What follows belongs to an exercise in optimizing a design on an open flow for small area; a production flow would make more cautious choices. The RTL was checked by simulation tests, not by an equivalence proof against the original design. Not every run is shown, and edits may drop behaviour that the tests do not exercise. Power is estimated from default activity; no workload was simulated.

run_1/m1.png
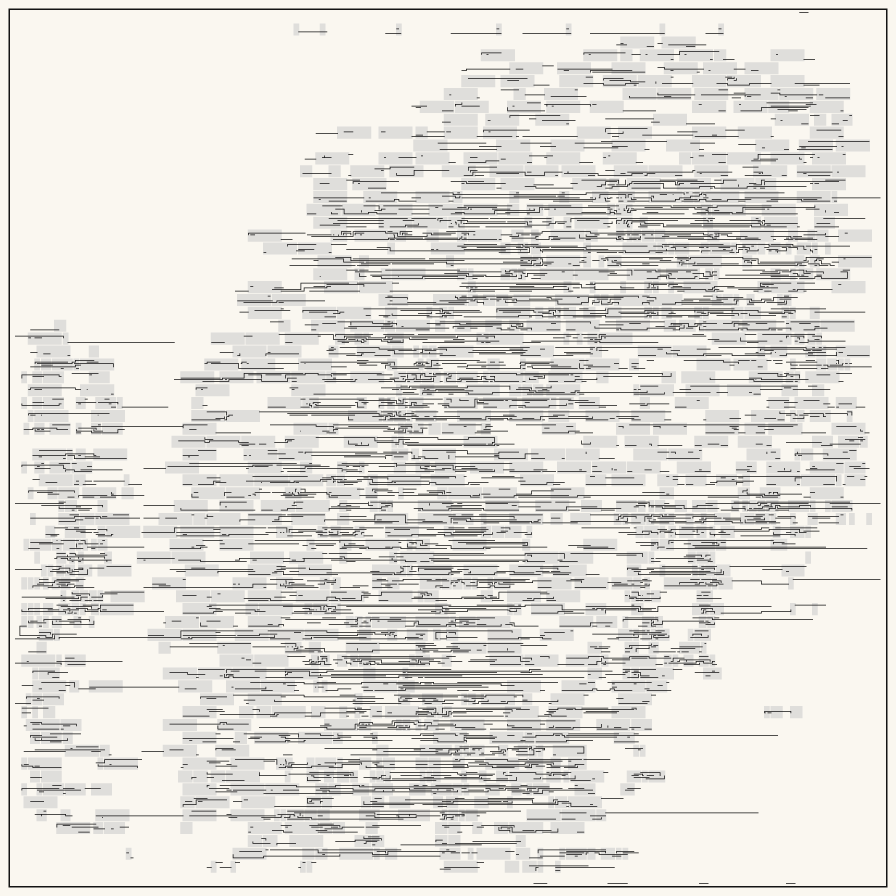
run_1/m2.png
Scale bar: 50 µm.
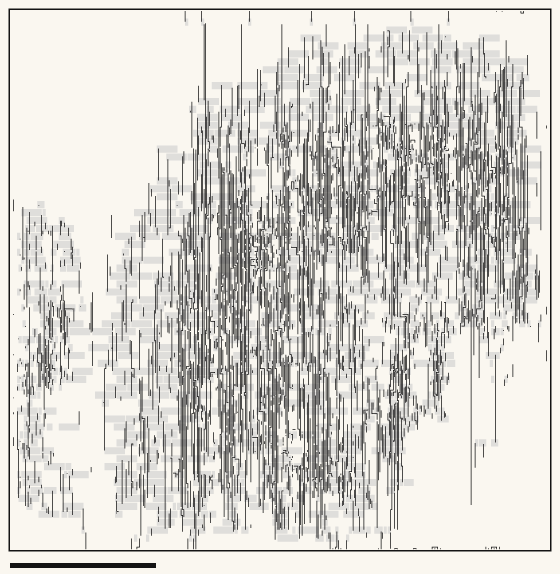
run_1/m3.png
Scale bar: 50 µm.
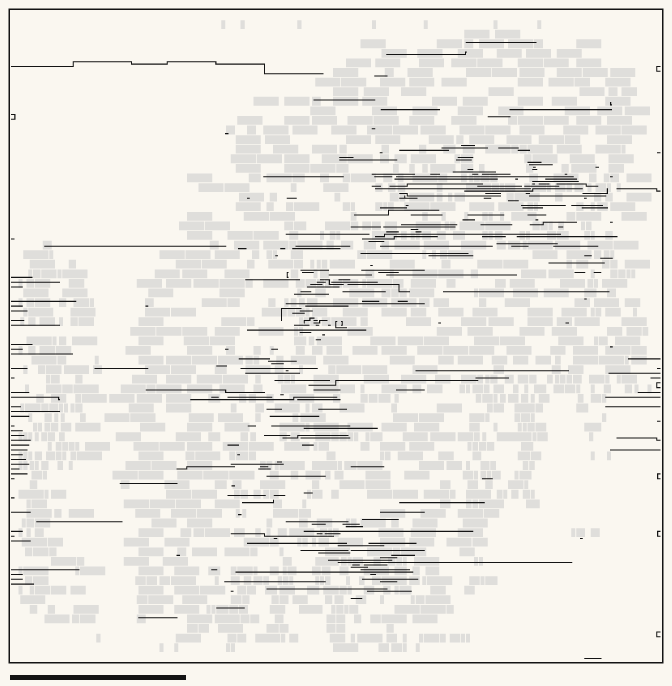
run_1/m4.png
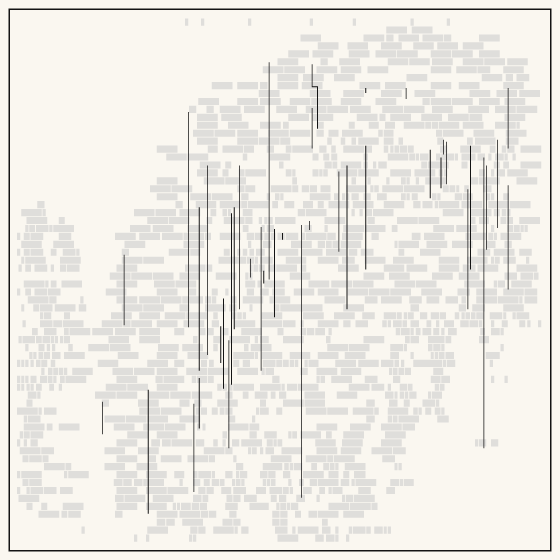
### design.v
module playrec(
	input			CLOCK_50, reset,
	output reg	[21:0]	ram_addr,
	output	[15:0]	ram_data_in,
	output			ram_read, ram_write,
	input	[15:0]	ram_data_out,
	input			ram_valid, ram_waitrq,
	output	[15:0]	audio_out,
	input	[15:0]	audio_in,
	input			audio_out_allowed, audio_in_available,
	output			write_audio_out, read_audio_in,
	input			play, record, pause,
	input	[1:0]	speed,
	input [2:0] sel
);
reg signed [15:0] x1, x2, x3, x4, x5, x6, x7, x8;
always @(posedge CLOCK_50) begin
  x1 <= audio_in; x2 <= x1; x3 <= x2; x4 <= x3;
  x5 <= x4; x6 <= x5; x7 <= x6; x8 <= x7;
end
wire signed [15:0] pa1 = audio_in;
wire [16:0] sn1_a = {pa1[15], pa1};
wire [16:0] sn1_b = {x7[15], x7};
wire signed [16:0] sn1;
wire sn1_s1, sn1_c2;
ha_cell u_sn1_s1 (.a(sn1_a[0]), .b(sn1_b[0]), .s(sn1_s1), .k(sn1_c2));
assign sn1[0] = sn1_s1;
wire sn1_s3, sn1_c4;
fa_cell u_sn1_s3 (.a(sn1_a[1]), .b(sn1_b[1]), .c(sn1_c2), .s(sn1_s3), .k(sn1_c4));
assign sn1[1] = sn1_s3;
wire sn1_s5, sn1_c6;
fa_cell u_sn1_s5 (.a(sn1_a[2]), .b(sn1_b[2]), .c(sn1_c4), .s(sn1_s5), .k(sn1_c6));
assign sn1[2] = sn1_s5;
wire sn1_s7, sn1_c8;
fa_cell u_sn1_s7 (.a(sn1_a[3]), .b(sn1_b[3]), .c(sn1_c6), .s(sn1_s7), .k(sn1_c8));
assign sn1[3] = sn1_s7;
wire sn1_s9, sn1_c10;
fa_cell u_sn1_s9 (.a(sn1_a[4]), .b(sn1_b[4]), .c(sn1_c8), .s(sn1_s9), .k(sn1_c10));
assign sn1[4] = sn1_s9;
wire sn1_s11, sn1_c12;
fa_cell u_sn1_s11 (.a(sn1_a[5]), .b(sn1_b[5]), .c(sn1_c10), .s(sn1_s11), .k(sn1_c12));
assign sn1[5] = sn1_s11;
wire sn1_s13, sn1_c14;
fa_cell u_sn1_s13 (.a(sn1_a[6]), .b(sn1_b[6]), .c(sn1_c12), .s(sn1_s13), .k(sn1_c14));
assign sn1[6] = sn1_s13;
wire sn1_s15, sn1_c16;
fa_cell u_sn1_s15 (.a(sn1_a[7]), .b(sn1_b[7]), .c(sn1_c14), .s(sn1_s15), .k(sn1_c16));
assign sn1[7] = sn1_s15;
wire sn1_s17, sn1_c18;
fa_cell u_sn1_s17 (.a(sn1_a[8]), .b(sn1_b[8]), .c(sn1_c16), .s(sn1_s17), .k(sn1_c18));
assign sn1[8] = sn1_s17;
wire sn1_s19, sn1_c20;
fa_cell u_sn1_s19 (.a(sn1_a[9]), .b(sn1_b[9]), .c(sn1_c18), .s(sn1_s19), .k(sn1_c20));
assign sn1[9] = sn1_s19;
wire sn1_s21, sn1_c22;
fa_cell u_sn1_s21 (.a(sn1_a[10]), .b(sn1_b[10]), .c(sn1_c20), .s(sn1_s21), .k(sn1_c22));
assign sn1[10] = sn1_s21;
wire sn1_s23, sn1_c24;
fa_cell u_sn1_s23 (.a(sn1_a[11]), .b(sn1_b[11]), .c(sn1_c22), .s(sn1_s23), .k(sn1_c24));
assign sn1[11] = sn1_s23;
wire sn1_s25, sn1_c26;
fa_cell u_sn1_s25 (.a(sn1_a[12]), .b(sn1_b[12]), .c(sn1_c24), .s(sn1_s25), .k(sn1_c26));
assign sn1[12] = sn1_s25;
wire sn1_s27, sn1_c28;
fa_cell u_sn1_s27 (.a(sn1_a[13]), .b(sn1_b[13]), .c(sn1_c26), .s(sn1_s27), .k(sn1_c28));
assign sn1[13] = sn1_s27;
wire sn1_s29, sn1_c30;
fa_cell u_sn1_s29 (.a(sn1_a[14]), .b(sn1_b[14]), .c(sn1_c28), .s(sn1_s29), .k(sn1_c30));
assign sn1[14] = sn1_s29;
wire sn1_s31, sn1_c32;
fa_cell u_sn1_s31 (.a(sn1_a[15]), .b(sn1_b[15]), .c(sn1_c30), .s(sn1_s31), .k(sn1_c32));
assign sn1[15] = sn1_s31;
wire sn1_x33 = sn1_a[16] ^ sn1_b[16] ^ sn1_c32;
assign sn1[16] = sn1_x33;
reg signed [16:0] s1;
always @(posedge CLOCK_50) s1 <= sn1;
wire signed [15:0] pa2 = x1;
wire [16:0] sn2_a = {pa2[15], pa2};
wire [16:0] sn2_b = {x6[15], x6};
wire signed [16:0] sn2;
wire sn2_s34, sn2_c35;
ha_cell u_sn2_s34 (.a(sn2_a[0]), .b(sn2_b[0]), .s(sn2_s34), .k(sn2_c35));
assign sn2[0] = sn2_s34;
wire sn2_s36, sn2_c37;
fa_cell u_sn2_s36 (.a(sn2_a[1]), .b(sn2_b[1]), .c(sn2_c35), .s(sn2_s36), .k(sn2_c37));
assign sn2[1] = sn2_s36;
wire sn2_s38, sn2_c39;
fa_cell u_sn2_s38 (.a(sn2_a[2]), .b(sn2_b[2]), .c(sn2_c37), .s(sn2_s38), .k(sn2_c39));
assign sn2[2] = sn2_s38;
wire sn2_s40, sn2_c41;
fa_cell u_sn2_s40 (.a(sn2_a[3]), .b(sn2_b[3]), .c(sn2_c39), .s(sn2_s40), .k(sn2_c41));
assign sn2[3] = sn2_s40;
wire sn2_s42, sn2_c43;
fa_cell u_sn2_s42 (.a(sn2_a[4]), .b(sn2_b[4]), .c(sn2_c41), .s(sn2_s42), .k(sn2_c43));
assign sn2[4] = sn2_s42;
wire sn2_s44, sn2_c45;
fa_cell u_sn2_s44 (.a(sn2_a[5]), .b(sn2_b[5]), .c(sn2_c43), .s(sn2_s44), .k(sn2_c45));
assign sn2[5] = sn2_s44;
wire sn2_s46, sn2_c47;
fa_cell u_sn2_s46 (.a(sn2_a[6]), .b(sn2_b[6]), .c(sn2_c45), .s(sn2_s46), .k(sn2_c47));
assign sn2[6] = sn2_s46;
wire sn2_s48, sn2_c49;
fa_cell u_sn2_s48 (.a(sn2_a[7]), .b(sn2_b[7]), .c(sn2_c47), .s(sn2_s48), .k(sn2_c49));
assign sn2[7] = sn2_s48;
wire sn2_s50, sn2_c51;
fa_cell u_sn2_s50 (.a(sn2_a[8]), .b(sn2_b[8]), .c(sn2_c49), .s(sn2_s50), .k(sn2_c51));
assign sn2[8] = sn2_s50;
wire sn2_s52, sn2_c53;
fa_cell u_sn2_s52 (.a(sn2_a[9]), .b(sn2_b[9]), .c(sn2_c51), .s(sn2_s52), .k(sn2_c53));
assign sn2[9] = sn2_s52;
wire sn2_s54, sn2_c55;
fa_cell u_sn2_s54 (.a(sn2_a[10]), .b(sn2_b[10]), .c(sn2_c53), .s(sn2_s54), .k(sn2_c55));
assign sn2[10] = sn2_s54;
wire sn2_s56, sn2_c57;
fa_cell u_sn2_s56 (.a(sn2_a[11]), .b(sn2_b[11]), .c(sn2_c55), .s(sn2_s56), .k(sn2_c57));
assign sn2[11] = sn2_s56;
wire sn2_s58, sn2_c59;
fa_cell u_sn2_s58 (.a(sn2_a[12]), .b(sn2_b[12]), .c(sn2_c57), .s(sn2_s58), .k(sn2_c59));
assign sn2[12] = sn2_s58;
wire sn2_s60, sn2_c61;
fa_cell u_sn2_s60 (.a(sn2_a[13]), .b(sn2_b[13]), .c(sn2_c59), .s(sn2_s60), .k(sn2_c61));
assign sn2[13] = sn2_s60;
wire sn2_s62, sn2_c63;
fa_cell u_sn2_s62 (.a(sn2_a[14]), .b(sn2_b[14]), .c(sn2_c61), .s(sn2_s62), .k(sn2_c63));
assign sn2[14] = sn2_s62;
wire sn2_s64, sn2_c65;
fa_cell u_sn2_s64 (.a(sn2_a[15]), .b(sn2_b[15]), .c(sn2_c63), .s(sn2_s64), .k(sn2_c65));
assign sn2[15] = sn2_s64;
wire sn2_x66 = sn2_a[16] ^ sn2_b[16] ^ sn2_c65;
assign sn2[16] = sn2_x66;
reg signed [16:0] s2;
always @(posedge CLOCK_50) s2 <= sn2;
wire signed [15:0] pa3 = x2;
wire [16:0] sn3_a = {pa3[15], pa3};
wire [16:0] sn3_b = {x5[15], x5};
wire signed [16:0] sn3;
wire sn3_s67, sn3_c68;
ha_cell u_sn3_s67 (.a(sn3_a[0]), .b(sn3_b[0]), .s(sn3_s67), .k(sn3_c68));
assign sn3[0] = sn3_s67;
wire sn3_s69, sn3_c70;
fa_cell u_sn3_s69 (.a(sn3_a[1]), .b(sn3_b[1]), .c(sn3_c68), .s(sn3_s69), .k(sn3_c70));
assign sn3[1] = sn3_s69;
wire sn3_s71, sn3_c72;
fa_cell u_sn3_s71 (.a(sn3_a[2]), .b(sn3_b[2]), .c(sn3_c70), .s(sn3_s71), .k(sn3_c72));
assign sn3[2] = sn3_s71;
wire sn3_s73, sn3_c74;
fa_cell u_sn3_s73 (.a(sn3_a[3]), .b(sn3_b[3]), .c(sn3_c72), .s(sn3_s73), .k(sn3_c74));
assign sn3[3] = sn3_s73;
wire sn3_s75, sn3_c76;
fa_cell u_sn3_s75 (.a(sn3_a[4]), .b(sn3_b[4]), .c(sn3_c74), .s(sn3_s75), .k(sn3_c76));
assign sn3[4] = sn3_s75;
wire sn3_s77, sn3_c78;
fa_cell u_sn3_s77 (.a(sn3_a[5]), .b(sn3_b[5]), .c(sn3_c76), .s(sn3_s77), .k(sn3_c78));
assign sn3[5] = sn3_s77;
wire sn3_s79, sn3_c80;
fa_cell u_sn3_s79 (.a(sn3_a[6]), .b(sn3_b[6]), .c(sn3_c78), .s(sn3_s79), .k(sn3_c80));
assign sn3[6] = sn3_s79;
wire sn3_s81, sn3_c82;
fa_cell u_sn3_s81 (.a(sn3_a[7]), .b(sn3_b[7]), .c(sn3_c80), .s(sn3_s81), .k(sn3_c82));
assign sn3[7] = sn3_s81;
wire sn3_s83, sn3_c84;
fa_cell u_sn3_s83 (.a(sn3_a[8]), .b(sn3_b[8]), .c(sn3_c82), .s(sn3_s83), .k(sn3_c84));
assign sn3[8] = sn3_s83;
wire sn3_s85, sn3_c86;
fa_cell u_sn3_s85 (.a(sn3_a[9]), .b(sn3_b[9]), .c(sn3_c84), .s(sn3_s85), .k(sn3_c86));
assign sn3[9] = sn3_s85;
wire sn3_s87, sn3_c88;
fa_cell u_sn3_s87 (.a(sn3_a[10]), .b(sn3_b[10]), .c(sn3_c86), .s(sn3_s87), .k(sn3_c88));
assign sn3[10] = sn3_s87;
wire sn3_s89, sn3_c90;
fa_cell u_sn3_s89 (.a(sn3_a[11]), .b(sn3_b[11]), .c(sn3_c88), .s(sn3_s89), .k(sn3_c90));
assign sn3[11] = sn3_s89;
wire sn3_s91, sn3_c92;
fa_cell u_sn3_s91 (.a(sn3_a[12]), .b(sn3_b[12]), .c(sn3_c90), .s(sn3_s91), .k(sn3_c92));
assign sn3[12] = sn3_s91;
wire sn3_s93, sn3_c94;
fa_cell u_sn3_s93 (.a(sn3_a[13]), .b(sn3_b[13]), .c(sn3_c92), .s(sn3_s93), .k(sn3_c94));
assign sn3[13] = sn3_s93;
wire sn3_s95, sn3_c96;
fa_cell u_sn3_s95 (.a(sn3_a[14]), .b(sn3_b[14]), .c(sn3_c94), .s(sn3_s95), .k(sn3_c96));
assign sn3[14] = sn3_s95;
wire sn3_s97, sn3_c98;
fa_cell u_sn3_s97 (.a(sn3_a[15]), .b(sn3_b[15]), .c(sn3_c96), .s(sn3_s97), .k(sn3_c98));
assign sn3[15] = sn3_s97;
wire sn3_x99 = sn3_a[16] ^ sn3_b[16] ^ sn3_c98;
assign sn3[16] = sn3_x99;
reg signed [16:0] s3;
always @(posedge CLOCK_50) s3 <= sn3;
wire signed [15:0] pa4 = x3;
wire [16:0] sn4_a = {pa4[15], pa4};
wire [16:0] sn4_b = {x4[15], x4};
wire signed [16:0] sn4;
wire sn4_s100, sn4_c101;
ha_cell u_sn4_s100 (.a(sn4_a[0]), .b(sn4_b[0]), .s(sn4_s100), .k(sn4_c101));
assign sn4[0] = sn4_s100;
wire sn4_s102, sn4_c103;
fa_cell u_sn4_s102 (.a(sn4_a[1]), .b(sn4_b[1]), .c(sn4_c101), .s(sn4_s102), .k(sn4_c103));
assign sn4[1] = sn4_s102;
wire sn4_s104, sn4_c105;
fa_cell u_sn4_s104 (.a(sn4_a[2]), .b(sn4_b[2]), .c(sn4_c103), .s(sn4_s104), .k(sn4_c105));
assign sn4[2] = sn4_s104;
wire sn4_s106, sn4_c107;
fa_cell u_sn4_s106 (.a(sn4_a[3]), .b(sn4_b[3]), .c(sn4_c105), .s(sn4_s106), .k(sn4_c107));
assign sn4[3] = sn4_s106;
wire sn4_s108, sn4_c109;
fa_cell u_sn4_s108 (.a(sn4_a[4]), .b(sn4_b[4]), .c(sn4_c107), .s(sn4_s108), .k(sn4_c109));
assign sn4[4] = sn4_s108;
wire sn4_s110, sn4_c111;
fa_cell u_sn4_s110 (.a(sn4_a[5]), .b(sn4_b[5]), .c(sn4_c109), .s(sn4_s110), .k(sn4_c111));
assign sn4[5] = sn4_s110;
wire sn4_s112, sn4_c113;
fa_cell u_sn4_s112 (.a(sn4_a[6]), .b(sn4_b[6]), .c(sn4_c111), .s(sn4_s112), .k(sn4_c113));
assign sn4[6] = sn4_s112;
wire sn4_s114, sn4_c115;
fa_cell u_sn4_s114 (.a(sn4_a[7]), .b(sn4_b[7]), .c(sn4_c113), .s(sn4_s114), .k(sn4_c115));
assign sn4[7] = sn4_s114;
wire sn4_s116, sn4_c117;
fa_cell u_sn4_s116 (.a(sn4_a[8]), .b(sn4_b[8]), .c(sn4_c115), .s(sn4_s116), .k(sn4_c117));
assign sn4[8] = sn4_s116;
wire sn4_s118, sn4_c119;
fa_cell u_sn4_s118 (.a(sn4_a[9]), .b(sn4_b[9]), .c(sn4_c117), .s(sn4_s118), .k(sn4_c119));
assign sn4[9] = sn4_s118;
wire sn4_s120, sn4_c121;
fa_cell u_sn4_s120 (.a(sn4_a[10]), .b(sn4_b[10]), .c(sn4_c119), .s(sn4_s120), .k(sn4_c121));
assign sn4[10] = sn4_s120;
wire sn4_s122, sn4_c123;
fa_cell u_sn4_s122 (.a(sn4_a[11]), .b(sn4_b[11]), .c(sn4_c121), .s(sn4_s122), .k(sn4_c123));
assign sn4[11] = sn4_s122;
wire sn4_s124, sn4_c125;
fa_cell u_sn4_s124 (.a(sn4_a[12]), .b(sn4_b[12]), .c(sn4_c123), .s(sn4_s124), .k(sn4_c125));
assign sn4[12] = sn4_s124;
wire sn4_s126, sn4_c127;
fa_cell u_sn4_s126 (.a(sn4_a[13]), .b(sn4_b[13]), .c(sn4_c125), .s(sn4_s126), .k(sn4_c127));
assign sn4[13] = sn4_s126;
wire sn4_s128, sn4_c129;
fa_cell u_sn4_s128 (.a(sn4_a[14]), .b(sn4_b[14]), .c(sn4_c127), .s(sn4_s128), .k(sn4_c129));
assign sn4[14] = sn4_s128;
wire sn4_s130, sn4_c131;
fa_cell u_sn4_s130 (.a(sn4_a[15]), .b(sn4_b[15]), .c(sn4_c129), .s(sn4_s130), .k(sn4_c131));
assign sn4[15] = sn4_s130;
wire sn4_x132 = sn4_a[16] ^ sn4_b[16] ^ sn4_c131;
assign sn4[16] = sn4_x132;
reg signed [16:0] s4;
always @(posedge CLOCK_50) s4 <= sn4;
wire f1_0, fe_0, f3_0, f4_0, fr_0;
sel_dec u_dec0 (.sel(sel), .f1(f1_0), .fe(fe_0), .f3(f3_0), .f4(f4_0), .fr(fr_0));
wire f1_1, fe_1, f3_1, f4_1, fr_1;
sel_dec u_dec1 (.sel(sel), .f1(f1_1), .fe(fe_1), .f3(f3_1), .f4(f4_1), .fr(fr_1));
wire f1_2, fe_2, f3_2, f4_2, fr_2;
sel_dec u_dec2 (.sel(sel), .f1(f1_2), .fe(fe_2), .f3(f3_2), .f4(f4_2), .fr(fr_2));
wire f1_3, fe_3, f3_3, f4_3, fr_3;
sel_dec u_dec3 (.sel(sel), .f1(f1_3), .fe(fe_3), .f3(f3_3), .f4(f4_3), .fr(fr_3));
wire f1_4, fe_4, f3_4, f4_4, fr_4;
sel_dec u_dec4 (.sel(sel), .f1(f1_4), .fe(fe_4), .f3(f3_4), .f4(f4_4), .fr(fr_4));
wire f1_5, fe_5, f3_5, f4_5, fr_5;
sel_dec u_dec5 (.sel(sel), .f1(f1_5), .fe(fe_5), .f3(f3_5), .f4(f4_5), .fr(fr_5));
wire r0_4 = (f4_0 & ~s3[0]);
wire r0_5 = (f1_0 & ~s3[0]) | (f3_0 & s3[0]) | (f4_0 & ~s3[1]);
wire r0_6 = (f1_0 & ~s3[1]) | (f3_0 & s3[1]) | (f4_0 & ~s3[2]);
wire r0_7 = (f1_0 & ~s3[2]) | (f3_0 & s3[2]) | (f4_0 & ~s3[3]) | (fe_0 & x8[0]);
wire r0_8 = (f1_0 & ~s3[3]) | (f3_0 & s3[3]) | (f4_0 & ~s3[4]) | (fe_0 & x8[1]);
wire r0_9 = (f1_0 & ~s3[4]) | (f3_0 & s3[4]) | (f4_0 & ~s3[5]) | (fe_0 & x8[2]);
wire r0_10 = (f1_0 & ~s3[5]) | (f3_0 & s3[5]) | (f4_0 & ~s3[6]) | (fe_0 & x8[3]);
wire r0_11 = (f1_0 & ~s3[6]) | (f3_0 & s3[6]) | (f4_0 & ~s3[7]) | (fe_0 & x8[4]);
wire r0_12 = (f1_0 & ~s3[7]) | (f3_0 & s3[7]) | (f4_0 & ~s3[8]) | (fe_0 & x8[5]);
wire r0_13 = (f1_0 & ~s3[8]) | (f3_0 & s3[8]) | (f4_0 & ~s3[9]) | (fe_0 & x8[6]);
wire r0_14 = (f1_0 & ~s3[9]) | (f3_0 & s3[9]) | (f4_0 & ~s3[10]) | (fe_0 & x8[7]);
wire r0_15 = (f1_0 & ~s3[10]) | (f3_0 & s3[10]) | (f4_0 & ~s3[11]) | (fe_0 & x8[8]);
wire r0_16 = (f1_0 & ~s3[11]) | (f3_0 & s3[11]) | (f4_0 & ~s3[12]) | (fe_0 & x8[9]);
wire r0_17 = (f1_0 & ~s3[12]) | (f3_0 & s3[12]) | (f4_0 & ~s3[13]) | (fe_0 & x8[10]);
wire r0_18 = (f1_0 & ~s3[13]) | (f3_0 & s3[13]) | (f4_0 & ~s3[14]) | (fe_0 & x8[11]);
wire r0_19 = (f1_0 & ~s3[14]) | (f3_0 & s3[14]) | (f4_0 & ~s3[15]) | (fe_0 & x8[12]);
wire r0_20 = (f1_0 & ~s3[15]) | (f3_0 & s3[15]) | (f4_0 & s3[16]) | (fe_0 & x8[13]);
wire r0_21 = (f1_0 & s3[16]) | (f3_0 & ~s3[16]) | (fe_0 & x8[14]);
wire r0_22 = (fe_0 & ~x8[15]);
wire r1_2 = (f3_0 & s2[0]) | (f4_0 & ~s2[0]);
wire r1_3 = (f3_0 & s2[1]) | (f4_0 & ~s2[1]);
wire r1_4 = (f3_0 & s2[2]) | (f4_0 & ~s2[2]);
wire r1_5 = (f3_0 & s2[3]) | (f4_0 & ~s2[3]);
wire r1_6 = (f3_0 & s2[4]) | (f4_0 & ~s2[4]);
wire r1_7 = (f3_0 & s2[5]) | (f4_0 & ~s2[5]);
wire r1_8 = (f3_0 & s2[6]) | (f4_0 & ~s2[6]);
wire r1_9 = (f3_0 & s2[7]) | (f4_0 & ~s2[7]);
wire r1_10 = (f3_0 & s2[8]) | (f4_0 & ~s2[8]);
wire r1_11 = (f3_0 & s2[9]) | (f4_0 & ~s2[9]);
wire r1_12 = (f3_0 & s2[10]) | (f4_0 & ~s2[10]);
wire r1_13 = (f3_0 & s2[11]) | (f4_0 & ~s2[11]);
wire r1_14 = (f3_0 & s2[12]) | (f4_0 & ~s2[12]);
wire r1_15 = (f3_0 & s2[13]) | (f4_0 & ~s2[13]);
wire r1_16 = (f3_0 & s2[14]) | (f4_0 & ~s2[14]);
wire r1_17 = (f3_0 & s2[15]) | (f4_0 & ~s2[15]);
wire r1_18 = (f3_0 & ~s2[16]) | (f4_0 & s2[16]);
wire r2_0 = (f1_1 & ~s3[0]) | (f3_1 & ~s3[0]);
wire r2_1 = (f1_1 & ~s3[1]) | (f3_1 & ~s3[1]) | (f4_1 & ~x7[0]);
wire r2_2 = (f1_1 & ~s3[2]) | (f3_1 & ~s3[2]) | (f4_1 & ~x7[1]);
wire r2_3 = (f1_1 & ~s3[3]) | (f3_1 & ~s3[3]) | (f4_1 & ~x7[2]);
wire r2_4 = (f1_1 & ~s3[4]) | (f3_1 & ~s3[4]) | (f4_1 & ~x7[3]);
wire r2_5 = (f1_1 & ~s3[5]) | (f3_1 & ~s3[5]) | (f4_1 & ~x7[4]);
wire r2_6 = (f1_1 & ~s3[6]) | (f3_1 & ~s3[6]) | (f4_1 & ~x7[5]);
wire r2_7 = (f1_1 & ~s3[7]) | (f3_1 & ~s3[7]) | (f4_1 & ~x7[6]);
wire r2_8 = (f1_1 & ~s3[8]) | (f3_1 & ~s3[8]) | (f4_1 & ~x7[7]);
wire r2_9 = (f1_1 & ~s3[9]) | (f3_1 & ~s3[9]) | (f4_1 & ~x7[8]);
wire r2_10 = (f1_1 & ~s3[10]) | (f3_1 & ~s3[10]) | (f4_1 & ~x7[9]);
wire r2_11 = (f1_1 & ~s3[11]) | (f3_1 & ~s3[11]) | (f4_1 & ~x7[10]);
wire r2_12 = (f1_1 & ~s3[12]) | (f3_1 & ~s3[12]) | (f4_1 & ~x7[11]);
wire r2_13 = (f1_1 & ~s3[13]) | (f3_1 & ~s3[13]) | (f4_1 & ~x7[12]);
wire r2_14 = (f1_1 & ~s3[14]) | (f3_1 & ~s3[14]) | (f4_1 & ~x7[13]);
wire r2_15 = (f1_1 & ~s3[15]) | (f3_1 & ~s3[15]) | (f4_1 & ~x7[14]);
wire r2_16 = (f1_1 & s3[16]) | (f3_1 & s3[16]) | (f4_1 & x7[15]);
wire r3_0 = (f3_1 & ~s1[0]);
wire r3_1 = (f1_1 & ~s3[0]) | (f3_1 & ~s1[1]) | (f4_1 & ~s3[0]);
wire r3_2 = (f1_1 & ~s3[1]) | (f3_1 & ~s1[2]) | (f4_1 & ~s3[1]);
wire r3_3 = (f1_1 & ~s3[2]) | (f3_1 & ~s1[3]) | (f4_1 & ~s3[2]);
wire r3_4 = (f1_1 & ~s3[3]) | (f3_1 & ~s1[4]) | (f4_1 & ~s3[3]);
wire r3_5 = (f1_1 & ~s3[4]) | (f3_1 & ~s1[5]) | (f4_1 & ~s3[4]);
wire r3_6 = (f1_1 & ~s3[5]) | (f3_1 & ~s1[6]) | (f4_1 & ~s3[5]);
wire r3_7 = (f1_1 & ~s3[6]) | (f3_1 & ~s1[7]) | (f4_1 & ~s3[6]);
wire r3_8 = (f1_1 & ~s3[7]) | (f3_1 & ~s1[8]) | (f4_1 & ~s3[7]);
wire r3_9 = (f1_1 & ~s3[8]) | (f3_1 & ~s1[9]) | (f4_1 & ~s3[8]);
wire r3_10 = (f1_1 & ~s3[9]) | (f3_1 & ~s1[10]) | (f4_1 & ~s3[9]);
wire r3_11 = (f1_1 & ~s3[10]) | (f3_1 & ~s1[11]) | (f4_1 & ~s3[10]);
wire r3_12 = (f1_1 & ~s3[11]) | (f3_1 & ~s1[12]) | (f4_1 & ~s3[11]);
wire r3_13 = (f1_1 & ~s3[12]) | (f3_1 & ~s1[13]) | (f4_1 & ~s3[12]);
wire r3_14 = (f1_1 & ~s3[13]) | (f3_1 & ~s1[14]) | (f4_1 & ~s3[13]);
wire r3_15 = (f1_1 & ~s3[14]) | (f3_1 & ~s1[15]) | (f4_1 & ~s3[14]);
wire r3_16 = (f1_1 & ~s3[15]) | (f3_1 & s1[16]) | (f4_1 & ~s3[15]);
wire r3_17 = (f1_1 & s3[16]) | (f4_1 & s3[16]);
wire r4_3 = (f3_2 & s3[0]);
wire r4_4 = (f3_2 & s3[1]) | (f4_2 & ~x7[0]);
wire r4_5 = (f3_2 & s3[2]) | (f4_2 & ~x7[1]);
wire r4_6 = (f3_2 & s3[3]) | (f4_2 & ~x7[2]);
wire r4_7 = (f3_2 & s3[4]) | (f4_2 & ~x7[3]);
wire r4_8 = (f3_2 & s3[5]) | (f4_2 & ~x7[4]);
wire r4_9 = (f3_2 & s3[6]) | (f4_2 & ~x7[5]);
wire r4_10 = (f3_2 & s3[7]) | (f4_2 & ~x7[6]);
wire r4_11 = (f3_2 & s3[8]) | (f4_2 & ~x7[7]);
wire r4_12 = (f3_2 & s3[9]) | (f4_2 & ~x7[8]);
wire r4_13 = (f3_2 & s3[10]) | (f4_2 & ~x7[9]);
wire r4_14 = (f3_2 & s3[11]) | (f4_2 & ~x7[10]);
wire r4_15 = (f3_2 & s3[12]) | (f4_2 & ~x7[11]);
wire r4_16 = (f3_2 & s3[13]) | (f4_2 & ~x7[12]);
wire r4_17 = (f3_2 & s3[14]) | (f4_2 & ~x7[13]);
wire r4_18 = (f3_2 & s3[15]) | (f4_2 & ~x7[14]);
wire r4_19 = (f3_2 & ~s3[16]) | (f4_2 & x7[15]);
wire r5_5 = (f1_2 & ~s4[0]) | (f3_2 & ~s4[0]) | (f4_2 & ~x6[0]);
wire r5_6 = (f1_2 & ~s4[1]) | (f3_2 & ~s4[1]) | (f4_2 & ~x6[1]);
wire r5_7 = (f1_2 & ~s4[2]) | (f3_2 & ~s4[2]) | (f4_2 & ~x6[2]);
wire r5_8 = (f1_2 & ~s4[3]) | (f3_2 & ~s4[3]) | (f4_2 & ~x6[3]);
wire r5_9 = (f1_2 & ~s4[4]) | (f3_2 & ~s4[4]) | (f4_2 & ~x6[4]);
wire r5_10 = (f1_2 & ~s4[5]) | (f3_2 & ~s4[5]) | (f4_2 & ~x6[5]);
wire r5_11 = (f1_2 & ~s4[6]) | (f3_2 & ~s4[6]) | (f4_2 & ~x6[6]);
wire r5_12 = (f1_2 & ~s4[7]) | (f3_2 & ~s4[7]) | (f4_2 & ~x6[7]);
wire r5_13 = (f1_2 & ~s4[8]) | (f3_2 & ~s4[8]) | (f4_2 & ~x6[8]);
wire r5_14 = (f1_2 & ~s4[9]) | (f3_2 & ~s4[9]) | (f4_2 & ~x6[9]);
wire r5_15 = (f1_2 & ~s4[10]) | (f3_2 & ~s4[10]) | (f4_2 & ~x6[10]);
wire r5_16 = (f1_2 & ~s4[11]) | (f3_2 & ~s4[11]) | (f4_2 & ~x6[11]);
wire r5_17 = (f1_2 & ~s4[12]) | (f3_2 & ~s4[12]) | (f4_2 & ~x6[12]);
wire r5_18 = (f1_2 & ~s4[13]) | (f3_2 & ~s4[13]) | (f4_2 & ~x6[13]);
wire r5_19 = (f1_2 & ~s4[14]) | (f3_2 & ~s4[14]) | (f4_2 & ~x6[14]);
wire r5_20 = (f1_2 & ~s4[15]) | (f3_2 & ~s4[15]) | (f4_2 & x6[15]);
wire r5_21 = (f1_2 & s4[16]) | (f3_2 & s4[16]);
wire r6_1 = (f1_3 & ~s4[0]) | (f3_3 & ~s4[0]);
wire r6_2 = (f1_3 & ~s4[1]) | (f3_3 & ~s4[1]) | (f4_3 & ~x8[0]);
wire r6_3 = (f1_3 & ~s4[2]) | (f3_3 & ~s4[2]) | (f4_3 & ~x8[1]);
wire r6_4 = (f1_3 & ~s4[3]) | (f3_3 & ~s4[3]) | (f4_3 & ~x8[2]);
wire r6_5 = (f1_3 & ~s4[4]) | (f3_3 & ~s4[4]) | (f4_3 & ~x8[3]);
wire r6_6 = (f1_3 & ~s4[5]) | (f3_3 & ~s4[5]) | (f4_3 & ~x8[4]);
wire r6_7 = (f1_3 & ~s4[6]) | (f3_3 & ~s4[6]) | (f4_3 & ~x8[5]);
wire r6_8 = (f1_3 & ~s4[7]) | (f3_3 & ~s4[7]) | (f4_3 & ~x8[6]);
wire r6_9 = (f1_3 & ~s4[8]) | (f3_3 & ~s4[8]) | (f4_3 & ~x8[7]);
wire r6_10 = (f1_3 & ~s4[9]) | (f3_3 & ~s4[9]) | (f4_3 & ~x8[8]);
wire r6_11 = (f1_3 & ~s4[10]) | (f3_3 & ~s4[10]) | (f4_3 & ~x8[9]);
wire r6_12 = (f1_3 & ~s4[11]) | (f3_3 & ~s4[11]) | (f4_3 & ~x8[10]);
wire r6_13 = (f1_3 & ~s4[12]) | (f3_3 & ~s4[12]) | (f4_3 & ~x8[11]);
wire r6_14 = (f1_3 & ~s4[13]) | (f3_3 & ~s4[13]) | (f4_3 & ~x8[12]);
wire r6_15 = (f1_3 & ~s4[14]) | (f3_3 & ~s4[14]) | (f4_3 & ~x8[13]);
wire r6_16 = (f1_3 & ~s4[15]) | (f3_3 & ~s4[15]) | (f4_3 & ~x8[14]);
wire r6_17 = (f1_3 & s4[16]) | (f3_3 & s4[16]) | (f4_3 & x8[15]);
wire r7_0 = (f1_3 & ~s4[0]) | (f3_3 & s2[0]);
wire r7_1 = (f1_3 & ~s4[1]) | (f3_3 & s2[1]) | (f4_3 & ~x4[0]);
wire r7_2 = (f1_3 & ~s4[2]) | (f3_3 & s2[2]) | (f4_3 & ~x4[1]);
wire r7_3 = (f1_3 & ~s4[3]) | (f3_3 & s2[3]) | (f4_3 & ~x4[2]);
wire r7_4 = (f1_3 & ~s4[4]) | (f3_3 & s2[4]) | (f4_3 & ~x4[3]);
wire r7_5 = (f1_3 & ~s4[5]) | (f3_3 & s2[5]) | (f4_3 & ~x4[4]);
wire r7_6 = (f1_3 & ~s4[6]) | (f3_3 & s2[6]) | (f4_3 & ~x4[5]);
wire r7_7 = (f1_3 & ~s4[7]) | (f3_3 & s2[7]) | (f4_3 & ~x4[6]);
wire r7_8 = (f1_3 & ~s4[8]) | (f3_3 & s2[8]) | (f4_3 & ~x4[7]);
wire r7_9 = (f1_3 & ~s4[9]) | (f3_3 & s2[9]) | (f4_3 & ~x4[8]);
wire r7_10 = (f1_3 & ~s4[10]) | (f3_3 & s2[10]) | (f4_3 & ~x4[9]);
wire r7_11 = (f1_3 & ~s4[11]) | (f3_3 & s2[11]) | (f4_3 & ~x4[10]);
wire r7_12 = (f1_3 & ~s4[12]) | (f3_3 & s2[12]) | (f4_3 & ~x4[11]);
wire r7_13 = (f1_3 & ~s4[13]) | (f3_3 & s2[13]) | (f4_3 & ~x4[12]);
wire r7_14 = (f1_3 & ~s4[14]) | (f3_3 & s2[14]) | (f4_3 & ~x4[13]);
wire r7_15 = (f1_3 & ~s4[15]) | (f3_3 & s2[15]) | (f4_3 & ~x4[14]);
wire r7_16 = (f1_3 & s4[16]) | (f3_3 & ~s2[16]) | (f4_3 & x4[15]);
wire r8_6 = (f1_4 & ~s4[0]) | (f4_4 & ~s4[0]);
wire r8_7 = (f1_4 & ~s4[1]) | (f3_4 & s4[0]) | (f4_4 & ~s4[1]);
wire r8_8 = (f1_4 & ~s4[2]) | (f3_4 & s4[1]) | (f4_4 & ~s4[2]) | (fe_4 & x1[0]) | (fr_4 & audio_in[0]);
wire r8_9 = (f1_4 & ~s4[3]) | (f3_4 & s4[2]) | (f4_4 & ~s4[3]) | (fe_4 & x1[1]) | (fr_4 & audio_in[1]);
wire r8_10 = (f1_4 & ~s4[4]) | (f3_4 & s4[3]) | (f4_4 & ~s4[4]) | (fe_4 & x1[2]) | (fr_4 & audio_in[2]);
wire r8_11 = (f1_4 & ~s4[5]) | (f3_4 & s4[4]) | (f4_4 & ~s4[5]) | (fe_4 & x1[3]) | (fr_4 & audio_in[3]);
wire r8_12 = (f1_4 & ~s4[6]) | (f3_4 & s4[5]) | (f4_4 & ~s4[6]) | (fe_4 & x1[4]) | (fr_4 & audio_in[4]);
wire r8_13 = (f1_4 & ~s4[7]) | (f3_4 & s4[6]) | (f4_4 & ~s4[7]) | (fe_4 & x1[5]) | (fr_4 & audio_in[5]);
wire r8_14 = (f1_4 & ~s4[8]) | (f3_4 & s4[7]) | (f4_4 & ~s4[8]) | (fe_4 & x1[6]) | (fr_4 & audio_in[6]);
wire r8_15 = (f1_4 & ~s4[9]) | (f3_4 & s4[8]) | (f4_4 & ~s4[9]) | (fe_4 & x1[7]) | (fr_4 & audio_in[7]);
wire r8_16 = (f1_4 & ~s4[10]) | (f3_4 & s4[9]) | (f4_4 & ~s4[10]) | (fe_4 & x1[8]) | (fr_4 & audio_in[8]);
wire r8_17 = (f1_4 & ~s4[11]) | (f3_4 & s4[10]) | (f4_4 & ~s4[11]) | (fe_4 & x1[9]) | (fr_4 & audio_in[9]);
wire r8_18 = (f1_4 & ~s4[12]) | (f3_4 & s4[11]) | (f4_4 & ~s4[12]) | (fe_4 & x1[10]) | (fr_4 & audio_in[10]);
wire r8_19 = (f1_4 & ~s4[13]) | (f3_4 & s4[12]) | (f4_4 & ~s4[13]) | (fe_4 & x1[11]) | (fr_4 & audio_in[11]);
wire r8_20 = (f1_4 & ~s4[14]) | (f3_4 & s4[13]) | (f4_4 & ~s4[14]) | (fe_4 & x1[12]) | (fr_4 & audio_in[12]);
wire r8_21 = (f1_4 & ~s4[15]) | (f3_4 & s4[14]) | (f4_4 & ~s4[15]) | (fe_4 & x1[13]) | (fr_4 & audio_in[13]);
wire r8_22 = (f1_4 & s4[16]) | (f3_4 & s4[15]) | (f4_4 & s4[16]) | (fe_4 & x1[14]) | (fr_4 & audio_in[14]);
wire r8_23 = (f3_4 & ~s4[16]) | (fe_4 & ~x1[15]) | (fr_4 & ~audio_in[15]);
wire r9_3 = (f1_4 & s2[0]) | (f3_4 & ~s4[0]);
wire r9_4 = (f1_4 & s2[1]) | (f3_4 & ~s4[1]) | (f4_4 & x4[0]);
wire r9_5 = (f1_4 & s2[2]) | (f3_4 & ~s4[2]) | (f4_4 & x4[1]);
wire r9_6 = (f1_4 & s2[3]) | (f3_4 & ~s4[3]) | (f4_4 & x4[2]);
wire r9_7 = (f1_4 & s2[4]) | (f3_4 & ~s4[4]) | (f4_4 & x4[3]);
wire r9_8 = (f1_4 & s2[5]) | (f3_4 & ~s4[5]) | (f4_4 & x4[4]);
wire r9_9 = (f1_4 & s2[6]) | (f3_4 & ~s4[6]) | (f4_4 & x4[5]);
wire r9_10 = (f1_4 & s2[7]) | (f3_4 & ~s4[7]) | (f4_4 & x4[6]);
wire r9_11 = (f1_4 & s2[8]) | (f3_4 & ~s4[8]) | (f4_4 & x4[7]);
wire r9_12 = (f1_4 & s2[9]) | (f3_4 & ~s4[9]) | (f4_4 & x4[8]);
wire r9_13 = (f1_4 & s2[10]) | (f3_4 & ~s4[10]) | (f4_4 & x4[9]);
wire r9_14 = (f1_4 & s2[11]) | (f3_4 & ~s4[11]) | (f4_4 & x4[10]);
wire r9_15 = (f1_4 & s2[12]) | (f3_4 & ~s4[12]) | (f4_4 & x4[11]);
wire r9_16 = (f1_4 & s2[13]) | (f3_4 & ~s4[13]) | (f4_4 & x4[12]);
wire r9_17 = (f1_4 & s2[14]) | (f3_4 & ~s4[14]) | (f4_4 & x4[13]);
wire r9_18 = (f1_4 & s2[15]) | (f3_4 & ~s4[15]) | (f4_4 & x4[14]);
wire r9_19 = (f1_4 & ~s2[16]) | (f3_4 & s4[16]) | (f4_4 & ~x4[15]);
wire r10_1 = (f1_5 & ~s1[0]);
wire r10_2 = (f1_5 & ~s1[1]) | (f4_5 & ~x3[0]);
wire r10_3 = (f1_5 & ~s1[2]) | (f4_5 & ~x3[1]);
wire r10_4 = (f1_5 & ~s1[3]) | (f4_5 & ~x3[2]);
wire r10_5 = (f1_5 & ~s1[4]) | (f4_5 & ~x3[3]);
wire r10_6 = (f1_5 & ~s1[5]) | (f4_5 & ~x3[4]);
wire r10_7 = (f1_5 & ~s1[6]) | (f4_5 & ~x3[5]);
wire r10_8 = (f1_5 & ~s1[7]) | (f4_5 & ~x3[6]);
wire r10_9 = (f1_5 & ~s1[8]) | (f4_5 & ~x3[7]);
wire r10_10 = (f1_5 & ~s1[9]) | (f4_5 & ~x3[8]);
wire r10_11 = (f1_5 & ~s1[10]) | (f4_5 & ~x3[9]);
wire r10_12 = (f1_5 & ~s1[11]) | (f4_5 & ~x3[10]);
wire r10_13 = (f1_5 & ~s1[12]) | (f4_5 & ~x3[11]);
wire r10_14 = (f1_5 & ~s1[13]) | (f4_5 & ~x3[12]);
wire r10_15 = (f1_5 & ~s1[14]) | (f4_5 & ~x3[13]);
wire r10_16 = (f1_5 & ~s1[15]) | (f4_5 & ~x3[14]);
wire r10_17 = (f1_5 & s1[16]) | (f4_5 & x3[15]);
wire k_1 = f4_0;
wire k_2 = f3_0;
wire k_3 = f1_0 | f3_0;
wire k_4 = f4_0;
wire k_5 = f3_0;
wire k_7 = f1_0 | f4_0;
wire k_16 = f3_0;
wire k_17 = f3_0;
wire k_18 = f3_0 | f4_0;
wire k_20 = f1_0;
wire k_21 = f1_0 | f3_0;
wire k_22 = f1_0 | fe_0;
wire k_23 = f4_0 | fr_0;
wire t_s133, t_c134;
ha_cell u_t_s133 (.a(r0_4), .b(r1_4), .s(t_s133), .k(t_c134));
wire t_s135, t_c136;
fa_cell u_t_s135 (.a(r0_5), .b(r1_5), .c(r2_5), .s(t_s135), .k(t_c136));
wire t_s137, t_c138;
ha_cell u_t_s137 (.a(r3_5), .b(r4_5), .s(t_s137), .k(t_c138));
wire t_s139, t_c140;
fa_cell u_t_s139 (.a(r0_6), .b(r1_6), .c(r2_6), .s(t_s139), .k(t_c140));
wire t_s141, t_c142;
fa_cell u_t_s141 (.a(r3_6), .b(r4_6), .c(r5_6), .s(t_s141), .k(t_c142));
wire t_s143, t_c144;
fa_cell u_t_s143 (.a(r0_7), .b(r1_7), .c(r2_7), .s(t_s143), .k(t_c144));
wire t_s145, t_c146;
fa_cell u_t_s145 (.a(r3_7), .b(r4_7), .c(r5_7), .s(t_s145), .k(t_c146));
wire t_s147, t_c148;
ha_cell u_t_s147 (.a(r6_7), .b(r7_7), .s(t_s147), .k(t_c148));
wire t_s149, t_c150;
fa_cell u_t_s149 (.a(r0_8), .b(r1_8), .c(r2_8), .s(t_s149), .k(t_c150));
wire t_s151, t_c152;
fa_cell u_t_s151 (.a(r3_8), .b(r4_8), .c(r5_8), .s(t_s151), .k(t_c152));
wire t_s153, t_c154;
ha_cell u_t_s153 (.a(r6_8), .b(r7_8), .s(t_s153), .k(t_c154));
wire t_s155, t_c156;
fa_cell u_t_s155 (.a(r0_9), .b(r1_9), .c(r2_9), .s(t_s155), .k(t_c156));
wire t_s157, t_c158;
fa_cell u_t_s157 (.a(r3_9), .b(r4_9), .c(r5_9), .s(t_s157), .k(t_c158));
wire t_s159, t_c160;
ha_cell u_t_s159 (.a(r6_9), .b(r7_9), .s(t_s159), .k(t_c160));
wire t_s161, t_c162;
fa_cell u_t_s161 (.a(r0_10), .b(r1_10), .c(r2_10), .s(t_s161), .k(t_c162));
wire t_s163, t_c164;
fa_cell u_t_s163 (.a(r3_10), .b(r4_10), .c(r5_10), .s(t_s163), .k(t_c164));
wire t_s165, t_c166;
ha_cell u_t_s165 (.a(r6_10), .b(r7_10), .s(t_s165), .k(t_c166));
wire t_s167, t_c168;
fa_cell u_t_s167 (.a(r0_11), .b(r1_11), .c(r2_11), .s(t_s167), .k(t_c168));
wire t_s169, t_c170;
fa_cell u_t_s169 (.a(r3_11), .b(r4_11), .c(r5_11), .s(t_s169), .k(t_c170));
wire t_s171, t_c172;
ha_cell u_t_s171 (.a(r6_11), .b(r7_11), .s(t_s171), .k(t_c172));
wire t_s173, t_c174;
fa_cell u_t_s173 (.a(r0_12), .b(r1_12), .c(r2_12), .s(t_s173), .k(t_c174));
wire t_s175, t_c176;
fa_cell u_t_s175 (.a(r3_12), .b(r4_12), .c(r5_12), .s(t_s175), .k(t_c176));
wire t_s177, t_c178;
ha_cell u_t_s177 (.a(r6_12), .b(r7_12), .s(t_s177), .k(t_c178));
wire t_s179, t_c180;
fa_cell u_t_s179 (.a(r0_13), .b(r1_13), .c(r2_13), .s(t_s179), .k(t_c180));
wire t_s181, t_c182;
fa_cell u_t_s181 (.a(r3_13), .b(r4_13), .c(r5_13), .s(t_s181), .k(t_c182));
wire t_s183, t_c184;
ha_cell u_t_s183 (.a(r6_13), .b(r7_13), .s(t_s183), .k(t_c184));
wire t_s185, t_c186;
fa_cell u_t_s185 (.a(r0_14), .b(r1_14), .c(r2_14), .s(t_s185), .k(t_c186));
wire t_s187, t_c188;
fa_cell u_t_s187 (.a(r3_14), .b(r4_14), .c(r5_14), .s(t_s187), .k(t_c188));
wire t_s189, t_c190;
ha_cell u_t_s189 (.a(r6_14), .b(r7_14), .s(t_s189), .k(t_c190));
wire t_s191, t_c192;
fa_cell u_t_s191 (.a(r0_15), .b(r1_15), .c(r2_15), .s(t_s191), .k(t_c192));
wire t_s193, t_c194;
fa_cell u_t_s193 (.a(r3_15), .b(r4_15), .c(r5_15), .s(t_s193), .k(t_c194));
wire t_s195, t_c196;
ha_cell u_t_s195 (.a(r6_15), .b(r7_15), .s(t_s195), .k(t_c196));
wire t_s197, t_c198;
fa_cell u_t_s197 (.a(r0_16), .b(r1_16), .c(r2_16), .s(t_s197), .k(t_c198));
wire t_s199, t_c200;
fa_cell u_t_s199 (.a(r3_16), .b(r4_16), .c(r5_16), .s(t_s199), .k(t_c200));
wire t_s201, t_c202;
fa_cell u_t_s201 (.a(r6_16), .b(r7_16), .c(r8_16), .s(t_s201), .k(t_c202));
wire t_s203, t_c204;
fa_cell u_t_s203 (.a(r0_17), .b(r1_17), .c(r3_17), .s(t_s203), .k(t_c204));
wire t_s205, t_c206;
fa_cell u_t_s205 (.a(r4_17), .b(r5_17), .c(r6_17), .s(t_s205), .k(t_c206));
wire t_s207, t_c208;
ha_cell u_t_s207 (.a(r1_2), .b(r2_2), .s(t_s207), .k(t_c208));
wire t_s209, t_c210;
fa_cell u_t_s209 (.a(r1_3), .b(r2_3), .c(r3_3), .s(t_s209), .k(t_c210));
wire t_s211, t_c212;
fa_cell u_t_s211 (.a(r4_3), .b(r6_3), .c(r7_3), .s(t_s211), .k(t_c212));
wire t_s213, t_c214;
fa_cell u_t_s213 (.a(r2_4), .b(r3_4), .c(r4_4), .s(t_s213), .k(t_c214));
wire t_s215, t_c216;
fa_cell u_t_s215 (.a(r6_4), .b(r7_4), .c(r9_4), .s(t_s215), .k(t_c216));
wire t_s217, t_c218;
ha_cell u_t_s217 (.a(r10_4), .b(k_4), .s(t_s217), .k(t_c218));
wire t_s219, t_c220;
fa_cell u_t_s219 (.a(r5_5), .b(r6_5), .c(r7_5), .s(t_s219), .k(t_c220));
wire t_s221, t_c222;
fa_cell u_t_s221 (.a(r9_5), .b(r10_5), .c(k_5), .s(t_s221), .k(t_c222));
wire t_s223, t_c224;
fa_cell u_t_s223 (.a(t_c134), .b(t_s137), .c(t_s135), .s(t_s223), .k(t_c224));
wire t_s225, t_c226;
fa_cell u_t_s225 (.a(r6_6), .b(r7_6), .c(r8_6), .s(t_s225), .k(t_c226));
wire t_s227, t_c228;
fa_cell u_t_s227 (.a(r9_6), .b(r10_6), .c(t_c138), .s(t_s227), .k(t_c228));
wire t_s229, t_c230;
fa_cell u_t_s229 (.a(t_c136), .b(t_s139), .c(t_s141), .s(t_s229), .k(t_c230));
wire t_s231, t_c232;
fa_cell u_t_s231 (.a(r8_7), .b(r9_7), .c(r10_7), .s(t_s231), .k(t_c232));
wire t_s233, t_c234;
fa_cell u_t_s233 (.a(k_7), .b(t_s147), .c(t_c140), .s(t_s233), .k(t_c234));
wire t_s235, t_c236;
fa_cell u_t_s235 (.a(t_c142), .b(t_s143), .c(t_s145), .s(t_s235), .k(t_c236));
wire t_s237, t_c238;
fa_cell u_t_s237 (.a(r8_8), .b(r9_8), .c(r10_8), .s(t_s237), .k(t_c238));
wire t_s239, t_c240;
fa_cell u_t_s239 (.a(t_c148), .b(t_s153), .c(t_c144), .s(t_s239), .k(t_c240));
wire t_s241, t_c242;
fa_cell u_t_s241 (.a(t_c146), .b(t_s149), .c(t_s151), .s(t_s241), .k(t_c242));
wire t_s243, t_c244;
fa_cell u_t_s243 (.a(r8_9), .b(r9_9), .c(r10_9), .s(t_s243), .k(t_c244));
wire t_s245, t_c246;
fa_cell u_t_s245 (.a(t_c154), .b(t_s159), .c(t_c150), .s(t_s245), .k(t_c246));
wire t_s247, t_c248;
fa_cell u_t_s247 (.a(t_c152), .b(t_s155), .c(t_s157), .s(t_s247), .k(t_c248));
wire t_s249, t_c250;
fa_cell u_t_s249 (.a(r8_10), .b(r9_10), .c(r10_10), .s(t_s249), .k(t_c250));
wire t_s251, t_c252;
fa_cell u_t_s251 (.a(t_c160), .b(t_s165), .c(t_c156), .s(t_s251), .k(t_c252));
wire t_s253, t_c254;
fa_cell u_t_s253 (.a(t_c158), .b(t_s161), .c(t_s163), .s(t_s253), .k(t_c254));
wire t_s255, t_c256;
fa_cell u_t_s255 (.a(r8_11), .b(r9_11), .c(r10_11), .s(t_s255), .k(t_c256));
wire t_s257, t_c258;
fa_cell u_t_s257 (.a(t_c166), .b(t_s171), .c(t_c162), .s(t_s257), .k(t_c258));
wire t_s259, t_c260;
fa_cell u_t_s259 (.a(t_c164), .b(t_s167), .c(t_s169), .s(t_s259), .k(t_c260));
wire t_s261, t_c262;
fa_cell u_t_s261 (.a(r8_12), .b(r9_12), .c(r10_12), .s(t_s261), .k(t_c262));
wire t_s263, t_c264;
fa_cell u_t_s263 (.a(t_c172), .b(t_s177), .c(t_c168), .s(t_s263), .k(t_c264));
wire t_s265, t_c266;
fa_cell u_t_s265 (.a(t_c170), .b(t_s173), .c(t_s175), .s(t_s265), .k(t_c266));
wire t_s267, t_c268;
fa_cell u_t_s267 (.a(r8_13), .b(r9_13), .c(r10_13), .s(t_s267), .k(t_c268));
wire t_s269, t_c270;
fa_cell u_t_s269 (.a(t_c178), .b(t_s183), .c(t_c174), .s(t_s269), .k(t_c270));
wire t_s271, t_c272;
fa_cell u_t_s271 (.a(t_c176), .b(t_s179), .c(t_s181), .s(t_s271), .k(t_c272));
wire t_s273, t_c274;
fa_cell u_t_s273 (.a(r8_14), .b(r9_14), .c(r10_14), .s(t_s273), .k(t_c274));
wire t_s275, t_c276;
fa_cell u_t_s275 (.a(t_c184), .b(t_s189), .c(t_c180), .s(t_s275), .k(t_c276));
wire t_s277, t_c278;
fa_cell u_t_s277 (.a(t_c182), .b(t_s185), .c(t_s187), .s(t_s277), .k(t_c278));
wire t_s279, t_c280;
fa_cell u_t_s279 (.a(r8_15), .b(r9_15), .c(r10_15), .s(t_s279), .k(t_c280));
wire t_s281, t_c282;
fa_cell u_t_s281 (.a(t_c190), .b(t_s195), .c(t_c186), .s(t_s281), .k(t_c282));
wire t_s283, t_c284;
fa_cell u_t_s283 (.a(t_c188), .b(t_s191), .c(t_s193), .s(t_s283), .k(t_c284));
wire t_s285, t_c286;
fa_cell u_t_s285 (.a(r9_16), .b(r10_16), .c(k_16), .s(t_s285), .k(t_c286));
wire t_s287, t_c288;
fa_cell u_t_s287 (.a(t_c196), .b(t_c192), .c(t_c194), .s(t_s287), .k(t_c288));
wire t_s289, t_c290;
fa_cell u_t_s289 (.a(t_s197), .b(t_s199), .c(t_s201), .s(t_s289), .k(t_c290));
wire t_s291, t_c292;
fa_cell u_t_s291 (.a(r8_17), .b(r9_17), .c(r10_17), .s(t_s291), .k(t_c292));
wire t_s293, t_c294;
fa_cell u_t_s293 (.a(k_17), .b(t_c198), .c(t_c200), .s(t_s293), .k(t_c294));
wire t_s295, t_c296;
fa_cell u_t_s295 (.a(t_c202), .b(t_s203), .c(t_s205), .s(t_s295), .k(t_c296));
wire t_s297, t_c298;
fa_cell u_t_s297 (.a(r0_18), .b(r1_18), .c(r4_18), .s(t_s297), .k(t_c298));
wire t_s299, t_c300;
fa_cell u_t_s299 (.a(r5_18), .b(r8_18), .c(r9_18), .s(t_s299), .k(t_c300));
wire t_s301, t_c302;
fa_cell u_t_s301 (.a(k_18), .b(t_c204), .c(t_c206), .s(t_s301), .k(t_c302));
wire t_s303, t_c304;
fa_cell u_t_s303 (.a(r0_19), .b(r4_19), .c(r5_19), .s(t_s303), .k(t_c304));
wire t_s305, t_c306;
fa_cell u_t_s305 (.a(r2_1), .b(r3_1), .c(r6_1), .s(t_s305), .k(t_c306));
wire t_s307, t_c308;
fa_cell u_t_s307 (.a(r3_2), .b(r6_2), .c(r7_2), .s(t_s307), .k(t_c308));
wire t_s309, t_c310;
ha_cell u_t_s309 (.a(r10_2), .b(k_2), .s(t_s309), .k(t_c310));
wire t_s311, t_c312;
fa_cell u_t_s311 (.a(r9_3), .b(r10_3), .c(k_3), .s(t_s311), .k(t_c312));
wire t_s313, t_c314;
fa_cell u_t_s313 (.a(t_c208), .b(t_s209), .c(t_s211), .s(t_s313), .k(t_c314));
wire t_s315, t_c316;
fa_cell u_t_s315 (.a(t_s217), .b(t_s133), .c(t_c210), .s(t_s315), .k(t_c316));
wire t_s317, t_c318;
fa_cell u_t_s317 (.a(t_c212), .b(t_s213), .c(t_s215), .s(t_s317), .k(t_c318));
wire t_s319, t_c320;
fa_cell u_t_s319 (.a(t_c218), .b(t_c214), .c(t_c216), .s(t_s319), .k(t_c320));
wire t_s321, t_c322;
fa_cell u_t_s321 (.a(t_s219), .b(t_s221), .c(t_s223), .s(t_s321), .k(t_c322));
wire t_s323, t_c324;
fa_cell u_t_s323 (.a(t_c220), .b(t_c222), .c(t_s225), .s(t_s323), .k(t_c324));
wire t_s325, t_c326;
fa_cell u_t_s325 (.a(t_s227), .b(t_c224), .c(t_s229), .s(t_s325), .k(t_c326));
wire t_s327, t_c328;
fa_cell u_t_s327 (.a(t_c226), .b(t_s231), .c(t_c228), .s(t_s327), .k(t_c328));
wire t_s329, t_c330;
fa_cell u_t_s329 (.a(t_c230), .b(t_s233), .c(t_s235), .s(t_s329), .k(t_c330));
wire t_s331, t_c332;
fa_cell u_t_s331 (.a(t_c232), .b(t_s237), .c(t_c234), .s(t_s331), .k(t_c332));
wire t_s333, t_c334;
fa_cell u_t_s333 (.a(t_c236), .b(t_s239), .c(t_s241), .s(t_s333), .k(t_c334));
wire t_s335, t_c336;
fa_cell u_t_s335 (.a(t_c238), .b(t_s243), .c(t_c240), .s(t_s335), .k(t_c336));
wire t_s337, t_c338;
fa_cell u_t_s337 (.a(t_c242), .b(t_s245), .c(t_s247), .s(t_s337), .k(t_c338));
wire t_s339, t_c340;
fa_cell u_t_s339 (.a(t_c244), .b(t_s249), .c(t_c246), .s(t_s339), .k(t_c340));
wire t_s341, t_c342;
fa_cell u_t_s341 (.a(t_c248), .b(t_s251), .c(t_s253), .s(t_s341), .k(t_c342));
wire t_s343, t_c344;
fa_cell u_t_s343 (.a(t_c250), .b(t_s255), .c(t_c252), .s(t_s343), .k(t_c344));
wire t_s345, t_c346;
fa_cell u_t_s345 (.a(t_c254), .b(t_s257), .c(t_s259), .s(t_s345), .k(t_c346));
wire t_s347, t_c348;
fa_cell u_t_s347 (.a(t_c256), .b(t_s261), .c(t_c258), .s(t_s347), .k(t_c348));
wire t_s349, t_c350;
fa_cell u_t_s349 (.a(t_c260), .b(t_s263), .c(t_s265), .s(t_s349), .k(t_c350));
wire t_s351, t_c352;
fa_cell u_t_s351 (.a(t_c262), .b(t_s267), .c(t_c264), .s(t_s351), .k(t_c352));
wire t_s353, t_c354;
fa_cell u_t_s353 (.a(t_c266), .b(t_s269), .c(t_s271), .s(t_s353), .k(t_c354));
wire t_s355, t_c356;
fa_cell u_t_s355 (.a(t_c268), .b(t_s273), .c(t_c270), .s(t_s355), .k(t_c356));
wire t_s357, t_c358;
fa_cell u_t_s357 (.a(t_c272), .b(t_s275), .c(t_s277), .s(t_s357), .k(t_c358));
wire t_s359, t_c360;
fa_cell u_t_s359 (.a(t_c274), .b(t_s279), .c(t_c276), .s(t_s359), .k(t_c360));
wire t_s361, t_c362;
fa_cell u_t_s361 (.a(t_c278), .b(t_s281), .c(t_s283), .s(t_s361), .k(t_c362));
wire t_s363, t_c364;
fa_cell u_t_s363 (.a(t_c280), .b(t_s285), .c(t_c282), .s(t_s363), .k(t_c364));
wire t_s365, t_c366;
fa_cell u_t_s365 (.a(t_c284), .b(t_s287), .c(t_s289), .s(t_s365), .k(t_c366));
wire t_s367, t_c368;
fa_cell u_t_s367 (.a(t_c286), .b(t_s291), .c(t_c288), .s(t_s367), .k(t_c368));
wire t_s369, t_c370;
fa_cell u_t_s369 (.a(t_c290), .b(t_s293), .c(t_s295), .s(t_s369), .k(t_c370));
wire t_s371, t_c372;
fa_cell u_t_s371 (.a(t_c292), .b(t_s297), .c(t_s299), .s(t_s371), .k(t_c372));
wire t_s373, t_c374;
fa_cell u_t_s373 (.a(t_c294), .b(t_c296), .c(t_s301), .s(t_s373), .k(t_c374));
wire t_s375, t_c376;
fa_cell u_t_s375 (.a(r8_19), .b(r9_19), .c(t_c298), .s(t_s375), .k(t_c376));
wire t_s377, t_c378;
fa_cell u_t_s377 (.a(t_c300), .b(t_s303), .c(t_c302), .s(t_s377), .k(t_c378));
wire t_s379, t_c380;
fa_cell u_t_s379 (.a(r0_20), .b(r5_20), .c(r8_20), .s(t_s379), .k(t_c380));
wire t_s381, t_c382;
ha_cell u_t_s381 (.a(k_20), .b(t_c304), .s(t_s381), .k(t_c382));
wire t_s383, t_c384;
fa_cell u_t_s383 (.a(r0_21), .b(r5_21), .c(r8_21), .s(t_s383), .k(t_c384));
wire t_s385, t_c386;
ha_cell u_t_s385 (.a(r7_1), .b(r10_1), .s(t_s385), .k(t_c386));
wire t_s387, t_c388;
fa_cell u_t_s387 (.a(t_s309), .b(t_s207), .c(t_c306), .s(t_s387), .k(t_c388));
wire t_s389, t_c390;
fa_cell u_t_s389 (.a(t_c310), .b(t_c308), .c(t_s311), .s(t_s389), .k(t_c390));
wire t_s391, t_c392;
fa_cell u_t_s391 (.a(t_c312), .b(t_c314), .c(t_s315), .s(t_s391), .k(t_c392));
wire t_s393, t_c394;
fa_cell u_t_s393 (.a(t_c316), .b(t_c318), .c(t_s319), .s(t_s393), .k(t_c394));
wire t_s395, t_c396;
fa_cell u_t_s395 (.a(t_c320), .b(t_s323), .c(t_c322), .s(t_s395), .k(t_c396));
wire t_s397, t_c398;
fa_cell u_t_s397 (.a(t_c324), .b(t_s327), .c(t_c326), .s(t_s397), .k(t_c398));
wire t_s399, t_c400;
fa_cell u_t_s399 (.a(t_c328), .b(t_s331), .c(t_c330), .s(t_s399), .k(t_c400));
wire t_s401, t_c402;
fa_cell u_t_s401 (.a(t_c332), .b(t_s335), .c(t_c334), .s(t_s401), .k(t_c402));
wire t_s403, t_c404;
fa_cell u_t_s403 (.a(t_c336), .b(t_s339), .c(t_c338), .s(t_s403), .k(t_c404));
wire t_s405, t_c406;
fa_cell u_t_s405 (.a(t_c340), .b(t_s343), .c(t_c342), .s(t_s405), .k(t_c406));
wire t_s407, t_c408;
fa_cell u_t_s407 (.a(t_c344), .b(t_s347), .c(t_c346), .s(t_s407), .k(t_c408));
wire t_s409, t_c410;
fa_cell u_t_s409 (.a(t_c348), .b(t_s351), .c(t_c350), .s(t_s409), .k(t_c410));
wire t_s411, t_c412;
fa_cell u_t_s411 (.a(t_c352), .b(t_s355), .c(t_c354), .s(t_s411), .k(t_c412));
wire t_s413, t_c414;
fa_cell u_t_s413 (.a(t_c356), .b(t_s359), .c(t_c358), .s(t_s413), .k(t_c414));
wire t_s415, t_c416;
fa_cell u_t_s415 (.a(t_c360), .b(t_s363), .c(t_c362), .s(t_s415), .k(t_c416));
wire t_s417, t_c418;
fa_cell u_t_s417 (.a(t_c364), .b(t_s367), .c(t_c366), .s(t_s417), .k(t_c418));
wire t_s419, t_c420;
fa_cell u_t_s419 (.a(t_s371), .b(t_c368), .c(t_c370), .s(t_s419), .k(t_c420));
wire t_s421, t_c422;
fa_cell u_t_s421 (.a(t_c372), .b(t_s375), .c(t_c374), .s(t_s421), .k(t_c422));
wire t_s423, t_c424;
fa_cell u_t_s423 (.a(t_s379), .b(t_s381), .c(t_c376), .s(t_s423), .k(t_c424));
wire t_s425, t_c426;
fa_cell u_t_s425 (.a(k_21), .b(t_c380), .c(t_s383), .s(t_s425), .k(t_c426));
wire t_s427, t_c428;
fa_cell u_t_s427 (.a(r0_22), .b(r8_22), .c(k_22), .s(t_s427), .k(t_c428));
wire t_s429, t_c430;
ha_cell u_t_s429 (.a(r2_0), .b(r3_0), .s(t_s429), .k(t_c430));
wire t_s431, t_c432;
fa_cell u_t_s431 (.a(k_1), .b(t_s385), .c(t_s305), .s(t_s431), .k(t_c432));
wire t_s433, t_c434;
fa_cell u_t_s433 (.a(t_c386), .b(t_s307), .c(t_s387), .s(t_s433), .k(t_c434));
wire t_s435, t_c436;
fa_cell u_t_s435 (.a(t_c388), .b(t_s389), .c(t_s313), .s(t_s435), .k(t_c436));
wire t_s437, t_c438;
fa_cell u_t_s437 (.a(t_c390), .b(t_s317), .c(t_s391), .s(t_s437), .k(t_c438));
wire t_s439, t_c440;
fa_cell u_t_s439 (.a(t_c392), .b(t_s393), .c(t_s321), .s(t_s439), .k(t_c440));
wire t_s441, t_c442;
fa_cell u_t_s441 (.a(t_c394), .b(t_s325), .c(t_s395), .s(t_s441), .k(t_c442));
wire t_s443, t_c444;
fa_cell u_t_s443 (.a(t_s329), .b(t_c396), .c(t_s397), .s(t_s443), .k(t_c444));
wire t_s445, t_c446;
fa_cell u_t_s445 (.a(t_s333), .b(t_c398), .c(t_s399), .s(t_s445), .k(t_c446));
wire t_s447, t_c448;
fa_cell u_t_s447 (.a(t_s337), .b(t_c400), .c(t_s401), .s(t_s447), .k(t_c448));
wire t_s449, t_c450;
fa_cell u_t_s449 (.a(t_s341), .b(t_c402), .c(t_s403), .s(t_s449), .k(t_c450));
wire t_s451, t_c452;
fa_cell u_t_s451 (.a(t_s345), .b(t_c404), .c(t_s405), .s(t_s451), .k(t_c452));
wire t_s453, t_c454;
fa_cell u_t_s453 (.a(t_s349), .b(t_c406), .c(t_s407), .s(t_s453), .k(t_c454));
wire t_s455, t_c456;
fa_cell u_t_s455 (.a(t_s353), .b(t_c408), .c(t_s409), .s(t_s455), .k(t_c456));
wire t_s457, t_c458;
fa_cell u_t_s457 (.a(t_s357), .b(t_c410), .c(t_s411), .s(t_s457), .k(t_c458));
wire t_s459, t_c460;
fa_cell u_t_s459 (.a(t_s361), .b(t_c412), .c(t_s413), .s(t_s459), .k(t_c460));
wire t_s461, t_c462;
fa_cell u_t_s461 (.a(t_s365), .b(t_c414), .c(t_s415), .s(t_s461), .k(t_c462));
wire t_s463, t_c464;
fa_cell u_t_s463 (.a(t_s369), .b(t_c416), .c(t_s417), .s(t_s463), .k(t_c464));
wire t_s465, t_c466;
fa_cell u_t_s465 (.a(t_s373), .b(t_c418), .c(t_s419), .s(t_s465), .k(t_c466));
wire t_s467, t_c468;
fa_cell u_t_s467 (.a(t_s377), .b(t_c420), .c(t_s421), .s(t_s467), .k(t_c468));
wire t_s469, t_c470;
fa_cell u_t_s469 (.a(t_c378), .b(t_s423), .c(t_c422), .s(t_s469), .k(t_c470));
wire t_s471, t_c472;
fa_cell u_t_s471 (.a(t_c382), .b(t_s425), .c(t_c424), .s(t_s471), .k(t_c472));
wire t_s473, t_c474;
fa_cell u_t_s473 (.a(t_c384), .b(t_s427), .c(t_c426), .s(t_s473), .k(t_c474));
wire t_x475 = r8_23 ^ k_23 ^ t_c428;
wire [23:0] ta = {t_c474, t_c472, t_c470, t_c468, t_c466, t_c464, t_c462, t_c460, t_c458, t_c456, t_c454, t_c452, t_c450, t_c448, t_c446, t_c444, t_c442, t_c440, t_c438, t_c436, t_c434, t_c432, t_c430, t_s429};
wire [23:0] tb = {t_x475, t_s473, t_s471, t_s469, t_s467, t_s465, t_s463, t_s461, t_s459, t_s457, t_s455, t_s453, t_s451, t_s449, t_s447, t_s445, t_s443, t_s441, t_s439, t_s437, t_s435, t_s433, t_s431, r7_0};
wire [23:0] tsum = ta + tb;
assign ram_data_in = tsum[23:8];
reg [2:0] st, streg;
localparam	st_start = 0,
			st_rc_audio_wait = 1,
			st_rc_ram_nextaddr = 2,
			st_rc_ram_wait = 3,
			st_pl_ram_rd = 4,
			st_pl_audio_wait = 5,
			st_pl_ram_nextaddr = 6,
			st_input_check = 7;
always @(*) begin
	st = streg;
	case(streg)
		st_start: st = st_input_check;
		st_input_check:
			if(!pause)
				if(play) st = st_pl_audio_wait;
				else if(record) st = st_rc_audio_wait;
				else st = st_start;
		st_rc_audio_wait: if(audio_in_available) st = st_rc_ram_nextaddr;
		st_rc_ram_nextaddr: st = st_rc_ram_wait;
		st_rc_ram_wait: if(!ram_waitrq) st = st_input_check;
		st_pl_audio_wait: if(audio_out_allowed) st = st_pl_ram_rd;
		st_pl_ram_rd: if(!ram_waitrq && ram_valid) st = st_pl_ram_nextaddr;
		st_pl_ram_nextaddr: st = st_input_check;
	endcase
end
always @(posedge CLOCK_50)
	if(reset) streg <= st_input_check;
	else streg <= st;
wire is_start = (streg == st_start);
wire is_rcn = (streg == st_rc_ram_nextaddr);
wire is_pln = (streg == st_pl_ram_nextaddr);
wire [2:0] addr_inc = is_pln ? ({1'b0, speed} + 3'd1) : {2'b00, is_rcn};
wire [3:0] addr_lo = {1'b0, ram_addr[2:0]} + {1'b0, addr_inc};
wire [19:0] addr_cy;
wire [21:0] addr_sum;
assign addr_cy[0] = addr_lo[3];
assign addr_sum[2:0] = addr_lo[2:0];
genvar ai;
generate for (ai = 3; ai < 22; ai = ai + 1) begin : g_inc
	ha_cell u_inc (.a(ram_addr[ai]), .b(addr_cy[ai-3]), .s(addr_sum[ai]), .k(addr_cy[ai-2]));
end endgenerate
always @(posedge CLOCK_50)
	if(reset || is_start) ram_addr <= 0;
	else ram_addr <= addr_sum;
assign read_audio_in = (streg == st_rc_ram_nextaddr) || (streg == st_start && audio_in_available);
assign write_audio_out = (st == st_pl_ram_nextaddr);
assign audio_out = ram_data_out;
assign ram_write = (streg == st_rc_ram_wait);
assign ram_read = (streg == st_pl_ram_rd);
endmodule
module fa_cell(input a, input b, input c, output s, output k);
  assign {k, s} = a + b + c;
endmodule
module sel_dec(input [2:0] sel, output f1, output fe, output f3, output f4, output fr);
  assign f1 = (sel == 3'd1);
  assign fe = (sel == 3'd2);
  assign f3 = (sel == 3'd3);
  assign f4 = (sel == 3'd4);
  assign fr = ~(f1 | fe | f3 | f4);
endmodule
module ha_cell(input a, input b, output s, output k);
  assign {k, s} = a + b;
endmodule
### flow/run.sh
#!/bin/bash
# Standard ORFS layout (standard.sh, unchanged synthesis) with two
# layout-only choices passed to the ORFS scripts:
#  - port buffers use the smallest buffer cell (every port is still buffered)
#  - clock tree synthesis without dummy loads
set -euo pipefail
export BUFFER_PORTS_ARGS="-buffer_cell sky130_fd_sc_hd__buf_1"
export CTS_ARGS="-sink_clustering_enable -repair_clock_nets -dont_use_dummy_load -buf_list sky130_fd_sc_hd__clkbuf_4 -sink_clustering_size 10 -sink_clustering_max_diameter 50"
bash standard.sh > standard_flow.log 2>&1
### standard.sh
#!/bin/bash
# synth_recipe.tcl (not shown) runs the flow's synth.tcl, then flattens the netlist and writes it again
# the make line also repeats each setting of config.mk as NAME=value (left out here)
make -C /OpenROAD-flow-scripts/flow DESIGN_CONFIG=/design/flow/config.mk WORK_HOME=/design/flow/orfs CLKGATE_MAP_FILE= SYNTH_SCRIPT=/design/flow/synth_recipe.tcl "${@:-finish}"
### config.mk
export PLATFORM = sky130hd
export DESIGN_NAME = playrec
export DESIGN_NICKNAME = playrec
export VERILOG_FILES = /design/flow/design.v
export SDC_FILE = /design/flow/constraint.sdc
export NUM_CORES = 4
export LEC_CHECK = 0
export CAP_MARGIN = 20
export CORE_MARGIN = 2
export CORE_UTILIZATION = 40
export SETUP_SLACK_MARGIN = 0.2
export SLEW_MARGIN = 20
export SYNTH_HIERARCHICAL = 1
export SYNTH_MINIMUM_KEEP_SIZE = 0
### constraint.sdc
create_clock -name core_clock -period 10.0 [get_ports {CLOCK_50}]
set_input_delay 2.0000 -clock core_clock [delete_from_list [all_inputs] [get_ports {CLOCK_50}]]
set_output_delay 2.0000 -clock core_clock [all_outputs]
set_load 0.01 [all_outputs]
==> flow_metrics.tcl, run 1 <==
set metrics [dict create \
    nonClkBufAreaFrac 0.0343 \
    syn_to_final_growth_pct 8.03 \
    yosys_warnings 7 \
    cp_common_cell "fa_1" \
    fin_cells 1602 \
    sh_seq_area 0.312 \
    crit_buf_inv 5 \
    largest_cell_class "multi-input gates" \
    cts_buffer_depth 3 \
    first_pass_iters 6 \
    syn-mean-instance-area_um2 12.0 \
    initialDrtViolationCount 914 \
    seq_area_um2 4420 \
    coreArea_um2 32400 \
    status "no timing/DRC/antenna violations" \
    critPathArrivalTime_ns 7.63 \
    finalHoldViolCount 0 \
    reg2reg_slack_ns 2.89 \
    cts_buffers 31 \
    root_buffer "clkbuf_4" \
    grt_pass1_wl_um 56000 \
    p_leak_nw 5.97 \
    clock_buffers 31 \
    path_clk_slew_ns 0.09 \
    final_cell_mix "221 x dfxtp_1, 215 x fa_1, 86 x nand2_1" \
    hold_depth 0 \
    wirelength_met1_um 15300 \
    grt_max_degree 33 \
    core.rowCount 66 \
    tightest_slew_ns 0.761 \
    max_cap_viol_count 0 \
    p_int_w 0.00243 \
    switchingPower_w 0.00240 \
    flops_and_latches 221 \
    postCtsHoldBufs 0 \
    r2r_end "s2[16]" \
    grt_overflow 0 \
    power_density_nw_per_um2 341 \
    layout-drive-gt1-share 0.0854 \
    syn_area_um2 13100 \
    nNetsFinal 1488 \
    crit_start "sel[0]" \
    clk_share 0.0164 \
    seq_power_share 0.225 \
    postCtsSetupBuffers 0 \
    clkPwrFrac 0.088 \
    path_cells "buf_1 > buf_4 > nor2_2 > and2_4 > inv_1 > buf_4 > o21ai_0 > fa_1 > fa_1 > fa_1 > fa_1 > fa_1 > ha_1 > a21oi_1 > o21ai_1 > o21ai_0 > o21ai_0 > a211o_1 > a21oi_1 > xnor2_1 > buf_1" \
    grt_pass1_vias 9719 \
    nWellTaps 442 \
    powerComb_w 0.00332 \
    worst_hold_slack_ns 0.330 \
    synth_nets 1417 \
    antenna_found_initial 2 \
    max_stage_delay_ns 0.52 \
    setup_slack_ns 0.370 \
    post_dp_cell_area_um2 13900 \
    post-route-period-util 0.963 \
    p_clk_w 0.000426 \
    path_max_fanout 32 \
    fmax_ghz 0.104 \
    via_per_inst 5.69 \
    dr_wl_met2_um 17300 \
    port_buffers 71 \
    wl_per_cell_um 23.0 \
    power_leader "combinational logic" \
    max-slew-margin-rel 0.492 \
    finalMaxSlewViolations 0 \
    largest_reg_flops 22 \
    final_common_cell "dfxtp_1" \
    final.min_clock_period_ns 9.63 \
    multi_input_area_share 0.591 \
    setup_viol 0 \
    multiInputCombCellCount 789 \
    critPathKind "in -> out" \
    multiInputGateArea_um2 8370 \
    r2r_start "x1[0]" \
    start_kind "primary input" \
    syn_inst 1090 \
    hpwlAfterDp_um 28900 \
    inverters 20 \
    critical_path.endpoint "ram_data_in[15]" \
    ctsHtreeMaxLevel 1 \
    busiest_layer "met2" \
    power.total_w 0.00483 \
    rsz0062_at_grt "yes" \
    dieWidth_um 185 \
    start_util 0.405 \
    largest_register "ram_addr" \
    required_ns 8.00 \
    insertedDiodeCount 1 \
    post-place-ws_ns 0.237 \
    buffers_excl_clock 98 \
    hold_end "x3[7]" \
    vdd_drop_max_uv 366 \
    die_y_um 185 \
    fin_skew_ns 0.0522 \
    top_level_ports 104 \
    end_kind "primary output" \
    crit_cells 21 \
    netSwitchingFraction 0.496 \
    crit_family "adder cells" \
    gp_congestion 0.897 \
    antenna_left 0 \
    maxUsedRoutingLayer "met5" \
    slowest_stage "fa_1" \
    wl_met3_um 3030 \
    clkLatencyLatePin_ns 0.73 \
    hold_class "reg -> reg" \
    min_from "x2[7]" \
    comb_power_share 0.687 \
    cts.sinks 221 \
    final.setup.tns_ns 0 \
    die_area_um2 34200 \
    track_usage 0.217 \
    postLayoutCoreUtil 0.437 \
    drc 0 \
    tritoncts "done" \
    rr_worst_depth 18 \
    post_cts_resized 0 \
    pg_seq_w 0.00109 \
    dpl.cell_count 1568 \
    fillers 3086 \
    design_area_um2 14200 \
]
-- m1.png (at the start) --
longest straight run: 49.2 µm
share of all routed wire: 41%
routed via count: 9,109
M1 GR Usage: 0.292
Routed WL: 36,900 µm

-- m2.png (at the start) --
share of all routed wire: 47%
longest straight run: 81.6 µm
nets with wire on the layer: 1,264
met2 global-route usage: 0.352

-- m3.png (at the start) --
wire length on this layer: 3,030 µm
share of all routed wire: 8.2%
main direction: horizontal
longest straight run: 66.2 µm
met3 Resource Use GR: 0.0419

-- m4.png (at the start) --
main direction: vertical
longest straight run: 99.3 µm
wire length on this layer: 1,310 µm
share of all routed wire: 3.6%
nets with wire on the layer: 29

run_1/critical_path.png
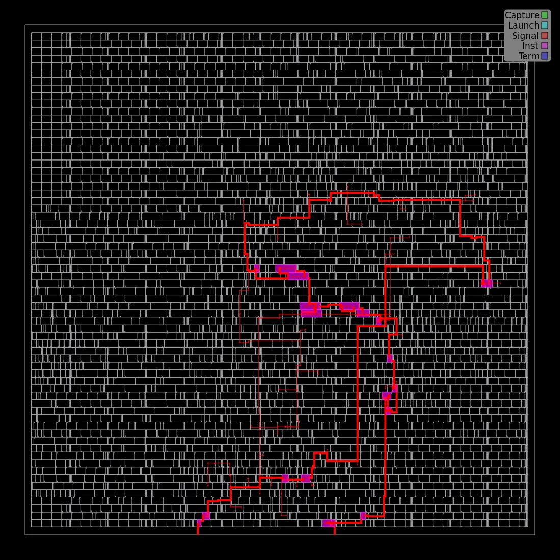

--- run 2 (diff from run 1) ---
--- a/flow/run.sh
+++ b/flow/run.sh
@@ -6,4 +6,4 @@
 set -euo pipefail
 export BUFFER_PORTS_ARGS="-buffer_cell sky130_fd_sc_hd__buf_1"
-export CTS_ARGS="-sink_clustering_enable -repair_clock_nets -dont_use_dummy_load -buf_list sky130_fd_sc_hd__clkbuf_4 -sink_clustering_size 10 -sink_clustering_max_diameter 50"
+export CTS_ARGS="-sink_clustering_enable -repair_clock_nets -dont_use_dummy_load -buf_list sky130_fd_sc_hd__clkbuf_4"
 bash standard.sh > standard_flow.log 2>&1
run_2/critical_path.png
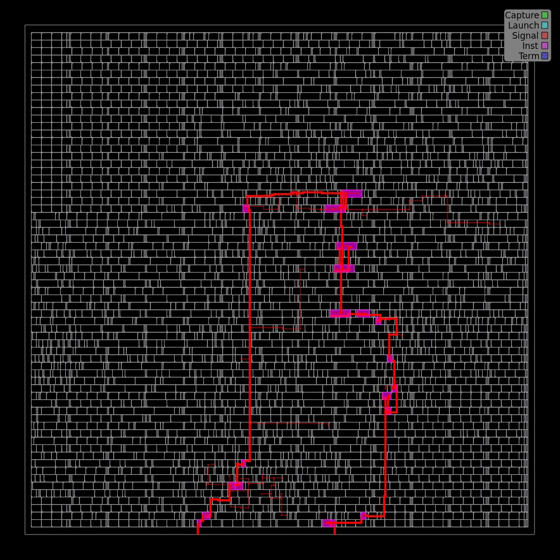
Post-Layout Cell Count: 1,627
final worst path period need: 9.60 ns

run_2/m3.png
Scale bar: 50 µm.
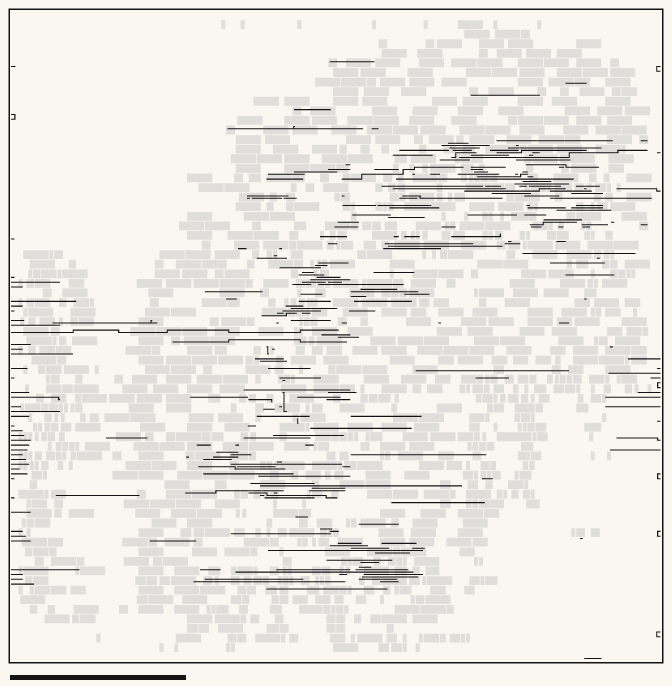
share of all routed wire: 8.5%
wire length on this layer: 3,090 µm
longest straight run: 57.0 µm
nets with wire on the layer: 200
routed via count: 9,140
met3 Resource Use GR: 0.0525
Routed WL: 36,300 µm

==> run 2 against run 1 <==
Compared with the run above: count of clock-buffer cells in the layout increased by 27; via count up 0.34%; synthesized cell count is the same; combinational power about the same; hold slack got worse by 0.023 ns; cell area is 1.1% higher; die area is the same; area after synthesis unchanged; routed wire length decreased by 1.6%; global-route usage up 0.21 points; clock power rose by 34%; register-to-register slack better by 0.10 ns; highest routed layer is now met4.
==> flow_metrics.tcl, run 2 <==
set metrics [dict create \
    max_stage_delay_ns 0.55 \
    top_level_ports 104 \
    required_ns 8.00 \
    worst_hold_slack_ns 0.307 \
    postCtsHoldBufs 0 \
    cts_buffer_depth 3 \
    yosys_warnings 7 \
    status "no timing/DRC/antenna violations" \
    drc 0 \
    grt_overflow 0 \
    postLayoutCoreUtil 0.442 \
    vdd_drop_max_uv 366 \
    rr_worst_depth 18 \
    path_max_fanout 19 \
    fmax_ghz 0.104 \
    crit_start "sel[0]" \
    nWellTaps 442 \
    setup_slack_ns 0.398 \
    r2r_end "s4[16]" \
    root_buffer "clkbuf_4" \
    cts_buffers 58 \
    port_buffers 71 \
    path_clk_slew_ns 0.06 \
    die_y_um 185 \
    p_int_w 0.00255 \
    path_cells "buf_1 > buf_4 > nor2_2 > and2_2 > inv_1 > o22ai_1 > fa_1 > fa_1 > fa_1 > fa_1 > fa_1 > ha_1 > a21oi_1 > o21ai_1 > o21ai_0 > o21ai_0 > a211o_1 > a21oi_1 > xnor2_1 > buf_1" \
    fin_skew_ns 0.104 \
    clk_share 0.0304 \
    end_kind "primary output" \
    insertedDiodeCount 1 \
    post-route-period-util 0.960 \
    max-slew-margin-rel 0.499 \
    critical_path.endpoint "ram_data_in[15]" \
    finalMaxSlewViolations 0 \
    post_cts_resized 0 \
    grt_pass1_wl_um 56300 \
    antenna_found_initial 1 \
    seq_area_um2 4420 \
    syn_to_final_growth_pct 9.24 \
    pg_seq_w 0.00109 \
    grt_pass1_vias 9936 \
    fillers 3080 \
    crit_cells 20 \
    syn-mean-instance-area_um2 12.0 \
    ctsHtreeMaxLevel 2 \
    globalRouteMet2Util 0.348 \
    p_leak_nw 6.08 \
    switchingPower_w 0.00241 \
    final_cell_mix "221 x dfxtp_1, 215 x fa_1, 86 x nand2_1" \
    dieWidth_um 185 \
    core.rowCount 66 \
    inverters 20 \
    track_usage 0.219 \
    nonClkBufAreaFrac 0.0332 \
    grt_max_degree 33 \
    min_from "x2[4]" \
    hold_class "reg -> reg" \
    power_density_nw_per_um2 347 \
    largest_reg_flops 22 \
    start_kind "primary input" \
    dr_wl_met2_um 16900 \
    power_leader "combinational logic" \
    r2r_start "x3[0]" \
    design_area_um2 14300 \
    via_per_inst 5.62 \
    die_area_um2 34200 \
    wl_met3_um 3090 \
    powerComb_w 0.00331 \
    seq_power_share 0.219 \
    crit_buf_inv 4 \
    tritoncts "done" \
    postCtsSetupBuffers 0 \
    buffers_excl_clock 97 \
    sh_seq_area 0.309 \
    multiInputCombCellCount 788 \
    post_dp_cell_area_um2 13900 \
    critPathKind "in -> out" \
    initialDrtViolationCount 868 \
    first_pass_iters 8 \
    nNetsFinal 1513 \
    rsz0062_at_grt "yes" \
    maxUsedRoutingLayer "met4" \
    multi_input_area_share 0.583 \
    power.total_w 0.00497 \
    cts.sinks 221 \
    hold_depth 0 \
    synth_nets 1417 \
    post-place-ws_ns 0.237 \
    dpl.cell_count 1568 \
    flops_and_latches 221 \
    hold_end "x3[4]" \
    setup_viol 0 \
    tightest_slew_ns 0.751 \
    layout-drive-gt1-share 0.102 \
    critPathArrivalTime_ns 7.60 \
    start_util 0.405 \
    syn_inst 1090 \
    reg2reg_slack_ns 2.99 \
    cp_common_cell "fa_1" \
    clkLatencyLatePin_ns 0.69 \
    gp_congestion 0.897 \
    p_clk_w 0.000572 \
    final.setup.tns_ns 0 \
    busiest_layer "met2" \
    finalHoldViolCount 0 \
    antenna_left 0 \
    clkPwrFrac 0.115 \
    slowest_stage "inv_1" \
    final_common_cell "dfxtp_1" \
    crit_family "adder cells" \
    wl_per_cell_um 22.3 \
    clock_buffers 58 \
    largest_cell_class "multi-input gates" \
    syn_area_um2 13100 \
    largest_register "ram_addr" \
    hpwlAfterDp_um 28900 \
    wirelength_met1_um 15100 \
    grt_use_met1 0.289 \
    comb_power_share 0.666 \
    coreArea_um2 32400 \
    multiInputGateArea_um2 8350 \
    netSwitchingFraction 0.486 \
    max_cap_viol_count 0 \
]
run_2/m1.png
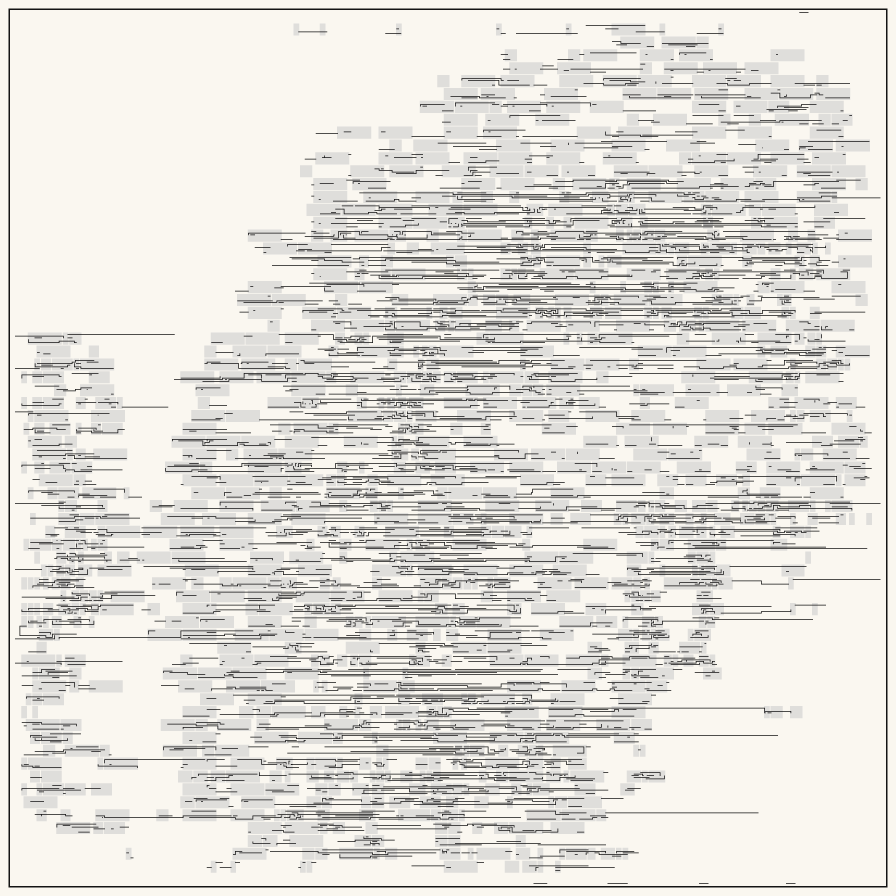

--- run 3 (diff from run 2) ---
--- a/design.v
+++ b/design.v
@@ -245,14 +245,4 @@
 wire f1_0, fe_0, f3_0, f4_0, fr_0;
 sel_dec u_dec0 (.sel(sel), .f1(f1_0), .fe(fe_0), .f3(f3_0), .f4(f4_0), .fr(fr_0));
-wire f1_1, fe_1, f3_1, f4_1, fr_1;
-sel_dec u_dec1 (.sel(sel), .f1(f1_1), .fe(fe_1), .f3(f3_1), .f4(f4_1), .fr(fr_1));
-wire f1_2, fe_2, f3_2, f4_2, fr_2;
-sel_dec u_dec2 (.sel(sel), .f1(f1_2), .fe(fe_2), .f3(f3_2), .f4(f4_2), .fr(fr_2));
-wire f1_3, fe_3, f3_3, f4_3, fr_3;
-sel_dec u_dec3 (.sel(sel), .f1(f1_3), .fe(fe_3), .f3(f3_3), .f4(f4_3), .fr(fr_3));
-wire f1_4, fe_4, f3_4, f4_4, fr_4;
-sel_dec u_dec4 (.sel(sel), .f1(f1_4), .fe(fe_4), .f3(f3_4), .f4(f4_4), .fr(fr_4));
-wire f1_5, fe_5, f3_5, f4_5, fr_5;
-sel_dec u_dec5 (.sel(sel), .f1(f1_5), .fe(fe_5), .f3(f3_5), .f4(f4_5), .fr(fr_5));
 wire r0_4 = (f4_0 & ~s3[0]);
 wire r0_5 = (f1_0 & ~s3[0]) | (f3_0 & s3[0]) | (f4_0 & ~s3[1]);
@@ -291,159 +281,159 @@
 wire r1_17 = (f3_0 & s2[15]) | (f4_0 & ~s2[15]);
 wire r1_18 = (f3_0 & ~s2[16]) | (f4_0 & s2[16]);
-wire r2_0 = (f1_1 & ~s3[0]) | (f3_1 & ~s3[0]);
-wire r2_1 = (f1_1 & ~s3[1]) | (f3_1 & ~s3[1]) | (f4_1 & ~x7[0]);
-wire r2_2 = (f1_1 & ~s3[2]) | (f3_1 & ~s3[2]) | (f4_1 & ~x7[1]);
-wire r2_3 = (f1_1 & ~s3[3]) | (f3_1 & ~s3[3]) | (f4_1 & ~x7[2]);
-wire r2_4 = (f1_1 & ~s3[4]) | (f3_1 & ~s3[4]) | (f4_1 & ~x7[3]);
-wire r2_5 = (f1_1 & ~s3[5]) | (f3_1 & ~s3[5]) | (f4_1 & ~x7[4]);
-wire r2_6 = (f1_1 & ~s3[6]) | (f3_1 & ~s3[6]) | (f4_1 & ~x7[5]);
-wire r2_7 = (f1_1 & ~s3[7]) | (f3_1 & ~s3[7]) | (f4_1 & ~x7[6]);
-wire r2_8 = (f1_1 & ~s3[8]) | (f3_1 & ~s3[8]) | (f4_1 & ~x7[7]);
-wire r2_9 = (f1_1 & ~s3[9]) | (f3_1 & ~s3[9]) | (f4_1 & ~x7[8]);
-wire r2_10 = (f1_1 & ~s3[10]) | (f3_1 & ~s3[10]) | (f4_1 & ~x7[9]);
-wire r2_11 = (f1_1 & ~s3[11]) | (f3_1 & ~s3[11]) | (f4_1 & ~x7[10]);
-wire r2_12 = (f1_1 & ~s3[12]) | (f3_1 & ~s3[12]) | (f4_1 & ~x7[11]);
-wire r2_13 = (f1_1 & ~s3[13]) | (f3_1 & ~s3[13]) | (f4_1 & ~x7[12]);
-wire r2_14 = (f1_1 & ~s3[14]) | (f3_1 & ~s3[14]) | (f4_1 & ~x7[13]);
-wire r2_15 = (f1_1 & ~s3[15]) | (f3_1 & ~s3[15]) | (f4_1 & ~x7[14]);
-wire r2_16 = (f1_1 & s3[16]) | (f3_1 & s3[16]) | (f4_1 & x7[15]);
-wire r3_0 = (f3_1 & ~s1[0]);
-wire r3_1 = (f1_1 & ~s3[0]) | (f3_1 & ~s1[1]) | (f4_1 & ~s3[0]);
-wire r3_2 = (f1_1 & ~s3[1]) | (f3_1 & ~s1[2]) | (f4_1 & ~s3[1]);
-wire r3_3 = (f1_1 & ~s3[2]) | (f3_1 & ~s1[3]) | (f4_1 & ~s3[2]);
-wire r3_4 = (f1_1 & ~s3[3]) | (f3_1 & ~s1[4]) | (f4_1 & ~s3[3]);
-wire r3_5 = (f1_1 & ~s3[4]) | (f3_1 & ~s1[5]) | (f4_1 & ~s3[4]);
-wire r3_6 = (f1_1 & ~s3[5]) | (f3_1 & ~s1[6]) | (f4_1 & ~s3[5]);
-wire r3_7 = (f1_1 & ~s3[6]) | (f3_1 & ~s1[7]) | (f4_1 & ~s3[6]);
-wire r3_8 = (f1_1 & ~s3[7]) | (f3_1 & ~s1[8]) | (f4_1 & ~s3[7]);
-wire r3_9 = (f1_1 & ~s3[8]) | (f3_1 & ~s1[9]) | (f4_1 & ~s3[8]);
-wire r3_10 = (f1_1 & ~s3[9]) | (f3_1 & ~s1[10]) | (f4_1 & ~s3[9]);
-wire r3_11 = (f1_1 & ~s3[10]) | (f3_1 & ~s1[11]) | (f4_1 & ~s3[10]);
-wire r3_12 = (f1_1 & ~s3[11]) | (f3_1 & ~s1[12]) | (f4_1 & ~s3[11]);
-wire r3_13 = (f1_1 & ~s3[12]) | (f3_1 & ~s1[13]) | (f4_1 & ~s3[12]);
-wire r3_14 = (f1_1 & ~s3[13]) | (f3_1 & ~s1[14]) | (f4_1 & ~s3[13]);
-wire r3_15 = (f1_1 & ~s3[14]) | (f3_1 & ~s1[15]) | (f4_1 & ~s3[14]);
-wire r3_16 = (f1_1 & ~s3[15]) | (f3_1 & s1[16]) | (f4_1 & ~s3[15]);
-wire r3_17 = (f1_1 & s3[16]) | (f4_1 & s3[16]);
-wire r4_3 = (f3_2 & s3[0]);
-wire r4_4 = (f3_2 & s3[1]) | (f4_2 & ~x7[0]);
-wire r4_5 = (f3_2 & s3[2]) | (f4_2 & ~x7[1]);
-wire r4_6 = (f3_2 & s3[3]) | (f4_2 & ~x7[2]);
-wire r4_7 = (f3_2 & s3[4]) | (f4_2 & ~x7[3]);
-wire r4_8 = (f3_2 & s3[5]) | (f4_2 & ~x7[4]);
-wire r4_9 = (f3_2 & s3[6]) | (f4_2 & ~x7[5]);
-wire r4_10 = (f3_2 & s3[7]) | (f4_2 & ~x7[6]);
-wire r4_11 = (f3_2 & s3[8]) | (f4_2 & ~x7[7]);
-wire r4_12 = (f3_2 & s3[9]) | (f4_2 & ~x7[8]);
-wire r4_13 = (f3_2 & s3[10]) | (f4_2 & ~x7[9]);
-wire r4_14 = (f3_2 & s3[11]) | (f4_2 & ~x7[10]);
-wire r4_15 = (f3_2 & s3[12]) | (f4_2 & ~x7[11]);
-wire r4_16 = (f3_2 & s3[13]) | (f4_2 & ~x7[12]);
-wire r4_17 = (f3_2 & s3[14]) | (f4_2 & ~x7[13]);
-wire r4_18 = (f3_2 & s3[15]) | (f4_2 & ~x7[14]);
-wire r4_19 = (f3_2 & ~s3[16]) | (f4_2 & x7[15]);
-wire r5_5 = (f1_2 & ~s4[0]) | (f3_2 & ~s4[0]) | (f4_2 & ~x6[0]);
-wire r5_6 = (f1_2 & ~s4[1]) | (f3_2 & ~s4[1]) | (f4_2 & ~x6[1]);
-wire r5_7 = (f1_2 & ~s4[2]) | (f3_2 & ~s4[2]) | (f4_2 & ~x6[2]);
-wire r5_8 = (f1_2 & ~s4[3]) | (f3_2 & ~s4[3]) | (f4_2 & ~x6[3]);
-wire r5_9 = (f1_2 & ~s4[4]) | (f3_2 & ~s4[4]) | (f4_2 & ~x6[4]);
-wire r5_10 = (f1_2 & ~s4[5]) | (f3_2 & ~s4[5]) | (f4_2 & ~x6[5]);
-wire r5_11 = (f1_2 & ~s4[6]) | (f3_2 & ~s4[6]) | (f4_2 & ~x6[6]);
-wire r5_12 = (f1_2 & ~s4[7]) | (f3_2 & ~s4[7]) | (f4_2 & ~x6[7]);
-wire r5_13 = (f1_2 & ~s4[8]) | (f3_2 & ~s4[8]) | (f4_2 & ~x6[8]);
-wire r5_14 = (f1_2 & ~s4[9]) | (f3_2 & ~s4[9]) | (f4_2 & ~x6[9]);
-wire r5_15 = (f1_2 & ~s4[10]) | (f3_2 & ~s4[10]) | (f4_2 & ~x6[10]);
-wire r5_16 = (f1_2 & ~s4[11]) | (f3_2 & ~s4[11]) | (f4_2 & ~x6[11]);
-wire r5_17 = (f1_2 & ~s4[12]) | (f3_2 & ~s4[12]) | (f4_2 & ~x6[12]);
-wire r5_18 = (f1_2 & ~s4[13]) | (f3_2 & ~s4[13]) | (f4_2 & ~x6[13]);
-wire r5_19 = (f1_2 & ~s4[14]) | (f3_2 & ~s4[14]) | (f4_2 & ~x6[14]);
-wire r5_20 = (f1_2 & ~s4[15]) | (f3_2 & ~s4[15]) | (f4_2 & x6[15]);
-wire r5_21 = (f1_2 & s4[16]) | (f3_2 & s4[16]);
-wire r6_1 = (f1_3 & ~s4[0]) | (f3_3 & ~s4[0]);
-wire r6_2 = (f1_3 & ~s4[1]) | (f3_3 & ~s4[1]) | (f4_3 & ~x8[0]);
-wire r6_3 = (f1_3 & ~s4[2]) | (f3_3 & ~s4[2]) | (f4_3 & ~x8[1]);
-wire r6_4 = (f1_3 & ~s4[3]) | (f3_3 & ~s4[3]) | (f4_3 & ~x8[2]);
-wire r6_5 = (f1_3 & ~s4[4]) | (f3_3 & ~s4[4]) | (f4_3 & ~x8[3]);
-wire r6_6 = (f1_3 & ~s4[5]) | (f3_3 & ~s4[5]) | (f4_3 & ~x8[4]);
-wire r6_7 = (f1_3 & ~s4[6]) | (f3_3 & ~s4[6]) | (f4_3 & ~x8[5]);
-wire r6_8 = (f1_3 & ~s4[7]) | (f3_3 & ~s4[7]) | (f4_3 & ~x8[6]);
-wire r6_9 = (f1_3 & ~s4[8]) | (f3_3 & ~s4[8]) | (f4_3 & ~x8[7]);
-wire r6_10 = (f1_3 & ~s4[9]) | (f3_3 & ~s4[9]) | (f4_3 & ~x8[8]);
-wire r6_11 = (f1_3 & ~s4[10]) | (f3_3 & ~s4[10]) | (f4_3 & ~x8[9]);
-wire r6_12 = (f1_3 & ~s4[11]) | (f3_3 & ~s4[11]) | (f4_3 & ~x8[10]);
-wire r6_13 = (f1_3 & ~s4[12]) | (f3_3 & ~s4[12]) | (f4_3 & ~x8[11]);
-wire r6_14 = (f1_3 & ~s4[13]) | (f3_3 & ~s4[13]) | (f4_3 & ~x8[12]);
-wire r6_15 = (f1_3 & ~s4[14]) | (f3_3 & ~s4[14]) | (f4_3 & ~x8[13]);
-wire r6_16 = (f1_3 & ~s4[15]) | (f3_3 & ~s4[15]) | (f4_3 & ~x8[14]);
-wire r6_17 = (f1_3 & s4[16]) | (f3_3 & s4[16]) | (f4_3 & x8[15]);
-wire r7_0 = (f1_3 & ~s4[0]) | (f3_3 & s2[0]);
-wire r7_1 = (f1_3 & ~s4[1]) | (f3_3 & s2[1]) | (f4_3 & ~x4[0]);
-wire r7_2 = (f1_3 & ~s4[2]) | (f3_3 & s2[2]) | (f4_3 & ~x4[1]);
-wire r7_3 = (f1_3 & ~s4[3]) | (f3_3 & s2[3]) | (f4_3 & ~x4[2]);
-wire r7_4 = (f1_3 & ~s4[4]) | (f3_3 & s2[4]) | (f4_3 & ~x4[3]);
-wire r7_5 = (f1_3 & ~s4[5]) | (f3_3 & s2[5]) | (f4_3 & ~x4[4]);
-wire r7_6 = (f1_3 & ~s4[6]) | (f3_3 & s2[6]) | (f4_3 & ~x4[5]);
-wire r7_7 = (f1_3 & ~s4[7]) | (f3_3 & s2[7]) | (f4_3 & ~x4[6]);
-wire r7_8 = (f1_3 & ~s4[8]) | (f3_3 & s2[8]) | (f4_3 & ~x4[7]);
-wire r7_9 = (f1_3 & ~s4[9]) | (f3_3 & s2[9]) | (f4_3 & ~x4[8]);
-wire r7_10 = (f1_3 & ~s4[10]) | (f3_3 & s2[10]) | (f4_3 & ~x4[9]);
-wire r7_11 = (f1_3 & ~s4[11]) | (f3_3 & s2[11]) | (f4_3 & ~x4[10]);
-wire r7_12 = (f1_3 & ~s4[12]) | (f3_3 & s2[12]) | (f4_3 & ~x4[11]);
-wire r7_13 = (f1_3 & ~s4[13]) | (f3_3 & s2[13]) | (f4_3 & ~x4[12]);
-wire r7_14 = (f1_3 & ~s4[14]) | (f3_3 & s2[14]) | (f4_3 & ~x4[13]);
-wire r7_15 = (f1_3 & ~s4[15]) | (f3_3 & s2[15]) | (f4_3 & ~x4[14]);
-wire r7_16 = (f1_3 & s4[16]) | (f3_3 & ~s2[16]) | (f4_3 & x4[15]);
-wire r8_6 = (f1_4 & ~s4[0]) | (f4_4 & ~s4[0]);
-wire r8_7 = (f1_4 & ~s4[1]) | (f3_4 & s4[0]) | (f4_4 & ~s4[1]);
-wire r8_8 = (f1_4 & ~s4[2]) | (f3_4 & s4[1]) | (f4_4 & ~s4[2]) | (fe_4 & x1[0]) | (fr_4 & audio_in[0]);
-wire r8_9 = (f1_4 & ~s4[3]) | (f3_4 & s4[2]) | (f4_4 & ~s4[3]) | (fe_4 & x1[1]) | (fr_4 & audio_in[1]);
-wire r8_10 = (f1_4 & ~s4[4]) | (f3_4 & s4[3]) | (f4_4 & ~s4[4]) | (fe_4 & x1[2]) | (fr_4 & audio_in[2]);
-wire r8_11 = (f1_4 & ~s4[5]) | (f3_4 & s4[4]) | (f4_4 & ~s4[5]) | (fe_4 & x1[3]) | (fr_4 & audio_in[3]);
-wire r8_12 = (f1_4 & ~s4[6]) | (f3_4 & s4[5]) | (f4_4 & ~s4[6]) | (fe_4 & x1[4]) | (fr_4 & audio_in[4]);
-wire r8_13 = (f1_4 & ~s4[7]) | (f3_4 & s4[6]) | (f4_4 & ~s4[7]) | (fe_4 & x1[5]) | (fr_4 & audio_in[5]);
-wire r8_14 = (f1_4 & ~s4[8]) | (f3_4 & s4[7]) | (f4_4 & ~s4[8]) | (fe_4 & x1[6]) | (fr_4 & audio_in[6]);
-wire r8_15 = (f1_4 & ~s4[9]) | (f3_4 & s4[8]) | (f4_4 & ~s4[9]) | (fe_4 & x1[7]) | (fr_4 & audio_in[7]);
-wire r8_16 = (f1_4 & ~s4[10]) | (f3_4 & s4[9]) | (f4_4 & ~s4[10]) | (fe_4 & x1[8]) | (fr_4 & audio_in[8]);
-wire r8_17 = (f1_4 & ~s4[11]) | (f3_4 & s4[10]) | (f4_4 & ~s4[11]) | (fe_4 & x1[9]) | (fr_4 & audio_in[9]);
-wire r8_18 = (f1_4 & ~s4[12]) | (f3_4 & s4[11]) | (f4_4 & ~s4[12]) | (fe_4 & x1[10]) | (fr_4 & audio_in[10]);
-wire r8_19 = (f1_4 & ~s4[13]) | (f3_4 & s4[12]) | (f4_4 & ~s4[13]) | (fe_4 & x1[11]) | (fr_4 & audio_in[11]);
-wire r8_20 = (f1_4 & ~s4[14]) | (f3_4 & s4[13]) | (f4_4 & ~s4[14]) | (fe_4 & x1[12]) | (fr_4 & audio_in[12]);
-wire r8_21 = (f1_4 & ~s4[15]) | (f3_4 & s4[14]) | (f4_4 & ~s4[15]) | (fe_4 & x1[13]) | (fr_4 & audio_in[13]);
-wire r8_22 = (f1_4 & s4[16]) | (f3_4 & s4[15]) | (f4_4 & s4[16]) | (fe_4 & x1[14]) | (fr_4 & audio_in[14]);
-wire r8_23 = (f3_4 & ~s4[16]) | (fe_4 & ~x1[15]) | (fr_4 & ~audio_in[15]);
-wire r9_3 = (f1_4 & s2[0]) | (f3_4 & ~s4[0]);
-wire r9_4 = (f1_4 & s2[1]) | (f3_4 & ~s4[1]) | (f4_4 & x4[0]);
-wire r9_5 = (f1_4 & s2[2]) | (f3_4 & ~s4[2]) | (f4_4 & x4[1]);
-wire r9_6 = (f1_4 & s2[3]) | (f3_4 & ~s4[3]) | (f4_4 & x4[2]);
-wire r9_7 = (f1_4 & s2[4]) | (f3_4 & ~s4[4]) | (f4_4 & x4[3]);
-wire r9_8 = (f1_4 & s2[5]) | (f3_4 & ~s4[5]) | (f4_4 & x4[4]);
-wire r9_9 = (f1_4 & s2[6]) | (f3_4 & ~s4[6]) | (f4_4 & x4[5]);
-wire r9_10 = (f1_4 & s2[7]) | (f3_4 & ~s4[7]) | (f4_4 & x4[6]);
-wire r9_11 = (f1_4 & s2[8]) | (f3_4 & ~s4[8]) | (f4_4 & x4[7]);
-wire r9_12 = (f1_4 & s2[9]) | (f3_4 & ~s4[9]) | (f4_4 & x4[8]);
-wire r9_13 = (f1_4 & s2[10]) | (f3_4 & ~s4[10]) | (f4_4 & x4[9]);
-wire r9_14 = (f1_4 & s2[11]) | (f3_4 & ~s4[11]) | (f4_4 & x4[10]);
-wire r9_15 = (f1_4 & s2[12]) | (f3_4 & ~s4[12]) | (f4_4 & x4[11]);
-wire r9_16 = (f1_4 & s2[13]) | (f3_4 & ~s4[13]) | (f4_4 & x4[12]);
-wire r9_17 = (f1_4 & s2[14]) | (f3_4 & ~s4[14]) | (f4_4 & x4[13]);
-wire r9_18 = (f1_4 & s2[15]) | (f3_4 & ~s4[15]) | (f4_4 & x4[14]);
-wire r9_19 = (f1_4 & ~s2[16]) | (f3_4 & s4[16]) | (f4_4 & ~x4[15]);
-wire r10_1 = (f1_5 & ~s1[0]);
-wire r10_2 = (f1_5 & ~s1[1]) | (f4_5 & ~x3[0]);
-wire r10_3 = (f1_5 & ~s1[2]) | (f4_5 & ~x3[1]);
-wire r10_4 = (f1_5 & ~s1[3]) | (f4_5 & ~x3[2]);
-wire r10_5 = (f1_5 & ~s1[4]) | (f4_5 & ~x3[3]);
-wire r10_6 = (f1_5 & ~s1[5]) | (f4_5 & ~x3[4]);
-wire r10_7 = (f1_5 & ~s1[6]) | (f4_5 & ~x3[5]);
-wire r10_8 = (f1_5 & ~s1[7]) | (f4_5 & ~x3[6]);
-wire r10_9 = (f1_5 & ~s1[8]) | (f4_5 & ~x3[7]);
-wire r10_10 = (f1_5 & ~s1[9]) | (f4_5 & ~x3[8]);
-wire r10_11 = (f1_5 & ~s1[10]) | (f4_5 & ~x3[9]);
-wire r10_12 = (f1_5 & ~s1[11]) | (f4_5 & ~x3[10]);
-wire r10_13 = (f1_5 & ~s1[12]) | (f4_5 & ~x3[11]);
-wire r10_14 = (f1_5 & ~s1[13]) | (f4_5 & ~x3[12]);
-wire r10_15 = (f1_5 & ~s1[14]) | (f4_5 & ~x3[13]);
-wire r10_16 = (f1_5 & ~s1[15]) | (f4_5 & ~x3[14]);
-wire r10_17 = (f1_5 & s1[16]) | (f4_5 & x3[15]);
+wire r2_0 = (f1_0 & ~s3[0]) | (f3_0 & ~s3[0]);
+wire r2_1 = (f1_0 & ~s3[1]) | (f3_0 & ~s3[1]) | (f4_0 & ~x7[0]);
+wire r2_2 = (f1_0 & ~s3[2]) | (f3_0 & ~s3[2]) | (f4_0 & ~x7[1]);
+wire r2_3 = (f1_0 & ~s3[3]) | (f3_0 & ~s3[3]) | (f4_0 & ~x7[2]);
+wire r2_4 = (f1_0 & ~s3[4]) | (f3_0 & ~s3[4]) | (f4_0 & ~x7[3]);
+wire r2_5 = (f1_0 & ~s3[5]) | (f3_0 & ~s3[5]) | (f4_0 & ~x7[4]);
+wire r2_6 = (f1_0 & ~s3[6]) | (f3_0 & ~s3[6]) | (f4_0 & ~x7[5]);
+wire r2_7 = (f1_0 & ~s3[7]) | (f3_0 & ~s3[7]) | (f4_0 & ~x7[6]);
+wire r2_8 = (f1_0 & ~s3[8]) | (f3_0 & ~s3[8]) | (f4_0 & ~x7[7]);
+wire r2_9 = (f1_0 & ~s3[9]) | (f3_0 & ~s3[9]) | (f4_0 & ~x7[8]);
+wire r2_10 = (f1_0 & ~s3[10]) | (f3_0 & ~s3[10]) | (f4_0 & ~x7[9]);
+wire r2_11 = (f1_0 & ~s3[11]) | (f3_0 & ~s3[11]) | (f4_0 & ~x7[10]);
+wire r2_12 = (f1_0 & ~s3[12]) | (f3_0 & ~s3[12]) | (f4_0 & ~x7[11]);
+wire r2_13 = (f1_0 & ~s3[13]) | (f3_0 & ~s3[13]) | (f4_0 & ~x7[12]);
+wire r2_14 = (f1_0 & ~s3[14]) | (f3_0 & ~s3[14]) | (f4_0 & ~x7[13]);
+wire r2_15 = (f1_0 & ~s3[15]) | (f3_0 & ~s3[15]) | (f4_0 & ~x7[14]);
+wire r2_16 = (f1_0 & s3[16]) | (f3_0 & s3[16]) | (f4_0 & x7[15]);
+wire r3_0 = (f3_0 & ~s1[0]);
+wire r3_1 = (f1_0 & ~s3[0]) | (f3_0 & ~s1[1]) | (f4_0 & ~s3[0]);
+wire r3_2 = (f1_0 & ~s3[1]) | (f3_0 & ~s1[2]) | (f4_0 & ~s3[1]);
+wire r3_3 = (f1_0 & ~s3[2]) | (f3_0 & ~s1[3]) | (f4_0 & ~s3[2]);
+wire r3_4 = (f1_0 & ~s3[3]) | (f3_0 & ~s1[4]) | (f4_0 & ~s3[3]);
+wire r3_5 = (f1_0 & ~s3[4]) | (f3_0 & ~s1[5]) | (f4_0 & ~s3[4]);
+wire r3_6 = (f1_0 & ~s3[5]) | (f3_0 & ~s1[6]) | (f4_0 & ~s3[5]);
+wire r3_7 = (f1_0 & ~s3[6]) | (f3_0 & ~s1[7]) | (f4_0 & ~s3[6]);
+wire r3_8 = (f1_0 & ~s3[7]) | (f3_0 & ~s1[8]) | (f4_0 & ~s3[7]);
+wire r3_9 = (f1_0 & ~s3[8]) | (f3_0 & ~s1[9]) | (f4_0 & ~s3[8]);
+wire r3_10 = (f1_0 & ~s3[9]) | (f3_0 & ~s1[10]) | (f4_0 & ~s3[9]);
+wire r3_11 = (f1_0 & ~s3[10]) | (f3_0 & ~s1[11]) | (f4_0 & ~s3[10]);
+wire r3_12 = (f1_0 & ~s3[11]) | (f3_0 & ~s1[12]) | (f4_0 & ~s3[11]);
+wire r3_13 = (f1_0 & ~s3[12]) | (f3_0 & ~s1[13]) | (f4_0 & ~s3[12]);
+wire r3_14 = (f1_0 & ~s3[13]) | (f3_0 & ~s1[14]) | (f4_0 & ~s3[13]);
+wire r3_15 = (f1_0 & ~s3[14]) | (f3_0 & ~s1[15]) | (f4_0 & ~s3[14]);
+wire r3_16 = (f1_0 & ~s3[15]) | (f3_0 & s1[16]) | (f4_0 & ~s3[15]);
+wire r3_17 = (f1_0 & s3[16]) | (f4_0 & s3[16]);
+wire r4_3 = (f3_0 & s3[0]);
+wire r4_4 = (f3_0 & s3[1]) | (f4_0 & ~x7[0]);
+wire r4_5 = (f3_0 & s3[2]) | (f4_0 & ~x7[1]);
+wire r4_6 = (f3_0 & s3[3]) | (f4_0 & ~x7[2]);
+wire r4_7 = (f3_0 & s3[4]) | (f4_0 & ~x7[3]);
+wire r4_8 = (f3_0 & s3[5]) | (f4_0 & ~x7[4]);
+wire r4_9 = (f3_0 & s3[6]) | (f4_0 & ~x7[5]);
+wire r4_10 = (f3_0 & s3[7]) | (f4_0 & ~x7[6]);
+wire r4_11 = (f3_0 & s3[8]) | (f4_0 & ~x7[7]);
+wire r4_12 = (f3_0 & s3[9]) | (f4_0 & ~x7[8]);
+wire r4_13 = (f3_0 & s3[10]) | (f4_0 & ~x7[9]);
+wire r4_14 = (f3_0 & s3[11]) | (f4_0 & ~x7[10]);
+wire r4_15 = (f3_0 & s3[12]) | (f4_0 & ~x7[11]);
+wire r4_16 = (f3_0 & s3[13]) | (f4_0 & ~x7[12]);
+wire r4_17 = (f3_0 & s3[14]) | (f4_0 & ~x7[13]);
+wire r4_18 = (f3_0 & s3[15]) | (f4_0 & ~x7[14]);
+wire r4_19 = (f3_0 & ~s3[16]) | (f4_0 & x7[15]);
+wire r5_5 = (f1_0 & ~s4[0]) | (f3_0 & ~s4[0]) | (f4_0 & ~x6[0]);
+wire r5_6 = (f1_0 & ~s4[1]) | (f3_0 & ~s4[1]) | (f4_0 & ~x6[1]);
+wire r5_7 = (f1_0 & ~s4[2]) | (f3_0 & ~s4[2]) | (f4_0 & ~x6[2]);
+wire r5_8 = (f1_0 & ~s4[3]) | (f3_0 & ~s4[3]) | (f4_0 & ~x6[3]);
+wire r5_9 = (f1_0 & ~s4[4]) | (f3_0 & ~s4[4]) | (f4_0 & ~x6[4]);
+wire r5_10 = (f1_0 & ~s4[5]) | (f3_0 & ~s4[5]) | (f4_0 & ~x6[5]);
+wire r5_11 = (f1_0 & ~s4[6]) | (f3_0 & ~s4[6]) | (f4_0 & ~x6[6]);
+wire r5_12 = (f1_0 & ~s4[7]) | (f3_0 & ~s4[7]) | (f4_0 & ~x6[7]);
+wire r5_13 = (f1_0 & ~s4[8]) | (f3_0 & ~s4[8]) | (f4_0 & ~x6[8]);
+wire r5_14 = (f1_0 & ~s4[9]) | (f3_0 & ~s4[9]) | (f4_0 & ~x6[9]);
+wire r5_15 = (f1_0 & ~s4[10]) | (f3_0 & ~s4[10]) | (f4_0 & ~x6[10]);
+wire r5_16 = (f1_0 & ~s4[11]) | (f3_0 & ~s4[11]) | (f4_0 & ~x6[11]);
+wire r5_17 = (f1_0 & ~s4[12]) | (f3_0 & ~s4[12]) | (f4_0 & ~x6[12]);
+wire r5_18 = (f1_0 & ~s4[13]) | (f3_0 & ~s4[13]) | (f4_0 & ~x6[13]);
+wire r5_19 = (f1_0 & ~s4[14]) | (f3_0 & ~s4[14]) | (f4_0 & ~x6[14]);
+wire r5_20 = (f1_0 & ~s4[15]) | (f3_0 & ~s4[15]) | (f4_0 & x6[15]);
+wire r5_21 = (f1_0 & s4[16]) | (f3_0 & s4[16]);
+wire r6_1 = (f1_0 & ~s4[0]) | (f3_0 & ~s4[0]);
+wire r6_2 = (f1_0 & ~s4[1]) | (f3_0 & ~s4[1]) | (f4_0 & ~x8[0]);
+wire r6_3 = (f1_0 & ~s4[2]) | (f3_0 & ~s4[2]) | (f4_0 & ~x8[1]);
+wire r6_4 = (f1_0 & ~s4[3]) | (f3_0 & ~s4[3]) | (f4_0 & ~x8[2]);
+wire r6_5 = (f1_0 & ~s4[4]) | (f3_0 & ~s4[4]) | (f4_0 & ~x8[3]);
+wire r6_6 = (f1_0 & ~s4[5]) | (f3_0 & ~s4[5]) | (f4_0 & ~x8[4]);
+wire r6_7 = (f1_0 & ~s4[6]) | (f3_0 & ~s4[6]) | (f4_0 & ~x8[5]);
+wire r6_8 = (f1_0 & ~s4[7]) | (f3_0 & ~s4[7]) | (f4_0 & ~x8[6]);
+wire r6_9 = (f1_0 & ~s4[8]) | (f3_0 & ~s4[8]) | (f4_0 & ~x8[7]);
+wire r6_10 = (f1_0 & ~s4[9]) | (f3_0 & ~s4[9]) | (f4_0 & ~x8[8]);
+wire r6_11 = (f1_0 & ~s4[10]) | (f3_0 & ~s4[10]) | (f4_0 & ~x8[9]);
+wire r6_12 = (f1_0 & ~s4[11]) | (f3_0 & ~s4[11]) | (f4_0 & ~x8[10]);
+wire r6_13 = (f1_0 & ~s4[12]) | (f3_0 & ~s4[12]) | (f4_0 & ~x8[11]);
+wire r6_14 = (f1_0 & ~s4[13]) | (f3_0 & ~s4[13]) | (f4_0 & ~x8[12]);
+wire r6_15 = (f1_0 & ~s4[14]) | (f3_0 & ~s4[14]) | (f4_0 & ~x8[13]);
+wire r6_16 = (f1_0 & ~s4[15]) | (f3_0 & ~s4[15]) | (f4_0 & ~x8[14]);
+wire r6_17 = (f1_0 & s4[16]) | (f3_0 & s4[16]) | (f4_0 & x8[15]);
+wire r7_0 = (f1_0 & ~s4[0]) | (f3_0 & s2[0]);
+wire r7_1 = (f1_0 & ~s4[1]) | (f3_0 & s2[1]) | (f4_0 & ~x4[0]);
+wire r7_2 = (f1_0 & ~s4[2]) | (f3_0 & s2[2]) | (f4_0 & ~x4[1]);
+wire r7_3 = (f1_0 & ~s4[3]) | (f3_0 & s2[3]) | (f4_0 & ~x4[2]);
+wire r7_4 = (f1_0 & ~s4[4]) | (f3_0 & s2[4]) | (f4_0 & ~x4[3]);
+wire r7_5 = (f1_0 & ~s4[5]) | (f3_0 & s2[5]) | (f4_0 & ~x4[4]);
+wire r7_6 = (f1_0 & ~s4[6]) | (f3_0 & s2[6]) | (f4_0 & ~x4[5]);
+wire r7_7 = (f1_0 & ~s4[7]) | (f3_0 & s2[7]) | (f4_0 & ~x4[6]);
+wire r7_8 = (f1_0 & ~s4[8]) | (f3_0 & s2[8]) | (f4_0 & ~x4[7]);
+wire r7_9 = (f1_0 & ~s4[9]) | (f3_0 & s2[9]) | (f4_0 & ~x4[8]);
+wire r7_10 = (f1_0 & ~s4[10]) | (f3_0 & s2[10]) | (f4_0 & ~x4[9]);
+wire r7_11 = (f1_0 & ~s4[11]) | (f3_0 & s2[11]) | (f4_0 & ~x4[10]);
+wire r7_12 = (f1_0 & ~s4[12]) | (f3_0 & s2[12]) | (f4_0 & ~x4[11]);
+wire r7_13 = (f1_0 & ~s4[13]) | (f3_0 & s2[13]) | (f4_0 & ~x4[12]);
+wire r7_14 = (f1_0 & ~s4[14]) | (f3_0 & s2[14]) | (f4_0 & ~x4[13]);
+wire r7_15 = (f1_0 & ~s4[15]) | (f3_0 & s2[15]) | (f4_0 & ~x4[14]);
+wire r7_16 = (f1_0 & s4[16]) | (f3_0 & ~s2[16]) | (f4_0 & x4[15]);
+wire r8_6 = (f1_0 & ~s4[0]) | (f4_0 & ~s4[0]);
+wire r8_7 = (f1_0 & ~s4[1]) | (f3_0 & s4[0]) | (f4_0 & ~s4[1]);
+wire r8_8 = (f1_0 & ~s4[2]) | (f3_0 & s4[1]) | (f4_0 & ~s4[2]) | (fe_0 & x1[0]) | (fr_0 & audio_in[0]);
+wire r8_9 = (f1_0 & ~s4[3]) | (f3_0 & s4[2]) | (f4_0 & ~s4[3]) | (fe_0 & x1[1]) | (fr_0 & audio_in[1]);
+wire r8_10 = (f1_0 & ~s4[4]) | (f3_0 & s4[3]) | (f4_0 & ~s4[4]) | (fe_0 & x1[2]) | (fr_0 & audio_in[2]);
+wire r8_11 = (f1_0 & ~s4[5]) | (f3_0 & s4[4]) | (f4_0 & ~s4[5]) | (fe_0 & x1[3]) | (fr_0 & audio_in[3]);
+wire r8_12 = (f1_0 & ~s4[6]) | (f3_0 & s4[5]) | (f4_0 & ~s4[6]) | (fe_0 & x1[4]) | (fr_0 & audio_in[4]);
+wire r8_13 = (f1_0 & ~s4[7]) | (f3_0 & s4[6]) | (f4_0 & ~s4[7]) | (fe_0 & x1[5]) | (fr_0 & audio_in[5]);
+wire r8_14 = (f1_0 & ~s4[8]) | (f3_0 & s4[7]) | (f4_0 & ~s4[8]) | (fe_0 & x1[6]) | (fr_0 & audio_in[6]);
+wire r8_15 = (f1_0 & ~s4[9]) | (f3_0 & s4[8]) | (f4_0 & ~s4[9]) | (fe_0 & x1[7]) | (fr_0 & audio_in[7]);
+wire r8_16 = (f1_0 & ~s4[10]) | (f3_0 & s4[9]) | (f4_0 & ~s4[10]) | (fe_0 & x1[8]) | (fr_0 & audio_in[8]);
+wire r8_17 = (f1_0 & ~s4[11]) | (f3_0 & s4[10]) | (f4_0 & ~s4[11]) | (fe_0 & x1[9]) | (fr_0 & audio_in[9]);
+wire r8_18 = (f1_0 & ~s4[12]) | (f3_0 & s4[11]) | (f4_0 & ~s4[12]) | (fe_0 & x1[10]) | (fr_0 & audio_in[10]);
+wire r8_19 = (f1_0 & ~s4[13]) | (f3_0 & s4[12]) | (f4_0 & ~s4[13]) | (fe_0 & x1[11]) | (fr_0 & audio_in[11]);
+wire r8_20 = (f1_0 & ~s4[14]) | (f3_0 & s4[13]) | (f4_0 & ~s4[14]) | (fe_0 & x1[12]) | (fr_0 & audio_in[12]);
+wire r8_21 = (f1_0 & ~s4[15]) | (f3_0 & s4[14]) | (f4_0 & ~s4[15]) | (fe_0 & x1[13]) | (fr_0 & audio_in[13]);
+wire r8_22 = (f1_0 & s4[16]) | (f3_0 & s4[15]) | (f4_0 & s4[16]) | (fe_0 & x1[14]) | (fr_0 & audio_in[14]);
+wire r8_23 = (f3_0 & ~s4[16]) | (fe_0 & ~x1[15]) | (fr_0 & ~audio_in[15]);
+wire r9_3 = (f1_0 & s2[0]) | (f3_0 & ~s4[0]);
+wire r9_4 = (f1_0 & s2[1]) | (f3_0 & ~s4[1]) | (f4_0 & x4[0]);
+wire r9_5 = (f1_0 & s2[2]) | (f3_0 & ~s4[2]) | (f4_0 & x4[1]);
+wire r9_6 = (f1_0 & s2[3]) | (f3_0 & ~s4[3]) | (f4_0 & x4[2]);
+wire r9_7 = (f1_0 & s2[4]) | (f3_0 & ~s4[4]) | (f4_0 & x4[3]);
+wire r9_8 = (f1_0 & s2[5]) | (f3_0 & ~s4[5]) | (f4_0 & x4[4]);
+wire r9_9 = (f1_0 & s2[6]) | (f3_0 & ~s4[6]) | (f4_0 & x4[5]);
+wire r9_10 = (f1_0 & s2[7]) | (f3_0 & ~s4[7]) | (f4_0 & x4[6]);
+wire r9_11 = (f1_0 & s2[8]) | (f3_0 & ~s4[8]) | (f4_0 & x4[7]);
+wire r9_12 = (f1_0 & s2[9]) | (f3_0 & ~s4[9]) | (f4_0 & x4[8]);
+wire r9_13 = (f1_0 & s2[10]) | (f3_0 & ~s4[10]) | (f4_0 & x4[9]);
+wire r9_14 = (f1_0 & s2[11]) | (f3_0 & ~s4[11]) | (f4_0 & x4[10]);
+wire r9_15 = (f1_0 & s2[12]) | (f3_0 & ~s4[12]) | (f4_0 & x4[11]);
+wire r9_16 = (f1_0 & s2[13]) | (f3_0 & ~s4[13]) | (f4_0 & x4[12]);
+wire r9_17 = (f1_0 & s2[14]) | (f3_0 & ~s4[14]) | (f4_0 & x4[13]);
+wire r9_18 = (f1_0 & s2[15]) | (f3_0 & ~s4[15]) | (f4_0 & x4[14]);
+wire r9_19 = (f1_0 & ~s2[16]) | (f3_0 & s4[16]) | (f4_0 & ~x4[15]);
+wire r10_1 = (f1_0 & ~s1[0]);
+wire r10_2 = (f1_0 & ~s1[1]) | (f4_0 & ~x3[0]);
+wire r10_3 = (f1_0 & ~s1[2]) | (f4_0 & ~x3[1]);
+wire r10_4 = (f1_0 & ~s1[3]) | (f4_0 & ~x3[2]);
+wire r10_5 = (f1_0 & ~s1[4]) | (f4_0 & ~x3[3]);
+wire r10_6 = (f1_0 & ~s1[5]) | (f4_0 & ~x3[4]);
+wire r10_7 = (f1_0 & ~s1[6]) | (f4_0 & ~x3[5]);
+wire r10_8 = (f1_0 & ~s1[7]) | (f4_0 & ~x3[6]);
+wire r10_9 = (f1_0 & ~s1[8]) | (f4_0 & ~x3[7]);
+wire r10_10 = (f1_0 & ~s1[9]) | (f4_0 & ~x3[8]);
+wire r10_11 = (f1_0 & ~s1[10]) | (f4_0 & ~x3[9]);
+wire r10_12 = (f1_0 & ~s1[11]) | (f4_0 & ~x3[10]);
+wire r10_13 = (f1_0 & ~s1[12]) | (f4_0 & ~x3[11]);
+wire r10_14 = (f1_0 & ~s1[13]) | (f4_0 & ~x3[12]);
+wire r10_15 = (f1_0 & ~s1[14]) | (f4_0 & ~x3[13]);
+wire r10_16 = (f1_0 & ~s1[15]) | (f4_0 & ~x3[14]);
+wire r10_17 = (f1_0 & s1[16]) | (f4_0 & x3[15]);
 wire k_1 = f4_0;
 wire k_2 = f3_0;
--- a/flow/run.sh
+++ b/flow/run.sh
@@ -6,4 +6,4 @@
 set -euo pipefail
 export BUFFER_PORTS_ARGS="-buffer_cell sky130_fd_sc_hd__buf_1"
-export CTS_ARGS="-sink_clustering_enable -repair_clock_nets -dont_use_dummy_load -buf_list sky130_fd_sc_hd__clkbuf_4"
+export CTS_ARGS="-sink_clustering_enable -repair_clock_nets -dont_use_dummy_load -buf_list sky130_fd_sc_hd__clkbuf_4 -sink_clustering_size 10 -sink_clustering_max_diameter 50"
 bash standard.sh > standard_flow.log 2>&1
--- a/config.mk
+++ b/config.mk
@@ -8,5 +8,5 @@
 export CAP_MARGIN = 20
 export CORE_MARGIN = 2
-export CORE_UTILIZATION = 40
+export CORE_UTILIZATION = 60
 export SETUP_SLACK_MARGIN = 0.2
 export SLEW_MARGIN = 20
run_3/m1.png
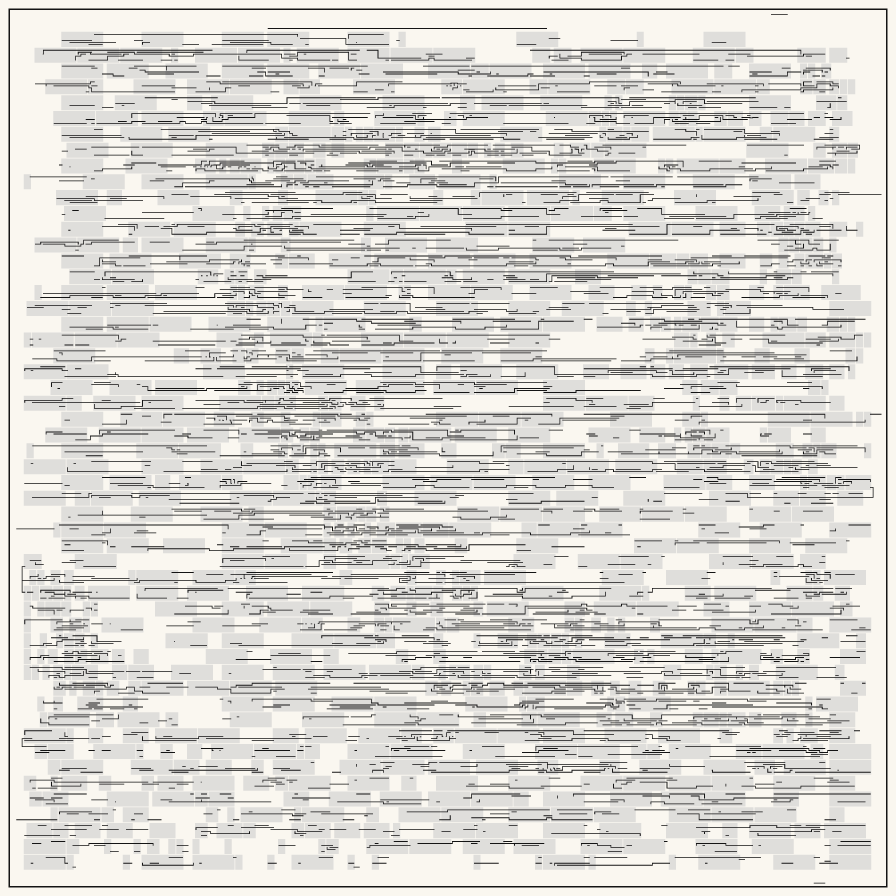
wire length on this layer: 14,300 µm
longest straight run: 60.7 µm
share of all routed wire: 45%
Routed WL: 31,500 µm
routed via count: 8,657
M1 GR Usage: 0.450

==> run 3 against run 2 <==
Compared with the run above: routed wire length down 13%; combinational power fell by 8.5%; global-route usage increased by 7.4 points; critical endpoint is now ram_data_in[8]; sequential cell count is the same; fmax rose by 0.18%; area after synthesis decreased by 1.7%; largest power group unchanged; register-to-register slack worse by 0.14 ns; hold slack gained 0.056 ns; cell area shrank 4.3%.
==> flow_metrics.tcl, run 3 <==
set metrics [dict create \
    post_dp_cell_area_um2 13400 \
    seq_power_share 0.239 \
    worst_hold_slack_ns 0.363 \
    synthAdderAreaFrac 0.398 \
    p_int_w 0.00236 \
    wl_per_cell_um 22.5 \
    post_cts_resized 0 \
    grt_pass1_wl_um 49900 \
    synth_top_family_by_area "adder cells" \
    hold_end "x3[0]" \
    drc 0 \
    multiInputGateArea_um2 8080 \
    syn_to_final_growth_pct 6.26 \
    multiInputCombCellCount 753 \
    yosys_warnings 7 \
    power_density_nw_per_um2 328 \
    track_usage 0.293 \
    critical_path.endpoint "ram_data_in[8]" \
    multi_input_area_share 0.590 \
    dr_wl_met2_um 12900 \
    synth.distinct_cells 61 \
    clock_buffers 27 \
    antenna_found_initial 1 \
    maxUsedRoutingLayer "met4" \
    wirelength_met1_um 14300 \
    status "no timing/DRC/antenna violations" \
    powerComb_w 0.00303 \
    yosysTopAreaCell "dfxtp_1" \
    flops_and_latches 221 \
    sh_seq_area 0.323 \
    via_per_inst 6.19 \
    core.rowCount 53 \
    pg_seq_w 0.00108 \
    gp_congestion 0.935 \
    power.total_w 0.00450 \
    required_ns 8.00 \
    r2r_start "x4[0]" \
    postCtsSetupBuffers 0 \
    port_buffers 71 \
    largest_cell_class "multi-input gates" \
    rr_worst_depth 18 \
    clkLatencyLatePin_ns 0.67 \
    fin_skew_ns 0.0563 \
    root_buffer "clkbuf_4" \
    path_cells "buf_1 > nor3b_4 > buf_4 > buf_6 > nor2_2 > buf_4 > o22ai_1 > fa_1 > fa_1 > fa_1 > fa_1 > fa_1 > ha_2 > a21oi_2 > nand2_1 > or3_4 > o21ai_4 > nand2_2 > a2111o_1 > o311ai_1 > buf_2" \
    path_clk_slew_ns 0.09 \
    path_max_fanout 16 \
    clk_share 0.0148 \
    post-place-ws_ns 0.318 \
    end_kind "primary output" \
    hold_class "reg -> reg" \
    die_area_um2 22700 \
    grt_util_met3 0.0861 \
    largest_register "ram_addr" \
    crit_start "sel[0]" \
    final.setup.tns_ns 0 \
    coreArea_um2 21000 \
    comb_power_share 0.673 \
    nonClkBufAreaFrac 0.0386 \
    max_stage_delay_ns 0.50 \
    setup_slack_ns 0.415 \
    start_kind "primary input" \
    final_common_cell "dfxtp_1" \
    critPathArrivalTime_ns 7.58 \
    fillers 1651 \
    setup_viol 0 \
    initialDrtViolationCount 978 \
    globalRouteMet2Util 0.406 \
    slowest_stage "fa_1" \
    crit_cells 21 \
    finalMaxSlewViolations 0 \
    layout-drive-gt1-share 0.0650 \
    die_y_um 151 \
    p_leak_nw 6.01 \
    grt_pass1_vias 8997 \
    seq_area_um2 4420 \
    fmax_ghz 0.104 \
    insertedDiodeCount 1 \
    min_from "x2[0]" \
    nWellTaps 275 \
    tritoncts "done" \
    largest_reg_flops 22 \
    syn_inst 1068 \
    netSwitchingFraction 0.475 \
    vdd_drop_max_uv 304 \
    ctsHtreeMaxLevel 1 \
    syn-mean-instance-area_um2 12.1 \
    finalHoldViolCount 0 \
    fin_cells 1399 \
    antenna_left 0 \
    cts_buffer_depth 3 \
    final.min_clock_period_ns 9.58 \
    hold_depth 0 \
    first_pass_iters 7 \
    final_cell_mix "221 x dfxtp_1, 215 x fa_1, 88 x o21ai_0" \
    critPathKind "in -> out" \
    cp_common_cell "fa_1" \
    power_leader "combinational logic" \
    synth_most_common_cell "dfxtp_1" \
    switchingPower_w 0.00214 \
    dpl.cell_count 1369 \
    dieWidth_um 151 \
    cts.sinks 221 \
    busiest_layer "met1" \
    synth-edff-count 0 \
    syn_area_um2 12900 \
    wl_met3_um 3430 \
    max-slew-margin-rel 0.574 \
    max_cap_viol_count 0 \
    crit_buf_inv 5 \
    inverters 29 \
    rsz0062_at_grt "yes" \
    grt_overflow 0 \
    reg2reg_slack_ns 2.85 \
    tightest_slew_ns 0.633 \
    start_util 0.613 \
    r2r_end "s4[16]" \
    crit_family "adder cells" \
    nNetsFinal 1452 \
    grt_max_degree 49 \
    ys_seq_elements 221 \
    p_clk_w 0.000391 \
    hpwlAfterDp_um 24800 \
    clkPwrFrac 0.087 \
    design_area_um2 13700 \
    buffers_excl_clock 93 \
    postCtsHoldBufs 0 \
    cts_buffers 27 \
    postLayoutCoreUtil 0.652 \
    post-route-period-util 0.958 \
    top_level_ports 104 \
    synth_nets 1395 \
]
run_3/m4.png
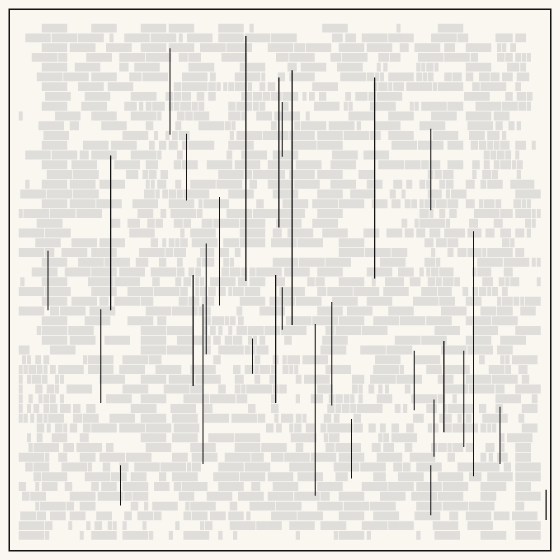
share of all routed wire: 2.8%
wire length on this layer: 885 µm
main direction: vertical
longest straight run: 70.7 µm
nets with wire on the layer: 24

run_3/critical_path.png
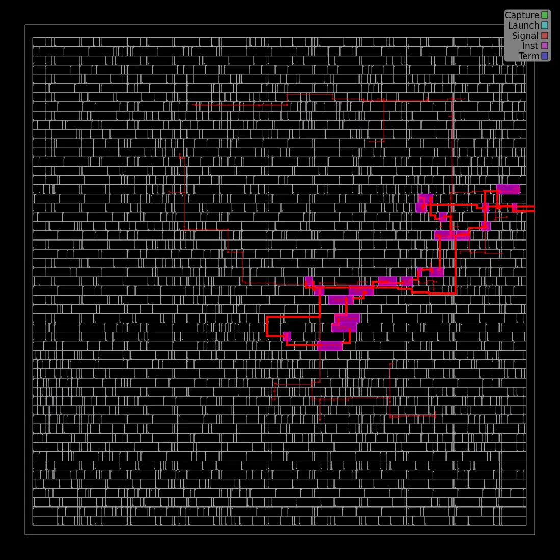

--- run 4 (diff from run 3) ---
--- a/config.mk
+++ b/config.mk
@@ -8,7 +8,8 @@
 export CAP_MARGIN = 20
 export CORE_MARGIN = 2
-export CORE_UTILIZATION = 60
+export CORE_UTILIZATION = 40
 export SETUP_SLACK_MARGIN = 0.2
 export SLEW_MARGIN = 20
 export SYNTH_HIERARCHICAL = 1
 export SYNTH_MINIMUM_KEEP_SIZE = 0
+export TNS_END_PERCENT = 0
run_4/critical_path.png
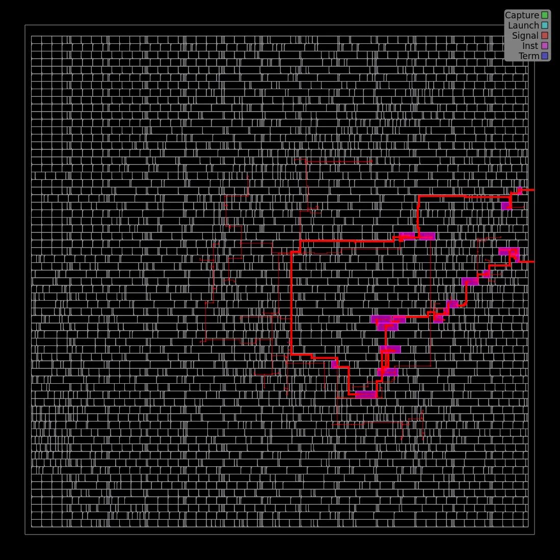
final setup margin: 0.371 ns
Setup TNS: 0 ns
Post-Layout Cell Count: 1,529

run_4/m3.png
Scale bar: 50 µm.
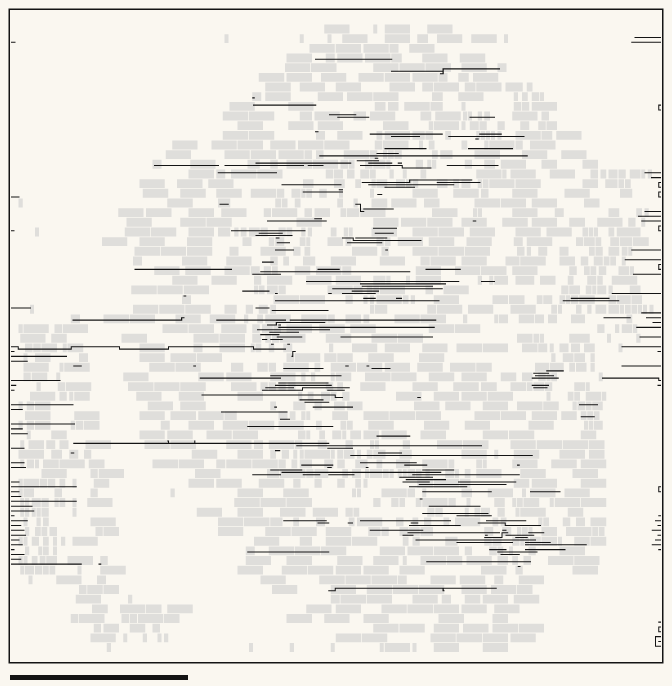
met3 Resource Use GR: 0.0404
routed via count: 8,641
Routed WL: 32,300 µm

==> run 4 against run 3 <==
Compared with the run above: worst setup slack got worse by 0.045 ns; hold slack got worse by 0.061 ns; first-iteration DRC count shrank 8.0%; clock power rose by 4%.
==> flow_metrics.tcl, run 4 <==
set metrics [dict create \
    syn_area_um2 12900 \
    dr_wl_met2_um 13700 \
    path_max_fanout 33 \
    p_leak_nw 6.01 \
    dieWidth_um 184 \
    ys_seq_elements 221 \
    top_level_ports 104 \
    post_cts_resized 0 \
    vdd_drop_max_uv 649 \
    crit_buf_inv 5 \
    r2r_end "s3[16]" \
    worst_hold_slack_ns 0.302 \
    final_common_cell "dfxtp_1" \
    synthArstFlopShare 0 \
    rsz0062_at_grt "no" \
    multiInputGateArea_um2 8090 \
    rr_worst_depth 18 \
    netSwitchingFraction 0.475 \
    largest_reg_flops 22 \
    post_dp_cell_area_um2 13500 \
    flops_and_latches 221 \
    via_per_inst 5.65 \
    seq_power_share 0.238 \
    syn_inst 1068 \
    sh_seq_area 0.319 \
    clk_share 0.0163 \
    postCtsHoldBufs 0 \
    syn-mean-instance-area_um2 12.1 \
    crit_start "sel[1]" \
    root_buffer "clkbuf_4" \
    synthSimpleGateAreaFrac 0.0734 \
    power_density_nw_per_um2 325 \
    postLayoutCoreUtil 0.438 \
    pg_seq_w 0.00107 \
    switchingPower_w 0.00214 \
    synthMuxAreaShare 0 \
    slowest_stage "fa_1" \
    wl_met3_um 2780 \
    critPathArrivalTime_ns 7.63 \
    max-slew-margin-rel 0.590 \
    comb_power_share 0.672 \
    insertedDiodeCount 1 \
    buffers_excl_clock 93 \
    wirelength_met1_um 15100 \
    cts_buffer_depth 3 \
    gp_congestion 0.932 \
    status "no timing/DRC/antenna violations" \
    synth_compound_area_frac 0.137 \
    largest_register "ram_addr" \
    fin_skew_ns 0.0990 \
    r2r_start "x2[0]" \
    start_util 0.407 \
    tritoncts "done" \
    finalMaxSlewViolations 0 \
    synthAdderAreaFrac 0.398 \
    port_buffers 71 \
    drc 0 \
    setup_viol 0 \
    cp_common_cell "fa_1" \
    max_stage_delay_ns 0.47 \
    inverters 29 \
    clkLatencyLatePin_ns 0.68 \
    reg2reg_slack_ns 2.82 \
    crit_cells 20 \
    hpwlAfterDp_um 25800 \
    post-place-ws_ns 0.247 \
    hold_depth 0 \
    path_clk_slew_ns 0.10 \
    hold_class "reg -> reg" \
    wl_per_cell_um 21.1 \
    synth_xor_area_frac 0.0149 \
    crit_family "adder cells" \
    cts_buffers 30 \
    largest_cell_class "multi-input gates" \
    max_cap_viol_count 0 \
    clkPwrFrac 0.090 \
    ctsHtreeMaxLevel 1 \
    p_int_w 0.00236 \
    synth-edff-count 0 \
    final_cell_mix "221 x dfxtp_1, 215 x fa_1, 90 x o21ai_0" \
    multiInputCombCellCount 753 \
    post-route-period-util 0.963 \
    tightest_slew_ns 0.614 \
    critical_path.endpoint "ram_data_in[8]" \
    p_clk_w 0.000405 \
    grt_max_degree 49 \
    fillers 2977 \
    core.rowCount 65 \
    synth_nets 1395 \
    die_area_um2 33700 \
    hold_end "x2[8]" \
    seq_area_um2 4420 \
    grt_pass1_vias 9032 \
    dpl.cell_count 1495 \
    start_kind "primary input" \
    grt_overflow 0 \
    antenna_found_initial 1 \
    power.total_w 0.00451 \
    globalRouteMet2Util 0.289 \
    grt_pass1_wl_um 51300 \
    yosys_warnings 7 \
    synth.distinct_cells 61 \
    nWellTaps 402 \
    nNetsFinal 1455 \
    ys_seq_area_frac 0.343 \
    final.min_clock_period_ns 9.63 \
    finalHoldViolCount 0 \
    clock_buffers 30 \
    cts.sinks 221 \
    antenna_left 0 \
    path_cells "buf_1 > and3b_2 > buf_8 > inv_1 > buf_6 > o22ai_1 > fa_1 > fa_1 > fa_1 > fa_1 > fa_1 > ha_1 > a21oi_2 > nand2_1 > or3_4 > o21ai_4 > nand2_2 > a2111o_1 > o311ai_1 > buf_1" \
    design_area_um2 13900 \
    maxUsedRoutingLayer "met4" \
    coreArea_um2 31600 \
    synth_top_family_by_area "adder cells" \
    postCtsSetupBuffers 0 \
    initialDrtViolationCount 900 \
    multi_input_area_share 0.584 \
    required_ns 8.00 \
    fmax_ghz 0.104 \
    critPathKind "in -> out" \
    busiest_layer "met1" \
    layout-drive-gt1-share 0.0657 \
    track_usage 0.197 \
    yosysTopAreaCell "dfxtp_1" \
    grt_use_met1 0.295 \
    die_y_um 184 \
    power_leader "combinational logic" \
    synth_most_common_cell "dfxtp_1" \
    syn_to_final_growth_pct 7.49 \
    nonClkBufAreaFrac 0.0365 \
    end_kind "primary output" \
    synthTopCellsByCount "221 x dfxtp_1, 215 x fa_1, 90 x o21ai_0, 75 x nand2_1, 66 x ha_1" \
    first_pass_iters 6 \
    powerComb_w 0.00303 \
    min_from "x1[8]" \
]
--- run 5 (diff from run 4) ---
--- a/config.mk
+++ b/config.mk
@@ -13,3 +13,2 @@
 export SYNTH_HIERARCHICAL = 1
 export SYNTH_MINIMUM_KEEP_SIZE = 0
-export TNS_END_PERCENT = 0
run_5/congestion_map.png
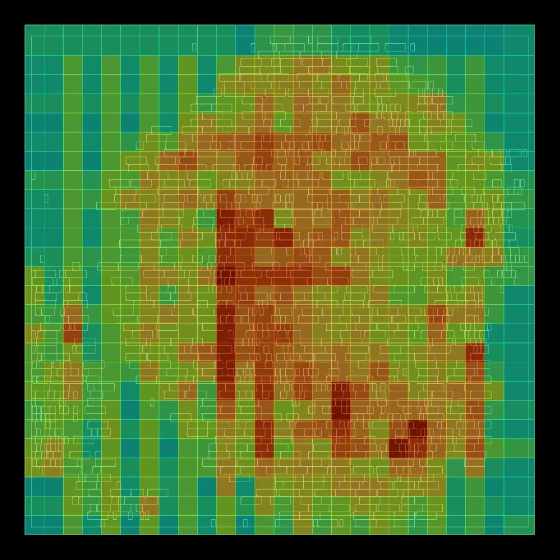
busiest layer in global routing: met1
GRT Util Overall: 0.197
Wirelength per Cell: 21.1 µm

==> run 5 against run 4 <==
Compared with the run above: combinational power hardly changed; die area unchanged; utilization stayed put; sequential cell count did not move; critical path depth unchanged; largest power group unchanged; via count unchanged; worst setup slack stayed put.
==> flow_metrics.tcl, run 5 <==
set metrics [dict create \
    nNetsFinal 1455 \
    start_util 0.407 \
    syn_to_final_growth_pct 7.49 \
    seq_area_um2 4420 \
    netSwitchingFraction 0.475 \
    critPathKind "in -> out" \
    yosysTopAreaCell "dfxtp_1" \
    post_dp_cell_area_um2 13500 \
    final.min_clock_period_ns 9.63 \
    comb_power_share 0.672 \
    dieWidth_um 184 \
    synth_compound_area_frac 0.137 \
    hold_depth 0 \
    required_ns 8.00 \
    cts.sinks 221 \
    rr_worst_depth 18 \
    syn_area_um2 12900 \
    power_leader "combinational logic" \
    crit_cells 20 \
    ys_seq_elements 221 \
    pg_seq_w 0.00107 \
    flops_and_latches 221 \
    crit_buf_inv 5 \
    coreArea_um2 31600 \
    worst_hold_slack_ns 0.302 \
    rsz0062_at_grt "no" \
    clkLatencyLatePin_ns 0.68 \
    post-place-ws_ns 0.247 \
    cp_common_cell "fa_1" \
    postCtsHoldBufs 0 \
    die_y_um 184 \
    insertedDiodeCount 1 \
    max_cap_viol_count 0 \
    min_from "x1[8]" \
    die_area_um2 33700 \
    grt_util_met3 0.0404 \
    tritoncts "done" \
    clk_share 0.0163 \
    ctsHtreeMaxLevel 1 \
    clock_buffers 30 \
    fin_skew_ns 0.0990 \
    path_cells "buf_1 > and3b_2 > buf_8 > inv_1 > buf_6 > o22ai_1 > fa_1 > fa_1 > fa_1 > fa_1 > fa_1 > ha_1 > a21oi_2 > nand2_1 > or3_4 > o21ai_4 > nand2_2 > a2111o_1 > o311ai_1 > buf_1" \
    reg2reg_slack_ns 2.82 \
    p_int_w 0.00236 \
    p_leak_nw 6.01 \
    hpwlAfterDp_um 25800 \
    synthTopCellsByCount "221 x dfxtp_1, 215 x fa_1, 90 x o21ai_0, 75 x nand2_1, 66 x ha_1" \
    maxUsedRoutingLayer "met4" \
    core.rowCount 65 \
    hold_end "x2[8]" \
    synthSimpleGateAreaFrac 0.0734 \
    crit_family "adder cells" \
    critPathArrivalTime_ns 7.63 \
    end_kind "primary output" \
    status "no timing/DRC/antenna violations" \
    grt_use_met1 0.295 \
    fmax_ghz 0.104 \
    gp_congestion 0.932 \
    grt_pass1_wl_um 51300 \
    crit_start "sel[1]" \
]
run_5/m4.png
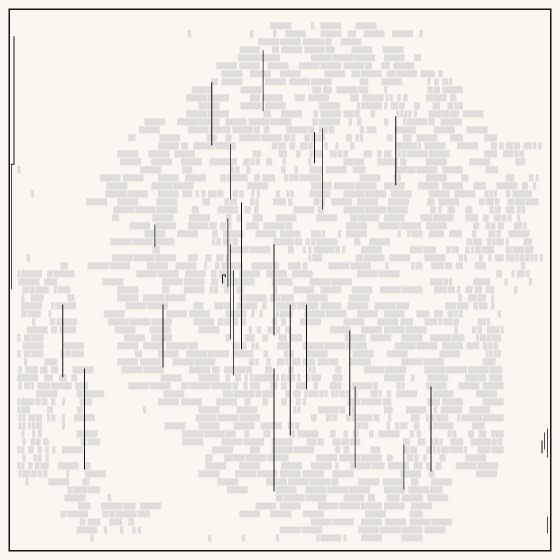
main direction: vertical
wire length on this layer: 707 µm
share of all routed wire: 2.2%

run_5/m1.png
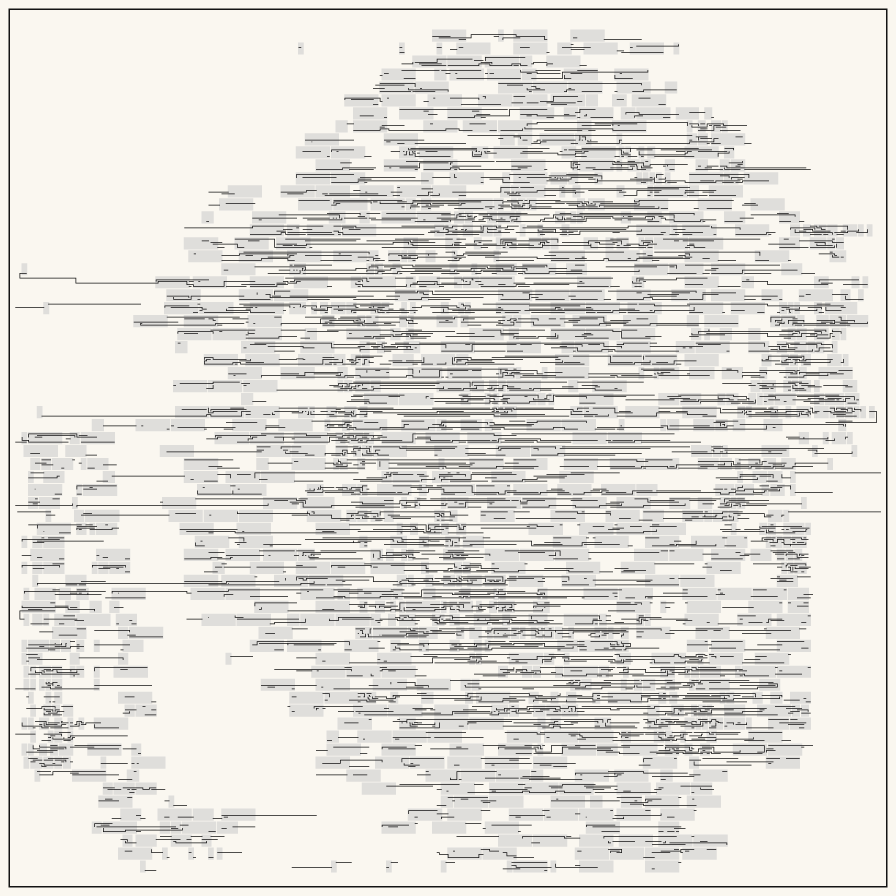

--- run 6 (diff from run 5) ---
--- a/config.mk
+++ b/config.mk
@@ -9,5 +9,5 @@
 export CORE_MARGIN = 2
 export CORE_UTILIZATION = 40
-export SETUP_SLACK_MARGIN = 0.2
+export SETUP_SLACK_MARGIN = 0.05
 export SLEW_MARGIN = 20
 export SYNTH_HIERARCHICAL = 1
run_6/m1.png
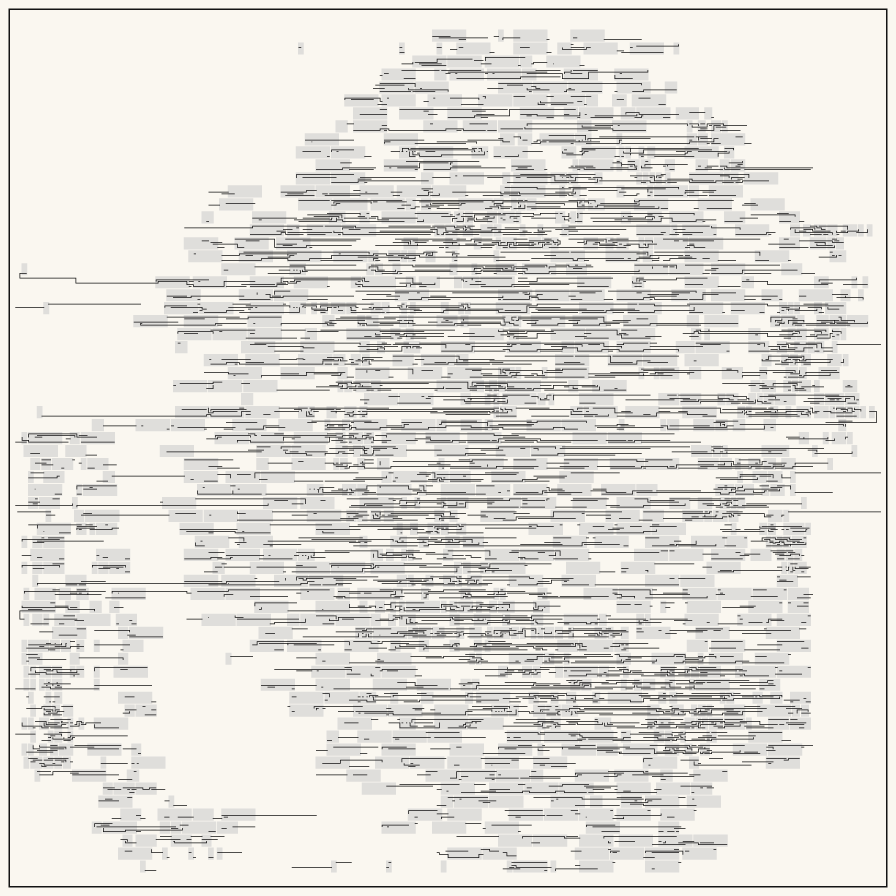
nets with wire on the layer: 1,327
wire length on this layer: 14,800 µm
share of all routed wire: 46%
main direction: horizontal
longest straight run: 51.5 µm
Routed WL: 32,200 µm
routed via count: 8,664
M1 GR Usage: 0.295

==> run 6 against run 5 <==
Compared with the run above: still clean on timing, DRC and antenna; sequential power about the same; non-clock buffer count decreased by 3; synthesized cell count unchanged; cell area decreased by 0.59%; critical path depth unchanged; clock skew decreased by 0.00092 ns; sequential cell count unchanged; power decreased by 0.36%; utilization decreased by 0.26 points; sequential share of layout area increased by 0.19 points; worst setup slack got worse by 0.081 ns; via count increased by 0.27%; critical path type unchanged.
==> flow_metrics.tcl, run 6 <==
set metrics [dict create \
    synthAdderAreaFrac 0.398 \
    initialDrtViolationCount 913 \
    crit_family "adder cells" \
    fin_skew_ns 0.0981 \
    netSwitchingFraction 0.474 \
    ys_seq_area_frac 0.343 \
    synthArstFlopShare 0 \
    cts_buffers 30 \
    synth_compound_area_frac 0.137 \
    pg_seq_w 0.00107 \
    rsz0062_at_grt "yes" \
    powerComb_w 0.00301 \
    min_from "x1[8]" \
    port_buffers 71 \
    vdd_drop_max_uv 647 \
    design_area_um2 13800 \
    multiInputCombCellCount 753 \
    start_kind "primary input" \
    power.total_w 0.00449 \
    final_cell_mix "221 x dfxtp_1, 215 x fa_1, 90 x o21ai_0" \
    hold_depth 0 \
    multi_input_area_share 0.585 \
    hpwlAfterDp_um 25800 \
    insertedDiodeCount 1 \
    final_common_cell "dfxtp_1" \
    finalMaxSlewViolations 0 \
    wl_met3_um 2950 \
    crit_buf_inv 5 \
    required_ns 8.00 \
    synth.distinct_cells 61 \
    start_util 0.407 \
    final.setup.tns_ns 0 \
    reg2reg_slack_ns 2.82 \
    largest_register "ram_addr" \
    fillers 2985 \
    busiest_layer "met1" \
    r2r_end "s4[16]" \
    hold_class "reg -> reg" \
    drc 0 \
    critPathKind "in -> out" \
    synth_xor_area_frac 0.0149 \
    p_clk_w 0.000406 \
    dieWidth_um 184 \
    antenna_left 0 \
    cts.sinks 221 \
    max_cap_viol_count 0 \
    crit_cells 20 \
    clkPwrFrac 0.090 \
    synth_top_family_by_area "adder cells" \
    switchingPower_w 0.00213 \
    setup_slack_ns 0.290 \
    r2r_start "x4[0]" \
    nonClkBufAreaFrac 0.0327 \
    syn_area_um2 12900 \
    globalRouteMet2Util 0.289 \
    largest_reg_flops 22 \
    p_leak_nw 5.98 \
    path_max_fanout 33 \
    coreArea_um2 31600 \
    synth_most_common_cell "dfxtp_1" \
    yosys_warnings 7 \
    synth-edff-count 0 \
    tightest_slew_ns 0.614 \
    max_stage_delay_ns 0.51 \
    ys_seq_elements 221 \
    syn_inst 1068 \
    dr_wl_met2_um 13700 \
    maxUsedRoutingLayer "met4" \
    end_kind "primary output" \
    cts_buffer_depth 3 \
    worst_hold_slack_ns 0.306 \
    die_area_um2 33700 \
    setup_viol 0 \
    wirelength_met1_um 14800 \
    clk_share 0.0164 \
    flops_and_latches 221 \
    postLayoutCoreUtil 0.435 \
    grt_pass1_vias 9032 \
    rr_worst_depth 18 \
    power_leader "combinational logic" \
    critical_path.endpoint "ram_data_in[8]" \
    yosysTopAreaCell "dfxtp_1" \
    nNetsFinal 1452 \
    synthMuxAreaShare 0 \
    synth_nets 1395 \
    clkLatencyLatePin_ns 0.68 \
    postCtsHoldBufs 0 \
    tritoncts "done" \
    grt_overflow 0 \
    seq_power_share 0.239 \
    finalHoldViolCount 0 \
    seq_area_um2 4420 \
    syn_to_final_growth_pct 6.86 \
    max-slew-margin-rel 0.590 \
    power_density_nw_per_um2 326 \
    crit_start "sel[2]" \
    path_clk_slew_ns 0.10 \
    final.min_clock_period_ns 9.71 \
    synthTopCellsByArea "dfxtp_1 34%, fa_1 33%, ha_1 6.4%" \
    antenna_found_initial 1 \
    die_y_um 184 \
    gp_congestion 0.932 \
    wl_per_cell_um 21.1 \
    post_cts_resized 0 \
    core.rowCount 65 \
    cp_common_cell "fa_1" \
    ctsHtreeMaxLevel 1 \
    grt_util_met3 0.0404 \
    clock_buffers 30 \
    sh_seq_area 0.321 \
    synthTopCellsByCount "221 x dfxtp_1, 215 x fa_1, 90 x o21ai_0, 75 x nand2_1, 66 x ha_1" \
    comb_power_share 0.670 \
    top_level_ports 104 \
    largest_cell_class "multi-input gates" \
    postCtsSetupBuffers 0 \
    layout-drive-gt1-share 0.0606 \
    path_cells "buf_1 > and3b_2 > buf_4 > inv_1 > buf_6 > o22ai_1 > fa_1 > fa_1 > fa_1 > fa_1 > fa_1 > ha_1 > a21oi_2 > nand2_1 > or3_4 > o21ai_4 > nand2_2 > a2111o_1 > o311ai_1 > buf_1" \
    hold_end "x2[8]" \
    syn-mean-instance-area_um2 12.1 \
    inverters 29 \
    p_int_w 0.00236 \
    multiInputGateArea_um2 8060 \
    synthSimpleGateAreaFrac 0.0734 \
    nWellTaps 402 \
    grt_pass1_wl_um 51300 \
    slowest_stage "fa_1" \
    via_per_inst 5.68 \
    post-route-period-util 0.971 \
    critPathArrivalTime_ns 7.71 \
    track_usage 0.197 \
    post-place-ws_ns 0.247 \
    first_pass_iters 5 \
    fin_cells 1526 \
    post_dp_cell_area_um2 13500 \
    grt_max_degree 49 \
    root_buffer "clkbuf_4" \
    status "no timing/DRC/antenna violations" \
]
run_6/m3.png
Scale bar: 50 µm.
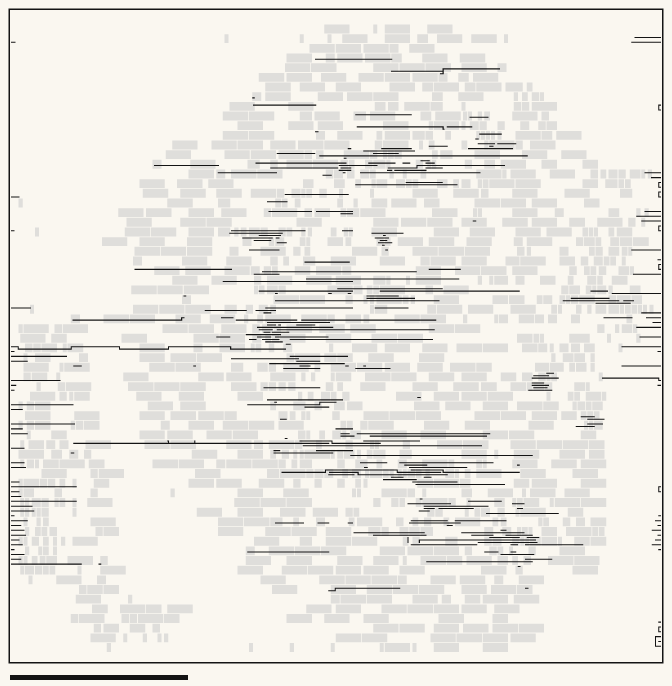

run_6/m4.png
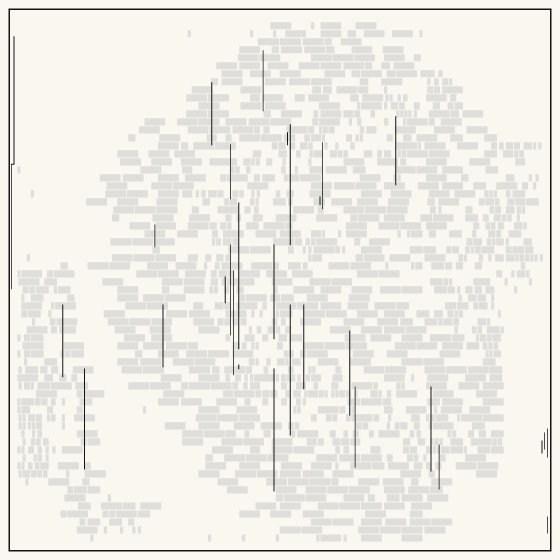

==> run 7: too many edits to list; what changed since run 6 <==
design.v: 861 -> 816 lines; modules unchanged: 3
  playrec: edited, 848 -> 803 lines
--- a/config.mk
+++ b/config.mk
@@ -9,5 +9,5 @@
 export CORE_MARGIN = 2
 export CORE_UTILIZATION = 40
-export SETUP_SLACK_MARGIN = 0.05
+export SETUP_SLACK_MARGIN = 0
 export SLEW_MARGIN = 20
 export SYNTH_HIERARCHICAL = 1
run_7/m4.png
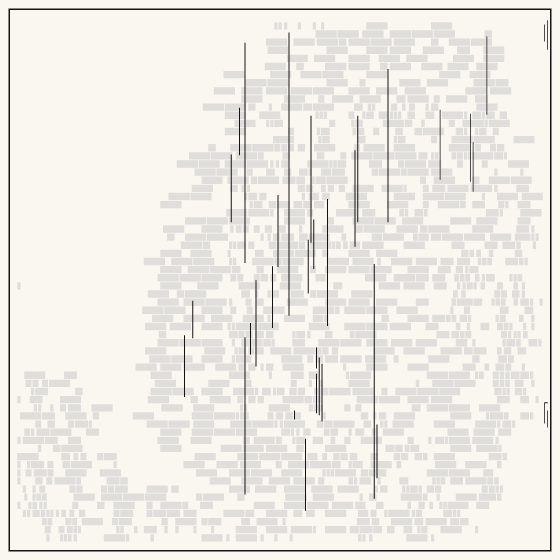
Routed WL: 32,900 µm
routed via count: 8,773

==> run 7 against run 6 <==
Compared with the run above: global-route usage increased by 0.68 points; hold slack gained 0.0018 ns; area after synthesis is 3.1% lower; still clean; via count grew 1.3%; synthesized cell count is 0.47% higher; power grew 4.1%; cell area shrank 3.0%; largest cell class unchanged; register-to-register slack improved by 0.08 ns; sequential share of layout area down 1.6 points; clock skew is 0.028 ns lower; fmax grew 2.1%.
==> flow_metrics.tcl, run 7 <==
set metrics [dict create \
    insertedDiodeCount 1 \
    seq_power_share 0.213 \
    synth_compound_area_frac 0.145 \
    via_per_inst 5.78 \
    nNetsFinal 1439 \
    synthTopCellsByCount "204 x dfxtp_1, 203 x fa_1, 118 x nand2_1, 66 x ha_1, 63 x o22ai_1" \
    path_max_fanout 29 \
    comb_power_share 0.703 \
    hold_end "x8[6]" \
    setup_viol 0 \
    fillers 2949 \
    post_dp_cell_area_um2 13100 \
    synth_top_family_by_area "adder cells" \
    multi_input_area_share 0.601 \
    grt_pass1_wl_um 52600 \
    synth_most_common_cell "dfxtp_1" \
    synth_nets 1388 \
    fin_cells 1519 \
    wirelength_met1_um 14400 \
    path_clk_slew_ns 0.10 \
    clkPwrFrac 0.084 \
    layout-drive-gt1-share 0.0579 \
    synthMuxAreaShare 0 \
    tritoncts "done" \
    yosys_warnings 7 \
    syn-mean-instance-area_um2 11.6 \
    grt_pass1_vias 9209 \
    sh_seq_area 0.306 \
    required_ns 8.00 \
    synth.distinct_cells 52 \
    critical_path.endpoint "ram_data_in[15]" \
    port_buffers 71 \
    max_cap_viol_count 0 \
    cts_buffers 30 \
    fin_skew_ns 0.0701 \
    switchingPower_w 0.00230 \
    multiInputCombCellCount 780 \
    synth-edff-count 0 \
    hpwlAfterDp_um 25900 \
    max_stage_delay_ns 0.52 \
    hold_depth 0 \
    critPathArrivalTime_ns 7.51 \
    power_density_nw_per_um2 350 \
    yosysTopAreaCell "dfxtp_1" \
    hold_class "reg -> reg" \
    crit_family "adder cells" \
    core.rowCount 64 \
    status "no timing/DRC/antenna violations" \
    ys_seq_elements 204 \
    p_clk_w 0.000394 \
    first_pass_iters 6 \
    end_kind "primary output" \
    top_level_ports 104 \
    critPathKind "in -> out" \
    seq_area_um2 4080 \
    antenna_left 0 \
    netSwitchingFraction 0.491 \
    rsz0062_at_grt "no" \
    rr_worst_depth 18 \
    post-place-ws_ns 0.571 \
    nonClkBufAreaFrac 0.0349 \
    setup_slack_ns 0.489 \
    ys_seq_area_frac 0.327 \
    syn_to_final_growth_pct 6.96 \
    post-route-period-util 0.951 \
    synthAdderAreaFrac 0.391 \
    crit_buf_inv 3 \
    cts.sinks 204 \
    synthArstFlopShare 0 \
    nWellTaps 396 \
    crit_start "sel[2]" \
    fmax_ghz 0.105 \
    die_area_um2 32700 \
    syn_area_um2 12500 \
    path_cells "buf_1 > and3b_2 > buf_4 > nand2_1 > o211ai_1 > fa_1 > fa_1 > fa_1 > fa_1 > fa_1 > ha_1 > a211oi_1 > nor2_1 > o31ai_1 > nand2_1 > o41ai_2 > xnor2_1 > buf_1" \
    synthTopCellsByArea "dfxtp_1 33%, fa_1 33%, ha_1 6.6%" \
    antenna_found_initial 1 \
    clock_buffers 30 \
    pg_seq_w 0.000994 \
    grt_util_met3 0.0401 \
    cts_buffer_depth 3 \
    drc 0 \
    start_util 0.407 \
    tightest_slew_ns 0.812 \
    power_leader "combinational logic" \
    final_cell_mix "204 x dfxtp_1, 203 x fa_1, 118 x nand2_1" \
    power.total_w 0.00467 \
    postLayoutCoreUtil 0.436 \
    finalMaxSlewViolations 0 \
    largest_reg_flops 22 \
    r2r_end "s2[16]" \
    post_cts_resized 0 \
    worst_hold_slack_ns 0.308 \
    final.setup.tns_ns 0 \
    gp_congestion 0.916 \
    dr_wl_met2_um 14900 \
    dpl.cell_count 1488 \
    syn_inst 1073 \
    crit_cells 18 \
    busiest_layer "met2" \
    vdd_drop_max_uv 418 \
    postCtsSetupBuffers 0 \
    grt_overflow 0 \
    design_area_um2 13400 \
    track_usage 0.203 \
    largest_cell_class "multi-input gates" \
    reg2reg_slack_ns 2.90 \
    clkLatencyLatePin_ns 0.69 \
    coreArea_um2 30700 \
    p_int_w 0.00238 \
    die_y_um 181 \
    dieWidth_um 181 \
    grt_max_degree 95 \
    final_common_cell "dfxtp_1" \
    clk_share 0.0169 \
    inverters 17 \
    largest_register "ram_addr" \
    ctsHtreeMaxLevel 1 \
    grt_use_met1 0.290 \
    wl_met3_um 2670 \
    cp_common_cell "fa_1" \
    maxUsedRoutingLayer "met4" \
    finalHoldViolCount 0 \
    start_kind "primary input" \
    flops_and_latches 204 \
    wl_per_cell_um 21.7 \
    final.min_clock_period_ns 9.51 \
    buffers_excl_clock 91 \
    synth_xor_area_frac 0.0182 \
    initialDrtViolationCount 963 \
]
run_7/m2.png
Scale bar: 50 µm.
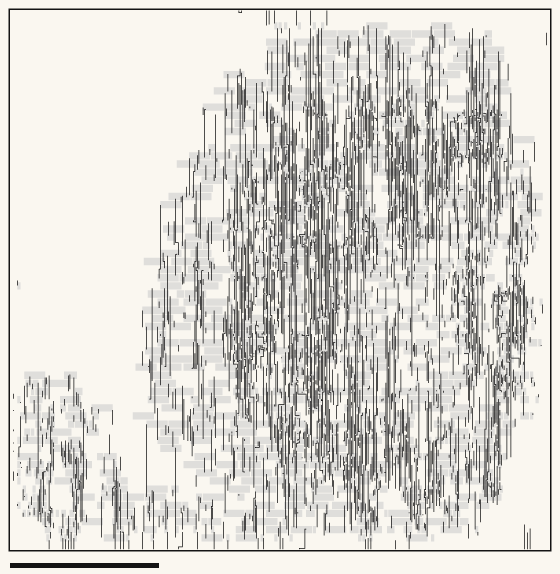
nets with wire on the layer: 1,224
share of all routed wire: 45%
wire length on this layer: 14,900 µm
main direction: vertical
met2 global-route usage: 0.313

--- run 8 (diff from run 7) ---
--- a/config.mk
+++ b/config.mk
@@ -9,5 +9,5 @@
 export CORE_MARGIN = 2
 export CORE_UTILIZATION = 40
-export SETUP_SLACK_MARGIN = 0
+export SETUP_SLACK_MARGIN = 0.05
 export SLEW_MARGIN = 20
 export SYNTH_HIERARCHICAL = 1
run_8/congestion_map.png
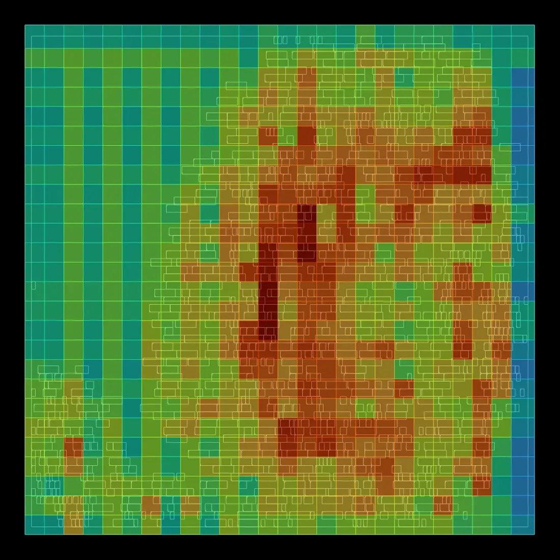
GRT Util Overall: 0.203
Final Core Density: 0.436

==> run 8 against run 7 <==
Compared with the run above: still clean; routed wire length unchanged; non-clock buffer count unchanged; utilization unchanged; hold slack unchanged; register-to-register slack about the same; critical path type unchanged.
==> flow_metrics.tcl, run 8 <==
set metrics [dict create \
    critical_path.endpoint "ram_data_in[15]" \
    power.total_w 0.00467 \
    path_max_fanout 29 \
    cts.sinks 204 \
    synthAdderAreaFrac 0.391 \
    multi_input_area_share 0.601 \
    post_dp_cell_area_um2 13100 \
    ctsHtreeMaxLevel 1 \
    power_density_nw_per_um2 350 \
    synth_most_common_cell "dfxtp_1" \
    clkLatencyLatePin_ns 0.69 \
    syn_inst 1073 \
    rsz0062_at_grt "no" \
    cp_common_cell "fa_1" \
    powerComb_w 0.00329 \
    core.rowCount 64 \
    grt_pass1_vias 9209 \
    busiest_layer "met2" \
    crit_cells 18 \
    drt-total-wl_um 32900 \
    post_cts_resized 0 \
    cts_buffers 30 \
    min_from "x7[6]" \
    flops_and_latches 204 \
    synthMuxAreaShare 0 \
    end_kind "primary output" \
    nNetsFinal 1439 \
    synthTopCellsByArea "dfxtp_1 33%, fa_1 33%, ha_1 6.6%" \
    insertedDiodeCount 1 \
    max_cap_viol_count 0 \
    synth.distinct_cells 52 \
    tightest_slew_ns 0.812 \
    wirelength_met1_um 14400 \
    seq_area_um2 4080 \
    design_area_um2 13400 \
    yosys_warnings 7 \
    critPathKind "in -> out" \
    hold_depth 0 \
    p_clk_w 0.000394 \
    dr_wl_met2_um 14900 \
    synthArstFlopShare 0 \
    fin_skew_ns 0.0701 \
    crit_buf_inv 3 \
    root_buffer "clkbuf_4" \
    r2r_end "s2[16]" \
    seq_power_share 0.213 \
    grt_overflow 0 \
    port_buffers 71 \
    num_vias 8773 \
    rr_worst_depth 18 \
    fillers 2949 \
    setup_slack_ns 0.489 \
    via_per_inst 5.78 \
    antenna_found_initial 1 \
    multiInputCombCellCount 780 \
    fin_cells 1519 \
    antenna_left 0 \
    required_ns 8.00 \
    final.min_clock_period_ns 9.51 \
    coreArea_um2 30700 \
    synth_xor_area_frac 0.0182 \
    path_clk_slew_ns 0.10 \
    synth-edff-count 0 \
    crit_family "adder cells" \
    netSwitchingFraction 0.491 \
    postCtsHoldBufs 0 \
    setup_viol 0 \
    hpwlAfterDp_um 25900 \
    hold_class "reg -> reg" \
    postCtsSetupBuffers 0 \
    dpl.cell_count 1488 \
    initialDrtViolationCount 963 \
    clkPwrFrac 0.084 \
    switchingPower_w 0.00230 \
    tritoncts "done" \
    clock_buffers 30 \
    final_cell_mix "204 x dfxtp_1, 203 x fa_1, 118 x nand2_1" \
    pg_seq_w 0.000994 \
    max_stage_delay_ns 0.52 \
    wl_met3_um 2670 \
    wl_per_cell_um 21.7 \
    die_area_um2 32700 \
    finalMaxSlewViolations 0 \
    nonClkBufAreaFrac 0.0349 \
    ys_seq_area_frac 0.327 \
    layout-drive-gt1-share 0.0579 \
    power_leader "combinational logic" \
    synth_compound_area_frac 0.145 \
    ys_seq_elements 204 \
    syn_area_um2 12500 \
    start_kind "primary input" \
    drc 0 \
    synth_nets 1388 \
    largest_reg_flops 22 \
    synthTopCellsByCount "204 x dfxtp_1, 203 x fa_1, 118 x nand2_1, 66 x ha_1, 63 x o22ai_1" \
    worst_hold_slack_ns 0.308 \
    grt_util_met3 0.0401 \
    status "no timing/DRC/antenna violations" \
    nWellTaps 396 \
    largest_cell_class "multi-input gates" \
    die_y_um 181 \
    crit_start "sel[2]" \
    buffers_excl_clock 91 \
    slowest_stage "fa_1" \
    post-route-period-util 0.951 \
    gp_congestion 0.916 \
    critPathArrivalTime_ns 7.51 \
    cts_buffer_depth 3 \
    synth_top_family_by_area "adder cells" \
    p_leak_nw 5.71 \
    synthSimpleGateAreaFrac 0.0860 \
    top_level_ports 104 \
    path_cells "buf_1 > and3b_2 > buf_4 > nand2_1 > o211ai_1 > fa_1 > fa_1 > fa_1 > fa_1 > fa_1 > ha_1 > a211oi_1 > nor2_1 > o31ai_1 > nand2_1 > o41ai_2 > xnor2_1 > buf_1" \
    fmax_ghz 0.105 \
    p_int_w 0.00238 \
    maxUsedRoutingLayer "met4" \
    final_common_cell "dfxtp_1" \
    multiInputGateArea_um2 8030 \
    globalRouteMet2Util 0.313 \
    comb_power_share 0.703 \
    grt_pass1_wl_um 52600 \
    start_util 0.407 \
    syn_to_final_growth_pct 6.96 \
    vdd_drop_max_uv 418 \
    largest_register "ram_addr" \
    hold_end "x8[6]" \
    post-place-ws_ns 0.571 \
    grt_max_degree 95 \
    sh_seq_area 0.306 \
    clk_share 0.0169 \
    syn-mean-instance-area_um2 11.6 \
    final.setup.tns_ns 0 \
    yosysTopAreaCell "dfxtp_1" \
    r2r_start "x1[0]" \
]
run_8/m1.png
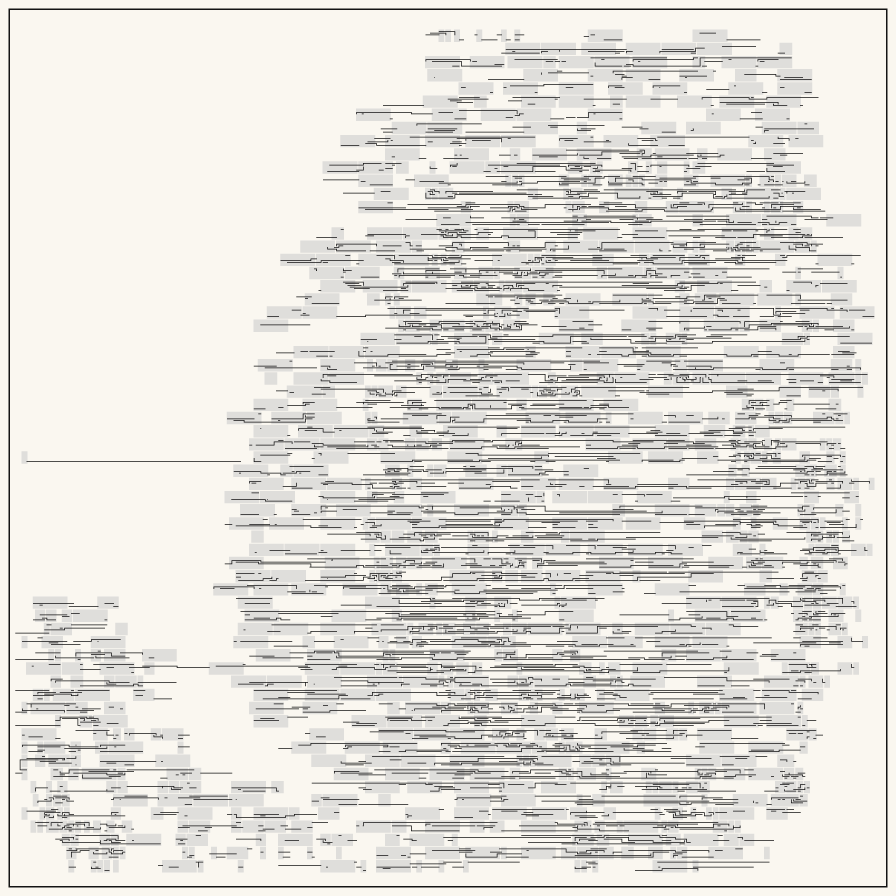
main direction: horizontal
longest straight run: 52.4 µm
wire length on this layer: 14,400 µm
M1 GR Usage: 0.290

run_8/critical_path.png
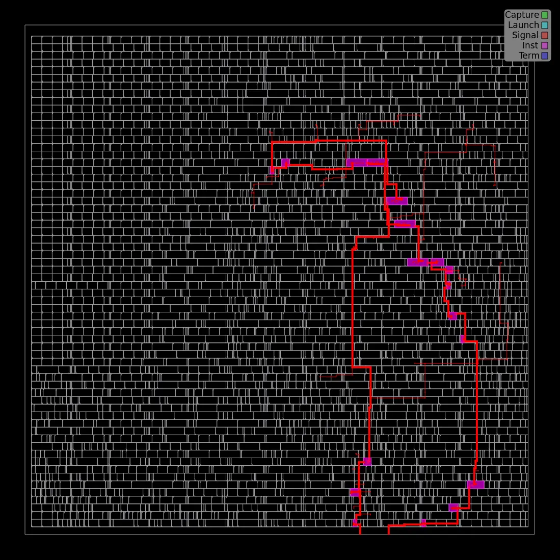

--- run 9 (diff from run 8) ---
--- a/design.v
+++ b/design.v
@@ -749,6 +749,101 @@
 wire [23:0] ta = {t_c449, t_c447, t_c445, t_c443, t_c441, t_c439, t_c437, t_c435, t_c433, t_c431, t_c429, t_c427, t_c425, t_c423, t_c421, t_c419, t_c417, t_c415, t_c413, t_c411, t_c409, t_c407, t_c405, t_s404};
 wire [23:0] tb = {t_x450, t_s448, t_s446, t_s444, t_s442, t_s440, t_s438, t_s436, t_s434, t_s432, t_s430, t_s428, t_s426, t_s424, t_s422, t_s420, t_s418, t_s416, t_s414, t_s412, t_s410, t_s408, t_s406, t_s274};
-wire [23:0] tsum = ta + tb;
-assign ram_data_in = tsum[23:8];
+wire [23:0] fg = ta & tb, fp = ta ^ tb;
+wire lg1 = fg[1] | (fp[1] & fg[0]);
+wire lp1 = fp[1] & fp[0];
+wire lg2 = fg[3] | (fp[3] & fg[2]);
+wire lp2 = fp[3] & fp[2];
+wire lg3 = fg[5] | (fp[5] & fg[4]);
+wire lp3 = fp[5] & fp[4];
+wire lg4 = fg[7] | (fp[7] & fg[6]);
+wire lp4 = fp[7] & fp[6];
+wire lg5 = lg2 | (lp2 & lg1);
+wire lp5 = lp2 & lp1;
+wire lg6 = lg4 | (lp4 & lg3);
+wire lp6 = lp4 & lp3;
+wire lg7 = lg6 | (lp6 & lg5);
+wire lp7 = lp6 & lp5;
+wire c8 = lg7;
+wire pg1 = fg[9] | (fp[9] & fg[8]);
+wire pp1 = fp[9] & fp[8];
+wire pg2 = fg[11] | (fp[11] & fg[10]);
+wire pp2 = fp[11] & fp[10];
+wire pg3 = fg[13] | (fp[13] & fg[12]);
+wire pp3 = fp[13] & fp[12];
+wire pg4 = fg[15] | (fp[15] & fg[14]);
+wire pp4 = fp[15] & fp[14];
+wire pg5 = fg[17] | (fp[17] & fg[16]);
+wire pp5 = fp[17] & fp[16];
+wire pg6 = fg[19] | (fp[19] & fg[18]);
+wire pp6 = fp[19] & fp[18];
+wire pg7 = fg[21] | (fp[21] & fg[20]);
+wire pp7 = fp[21] & fp[20];
+wire pg8 = fg[23] | (fp[23] & fg[22]);
+wire pp8 = fp[23] & fp[22];
+wire pg9 = fg[10] | (fp[10] & pg1);
+wire pp9 = fp[10] & pp1;
+wire pg10 = pg2 | (pp2 & pg1);
+wire pp10 = pp2 & pp1;
+wire pg11 = fg[14] | (fp[14] & pg3);
+wire pp11 = fp[14] & pp3;
+wire pg12 = pg4 | (pp4 & pg3);
+wire pp12 = pp4 & pp3;
+wire pg13 = fg[18] | (fp[18] & pg5);
+wire pp13 = fp[18] & pp5;
+wire pg14 = pg6 | (pp6 & pg5);
+wire pp14 = pp6 & pp5;
+wire pg15 = fg[22] | (fp[22] & pg7);
+wire pp15 = fp[22] & pp7;
+wire pg16 = pg8 | (pp8 & pg7);
+wire pp16 = pp8 & pp7;
+wire pg17 = fg[12] | (fp[12] & pg10);
+wire pp17 = fp[12] & pp10;
+wire pg18 = pg3 | (pp3 & pg10);
+wire pp18 = pp3 & pp10;
+wire pg19 = pg11 | (pp11 & pg10);
+wire pp19 = pp11 & pp10;
+wire pg20 = pg12 | (pp12 & pg10);
+wire pp20 = pp12 & pp10;
+wire pg21 = fg[20] | (fp[20] & pg14);
+wire pp21 = fp[20] & pp14;
+wire pg22 = pg7 | (pp7 & pg14);
+wire pp22 = pp7 & pp14;
+wire pg23 = pg15 | (pp15 & pg14);
+wire pp23 = pp15 & pp14;
+wire pg24 = pg16 | (pp16 & pg14);
+wire pp24 = pp16 & pp14;
+wire pg25 = fg[16] | (fp[16] & pg20);
+wire pp25 = fp[16] & pp20;
+wire pg26 = pg5 | (pp5 & pg20);
+wire pp26 = pp5 & pp20;
+wire pg27 = pg13 | (pp13 & pg20);
+wire pp27 = pp13 & pp20;
+wire pg28 = pg14 | (pp14 & pg20);
+wire pp28 = pp14 & pp20;
+wire pg29 = pg21 | (pp21 & pg20);
+wire pp29 = pp21 & pp20;
+wire pg30 = pg22 | (pp22 & pg20);
+wire pp30 = pp22 & pp20;
+wire pg31 = pg23 | (pp23 & pg20);
+wire pp31 = pp23 & pp20;
+wire pg32 = pg24 | (pp24 & pg20);
+wire pp32 = pp24 & pp20;
+wire cc33 = fg[8] | (fp[8] & c8);
+wire cc34 = pg1 | (pp1 & c8);
+wire cc35 = pg9 | (pp9 & c8);
+wire cc36 = pg10 | (pp10 & c8);
+wire cc37 = pg17 | (pp17 & c8);
+wire cc38 = pg18 | (pp18 & c8);
+wire cc39 = pg19 | (pp19 & c8);
+wire cc40 = pg20 | (pp20 & c8);
+wire cc41 = pg25 | (pp25 & c8);
+wire cc42 = pg26 | (pp26 & c8);
+wire cc43 = pg27 | (pp27 & c8);
+wire cc44 = pg28 | (pp28 & c8);
+wire cc45 = pg29 | (pp29 & c8);
+wire cc46 = pg30 | (pp30 & c8);
+wire cc47 = pg31 | (pp31 & c8);
+wire [15:0] hc = {cc47, cc46, cc45, cc44, cc43, cc42, cc41, cc40, cc39, cc38, cc37, cc36, cc35, cc34, cc33, c8};
+assign ram_data_in = fp[23:8] ^ hc;
 reg [2:0] st, streg;
 localparam	st_start = 0,
--- a/flow/run.sh
+++ b/flow/run.sh
@@ -6,4 +6,4 @@
 set -euo pipefail
 export BUFFER_PORTS_ARGS="-buffer_cell sky130_fd_sc_hd__buf_1"
-export CTS_ARGS="-sink_clustering_enable -repair_clock_nets -dont_use_dummy_load -buf_list sky130_fd_sc_hd__clkbuf_4 -sink_clustering_size 10 -sink_clustering_max_diameter 50"
+export CTS_ARGS="-sink_clustering_enable -repair_clock_nets -dont_use_dummy_load -buf_list sky130_fd_sc_hd__clkbuf_4 -sink_clustering_size 12 -sink_clustering_max_diameter 45"
 bash standard.sh > standard_flow.log 2>&1
run_9/critical_path.png
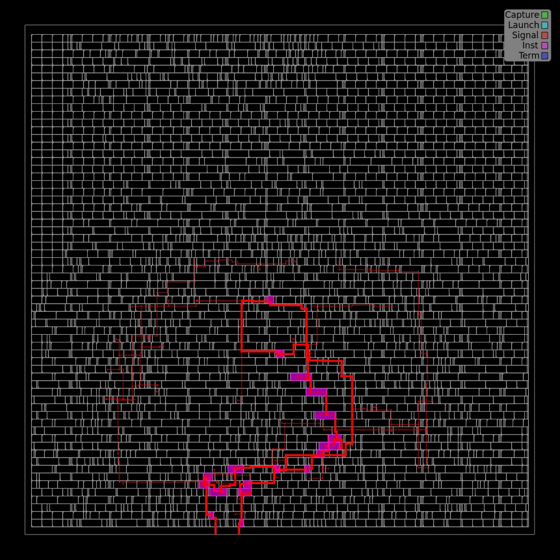
Post-Layout Cell Count: 1,483
final setup margin: 0.399 ns
final worst path period need: 9.60 ns

==> run 9 against run 8 <==
Compared with the run above: cell area shrank 0.91%; still clean; combinational power is 4% lower; routed wire length fell by 4.1%; non-clock buffer count shrank 5.
==> flow_metrics.tcl, run 9 <==
set metrics [dict create \
    status "no timing/DRC/antenna violations" \
    grt_overflow 0 \
    synth_xor_area_frac 0.0162 \
    path_clk_slew_ns 0.11 \
    synth_compound_area_frac 0.149 \
    start_util 0.406 \
    gp_congestion 0.902 \
    multiInputCombCellCount 750 \
    synthMuxAreaShare 0 \
    clkPwrFrac 0.084 \
    p_clk_w 0.000380 \
    die_area_um2 32500 \
    dieWidth_um 180 \
    crit_buf_inv 4 \
    first_pass_iters 10 \
    track_usage 0.195 \
    grt_max_degree 93 \
    netSwitchingFraction 0.482 \
    coreArea_um2 30600 \
    post_dp_cell_area_um2 13000 \
    hpwlAfterDp_um 24300 \
    maxUsedRoutingLayer "met4" \
    nonClkBufAreaFrac 0.0315 \
    comb_power_share 0.697 \
    flops_and_latches 204 \
    fillers 2886 \
    syn-mean-instance-area_um2 11.9 \
    finalMaxSlewViolations 0 \
    critPathKind "in -> out" \
    synthTopCellsByArea "dfxtp_1 33%, fa_1 33%, ha_1 6.7%" \
    rsz0062_at_grt "no" \
    ys_seq_elements 204 \
    switchingPower_w 0.00219 \
    hold_end "x6[8]" \
    inverters 18 \
    synthSimpleGateAreaFrac 0.0798 \
    tritoncts "done" \
    antenna_found_initial 1 \
    nWellTaps 396 \
    die_y_um 180 \
    multi_input_area_share 0.602 \
    crit_start "sel[0]" \
    r2r_end "s4[16]" \
    dr_wl_met2_um 15200 \
    cp_common_cell "fa_1" \
    wl_met3_um 2100 \
    powerComb_w 0.00317 \
    power.total_w 0.00454 \
    cts_buffer_depth 3 \
    synth-edff-count 0 \
    postLayoutCoreUtil 0.433 \
    max_cap_viol_count 0 \
    syn_area_um2 12400 \
    max-slew-margin-rel 0.334 \
    insertedDiodeCount 1 \
    finalHoldViolCount 0 \
    nNetsFinal 1404 \
    crit_cells 18 \
    synthArstFlopShare 0 \
    synth_top_family_by_area "adder cells" \
    synthTopCellsByCount "204 x dfxtp_1, 204 x fa_1, 113 x nand2_1, 66 x ha_1, 62 x o22ai_1" \
    synth_top_area_share 0.329 \
    antenna_left 0 \
    largest_reg_flops 22 \
    r2r_start "x4[0]" \
    drt-total-wl_um 31600 \
    hold_depth 0 \
    hold_class "reg -> reg" \
    min_from "x5[8]" \
    synth.distinct_cells 58 \
    core.rowCount 64 \
    largest_cell_class "multi-input gates" \
    end_kind "primary output" \
    post_cts_resized 0 \
    postCtsSetupBuffers 0 \
    tightest_slew_ns 0.996 \
    syn_to_final_growth_pct 6.71 \
    postCtsHoldBufs 0 \
    buffers_excl_clock 86 \
    drc 0 \
    slowest_stage "nor2_2" \
    worst_hold_slack_ns 0.319 \
    wirelength_met1_um 13000 \
    p_leak_nw 5.65 \
    path_cells "buf_1 > nor3b_2 > buf_4 > nor2_2 > buf_4 > o22ai_1 > fa_1 > fa_1 > fa_1 > fa_1 > ha_1 > a21o_1 > a21oi_1 > a2bb2oi_2 > o311ai_2 > a21oi_2 > xnor2_1 > buf_1" \
    path_max_fanout 23 \
    multiInputGateArea_um2 7970 \
    ys_seq_area_frac 0.329 \
    clock_buffers 28 \
    ctsHtreeMaxLevel 1 \
    seq_area_um2 4080 \
    grt_pass1_wl_um 50300 \
    cts_buffers 28 \
    clk_share 0.0159 \
    grt_pass1_vias 9040 \
    critical_path.endpoint "ram_data_in[10]" \
    fin_skew_ns 0.117 \
    synthAdderAreaFrac 0.396 \
    top_level_ports 104 \
    globalRouteMet2Util 0.321 \
    clkLatencyLatePin_ns 0.70 \
    syn_inst 1039 \
    vdd_drop_max_uv 312 \
    start_kind "primary input" \
    fmax_ghz 0.104 \
    reg2reg_slack_ns 2.96 \
    yosysTopAreaCell "dfxtp_1" \
    layout-drive-gt1-share 0.0608 \
    root_buffer "clkbuf_4" \
    p_int_w 0.00235 \
    design_area_um2 13200 \
    pg_seq_w 0.000994 \
    power_density_nw_per_um2 343 \
    final_cell_mix "204 x fa_1, 204 x dfxtp_1, 113 x nand2_1" \
    grt_util_met3 0.0275 \
    yosys_warnings 7 \
    crit_family "adder cells" \
    power_leader "combinational logic" \
    rr_worst_depth 18 \
    largest_register "ram_addr" \
    final.setup.tns_ns 0 \
    synth_nets 1355 \
    cts.sinks 204 \
    post-place-ws_ns 0.441 \
    sh_seq_area 0.308 \
    port_buffers 71 \
    seq_power_share 0.219 \
    initialDrtViolationCount 853 \
    setup_viol 0 \
    synth_flop_cell "dfxtp_1" \
    dpl.cell_count 1454 \
    max_stage_delay_ns 0.70 \
    via_per_inst 5.79 \
    wl_per_cell_um 21.3 \
    critPathArrivalTime_ns 7.60 \
    required_ns 8.00 \
    post-route-period-util 0.960 \
    num_vias 8591 \
]
run_9/congestion_map.png
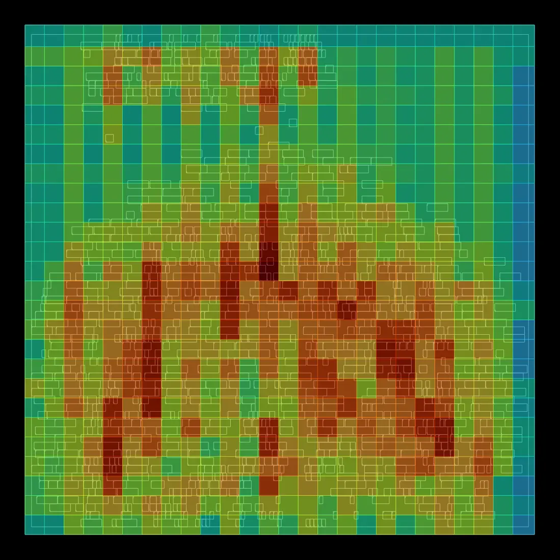
M1 GR Usage: 0.264
busiest layer in global routing: met2

run_9/m2.png
Scale bar: 50 µm.
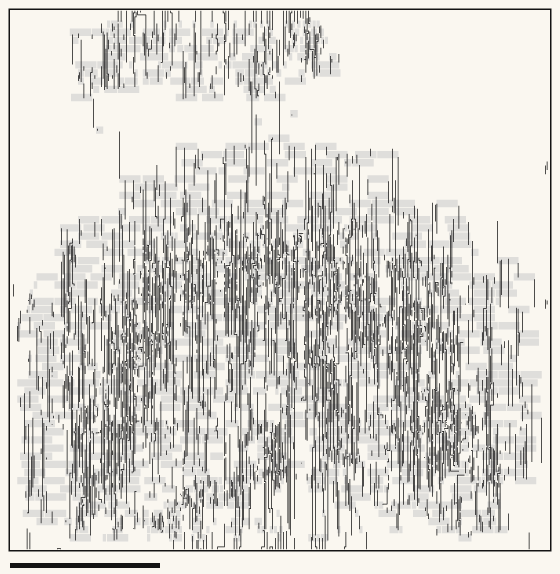

--- run 10 (diff from run 9) ---
--- a/flow/run.sh
+++ b/flow/run.sh
@@ -6,4 +6,4 @@
 set -euo pipefail
 export BUFFER_PORTS_ARGS="-buffer_cell sky130_fd_sc_hd__buf_1"
-export CTS_ARGS="-sink_clustering_enable -repair_clock_nets -dont_use_dummy_load -buf_list sky130_fd_sc_hd__clkbuf_4 -sink_clustering_size 12 -sink_clustering_max_diameter 45"
+export CTS_ARGS="-sink_clustering_enable -repair_clock_nets -dont_use_dummy_load -buf_list sky130_fd_sc_hd__clkbuf_4 -sink_clustering_size 10 -sink_clustering_max_diameter 50"
 bash standard.sh > standard_flow.log 2>&1
--- a/config.mk
+++ b/config.mk
@@ -9,4 +9,5 @@
 export CORE_MARGIN = 2
 export CORE_UTILIZATION = 40
+export GPL_ROUTABILITY_DRIVEN = 0
 export SETUP_SLACK_MARGIN = 0.05
 export SLEW_MARGIN = 20
run_10/m2.png
Scale bar: 50 µm.
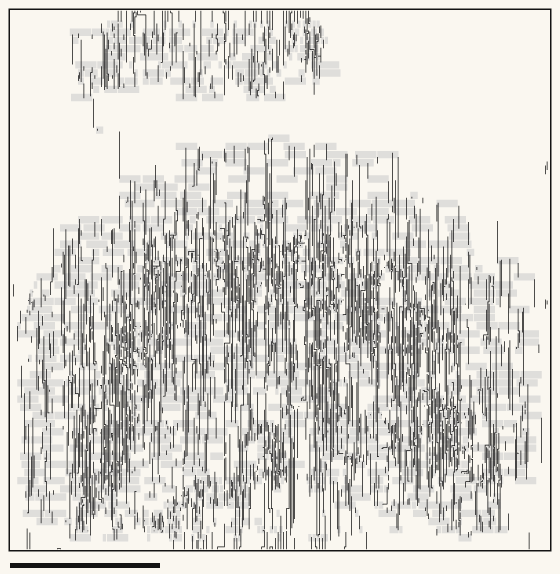
nets with wire on the layer: 1,213
longest straight run: 57.8 µm
met2 global-route usage: 0.321
routed via count: 8,468
Routed WL: 31,500 µm

==> run 10 against run 9 <==
Compared with the run above: worst setup slack lost 0.0052 ns; critical path type unchanged; die area is the same; fmax is essentially flat; highest routed layer unchanged; largest cell class unchanged; global-route usage is essentially flat; cell count is the same; area after synthesis is the same; sequential power is essentially flat; utilization is the same; count of clock-buffer cells in the layout is the same; routed wire length shrank 0.12%; sequential share of layout area is the same; critical endpoint unchanged; combinational power is essentially flat.
==> flow_metrics.tcl, run 10 <==
set metrics [dict create \
    status "no timing/DRC/antenna violations" \
    powerComb_w 0.00317 \
    synthSimpleGateAreaFrac 0.0798 \
    post-route-period-util 0.961 \
    seq_power_share 0.219 \
    grt_util_met3 0.0243 \
    core.rowCount 64 \
    synth_xor_area_frac 0.0162 \
    postCtsSetupBuffers 0 \
    netSwitchingFraction 0.482 \
    hold_depth 0 \
    synthTopCellsByCount "204 x dfxtp_1, 204 x fa_1, 113 x nand2_1, 66 x ha_1, 62 x o22ai_1" \
    fin_cells 1483 \
    ys_seq_area_frac 0.329 \
    power_density_nw_per_um2 343 \
    p_clk_w 0.000381 \
    syn-mean-instance-area_um2 11.9 \
    path_cells "buf_1 > nor3b_2 > buf_4 > nor2_2 > buf_4 > o22ai_1 > fa_1 > fa_1 > fa_1 > fa_1 > ha_1 > a21o_1 > a21oi_1 > a2bb2oi_2 > o311ai_2 > a21oi_2 > xnor2_1 > buf_1" \
    wl_met3_um 1910 \
    fmax_ghz 0.104 \
    initialDrtViolationCount 844 \
    tritoncts "done" \
    drc 0 \
    critical_path.endpoint "ram_data_in[10]" \
    p_int_w 0.00235 \
    grt_pass1_wl_um 50300 \
    largest_reg_flops 22 \
    first_pass_iters 8 \
    max_stage_delay_ns 0.71 \
    final.setup.tns_ns 0 \
    largest_cell_class "multi-input gates" \
    crit_cells 18 \
    required_ns 8.00 \
    yosys_warnings 7 \
    start_util 0.406 \
    setup_viol 0 \
    power_leader "combinational logic" \
    crit_buf_inv 4 \
    pg_seq_w 0.000993 \
    synth.distinct_cells 58 \
    grt_overflow 0 \
    r2r_start "x4[0]" \
    hold_end "x3[11]" \
    antenna_found_initial 1 \
    cts.sinks 204 \
    finalMaxSlewViolations 0 \
    vdd_drop_max_uv 312 \
    largest_register "ram_addr" \
    grt_max_degree 93 \
    synth_flop_cell "dfxtp_1" \
    nNetsFinal 1404 \
    slowest_stage "nor2_2" \
    coreArea_um2 30600 \
    port_buffers 71 \
    wl_per_cell_um 21.2 \
    hpwlAfterDp_um 24300 \
    layout-drive-gt1-share 0.0608 \
    postCtsHoldBufs 0 \
    finalHoldViolCount 0 \
    insertedDiodeCount 1 \
    clkPwrFrac 0.084 \
    root_buffer "clkbuf_4" \
    critPathArrivalTime_ns 7.61 \
    via_per_inst 5.71 \
    post-place-ws_ns 0.441 \
    flops_and_latches 204 \
    worst_hold_slack_ns 0.321 \
    synthArstFlopShare 0 \
    synthMuxAreaShare 0 \
    max-slew-margin-rel 0.328 \
    ys_seq_elements 204 \
    yosysTopAreaCell "dfxtp_1" \
    tightest_slew_ns 1.00 \
    critPathKind "in -> out" \
    post_dp_cell_area_um2 13000 \
    clkLatencyLatePin_ns 0.69 \
    busiest_layer "met2" \
    top_level_ports 104 \
    sh_seq_area 0.308 \
    p_leak_nw 5.65 \
    switchingPower_w 0.00219 \
    grt_use_met1 0.268 \
    buffers_excl_clock 86 \
    max_cap_viol_count 0 \
    nWellTaps 396 \
    synth_top_area_share 0.329 \
    crit_family "adder cells" \
    synth_nets 1355 \
    dr_wl_met2_um 15200 \
    cp_common_cell "fa_1" \
    clk_share 0.0159 \
    r2r_end "s4[16]" \
    synth_top_family_by_area "adder cells" \
    antenna_left 0 \
    start_kind "primary input" \
    crit_start "sel[0]" \
    synth_compound_area_frac 0.149 \
    path_clk_slew_ns 0.10 \
    multiInputGateArea_um2 7970 \
    rr_worst_depth 18 \
    dieWidth_um 180 \
    fin_skew_ns 0.101 \
    ctsHtreeMaxLevel 1 \
    grt_pass1_vias 9042 \
    fillers 2893 \
    design_area_um2 13200 \
    cts_buffer_depth 3 \
    seq_area_um2 4080 \
    synthAdderAreaFrac 0.396 \
    multiInputCombCellCount 750 \
    dpl.cell_count 1454 \
    inverters 18 \
    post_cts_resized 0 \
    power.total_w 0.00454 \
    clock_buffers 28 \
    syn_inst 1039 \
    cts_buffers 28 \
    syn_area_um2 12400 \
    synth-edff-count 0 \
    path_max_fanout 23 \
    maxUsedRoutingLayer "met4" \
    wirelength_met1_um 13200 \
    end_kind "primary output" \
    die_y_um 180 \
    hold_class "reg -> reg" \
    synthTopCellsByArea "dfxtp_1 33%, fa_1 33%, ha_1 6.7%" \
    min_from "x2[11]" \
    multi_input_area_share 0.602 \
    die_area_um2 32500 \
    final_cell_mix "204 x fa_1, 204 x dfxtp_1, 113 x nand2_1" \
    syn_to_final_growth_pct 6.71 \
    reg2reg_slack_ns 2.94 \
    rsz0062_at_grt "no" \
    track_usage 0.196 \
    comb_power_share 0.697 \
    nonClkBufAreaFrac 0.0315 \
]
run_10/critical_path.png
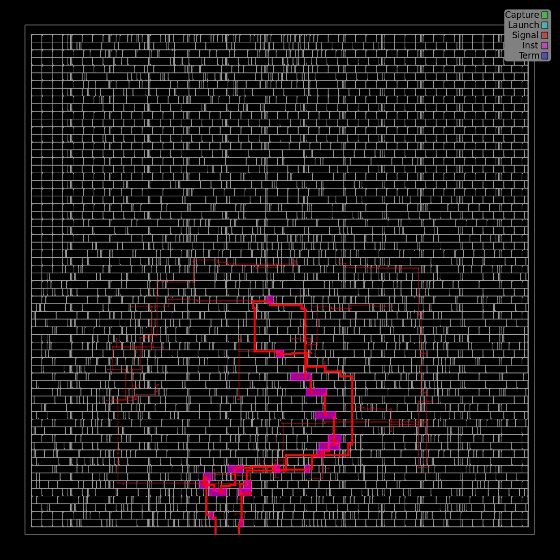
final worst path period need: 9.61 ns
final setup margin: 0.394 ns
Final Core Density: 0.433

run_10/congestion_map.png
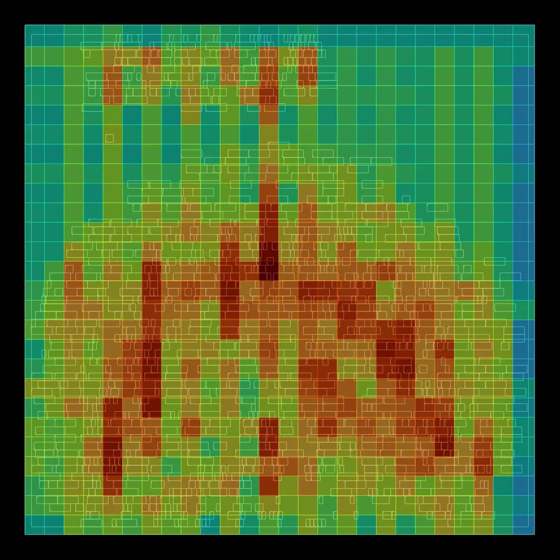

--- run 11 (diff from run 10) ---
--- a/config.mk
+++ b/config.mk
@@ -9,5 +9,5 @@
 export CORE_MARGIN = 2
 export CORE_UTILIZATION = 40
-export GPL_ROUTABILITY_DRIVEN = 0
+export GPL_TIMING_DRIVEN = 0
 export SETUP_SLACK_MARGIN = 0.05
 export SLEW_MARGIN = 20
run_11/congestion_map.png
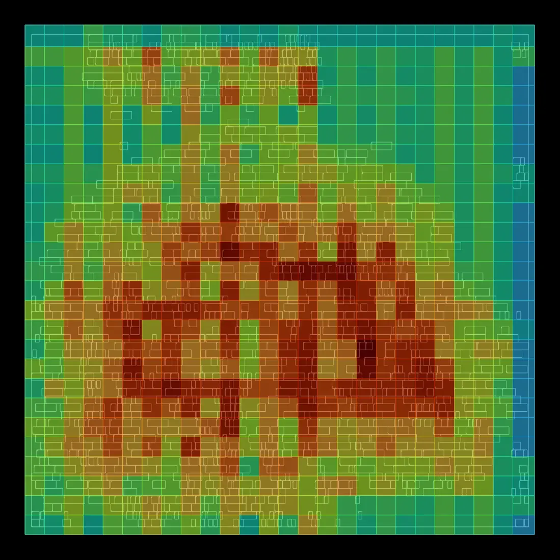
M1 GR Usage: 0.282
Wirelength per Cell: 23.4 µm
GRT Util Overall: 0.224

==> run 11 against run 10 <==
Compared with the run above: still clean; power grew 0.96%; global-route usage grew 2.8 points; via count rose by 8.4%; worst setup slack worse by 0.13 ns; sequential power about the same; clock skew fell by 0.0030 ns; first-iteration DRC count is 30% higher; cell area is 2.2% higher; fmax shrank 1.3%; count of clock-buffer cells in the layout grew 1; utilization up 0.95 points; sequential cell count unchanged; largest power group unchanged; highest routed layer unchanged.
==> flow_metrics.tcl, run 11 <==
set metrics [dict create \
    grt_max_degree 15 \
    postCtsSetupBuffers 0 \
    synth_top_family_by_area "adder cells" \
    synth_top_area_share 0.329 \
    nNetsFinal 1474 \
    seq_power_share 0.217 \
    via_per_inst 5.90 \
    max-slew-margin-rel 0.440 \
    synth_xor_area_frac 0.0162 \
    die_area_um2 32500 \
    wl_met3_um 3580 \
    pg_seq_w 0.000996 \
    core.rowCount 64 \
    crit_start "sel[1]" \
    path_max_fanout 10 \
    crit_cells 20 \
    post-route-period-util 0.973 \
    netSwitchingFraction 0.481 \
    synth-edff-count 0 \
    setup_slack_ns 0.267 \
    ys_seq_area_frac 0.329 \
    flops_and_latches 204 \
    grt_pass1_vias 9642 \
    top_level_ports 104 \
    multiInputCombCellCount 750 \
    required_ns 8.00 \
    cts_buffers 29 \
    syn-mean-instance-area_um2 11.9 \
    seq_area_um2 4080 \
    yosys_warnings 7 \
    die_y_um 180 \
    postLayoutCoreUtil 0.442 \
    max_cap_viol_count 0 \
    start_kind "primary input" \
    worst_hold_slack_ns 0.298 \
    first_pass_iters 6 \
    hold_depth 0 \
    clock_buffers 29 \
    synth_compound_area_frac 0.149 \
    fillers 2969 \
    rr_worst_depth 18 \
    grt_util_met3 0.0572 \
    clkPwrFrac 0.086 \
    dr_wl_met2_um 17100 \
    largest_register "ram_addr" \
    nWellTaps 396 \
    p_int_w 0.00238 \
    clkLatencyLatePin_ns 0.73 \
    syn_area_um2 12400 \
    comb_power_share 0.697 \
    busiest_layer "met2" \
    fin_cells 1554 \
    min_from "x7[5]" \
    synthTopCellsByArea "dfxtp_1 33%, fa_1 33%, ha_1 6.7%" \
    grt_overflow 0 \
    r2r_start "x4[0]" \
    syn_inst 1039 \
    postCtsHoldBufs 0 \
    reg2reg_slack_ns 3.03 \
    synth.distinct_cells 58 \
    switchingPower_w 0.00221 \
    antenna_left 0 \
    root_buffer "clkbuf_4" \
    syn_to_final_growth_pct 9.05 \
    cp_common_cell "fa_1" \
    dpl.cell_count 1522 \
    post_cts_resized 18 \
    fin_skew_ns 0.0981 \
    grt_pass1_wl_um 55400 \
    yosysTopAreaCell "dfxtp_1" \
    hpwlAfterDp_um 28800 \
    tightest_slew_ns 0.839 \
    synthSimpleGateAreaFrac 0.0798 \
    hold_class "reg -> reg" \
    maxUsedRoutingLayer "met4" \
    multi_input_area_share 0.589 \
    ys_seq_elements 204 \
    inverters 18 \
    status "no timing/DRC/antenna violations" \
    setup_viol 0 \
    sh_seq_area 0.302 \
    final.min_clock_period_ns 9.73 \
    finalHoldViolCount 0 \
    globalRouteMet2Util 0.363 \
    p_leak_nw 5.80 \
    cts_buffer_depth 3 \
    dieWidth_um 180 \
    ctsHtreeMaxLevel 1 \
    clk_share 0.0161 \
    power_density_nw_per_um2 339 \
    path_cells "buf_1 > nor2_2 > and2_2 > inv_1 > clkbuf_2 > clkbuf_2 > o22ai_1 > fa_1 > fa_1 > fa_1 > fa_1 > fa_1 > ha_1 > and3_4 > a221o_1 > a2bb2oi_2 > o311ai_2 > a21oi_2 > xnor2_1 > buf_1" \
    path_clk_slew_ns 0.11 \
    nonClkBufAreaFrac 0.0510 \
    largest_reg_flops 22 \
    final.setup.tns_ns 0 \
    initialDrtViolationCount 1096 \
    wirelength_met1_um 13800 \
    power_leader "combinational logic" \
    critPathArrivalTime_ns 7.73 \
    final_cell_mix "204 x fa_1, 204 x dfxtp_1, 113 x nand2_1" \
    synth_flop_cell "dfxtp_1" \
    crit_buf_inv 5 \
    gp_congestion 0.984 \
    largest_cell_class "multi-input gates" \
    coreArea_um2 30600 \
    synthArstFlopShare 0 \
    post-place-ws_ns -0.598 \
    synthTopCellsByCount "204 x dfxtp_1, 204 x fa_1, 113 x nand2_1, 66 x ha_1, 62 x o22ai_1" \
    powerComb_w 0.00319 \
    insertedDiodeCount 2 \
    buffers_excl_clock 155 \
    post_dp_cell_area_um2 13200 \
    vdd_drop_max_uv 418 \
]
run_11/m4.png
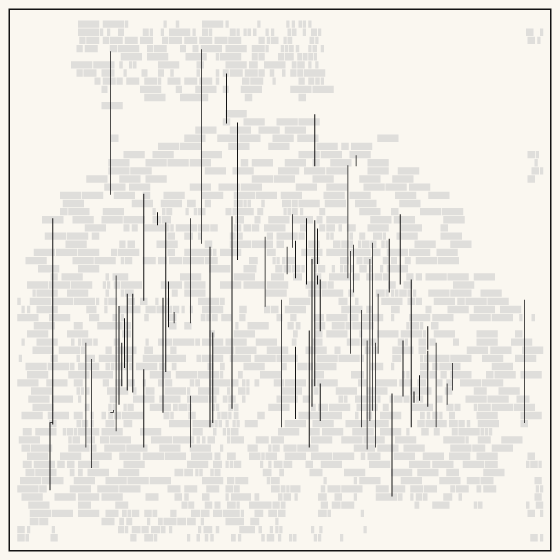
main direction: vertical
nets with wire on the layer: 51
share of all routed wire: 5.1%
routed via count: 9,176
Routed WL: 36,300 µm

run_11/m1.png
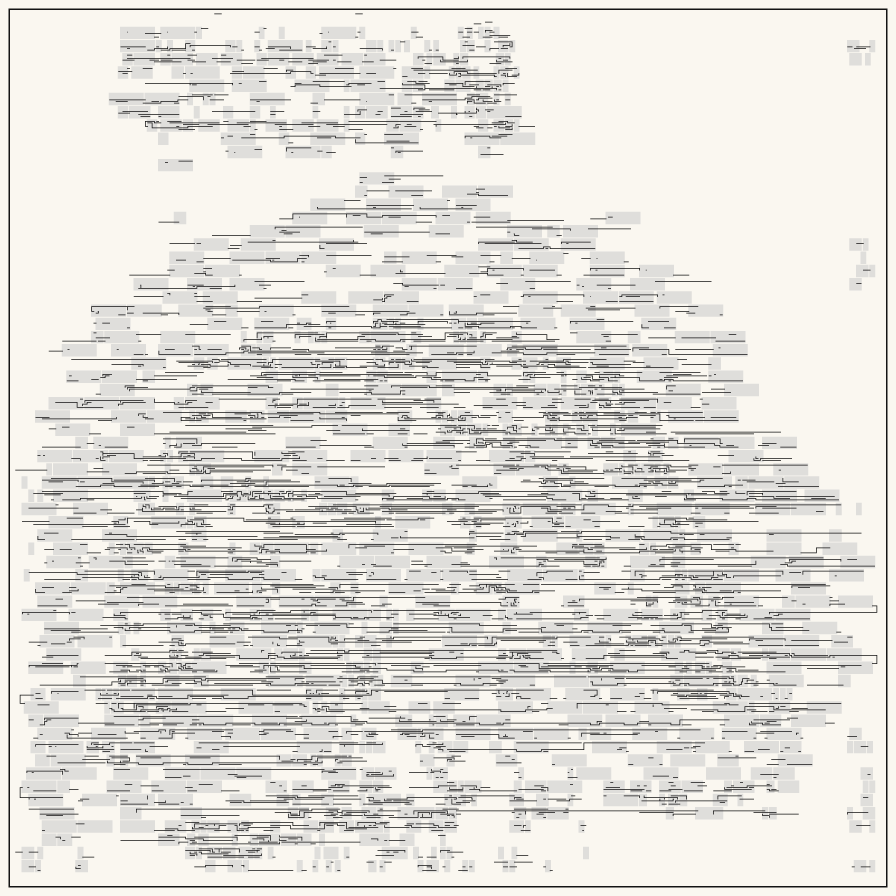

--- run 12 (diff from run 11) ---
--- a/config.mk
+++ b/config.mk
@@ -9,5 +9,4 @@
 export CORE_MARGIN = 2
 export CORE_UTILIZATION = 40
-export GPL_TIMING_DRIVEN = 0
 export SETUP_SLACK_MARGIN = 0.05
 export SLEW_MARGIN = 20
run_12/m1.png
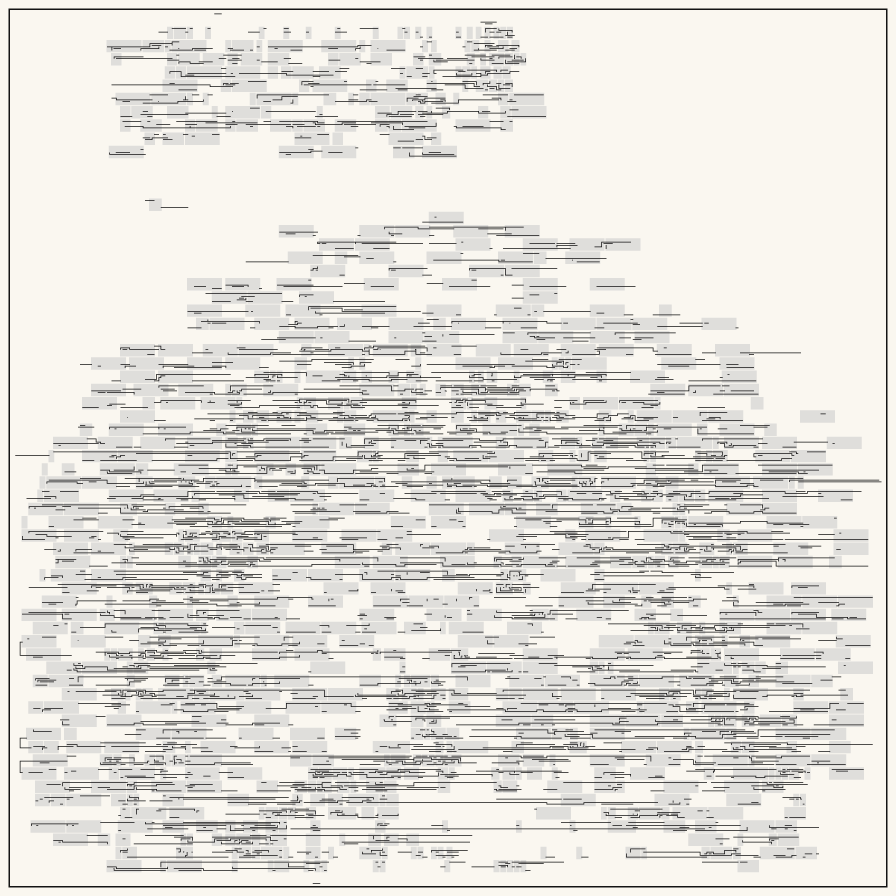
share of all routed wire: 42%
nets with wire on the layer: 1,289
longest straight run: 85.1 µm
main direction: horizontal
wire length on this layer: 13,200 µm
M1 GR Usage: 0.268
routed via count: 8,468

run_12/m3.png
Scale bar: 50 µm.
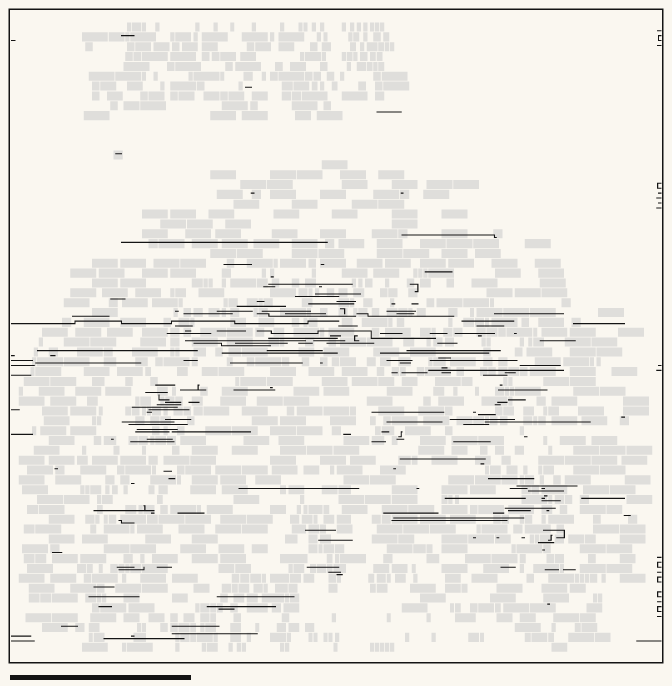
wire length on this layer: 1,910 µm
share of all routed wire: 6.1%
nets with wire on the layer: 138
Routed WL: 31,500 µm
met3 Resource Use GR: 0.0243

==> run 12 against run 11 <==
Compared with the run above: global-route usage fell by 2.8 points; combinational power barely moved; count of clock-buffer cells in the layout fell by 1; cell count fell by 4.6%; clock power fell by 4%; via count fell by 7.7%; sequential cell count did not move; die area did not move; utilization fell by 0.95 points; largest power group unchanged.
==> flow_metrics.tcl, run 12 <==
set metrics [dict create \
    buffers_excl_clock 86 \
    postLayoutCoreUtil 0.433 \
    r2r_end "s4[16]" \
    finalHoldViolCount 0 \
    path_clk_slew_ns 0.10 \
    layout-drive-gt1-share 0.0608 \
    multiInputGateArea_um2 7970 \
    post_cts_resized 0 \
    via_per_inst 5.71 \
    wl_met3_um 1910 \
    cp_common_cell "fa_1" \
    crit_cells 18 \
    grt_max_degree 93 \
    tightest_slew_ns 1.00 \
    ctsHtreeMaxLevel 1 \
    setup_viol 0 \
    critPathKind "in -> out" \
    first_pass_iters 8 \
    clk_share 0.0159 \
    cts_buffer_depth 3 \
    synth_xor_area_frac 0.0162 \
    switchingPower_w 0.00219 \
    tritoncts "done" \
    p_leak_nw 5.65 \
    initialDrtViolationCount 844 \
    setup_slack_ns 0.394 \
    inverters 18 \
    max_cap_viol_count 0 \
    start_util 0.406 \
    fin_cells 1483 \
    gp_congestion 0.902 \
    dr_wl_met2_um 15200 \
    design_area_um2 13200 \
    grt_pass1_vias 9042 \
    antenna_left 0 \
    syn_area_um2 12400 \
    nWellTaps 396 \
    antenna_found_initial 1 \
    synthTopCellsByArea "dfxtp_1 33%, fa_1 33%, ha_1 6.7%" \
    max_stage_delay_ns 0.71 \
    flops_and_latches 204 \
    finalMaxSlewViolations 0 \
    powerComb_w 0.00317 \
    synthAdderAreaFrac 0.396 \
    synth_compound_area_frac 0.149 \
    worst_hold_slack_ns 0.321 \
    nNetsFinal 1404 \
    final.setup.tns_ns 0 \
    clkPwrFrac 0.084 \
    maxUsedRoutingLayer "met4" \
    core.rowCount 64 \
    synthMuxAreaShare 0 \
    multiInputCombCellCount 750 \
    insertedDiodeCount 1 \
    critPathArrivalTime_ns 7.61 \
    path_cells "buf_1 > nor3b_2 > buf_4 > nor2_2 > buf_4 > o22ai_1 > fa_1 > fa_1 > fa_1 > fa_1 > ha_1 > a21o_1 > a21oi_1 > a2bb2oi_2 > o311ai_2 > a21oi_2 > xnor2_1 > buf_1" \
    dieWidth_um 180 \
    power_leader "combinational logic" \
    syn_inst 1039 \
    path_max_fanout 23 \
    status "no timing/DRC/antenna violations" \
    grt_pass1_wl_um 50300 \
    globalRouteMet2Util 0.321 \
    end_kind "primary output" \
    p_int_w 0.00235 \
    critical_path.endpoint "ram_data_in[10]" \
    cts.sinks 204 \
    reg2reg_slack_ns 2.94 \
    synth_top_family_by_area "adder cells" \
    sh_seq_area 0.308 \
    post-route-period-util 0.961 \
    comb_power_share 0.697 \
    crit_start "sel[0]" \
    wl_per_cell_um 21.2 \
    fillers 2893 \
    power.total_w 0.00454 \
    r2r_start "x4[0]" \
    cts_buffers 28 \
    p_clk_w 0.000381 \
    top_level_ports 104 \
    max-slew-margin-rel 0.328 \
    yosys_warnings 7 \
    clkLatencyLatePin_ns 0.69 \
    synth_flop_cell "dfxtp_1" \
    track_usage 0.196 \
    final_cell_mix "204 x fa_1, 204 x dfxtp_1, 113 x nand2_1" \
    slowest_stage "nor2_2" \
    power_density_nw_per_um2 343 \
    rsz0062_at_grt "no" \
    dpl.cell_count 1454 \
    yosysTopAreaCell "dfxtp_1" \
    largest_register "ram_addr" \
    post_dp_cell_area_um2 13000 \
    postCtsSetupBuffers 0 \
    ys_seq_elements 204 \
    hold_class "reg -> reg" \
    clock_buffers 28 \
    seq_power_share 0.219 \
    start_kind "primary input" \
    fin_skew_ns 0.101 \
    vdd_drop_max_uv 312 \
    ys_seq_area_frac 0.329 \
    fmax_ghz 0.104 \
    synth.distinct_cells 58 \
    required_ns 8.00 \
    port_buffers 71 \
    die_area_um2 32500 \
    synthArstFlopShare 0 \
    crit_family "adder cells" \
    pg_seq_w 0.000993 \
    post-place-ws_ns 0.441 \
    rr_worst_depth 18 \
    grt_overflow 0 \
    die_y_um 180 \
    root_buffer "clkbuf_4" \
    synth_top_area_share 0.329 \
    final.min_clock_period_ns 9.61 \
    drc 0 \
    postCtsHoldBufs 0 \
    synth_nets 1355 \
    hpwlAfterDp_um 24300 \
    synthSimpleGateAreaFrac 0.0798 \
    largest_cell_class "multi-input gates" \
    netSwitchingFraction 0.482 \
    coreArea_um2 30600 \
    wirelength_met1_um 13200 \
    seq_area_um2 4080 \
    synthTopCellsByCount "204 x dfxtp_1, 204 x fa_1, 113 x nand2_1, 66 x ha_1, 62 x o22ai_1" \
]
run_12/m4.png
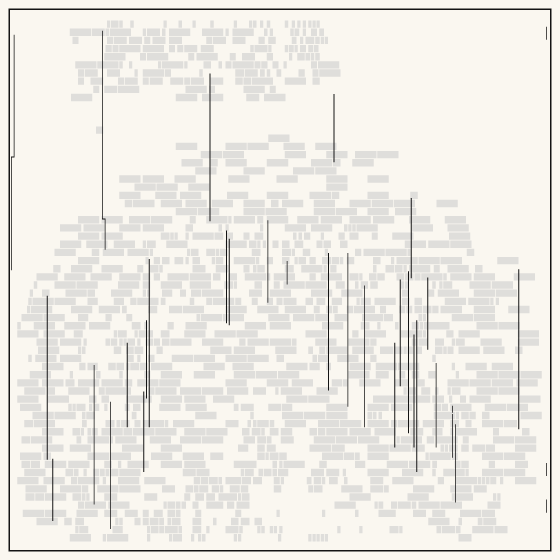

--- run 13 (diff from run 12) ---
--- a/design.v
+++ b/design.v
@@ -189,9 +189,9 @@
 wire f1_0, fe_0, f3_0, f4_0, fr_0;
 sel_dec u_dec0 (.sel(sel), .f1(f1_0), .fe(fe_0), .f3(f3_0), .f4(f4_0), .fr(fr_0));
-wire rb1_c3 = (f3_0 & s3[0]);
+wire rb1_c3 = (f3_0 & s3[0]) | f1_0;
 wire rb2_c4 = (f3_0 & s3[1]) | (f4_0 & x4[0]);
 wire rb3_c5 = (f3_0 & s3[2]) | (f4_0 & x4[1]);
 wire rb4_c6 = (f3_0 & s3[3]) | (f4_0 & x4[2]);
-wire rb5_c7 = (f3_0 & s3[4]) | (f4_0 & x4[3]);
+wire rb5_c7 = (f3_0 & s3[4]) | (f4_0 & x4[3]) | f1_0;
 wire rb6_c8 = (f3_0 & s3[5]) | (f4_0 & x4[4]);
 wire rb7_c9 = (f3_0 & s3[6]) | (f4_0 & x4[5]);
@@ -206,5 +206,5 @@
 wire rb16_c18 = (f3_0 & s3[15]) | (f4_0 & x4[14]);
 wire rb17_c19 = (f3_0 & ~s3[16]) | (f4_0 & ~x4[15]);
-wire rb18_c1 = (f1_0 & ~x8[0]);
+wire rb18_c1 = (f1_0 & ~x8[0]) | f4_0;
 wire rb19_c2 = (f1_0 & ~x8[1]) | (f3_0 & s2[0]) | (f4_0 & ~s2[0]);
 wire rb20_c3 = (f1_0 & ~x8[2]) | (f3_0 & s2[1]) | (f4_0 & ~s2[1]);
@@ -241,5 +241,5 @@
 wire rb51_c15 = (f1_0 & ~s3[15]) | (f3_0 & ~s3[15]) | (f4_0 & ~x3[13]);
 wire rb52_c16 = (f1_0 & s3[16]) | (f3_0 & s3[16]) | (f4_0 & ~x3[14]);
-wire rb53_c17 = (f4_0 & x3[15]);
+wire rb53_c17 = (f4_0 & x3[15]) | f3_0;
 wire rb54_c1 = (f1_0 & ~s4[0]) | (f3_0 & ~s4[0]);
 wire rb55_c2 = (f1_0 & ~s4[1]) | (f3_0 & ~s4[1]) | (f4_0 & ~x8[0]);
@@ -328,5 +328,5 @@
 wire rb138_c20 = (f1_0 & ~s4[15]) | (f3_0 & ~s4[15]) | (f4_0 & s3[16]) | (fe_0 & x8[13]);
 wire rb139_c21 = (f1_0 & s4[16]) | (f3_0 & s4[16]) | (fe_0 & x8[14]);
-wire rb140_c22 = (fe_0 & ~x8[15]);
+wire rb140_c22 = (fe_0 & ~x8[15]) | f1_0;
 wire rb141_c0 = (f1_0 & ~s4[0]) | (f3_0 & ~x8[0]);
 wire rb142_c1 = (f1_0 & ~s4[1]) | (f3_0 & ~x8[1]) | (f4_0 & ~x4[0]);
@@ -345,5 +345,5 @@
 wire rb155_c14 = (f1_0 & ~s4[14]) | (f3_0 & ~x8[14]) | (f4_0 & ~x4[13]);
 wire rb156_c15 = (f1_0 & ~s4[15]) | (f3_0 & x8[15]) | (f4_0 & ~x4[14]);
-wire rb157_c16 = (f1_0 & s4[16]) | (f4_0 & x4[15]);
+wire rb157_c16 = (f1_0 & s4[16]) | (f4_0 & x4[15]) | f3_0;
 wire rb158_c6 = (f1_0 & ~s4[0]) | (f4_0 & ~s4[0]);
 wire rb159_c7 = (f1_0 & ~s4[1]) | (f3_0 & s4[0]) | (f4_0 & ~s4[1]);
@@ -363,5 +363,5 @@
 wire rb173_c21 = (f1_0 & ~s4[15]) | (f3_0 & s4[14]) | (f4_0 & ~s4[15]) | (fe_0 & x1[13]) | (fr_0 & audio_in[13]);
 wire rb174_c22 = (f1_0 & s4[16]) | (f3_0 & s4[15]) | (f4_0 & s4[16]) | (fe_0 & x1[14]) | (fr_0 & audio_in[14]);
-wire rb175_c23 = (f3_0 & ~s4[16]) | (fe_0 & ~x1[15]) | (fr_0 & ~audio_in[15]);
+wire rb175_c23 = (f3_0 & ~s4[16]) | (fe_0 & ~x1[15]) | (fr_0 & ~audio_in[15]) | f4_0;
 wire rb176_c0 = (f3_0 & ~x1[0]);
 wire rb177_c1 = (f1_0 & ~s3[0]) | (f3_0 & ~x1[1]) | (f4_0 & ~s3[0]);
@@ -383,17 +383,15 @@
 wire rb193_c17 = (f1_0 & s3[16]) | (f4_0 & s3[16]);
 wire rb194_c0 = f3_0;
-wire rb195_c1 = f1_0 | f4_0;
+wire rb195_c1 = f1_0;
 wire rb196_c2 = f3_0;
-wire rb197_c3 = f1_0 | f3_0;
+wire rb197_c3 = f3_0;
 wire rb198_c4 = f4_0;
 wire rb199_c5 = f3_0;
-wire rb200_c7 = f1_0 | f4_0;
-wire rb201_c16 = f3_0;
-wire rb202_c17 = f3_0;
-wire rb203_c18 = f3_0 | f4_0;
-wire rb204_c20 = f1_0;
-wire rb205_c21 = f1_0 | f3_0;
-wire rb206_c22 = f1_0 | fe_0;
-wire rb207_c23 = f4_0 | fr_0;
+wire rb200_c7 = f4_0;
+wire rb201_c18 = f3_0 | f4_0;
+wire rb202_c20 = f1_0;
+wire rb203_c21 = f1_0 | f3_0;
+wire rb204_c22 = fe_0;
+wire rb205_c23 = fr_0;
 wire t_s100, t_c101;
 ha_cell u_t_s100 (.a(rb2_c4), .b(rb21_c4), .s(t_s100), .k(t_c101));
@@ -465,9 +463,9 @@
 fa_cell u_t_s166 (.a(rb69_c16), .b(rb87_c16), .c(rb99_c16), .s(t_s166), .k(t_c167));
 wire t_s168, t_c169;
-fa_cell u_t_s168 (.a(rb118_c16), .b(rb134_c16), .c(rb157_c16), .s(t_s168), .k(t_c169));
+ha_cell u_t_s168 (.a(rb118_c16), .b(rb134_c16), .s(t_s168), .k(t_c169));
 wire t_s170, t_c171;
 fa_cell u_t_s170 (.a(rb15_c17), .b(rb34_c17), .c(rb53_c17), .s(t_s170), .k(t_c171));
 wire t_s172, t_c173;
-fa_cell u_t_s172 (.a(rb70_c17), .b(rb100_c17), .c(rb119_c17), .s(t_s172), .k(t_c173));
+ha_cell u_t_s172 (.a(rb70_c17), .b(rb100_c17), .s(t_s172), .k(t_c173));
 wire t_s174, t_c175;
 ha_cell u_t_s174 (.a(rb18_c1), .b(rb37_c1), .s(t_s174), .k(t_c175));
@@ -551,15 +549,15 @@
 fa_cell u_t_s252 (.a(t_c155), .b(t_s158), .c(t_s160), .s(t_s252), .k(t_c253));
 wire t_s254, t_c255;
-fa_cell u_t_s254 (.a(rb168_c16), .b(rb192_c16), .c(rb201_c16), .s(t_s254), .k(t_c255));
+fa_cell u_t_s254 (.a(rb157_c16), .b(rb168_c16), .c(rb192_c16), .s(t_s254), .k(t_c255));
 wire t_s256, t_c257;
-fa_cell u_t_s256 (.a(t_c163), .b(t_c159), .c(t_c161), .s(t_s256), .k(t_c257));
+fa_cell u_t_s256 (.a(t_c163), .b(t_s168), .c(t_c159), .s(t_s256), .k(t_c257));
 wire t_s258, t_c259;
-fa_cell u_t_s258 (.a(t_s164), .b(t_s166), .c(t_s168), .s(t_s258), .k(t_c259));
+fa_cell u_t_s258 (.a(t_c161), .b(t_s164), .c(t_s166), .s(t_s258), .k(t_c259));
 wire t_s260, t_c261;
-fa_cell u_t_s260 (.a(rb135_c17), .b(rb169_c17), .c(rb193_c17), .s(t_s260), .k(t_c261));
+fa_cell u_t_s260 (.a(rb119_c17), .b(rb135_c17), .c(rb169_c17), .s(t_s260), .k(t_c261));
 wire t_s262, t_c263;
-fa_cell u_t_s262 (.a(rb202_c17), .b(t_c165), .c(t_c167), .s(t_s262), .k(t_c263));
+fa_cell u_t_s262 (.a(rb193_c17), .b(t_c169), .c(t_s172), .s(t_s262), .k(t_c263));
 wire t_s264, t_c265;
-fa_cell u_t_s264 (.a(t_c169), .b(t_s170), .c(t_s172), .s(t_s264), .k(t_c265));
+fa_cell u_t_s264 (.a(t_c165), .b(t_c167), .c(t_s170), .s(t_s264), .k(t_c265));
 wire t_s266, t_c267;
 fa_cell u_t_s266 (.a(rb16_c18), .b(rb35_c18), .c(rb101_c18), .s(t_s266), .k(t_c267));
@@ -567,5 +565,5 @@
 fa_cell u_t_s268 (.a(rb120_c18), .b(rb136_c18), .c(rb170_c18), .s(t_s268), .k(t_c269));
 wire t_s270, t_c271;
-fa_cell u_t_s270 (.a(rb203_c18), .b(t_c171), .c(t_c173), .s(t_s270), .k(t_c271));
+fa_cell u_t_s270 (.a(rb201_c18), .b(t_c173), .c(t_c171), .s(t_s270), .k(t_c271));
 wire t_s272, t_c273;
 fa_cell u_t_s272 (.a(rb17_c19), .b(rb102_c19), .c(rb121_c19), .s(t_s272), .k(t_c273));
@@ -637,7 +635,7 @@
 fa_cell u_t_s338 (.a(t_c253), .b(t_s256), .c(t_s258), .s(t_s338), .k(t_c339));
 wire t_s340, t_c341;
-fa_cell u_t_s340 (.a(t_c255), .b(t_s260), .c(t_c257), .s(t_s340), .k(t_c341));
+fa_cell u_t_s340 (.a(t_c255), .b(t_s260), .c(t_s262), .s(t_s340), .k(t_c341));
 wire t_s342, t_c343;
-fa_cell u_t_s342 (.a(t_c259), .b(t_s262), .c(t_s264), .s(t_s342), .k(t_c343));
+fa_cell u_t_s342 (.a(t_c257), .b(t_c259), .c(t_s264), .s(t_s342), .k(t_c343));
 wire t_s344, t_c345;
 fa_cell u_t_s344 (.a(t_c261), .b(t_s266), .c(t_s268), .s(t_s344), .k(t_c345));
@@ -651,5 +649,5 @@
 fa_cell u_t_s352 (.a(rb103_c20), .b(rb138_c20), .c(rb172_c20), .s(t_s352), .k(t_c353));
 wire t_s354, t_c355;
-ha_cell u_t_s354 (.a(rb204_c20), .b(t_c273), .s(t_s354), .k(t_c355));
+ha_cell u_t_s354 (.a(rb202_c20), .b(t_c273), .s(t_s354), .k(t_c355));
 wire t_s356, t_c357;
 fa_cell u_t_s356 (.a(rb104_c21), .b(rb139_c21), .c(rb173_c21), .s(t_s356), .k(t_c357));
@@ -697,7 +695,7 @@
 fa_cell u_t_s398 (.a(t_s352), .b(t_s354), .c(t_c349), .s(t_s398), .k(t_c399));
 wire t_s400, t_c401;
-fa_cell u_t_s400 (.a(rb205_c21), .b(t_c353), .c(t_s356), .s(t_s400), .k(t_c401));
+fa_cell u_t_s400 (.a(rb203_c21), .b(t_c353), .c(t_s356), .s(t_s400), .k(t_c401));
 wire t_s402, t_c403;
-fa_cell u_t_s402 (.a(rb140_c22), .b(rb174_c22), .c(rb206_c22), .s(t_s402), .k(t_c403));
+fa_cell u_t_s402 (.a(rb140_c22), .b(rb174_c22), .c(rb204_c22), .s(t_s402), .k(t_c403));
 wire t_s404, t_c405;
 ha_cell u_t_s404 (.a(rb194_c0), .b(t_s358), .s(t_s404), .k(t_c405));
@@ -746,5 +744,5 @@
 wire t_s448, t_c449;
 fa_cell u_t_s448 (.a(t_c357), .b(t_s402), .c(t_c401), .s(t_s448), .k(t_c449));
-wire t_x450 = rb175_c23 ^ rb207_c23 ^ t_c403;
+wire t_x450 = rb175_c23 ^ rb205_c23 ^ t_c403;
 wire [23:0] ta = {t_c449, t_c447, t_c445, t_c443, t_c441, t_c439, t_c437, t_c435, t_c433, t_c431, t_c429, t_c427, t_c425, t_c423, t_c421, t_c419, t_c417, t_c415, t_c413, t_c411, t_c409, t_c407, t_c405, t_s404};
 wire [23:0] tb = {t_x450, t_s448, t_s446, t_s444, t_s442, t_s440, t_s438, t_s436, t_s434, t_s432, t_s430, t_s428, t_s426, t_s424, t_s422, t_s420, t_s418, t_s416, t_s414, t_s412, t_s410, t_s408, t_s406, t_s274};
run_13/m4.png
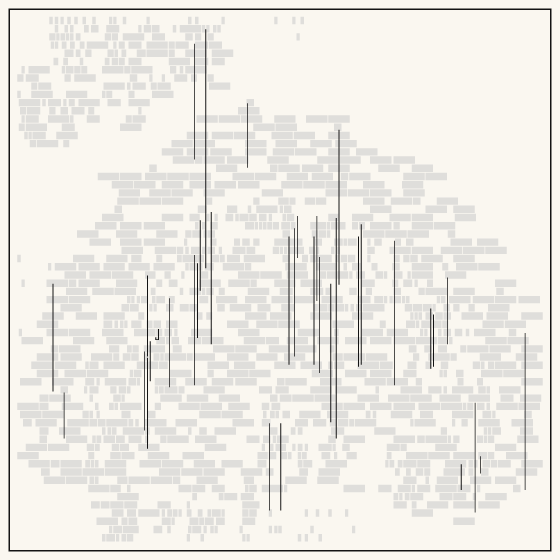
share of all routed wire: 3.8%
longest straight run: 78.9 µm
main direction: vertical
nets with wire on the layer: 31
wire length on this layer: 1,180 µm
routed via count: 8,342
Routed WL: 30,900 µm

run_13/congestion_map.png
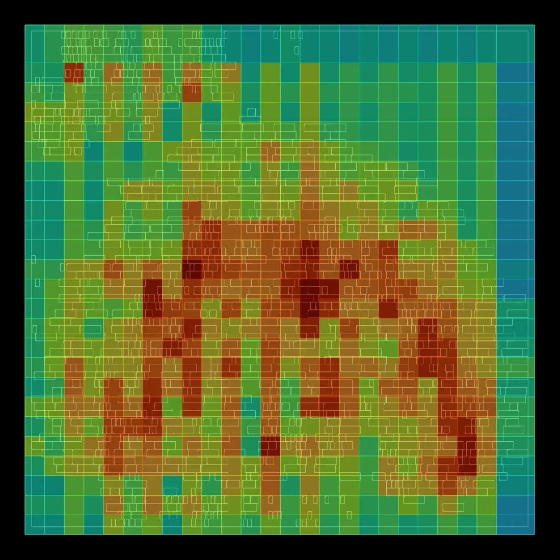
met3 Resource Use GR: 0.0301
Wirelength per Cell: 21.0 µm
Final Core Density: 0.433
GRT Util Overall: 0.197

==> run 13 against run 12 <==
Compared with the run above: still clean on timing, DRC and antenna; combinational power shrank 12%; first-iteration DRC count down 3.8%; synthesized cell count is 1.3% lower; die area down 1.4%; sequential cell count did not move; via count down 1.5%; routed wire length down 1.9%; power decreased by 8.8%; sequential share of layout area is 0.22 points higher; utilization hardly changed; critical path depth is 1 higher; non-clock buffer count grew 6.
==> flow_metrics.tcl, run 13 <==
set metrics [dict create \
    p_int_w 0.00219 \
    start_util 0.403 \
    ys_seq_elements 204 \
    insertedDiodeCount 1 \
    fin_skew_ns 0.110 \
    seq_area_um2 4080 \
    busiest_layer "met2" \
    post-place-ws_ns 0.322 \
    largest_register "ram_addr" \
    fin_cells 1473 \
    postCtsSetupBuffers 0 \
    syn_inst 1026 \
    dr_wl_met2_um 15600 \
    path_cells "buf_1 > and3b_2 > nor2_4 > buf_12 > o22ai_1 > fa_1 > fa_1 > fa_1 > fa_1 > fa_1 > ha_1 > a21o_1 > a21o_1 > o31ai_1 > o211a_1 > o21ai_2 > and4_4 > a2111oi_2 > buf_1" \
    synthAdderAreaFrac 0.400 \
    power_density_nw_per_um2 315 \
    finalMaxSlewViolations 0 \
    top_level_ports 104 \
    nNetsFinal 1394 \
    hpwlAfterDp_um 24100 \
    coreArea_um2 30300 \
    sh_seq_area 0.311 \
    root_buffer "clkbuf_4" \
    post_dp_cell_area_um2 12900 \
    rr_worst_depth 18 \
    maxUsedRoutingLayer "met4" \
    ys_seq_area_frac 0.334 \
    initialDrtViolationCount 812 \
    vdd_drop_max_uv 360 \
    synthMuxAreaShare 0.000818 \
    post_cts_resized 0 \
    hold_depth 0 \
    via_per_inst 5.66 \
    design_area_um2 13100 \
    final_cell_mix "204 x dfxtp_1, 202 x fa_1, 115 x nand2_1" \
    multi_input_area_share 0.594 \
    antenna_left 0 \
    r2r_end "s4[16]" \
    hold_end "x6[0]" \
    synth_top_family_by_area "adder cells" \
    ctsHtreeMaxLevel 1 \
    layout-drive-gt1-share 0.0623 \
    powerComb_w 0.00278 \
    synth.distinct_cells 47 \
    critical_path.endpoint "ram_data_in[15]" \
    reg2reg_slack_ns 3.02 \
    rsz0062_at_grt "no" \
    synthTopCellsByCount "204 x dfxtp_1, 202 x fa_1, 115 x nand2_1, 68 x ha_1, 60 x o22ai_1" \
    die_area_um2 32000 \
    largest_cell_class "multi-input gates" \
    inverters 14 \
    post-route-period-util 0.969 \
    cts_buffer_depth 3 \
    max_cap_viol_count 0 \
    grt_max_degree 53 \
    yosys_warnings 7 \
    grt_overflow 0 \
    crit_cells 19 \
    nWellTaps 396 \
    end_kind "primary output" \
    crit_buf_inv 3 \
    synth_nets 1342 \
    synth_flop_cell "dfxtp_1" \
    grt_pass1_wl_um 48300 \
    cts.sinks 204 \
    synth_xor_area_frac 0.0172 \
    comb_power_share 0.670 \
    pg_seq_w 0.000991 \
    antenna_found_initial 1 \
    die_y_um 179 \
    crit_start "sel[2]" \
    largest_reg_flops 22 \
    synthArstFlopShare 0 \
    synth_most_common_cell "dfxtp_1" \
    hold_class "reg -> reg" \
    power.total_w 0.00414 \
    grt_use_met1 0.251 \
    first_pass_iters 5 \
    switchingPower_w 0.00196 \
    min_from "x5[0]" \
    multiInputCombCellCount 739 \
    syn-mean-instance-area_um2 11.9 \
    setup_viol 0 \
    worst_hold_slack_ns 0.304 \
    max_stage_delay_ns 0.57 \
    tightest_slew_ns 0.630 \
    clkPwrFrac 0.091 \
    setup_slack_ns 0.311 \
    flops_and_latches 204 \
    cts_buffers 27 \
    p_clk_w 0.000377 \
    path_clk_slew_ns 0.11 \
    seq_power_share 0.239 \
    nonClkBufAreaFrac 0.0380 \
    wl_met3_um 1690 \
    p_leak_nw 5.63 \
    cp_common_cell "fa_1" \
    postCtsHoldBufs 0 \
    grt_pass1_vias 8803 \
    fillers 2823 \
    critPathKind "in -> out" \
    final.setup.tns_ns 0 \
    drc 0 \
    buffers_excl_clock 92 \
    final.min_clock_period_ns 9.69 \
    tritoncts "done" \
    wirelength_met1_um 12400 \
    r2r_start "x4[0]" \
    slowest_stage "fa_1" \
    clk_share 0.0154 \
    fmax_ghz 0.103 \
    synthTopCellsByArea "dfxtp_1 33%, fa_1 33%, ha_1 7.0%" \
    netSwitchingFraction 0.472 \
    synth_top_area_share 0.334 \
    required_ns 8.00 \
    dpl.cell_count 1445 \
    crit_family "adder cells" \
    gp_congestion 0.903 \
    clkLatencyLatePin_ns 0.69 \
    path_max_fanout 49 \
    syn_area_um2 12200 \
    finalHoldViolCount 0 \
    synth_compound_area_frac 0.140 \
    multiInputGateArea_um2 7810 \
    final_common_cell "dfxtp_1" \
    core.rowCount 64 \
    port_buffers 71 \
    globalRouteMet2Util 0.337 \
    power_leader "combinational logic" \
    clock_buffers 27 \
    syn_to_final_growth_pct 7.44 \
    status "no timing/DRC/antenna violations" \
    yosysTopAreaCell "dfxtp_1" \
    max-slew-margin-rel 0.579 \
    critPathArrivalTime_ns 7.69 \
    synth-edff-count 0 \
    synthSimpleGateAreaFrac 0.0782 \
    start_kind "primary input" \
    dieWidth_um 179 \
]

## Gallery

Met3 routing.
Scale bar: 50 µm.
image #1
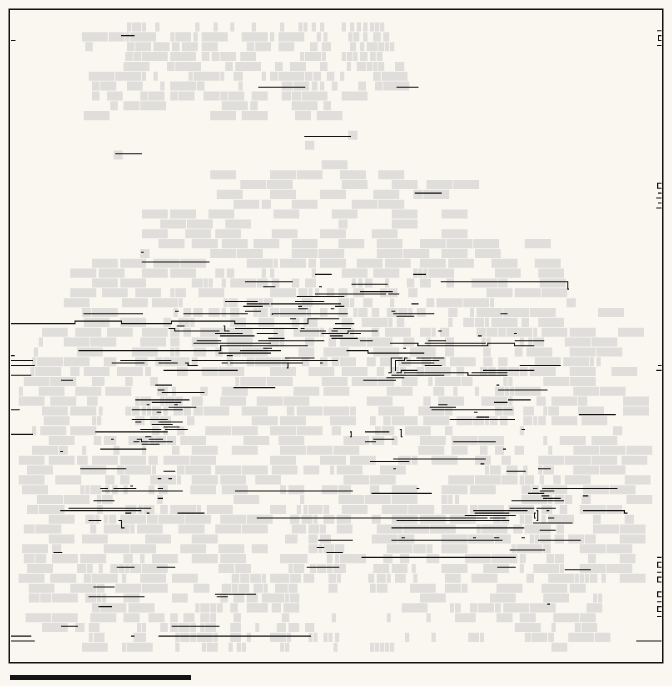
image #2
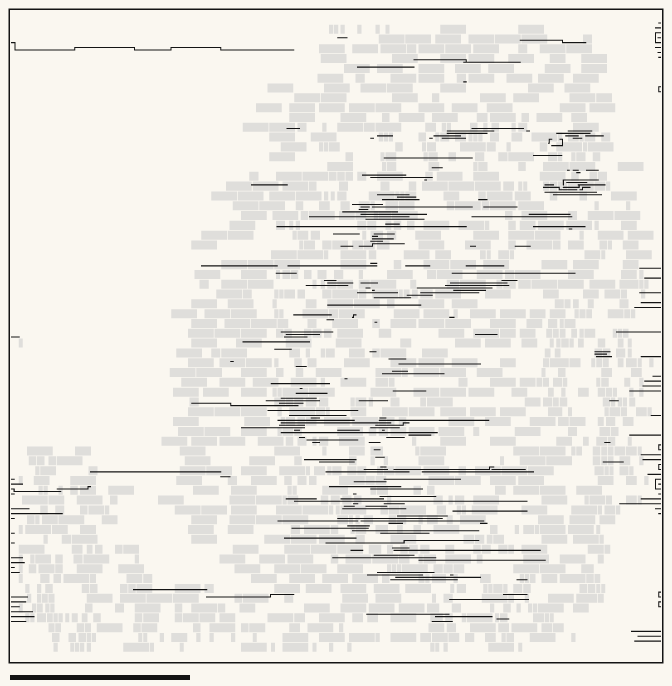
image #3
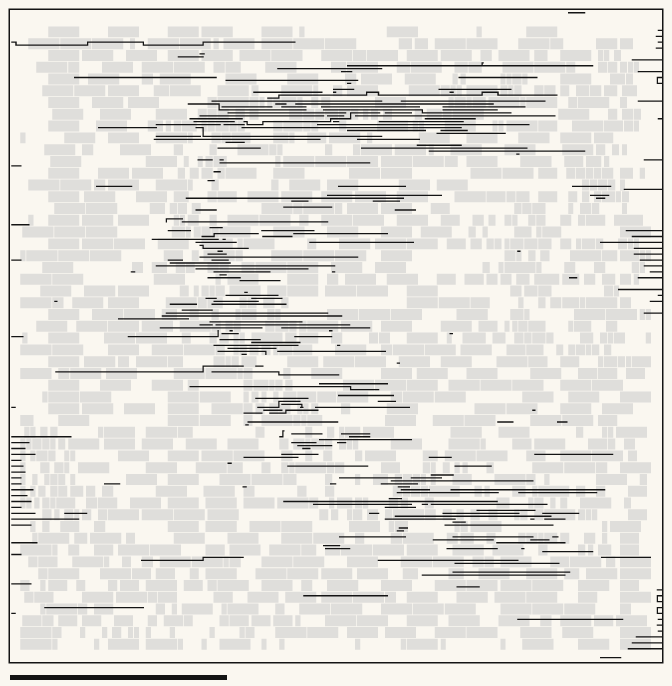
- smallest die: image #3
run 9 -> image #1
run 3 -> image #3
run 7 -> image #2

## what the ideal ports hide
The flow's constraints put no driver on any port. The routed layouts listed below were extracted and timed again, unchanged, in two steps. Step 1 (the two cells are an assumption about what drives the block):
set clk [get_ports {CLOCK_50}]
set_driving_cell -lib_cell sky130_fd_sc_hd__clkbuf_16 $clk
set_driving_cell -lib_cell sky130_fd_sc_hd__buf_2 [delete_from_list [all_inputs] $clk]
Step 2 moves the port delays by t, midway between the first and last clock arrival at a register: inputs arrive t later, outputs are due t later. That takes back most of the time a late clock gives input paths. Three values: no drivers, after step 1, after step 2; two values: the first two.
run	t, ns	setup WS [ns]	worst data-port slew with drivers (ns)
run 1	0.744	0.370 / 0.351 / 0.351	0.06
run 2	0.679	0.398 / 0.377 / 0.377	0.06
run 3	0.684	0.415 / 0.390 / 0.390	0.07
run 4	0.669	0.371 / 0.347 / 0.347	0.07
run 5	0.669	0.371 / 0.347 / 0.347	0.07
run 6	0.672	0.290 / 0.263 / 0.263	0.07
run 7	0.697	0.489 / 0.468 / 0.468	0.07
run 8	0.697	0.489 / 0.468 / 0.468	0.07
run 9	0.679	0.399 / 0.380 / 0.380	0.06
run 10	0.677	0.394 / 0.374 / 0.374	0.06
run 11	0.722	0.267 / 0.246 / 0.246	0.03
run 12	0.677	0.394 / 0.374 / 0.374	0.06
run 13	0.680	0.311 / 0.287 / 0.287	0.06
After both steps setup and hold are still met in every run listed. The setup slack of run 6, which loses most, moves by -0.027 ns with the drivers and by -0.027 ns with both steps.
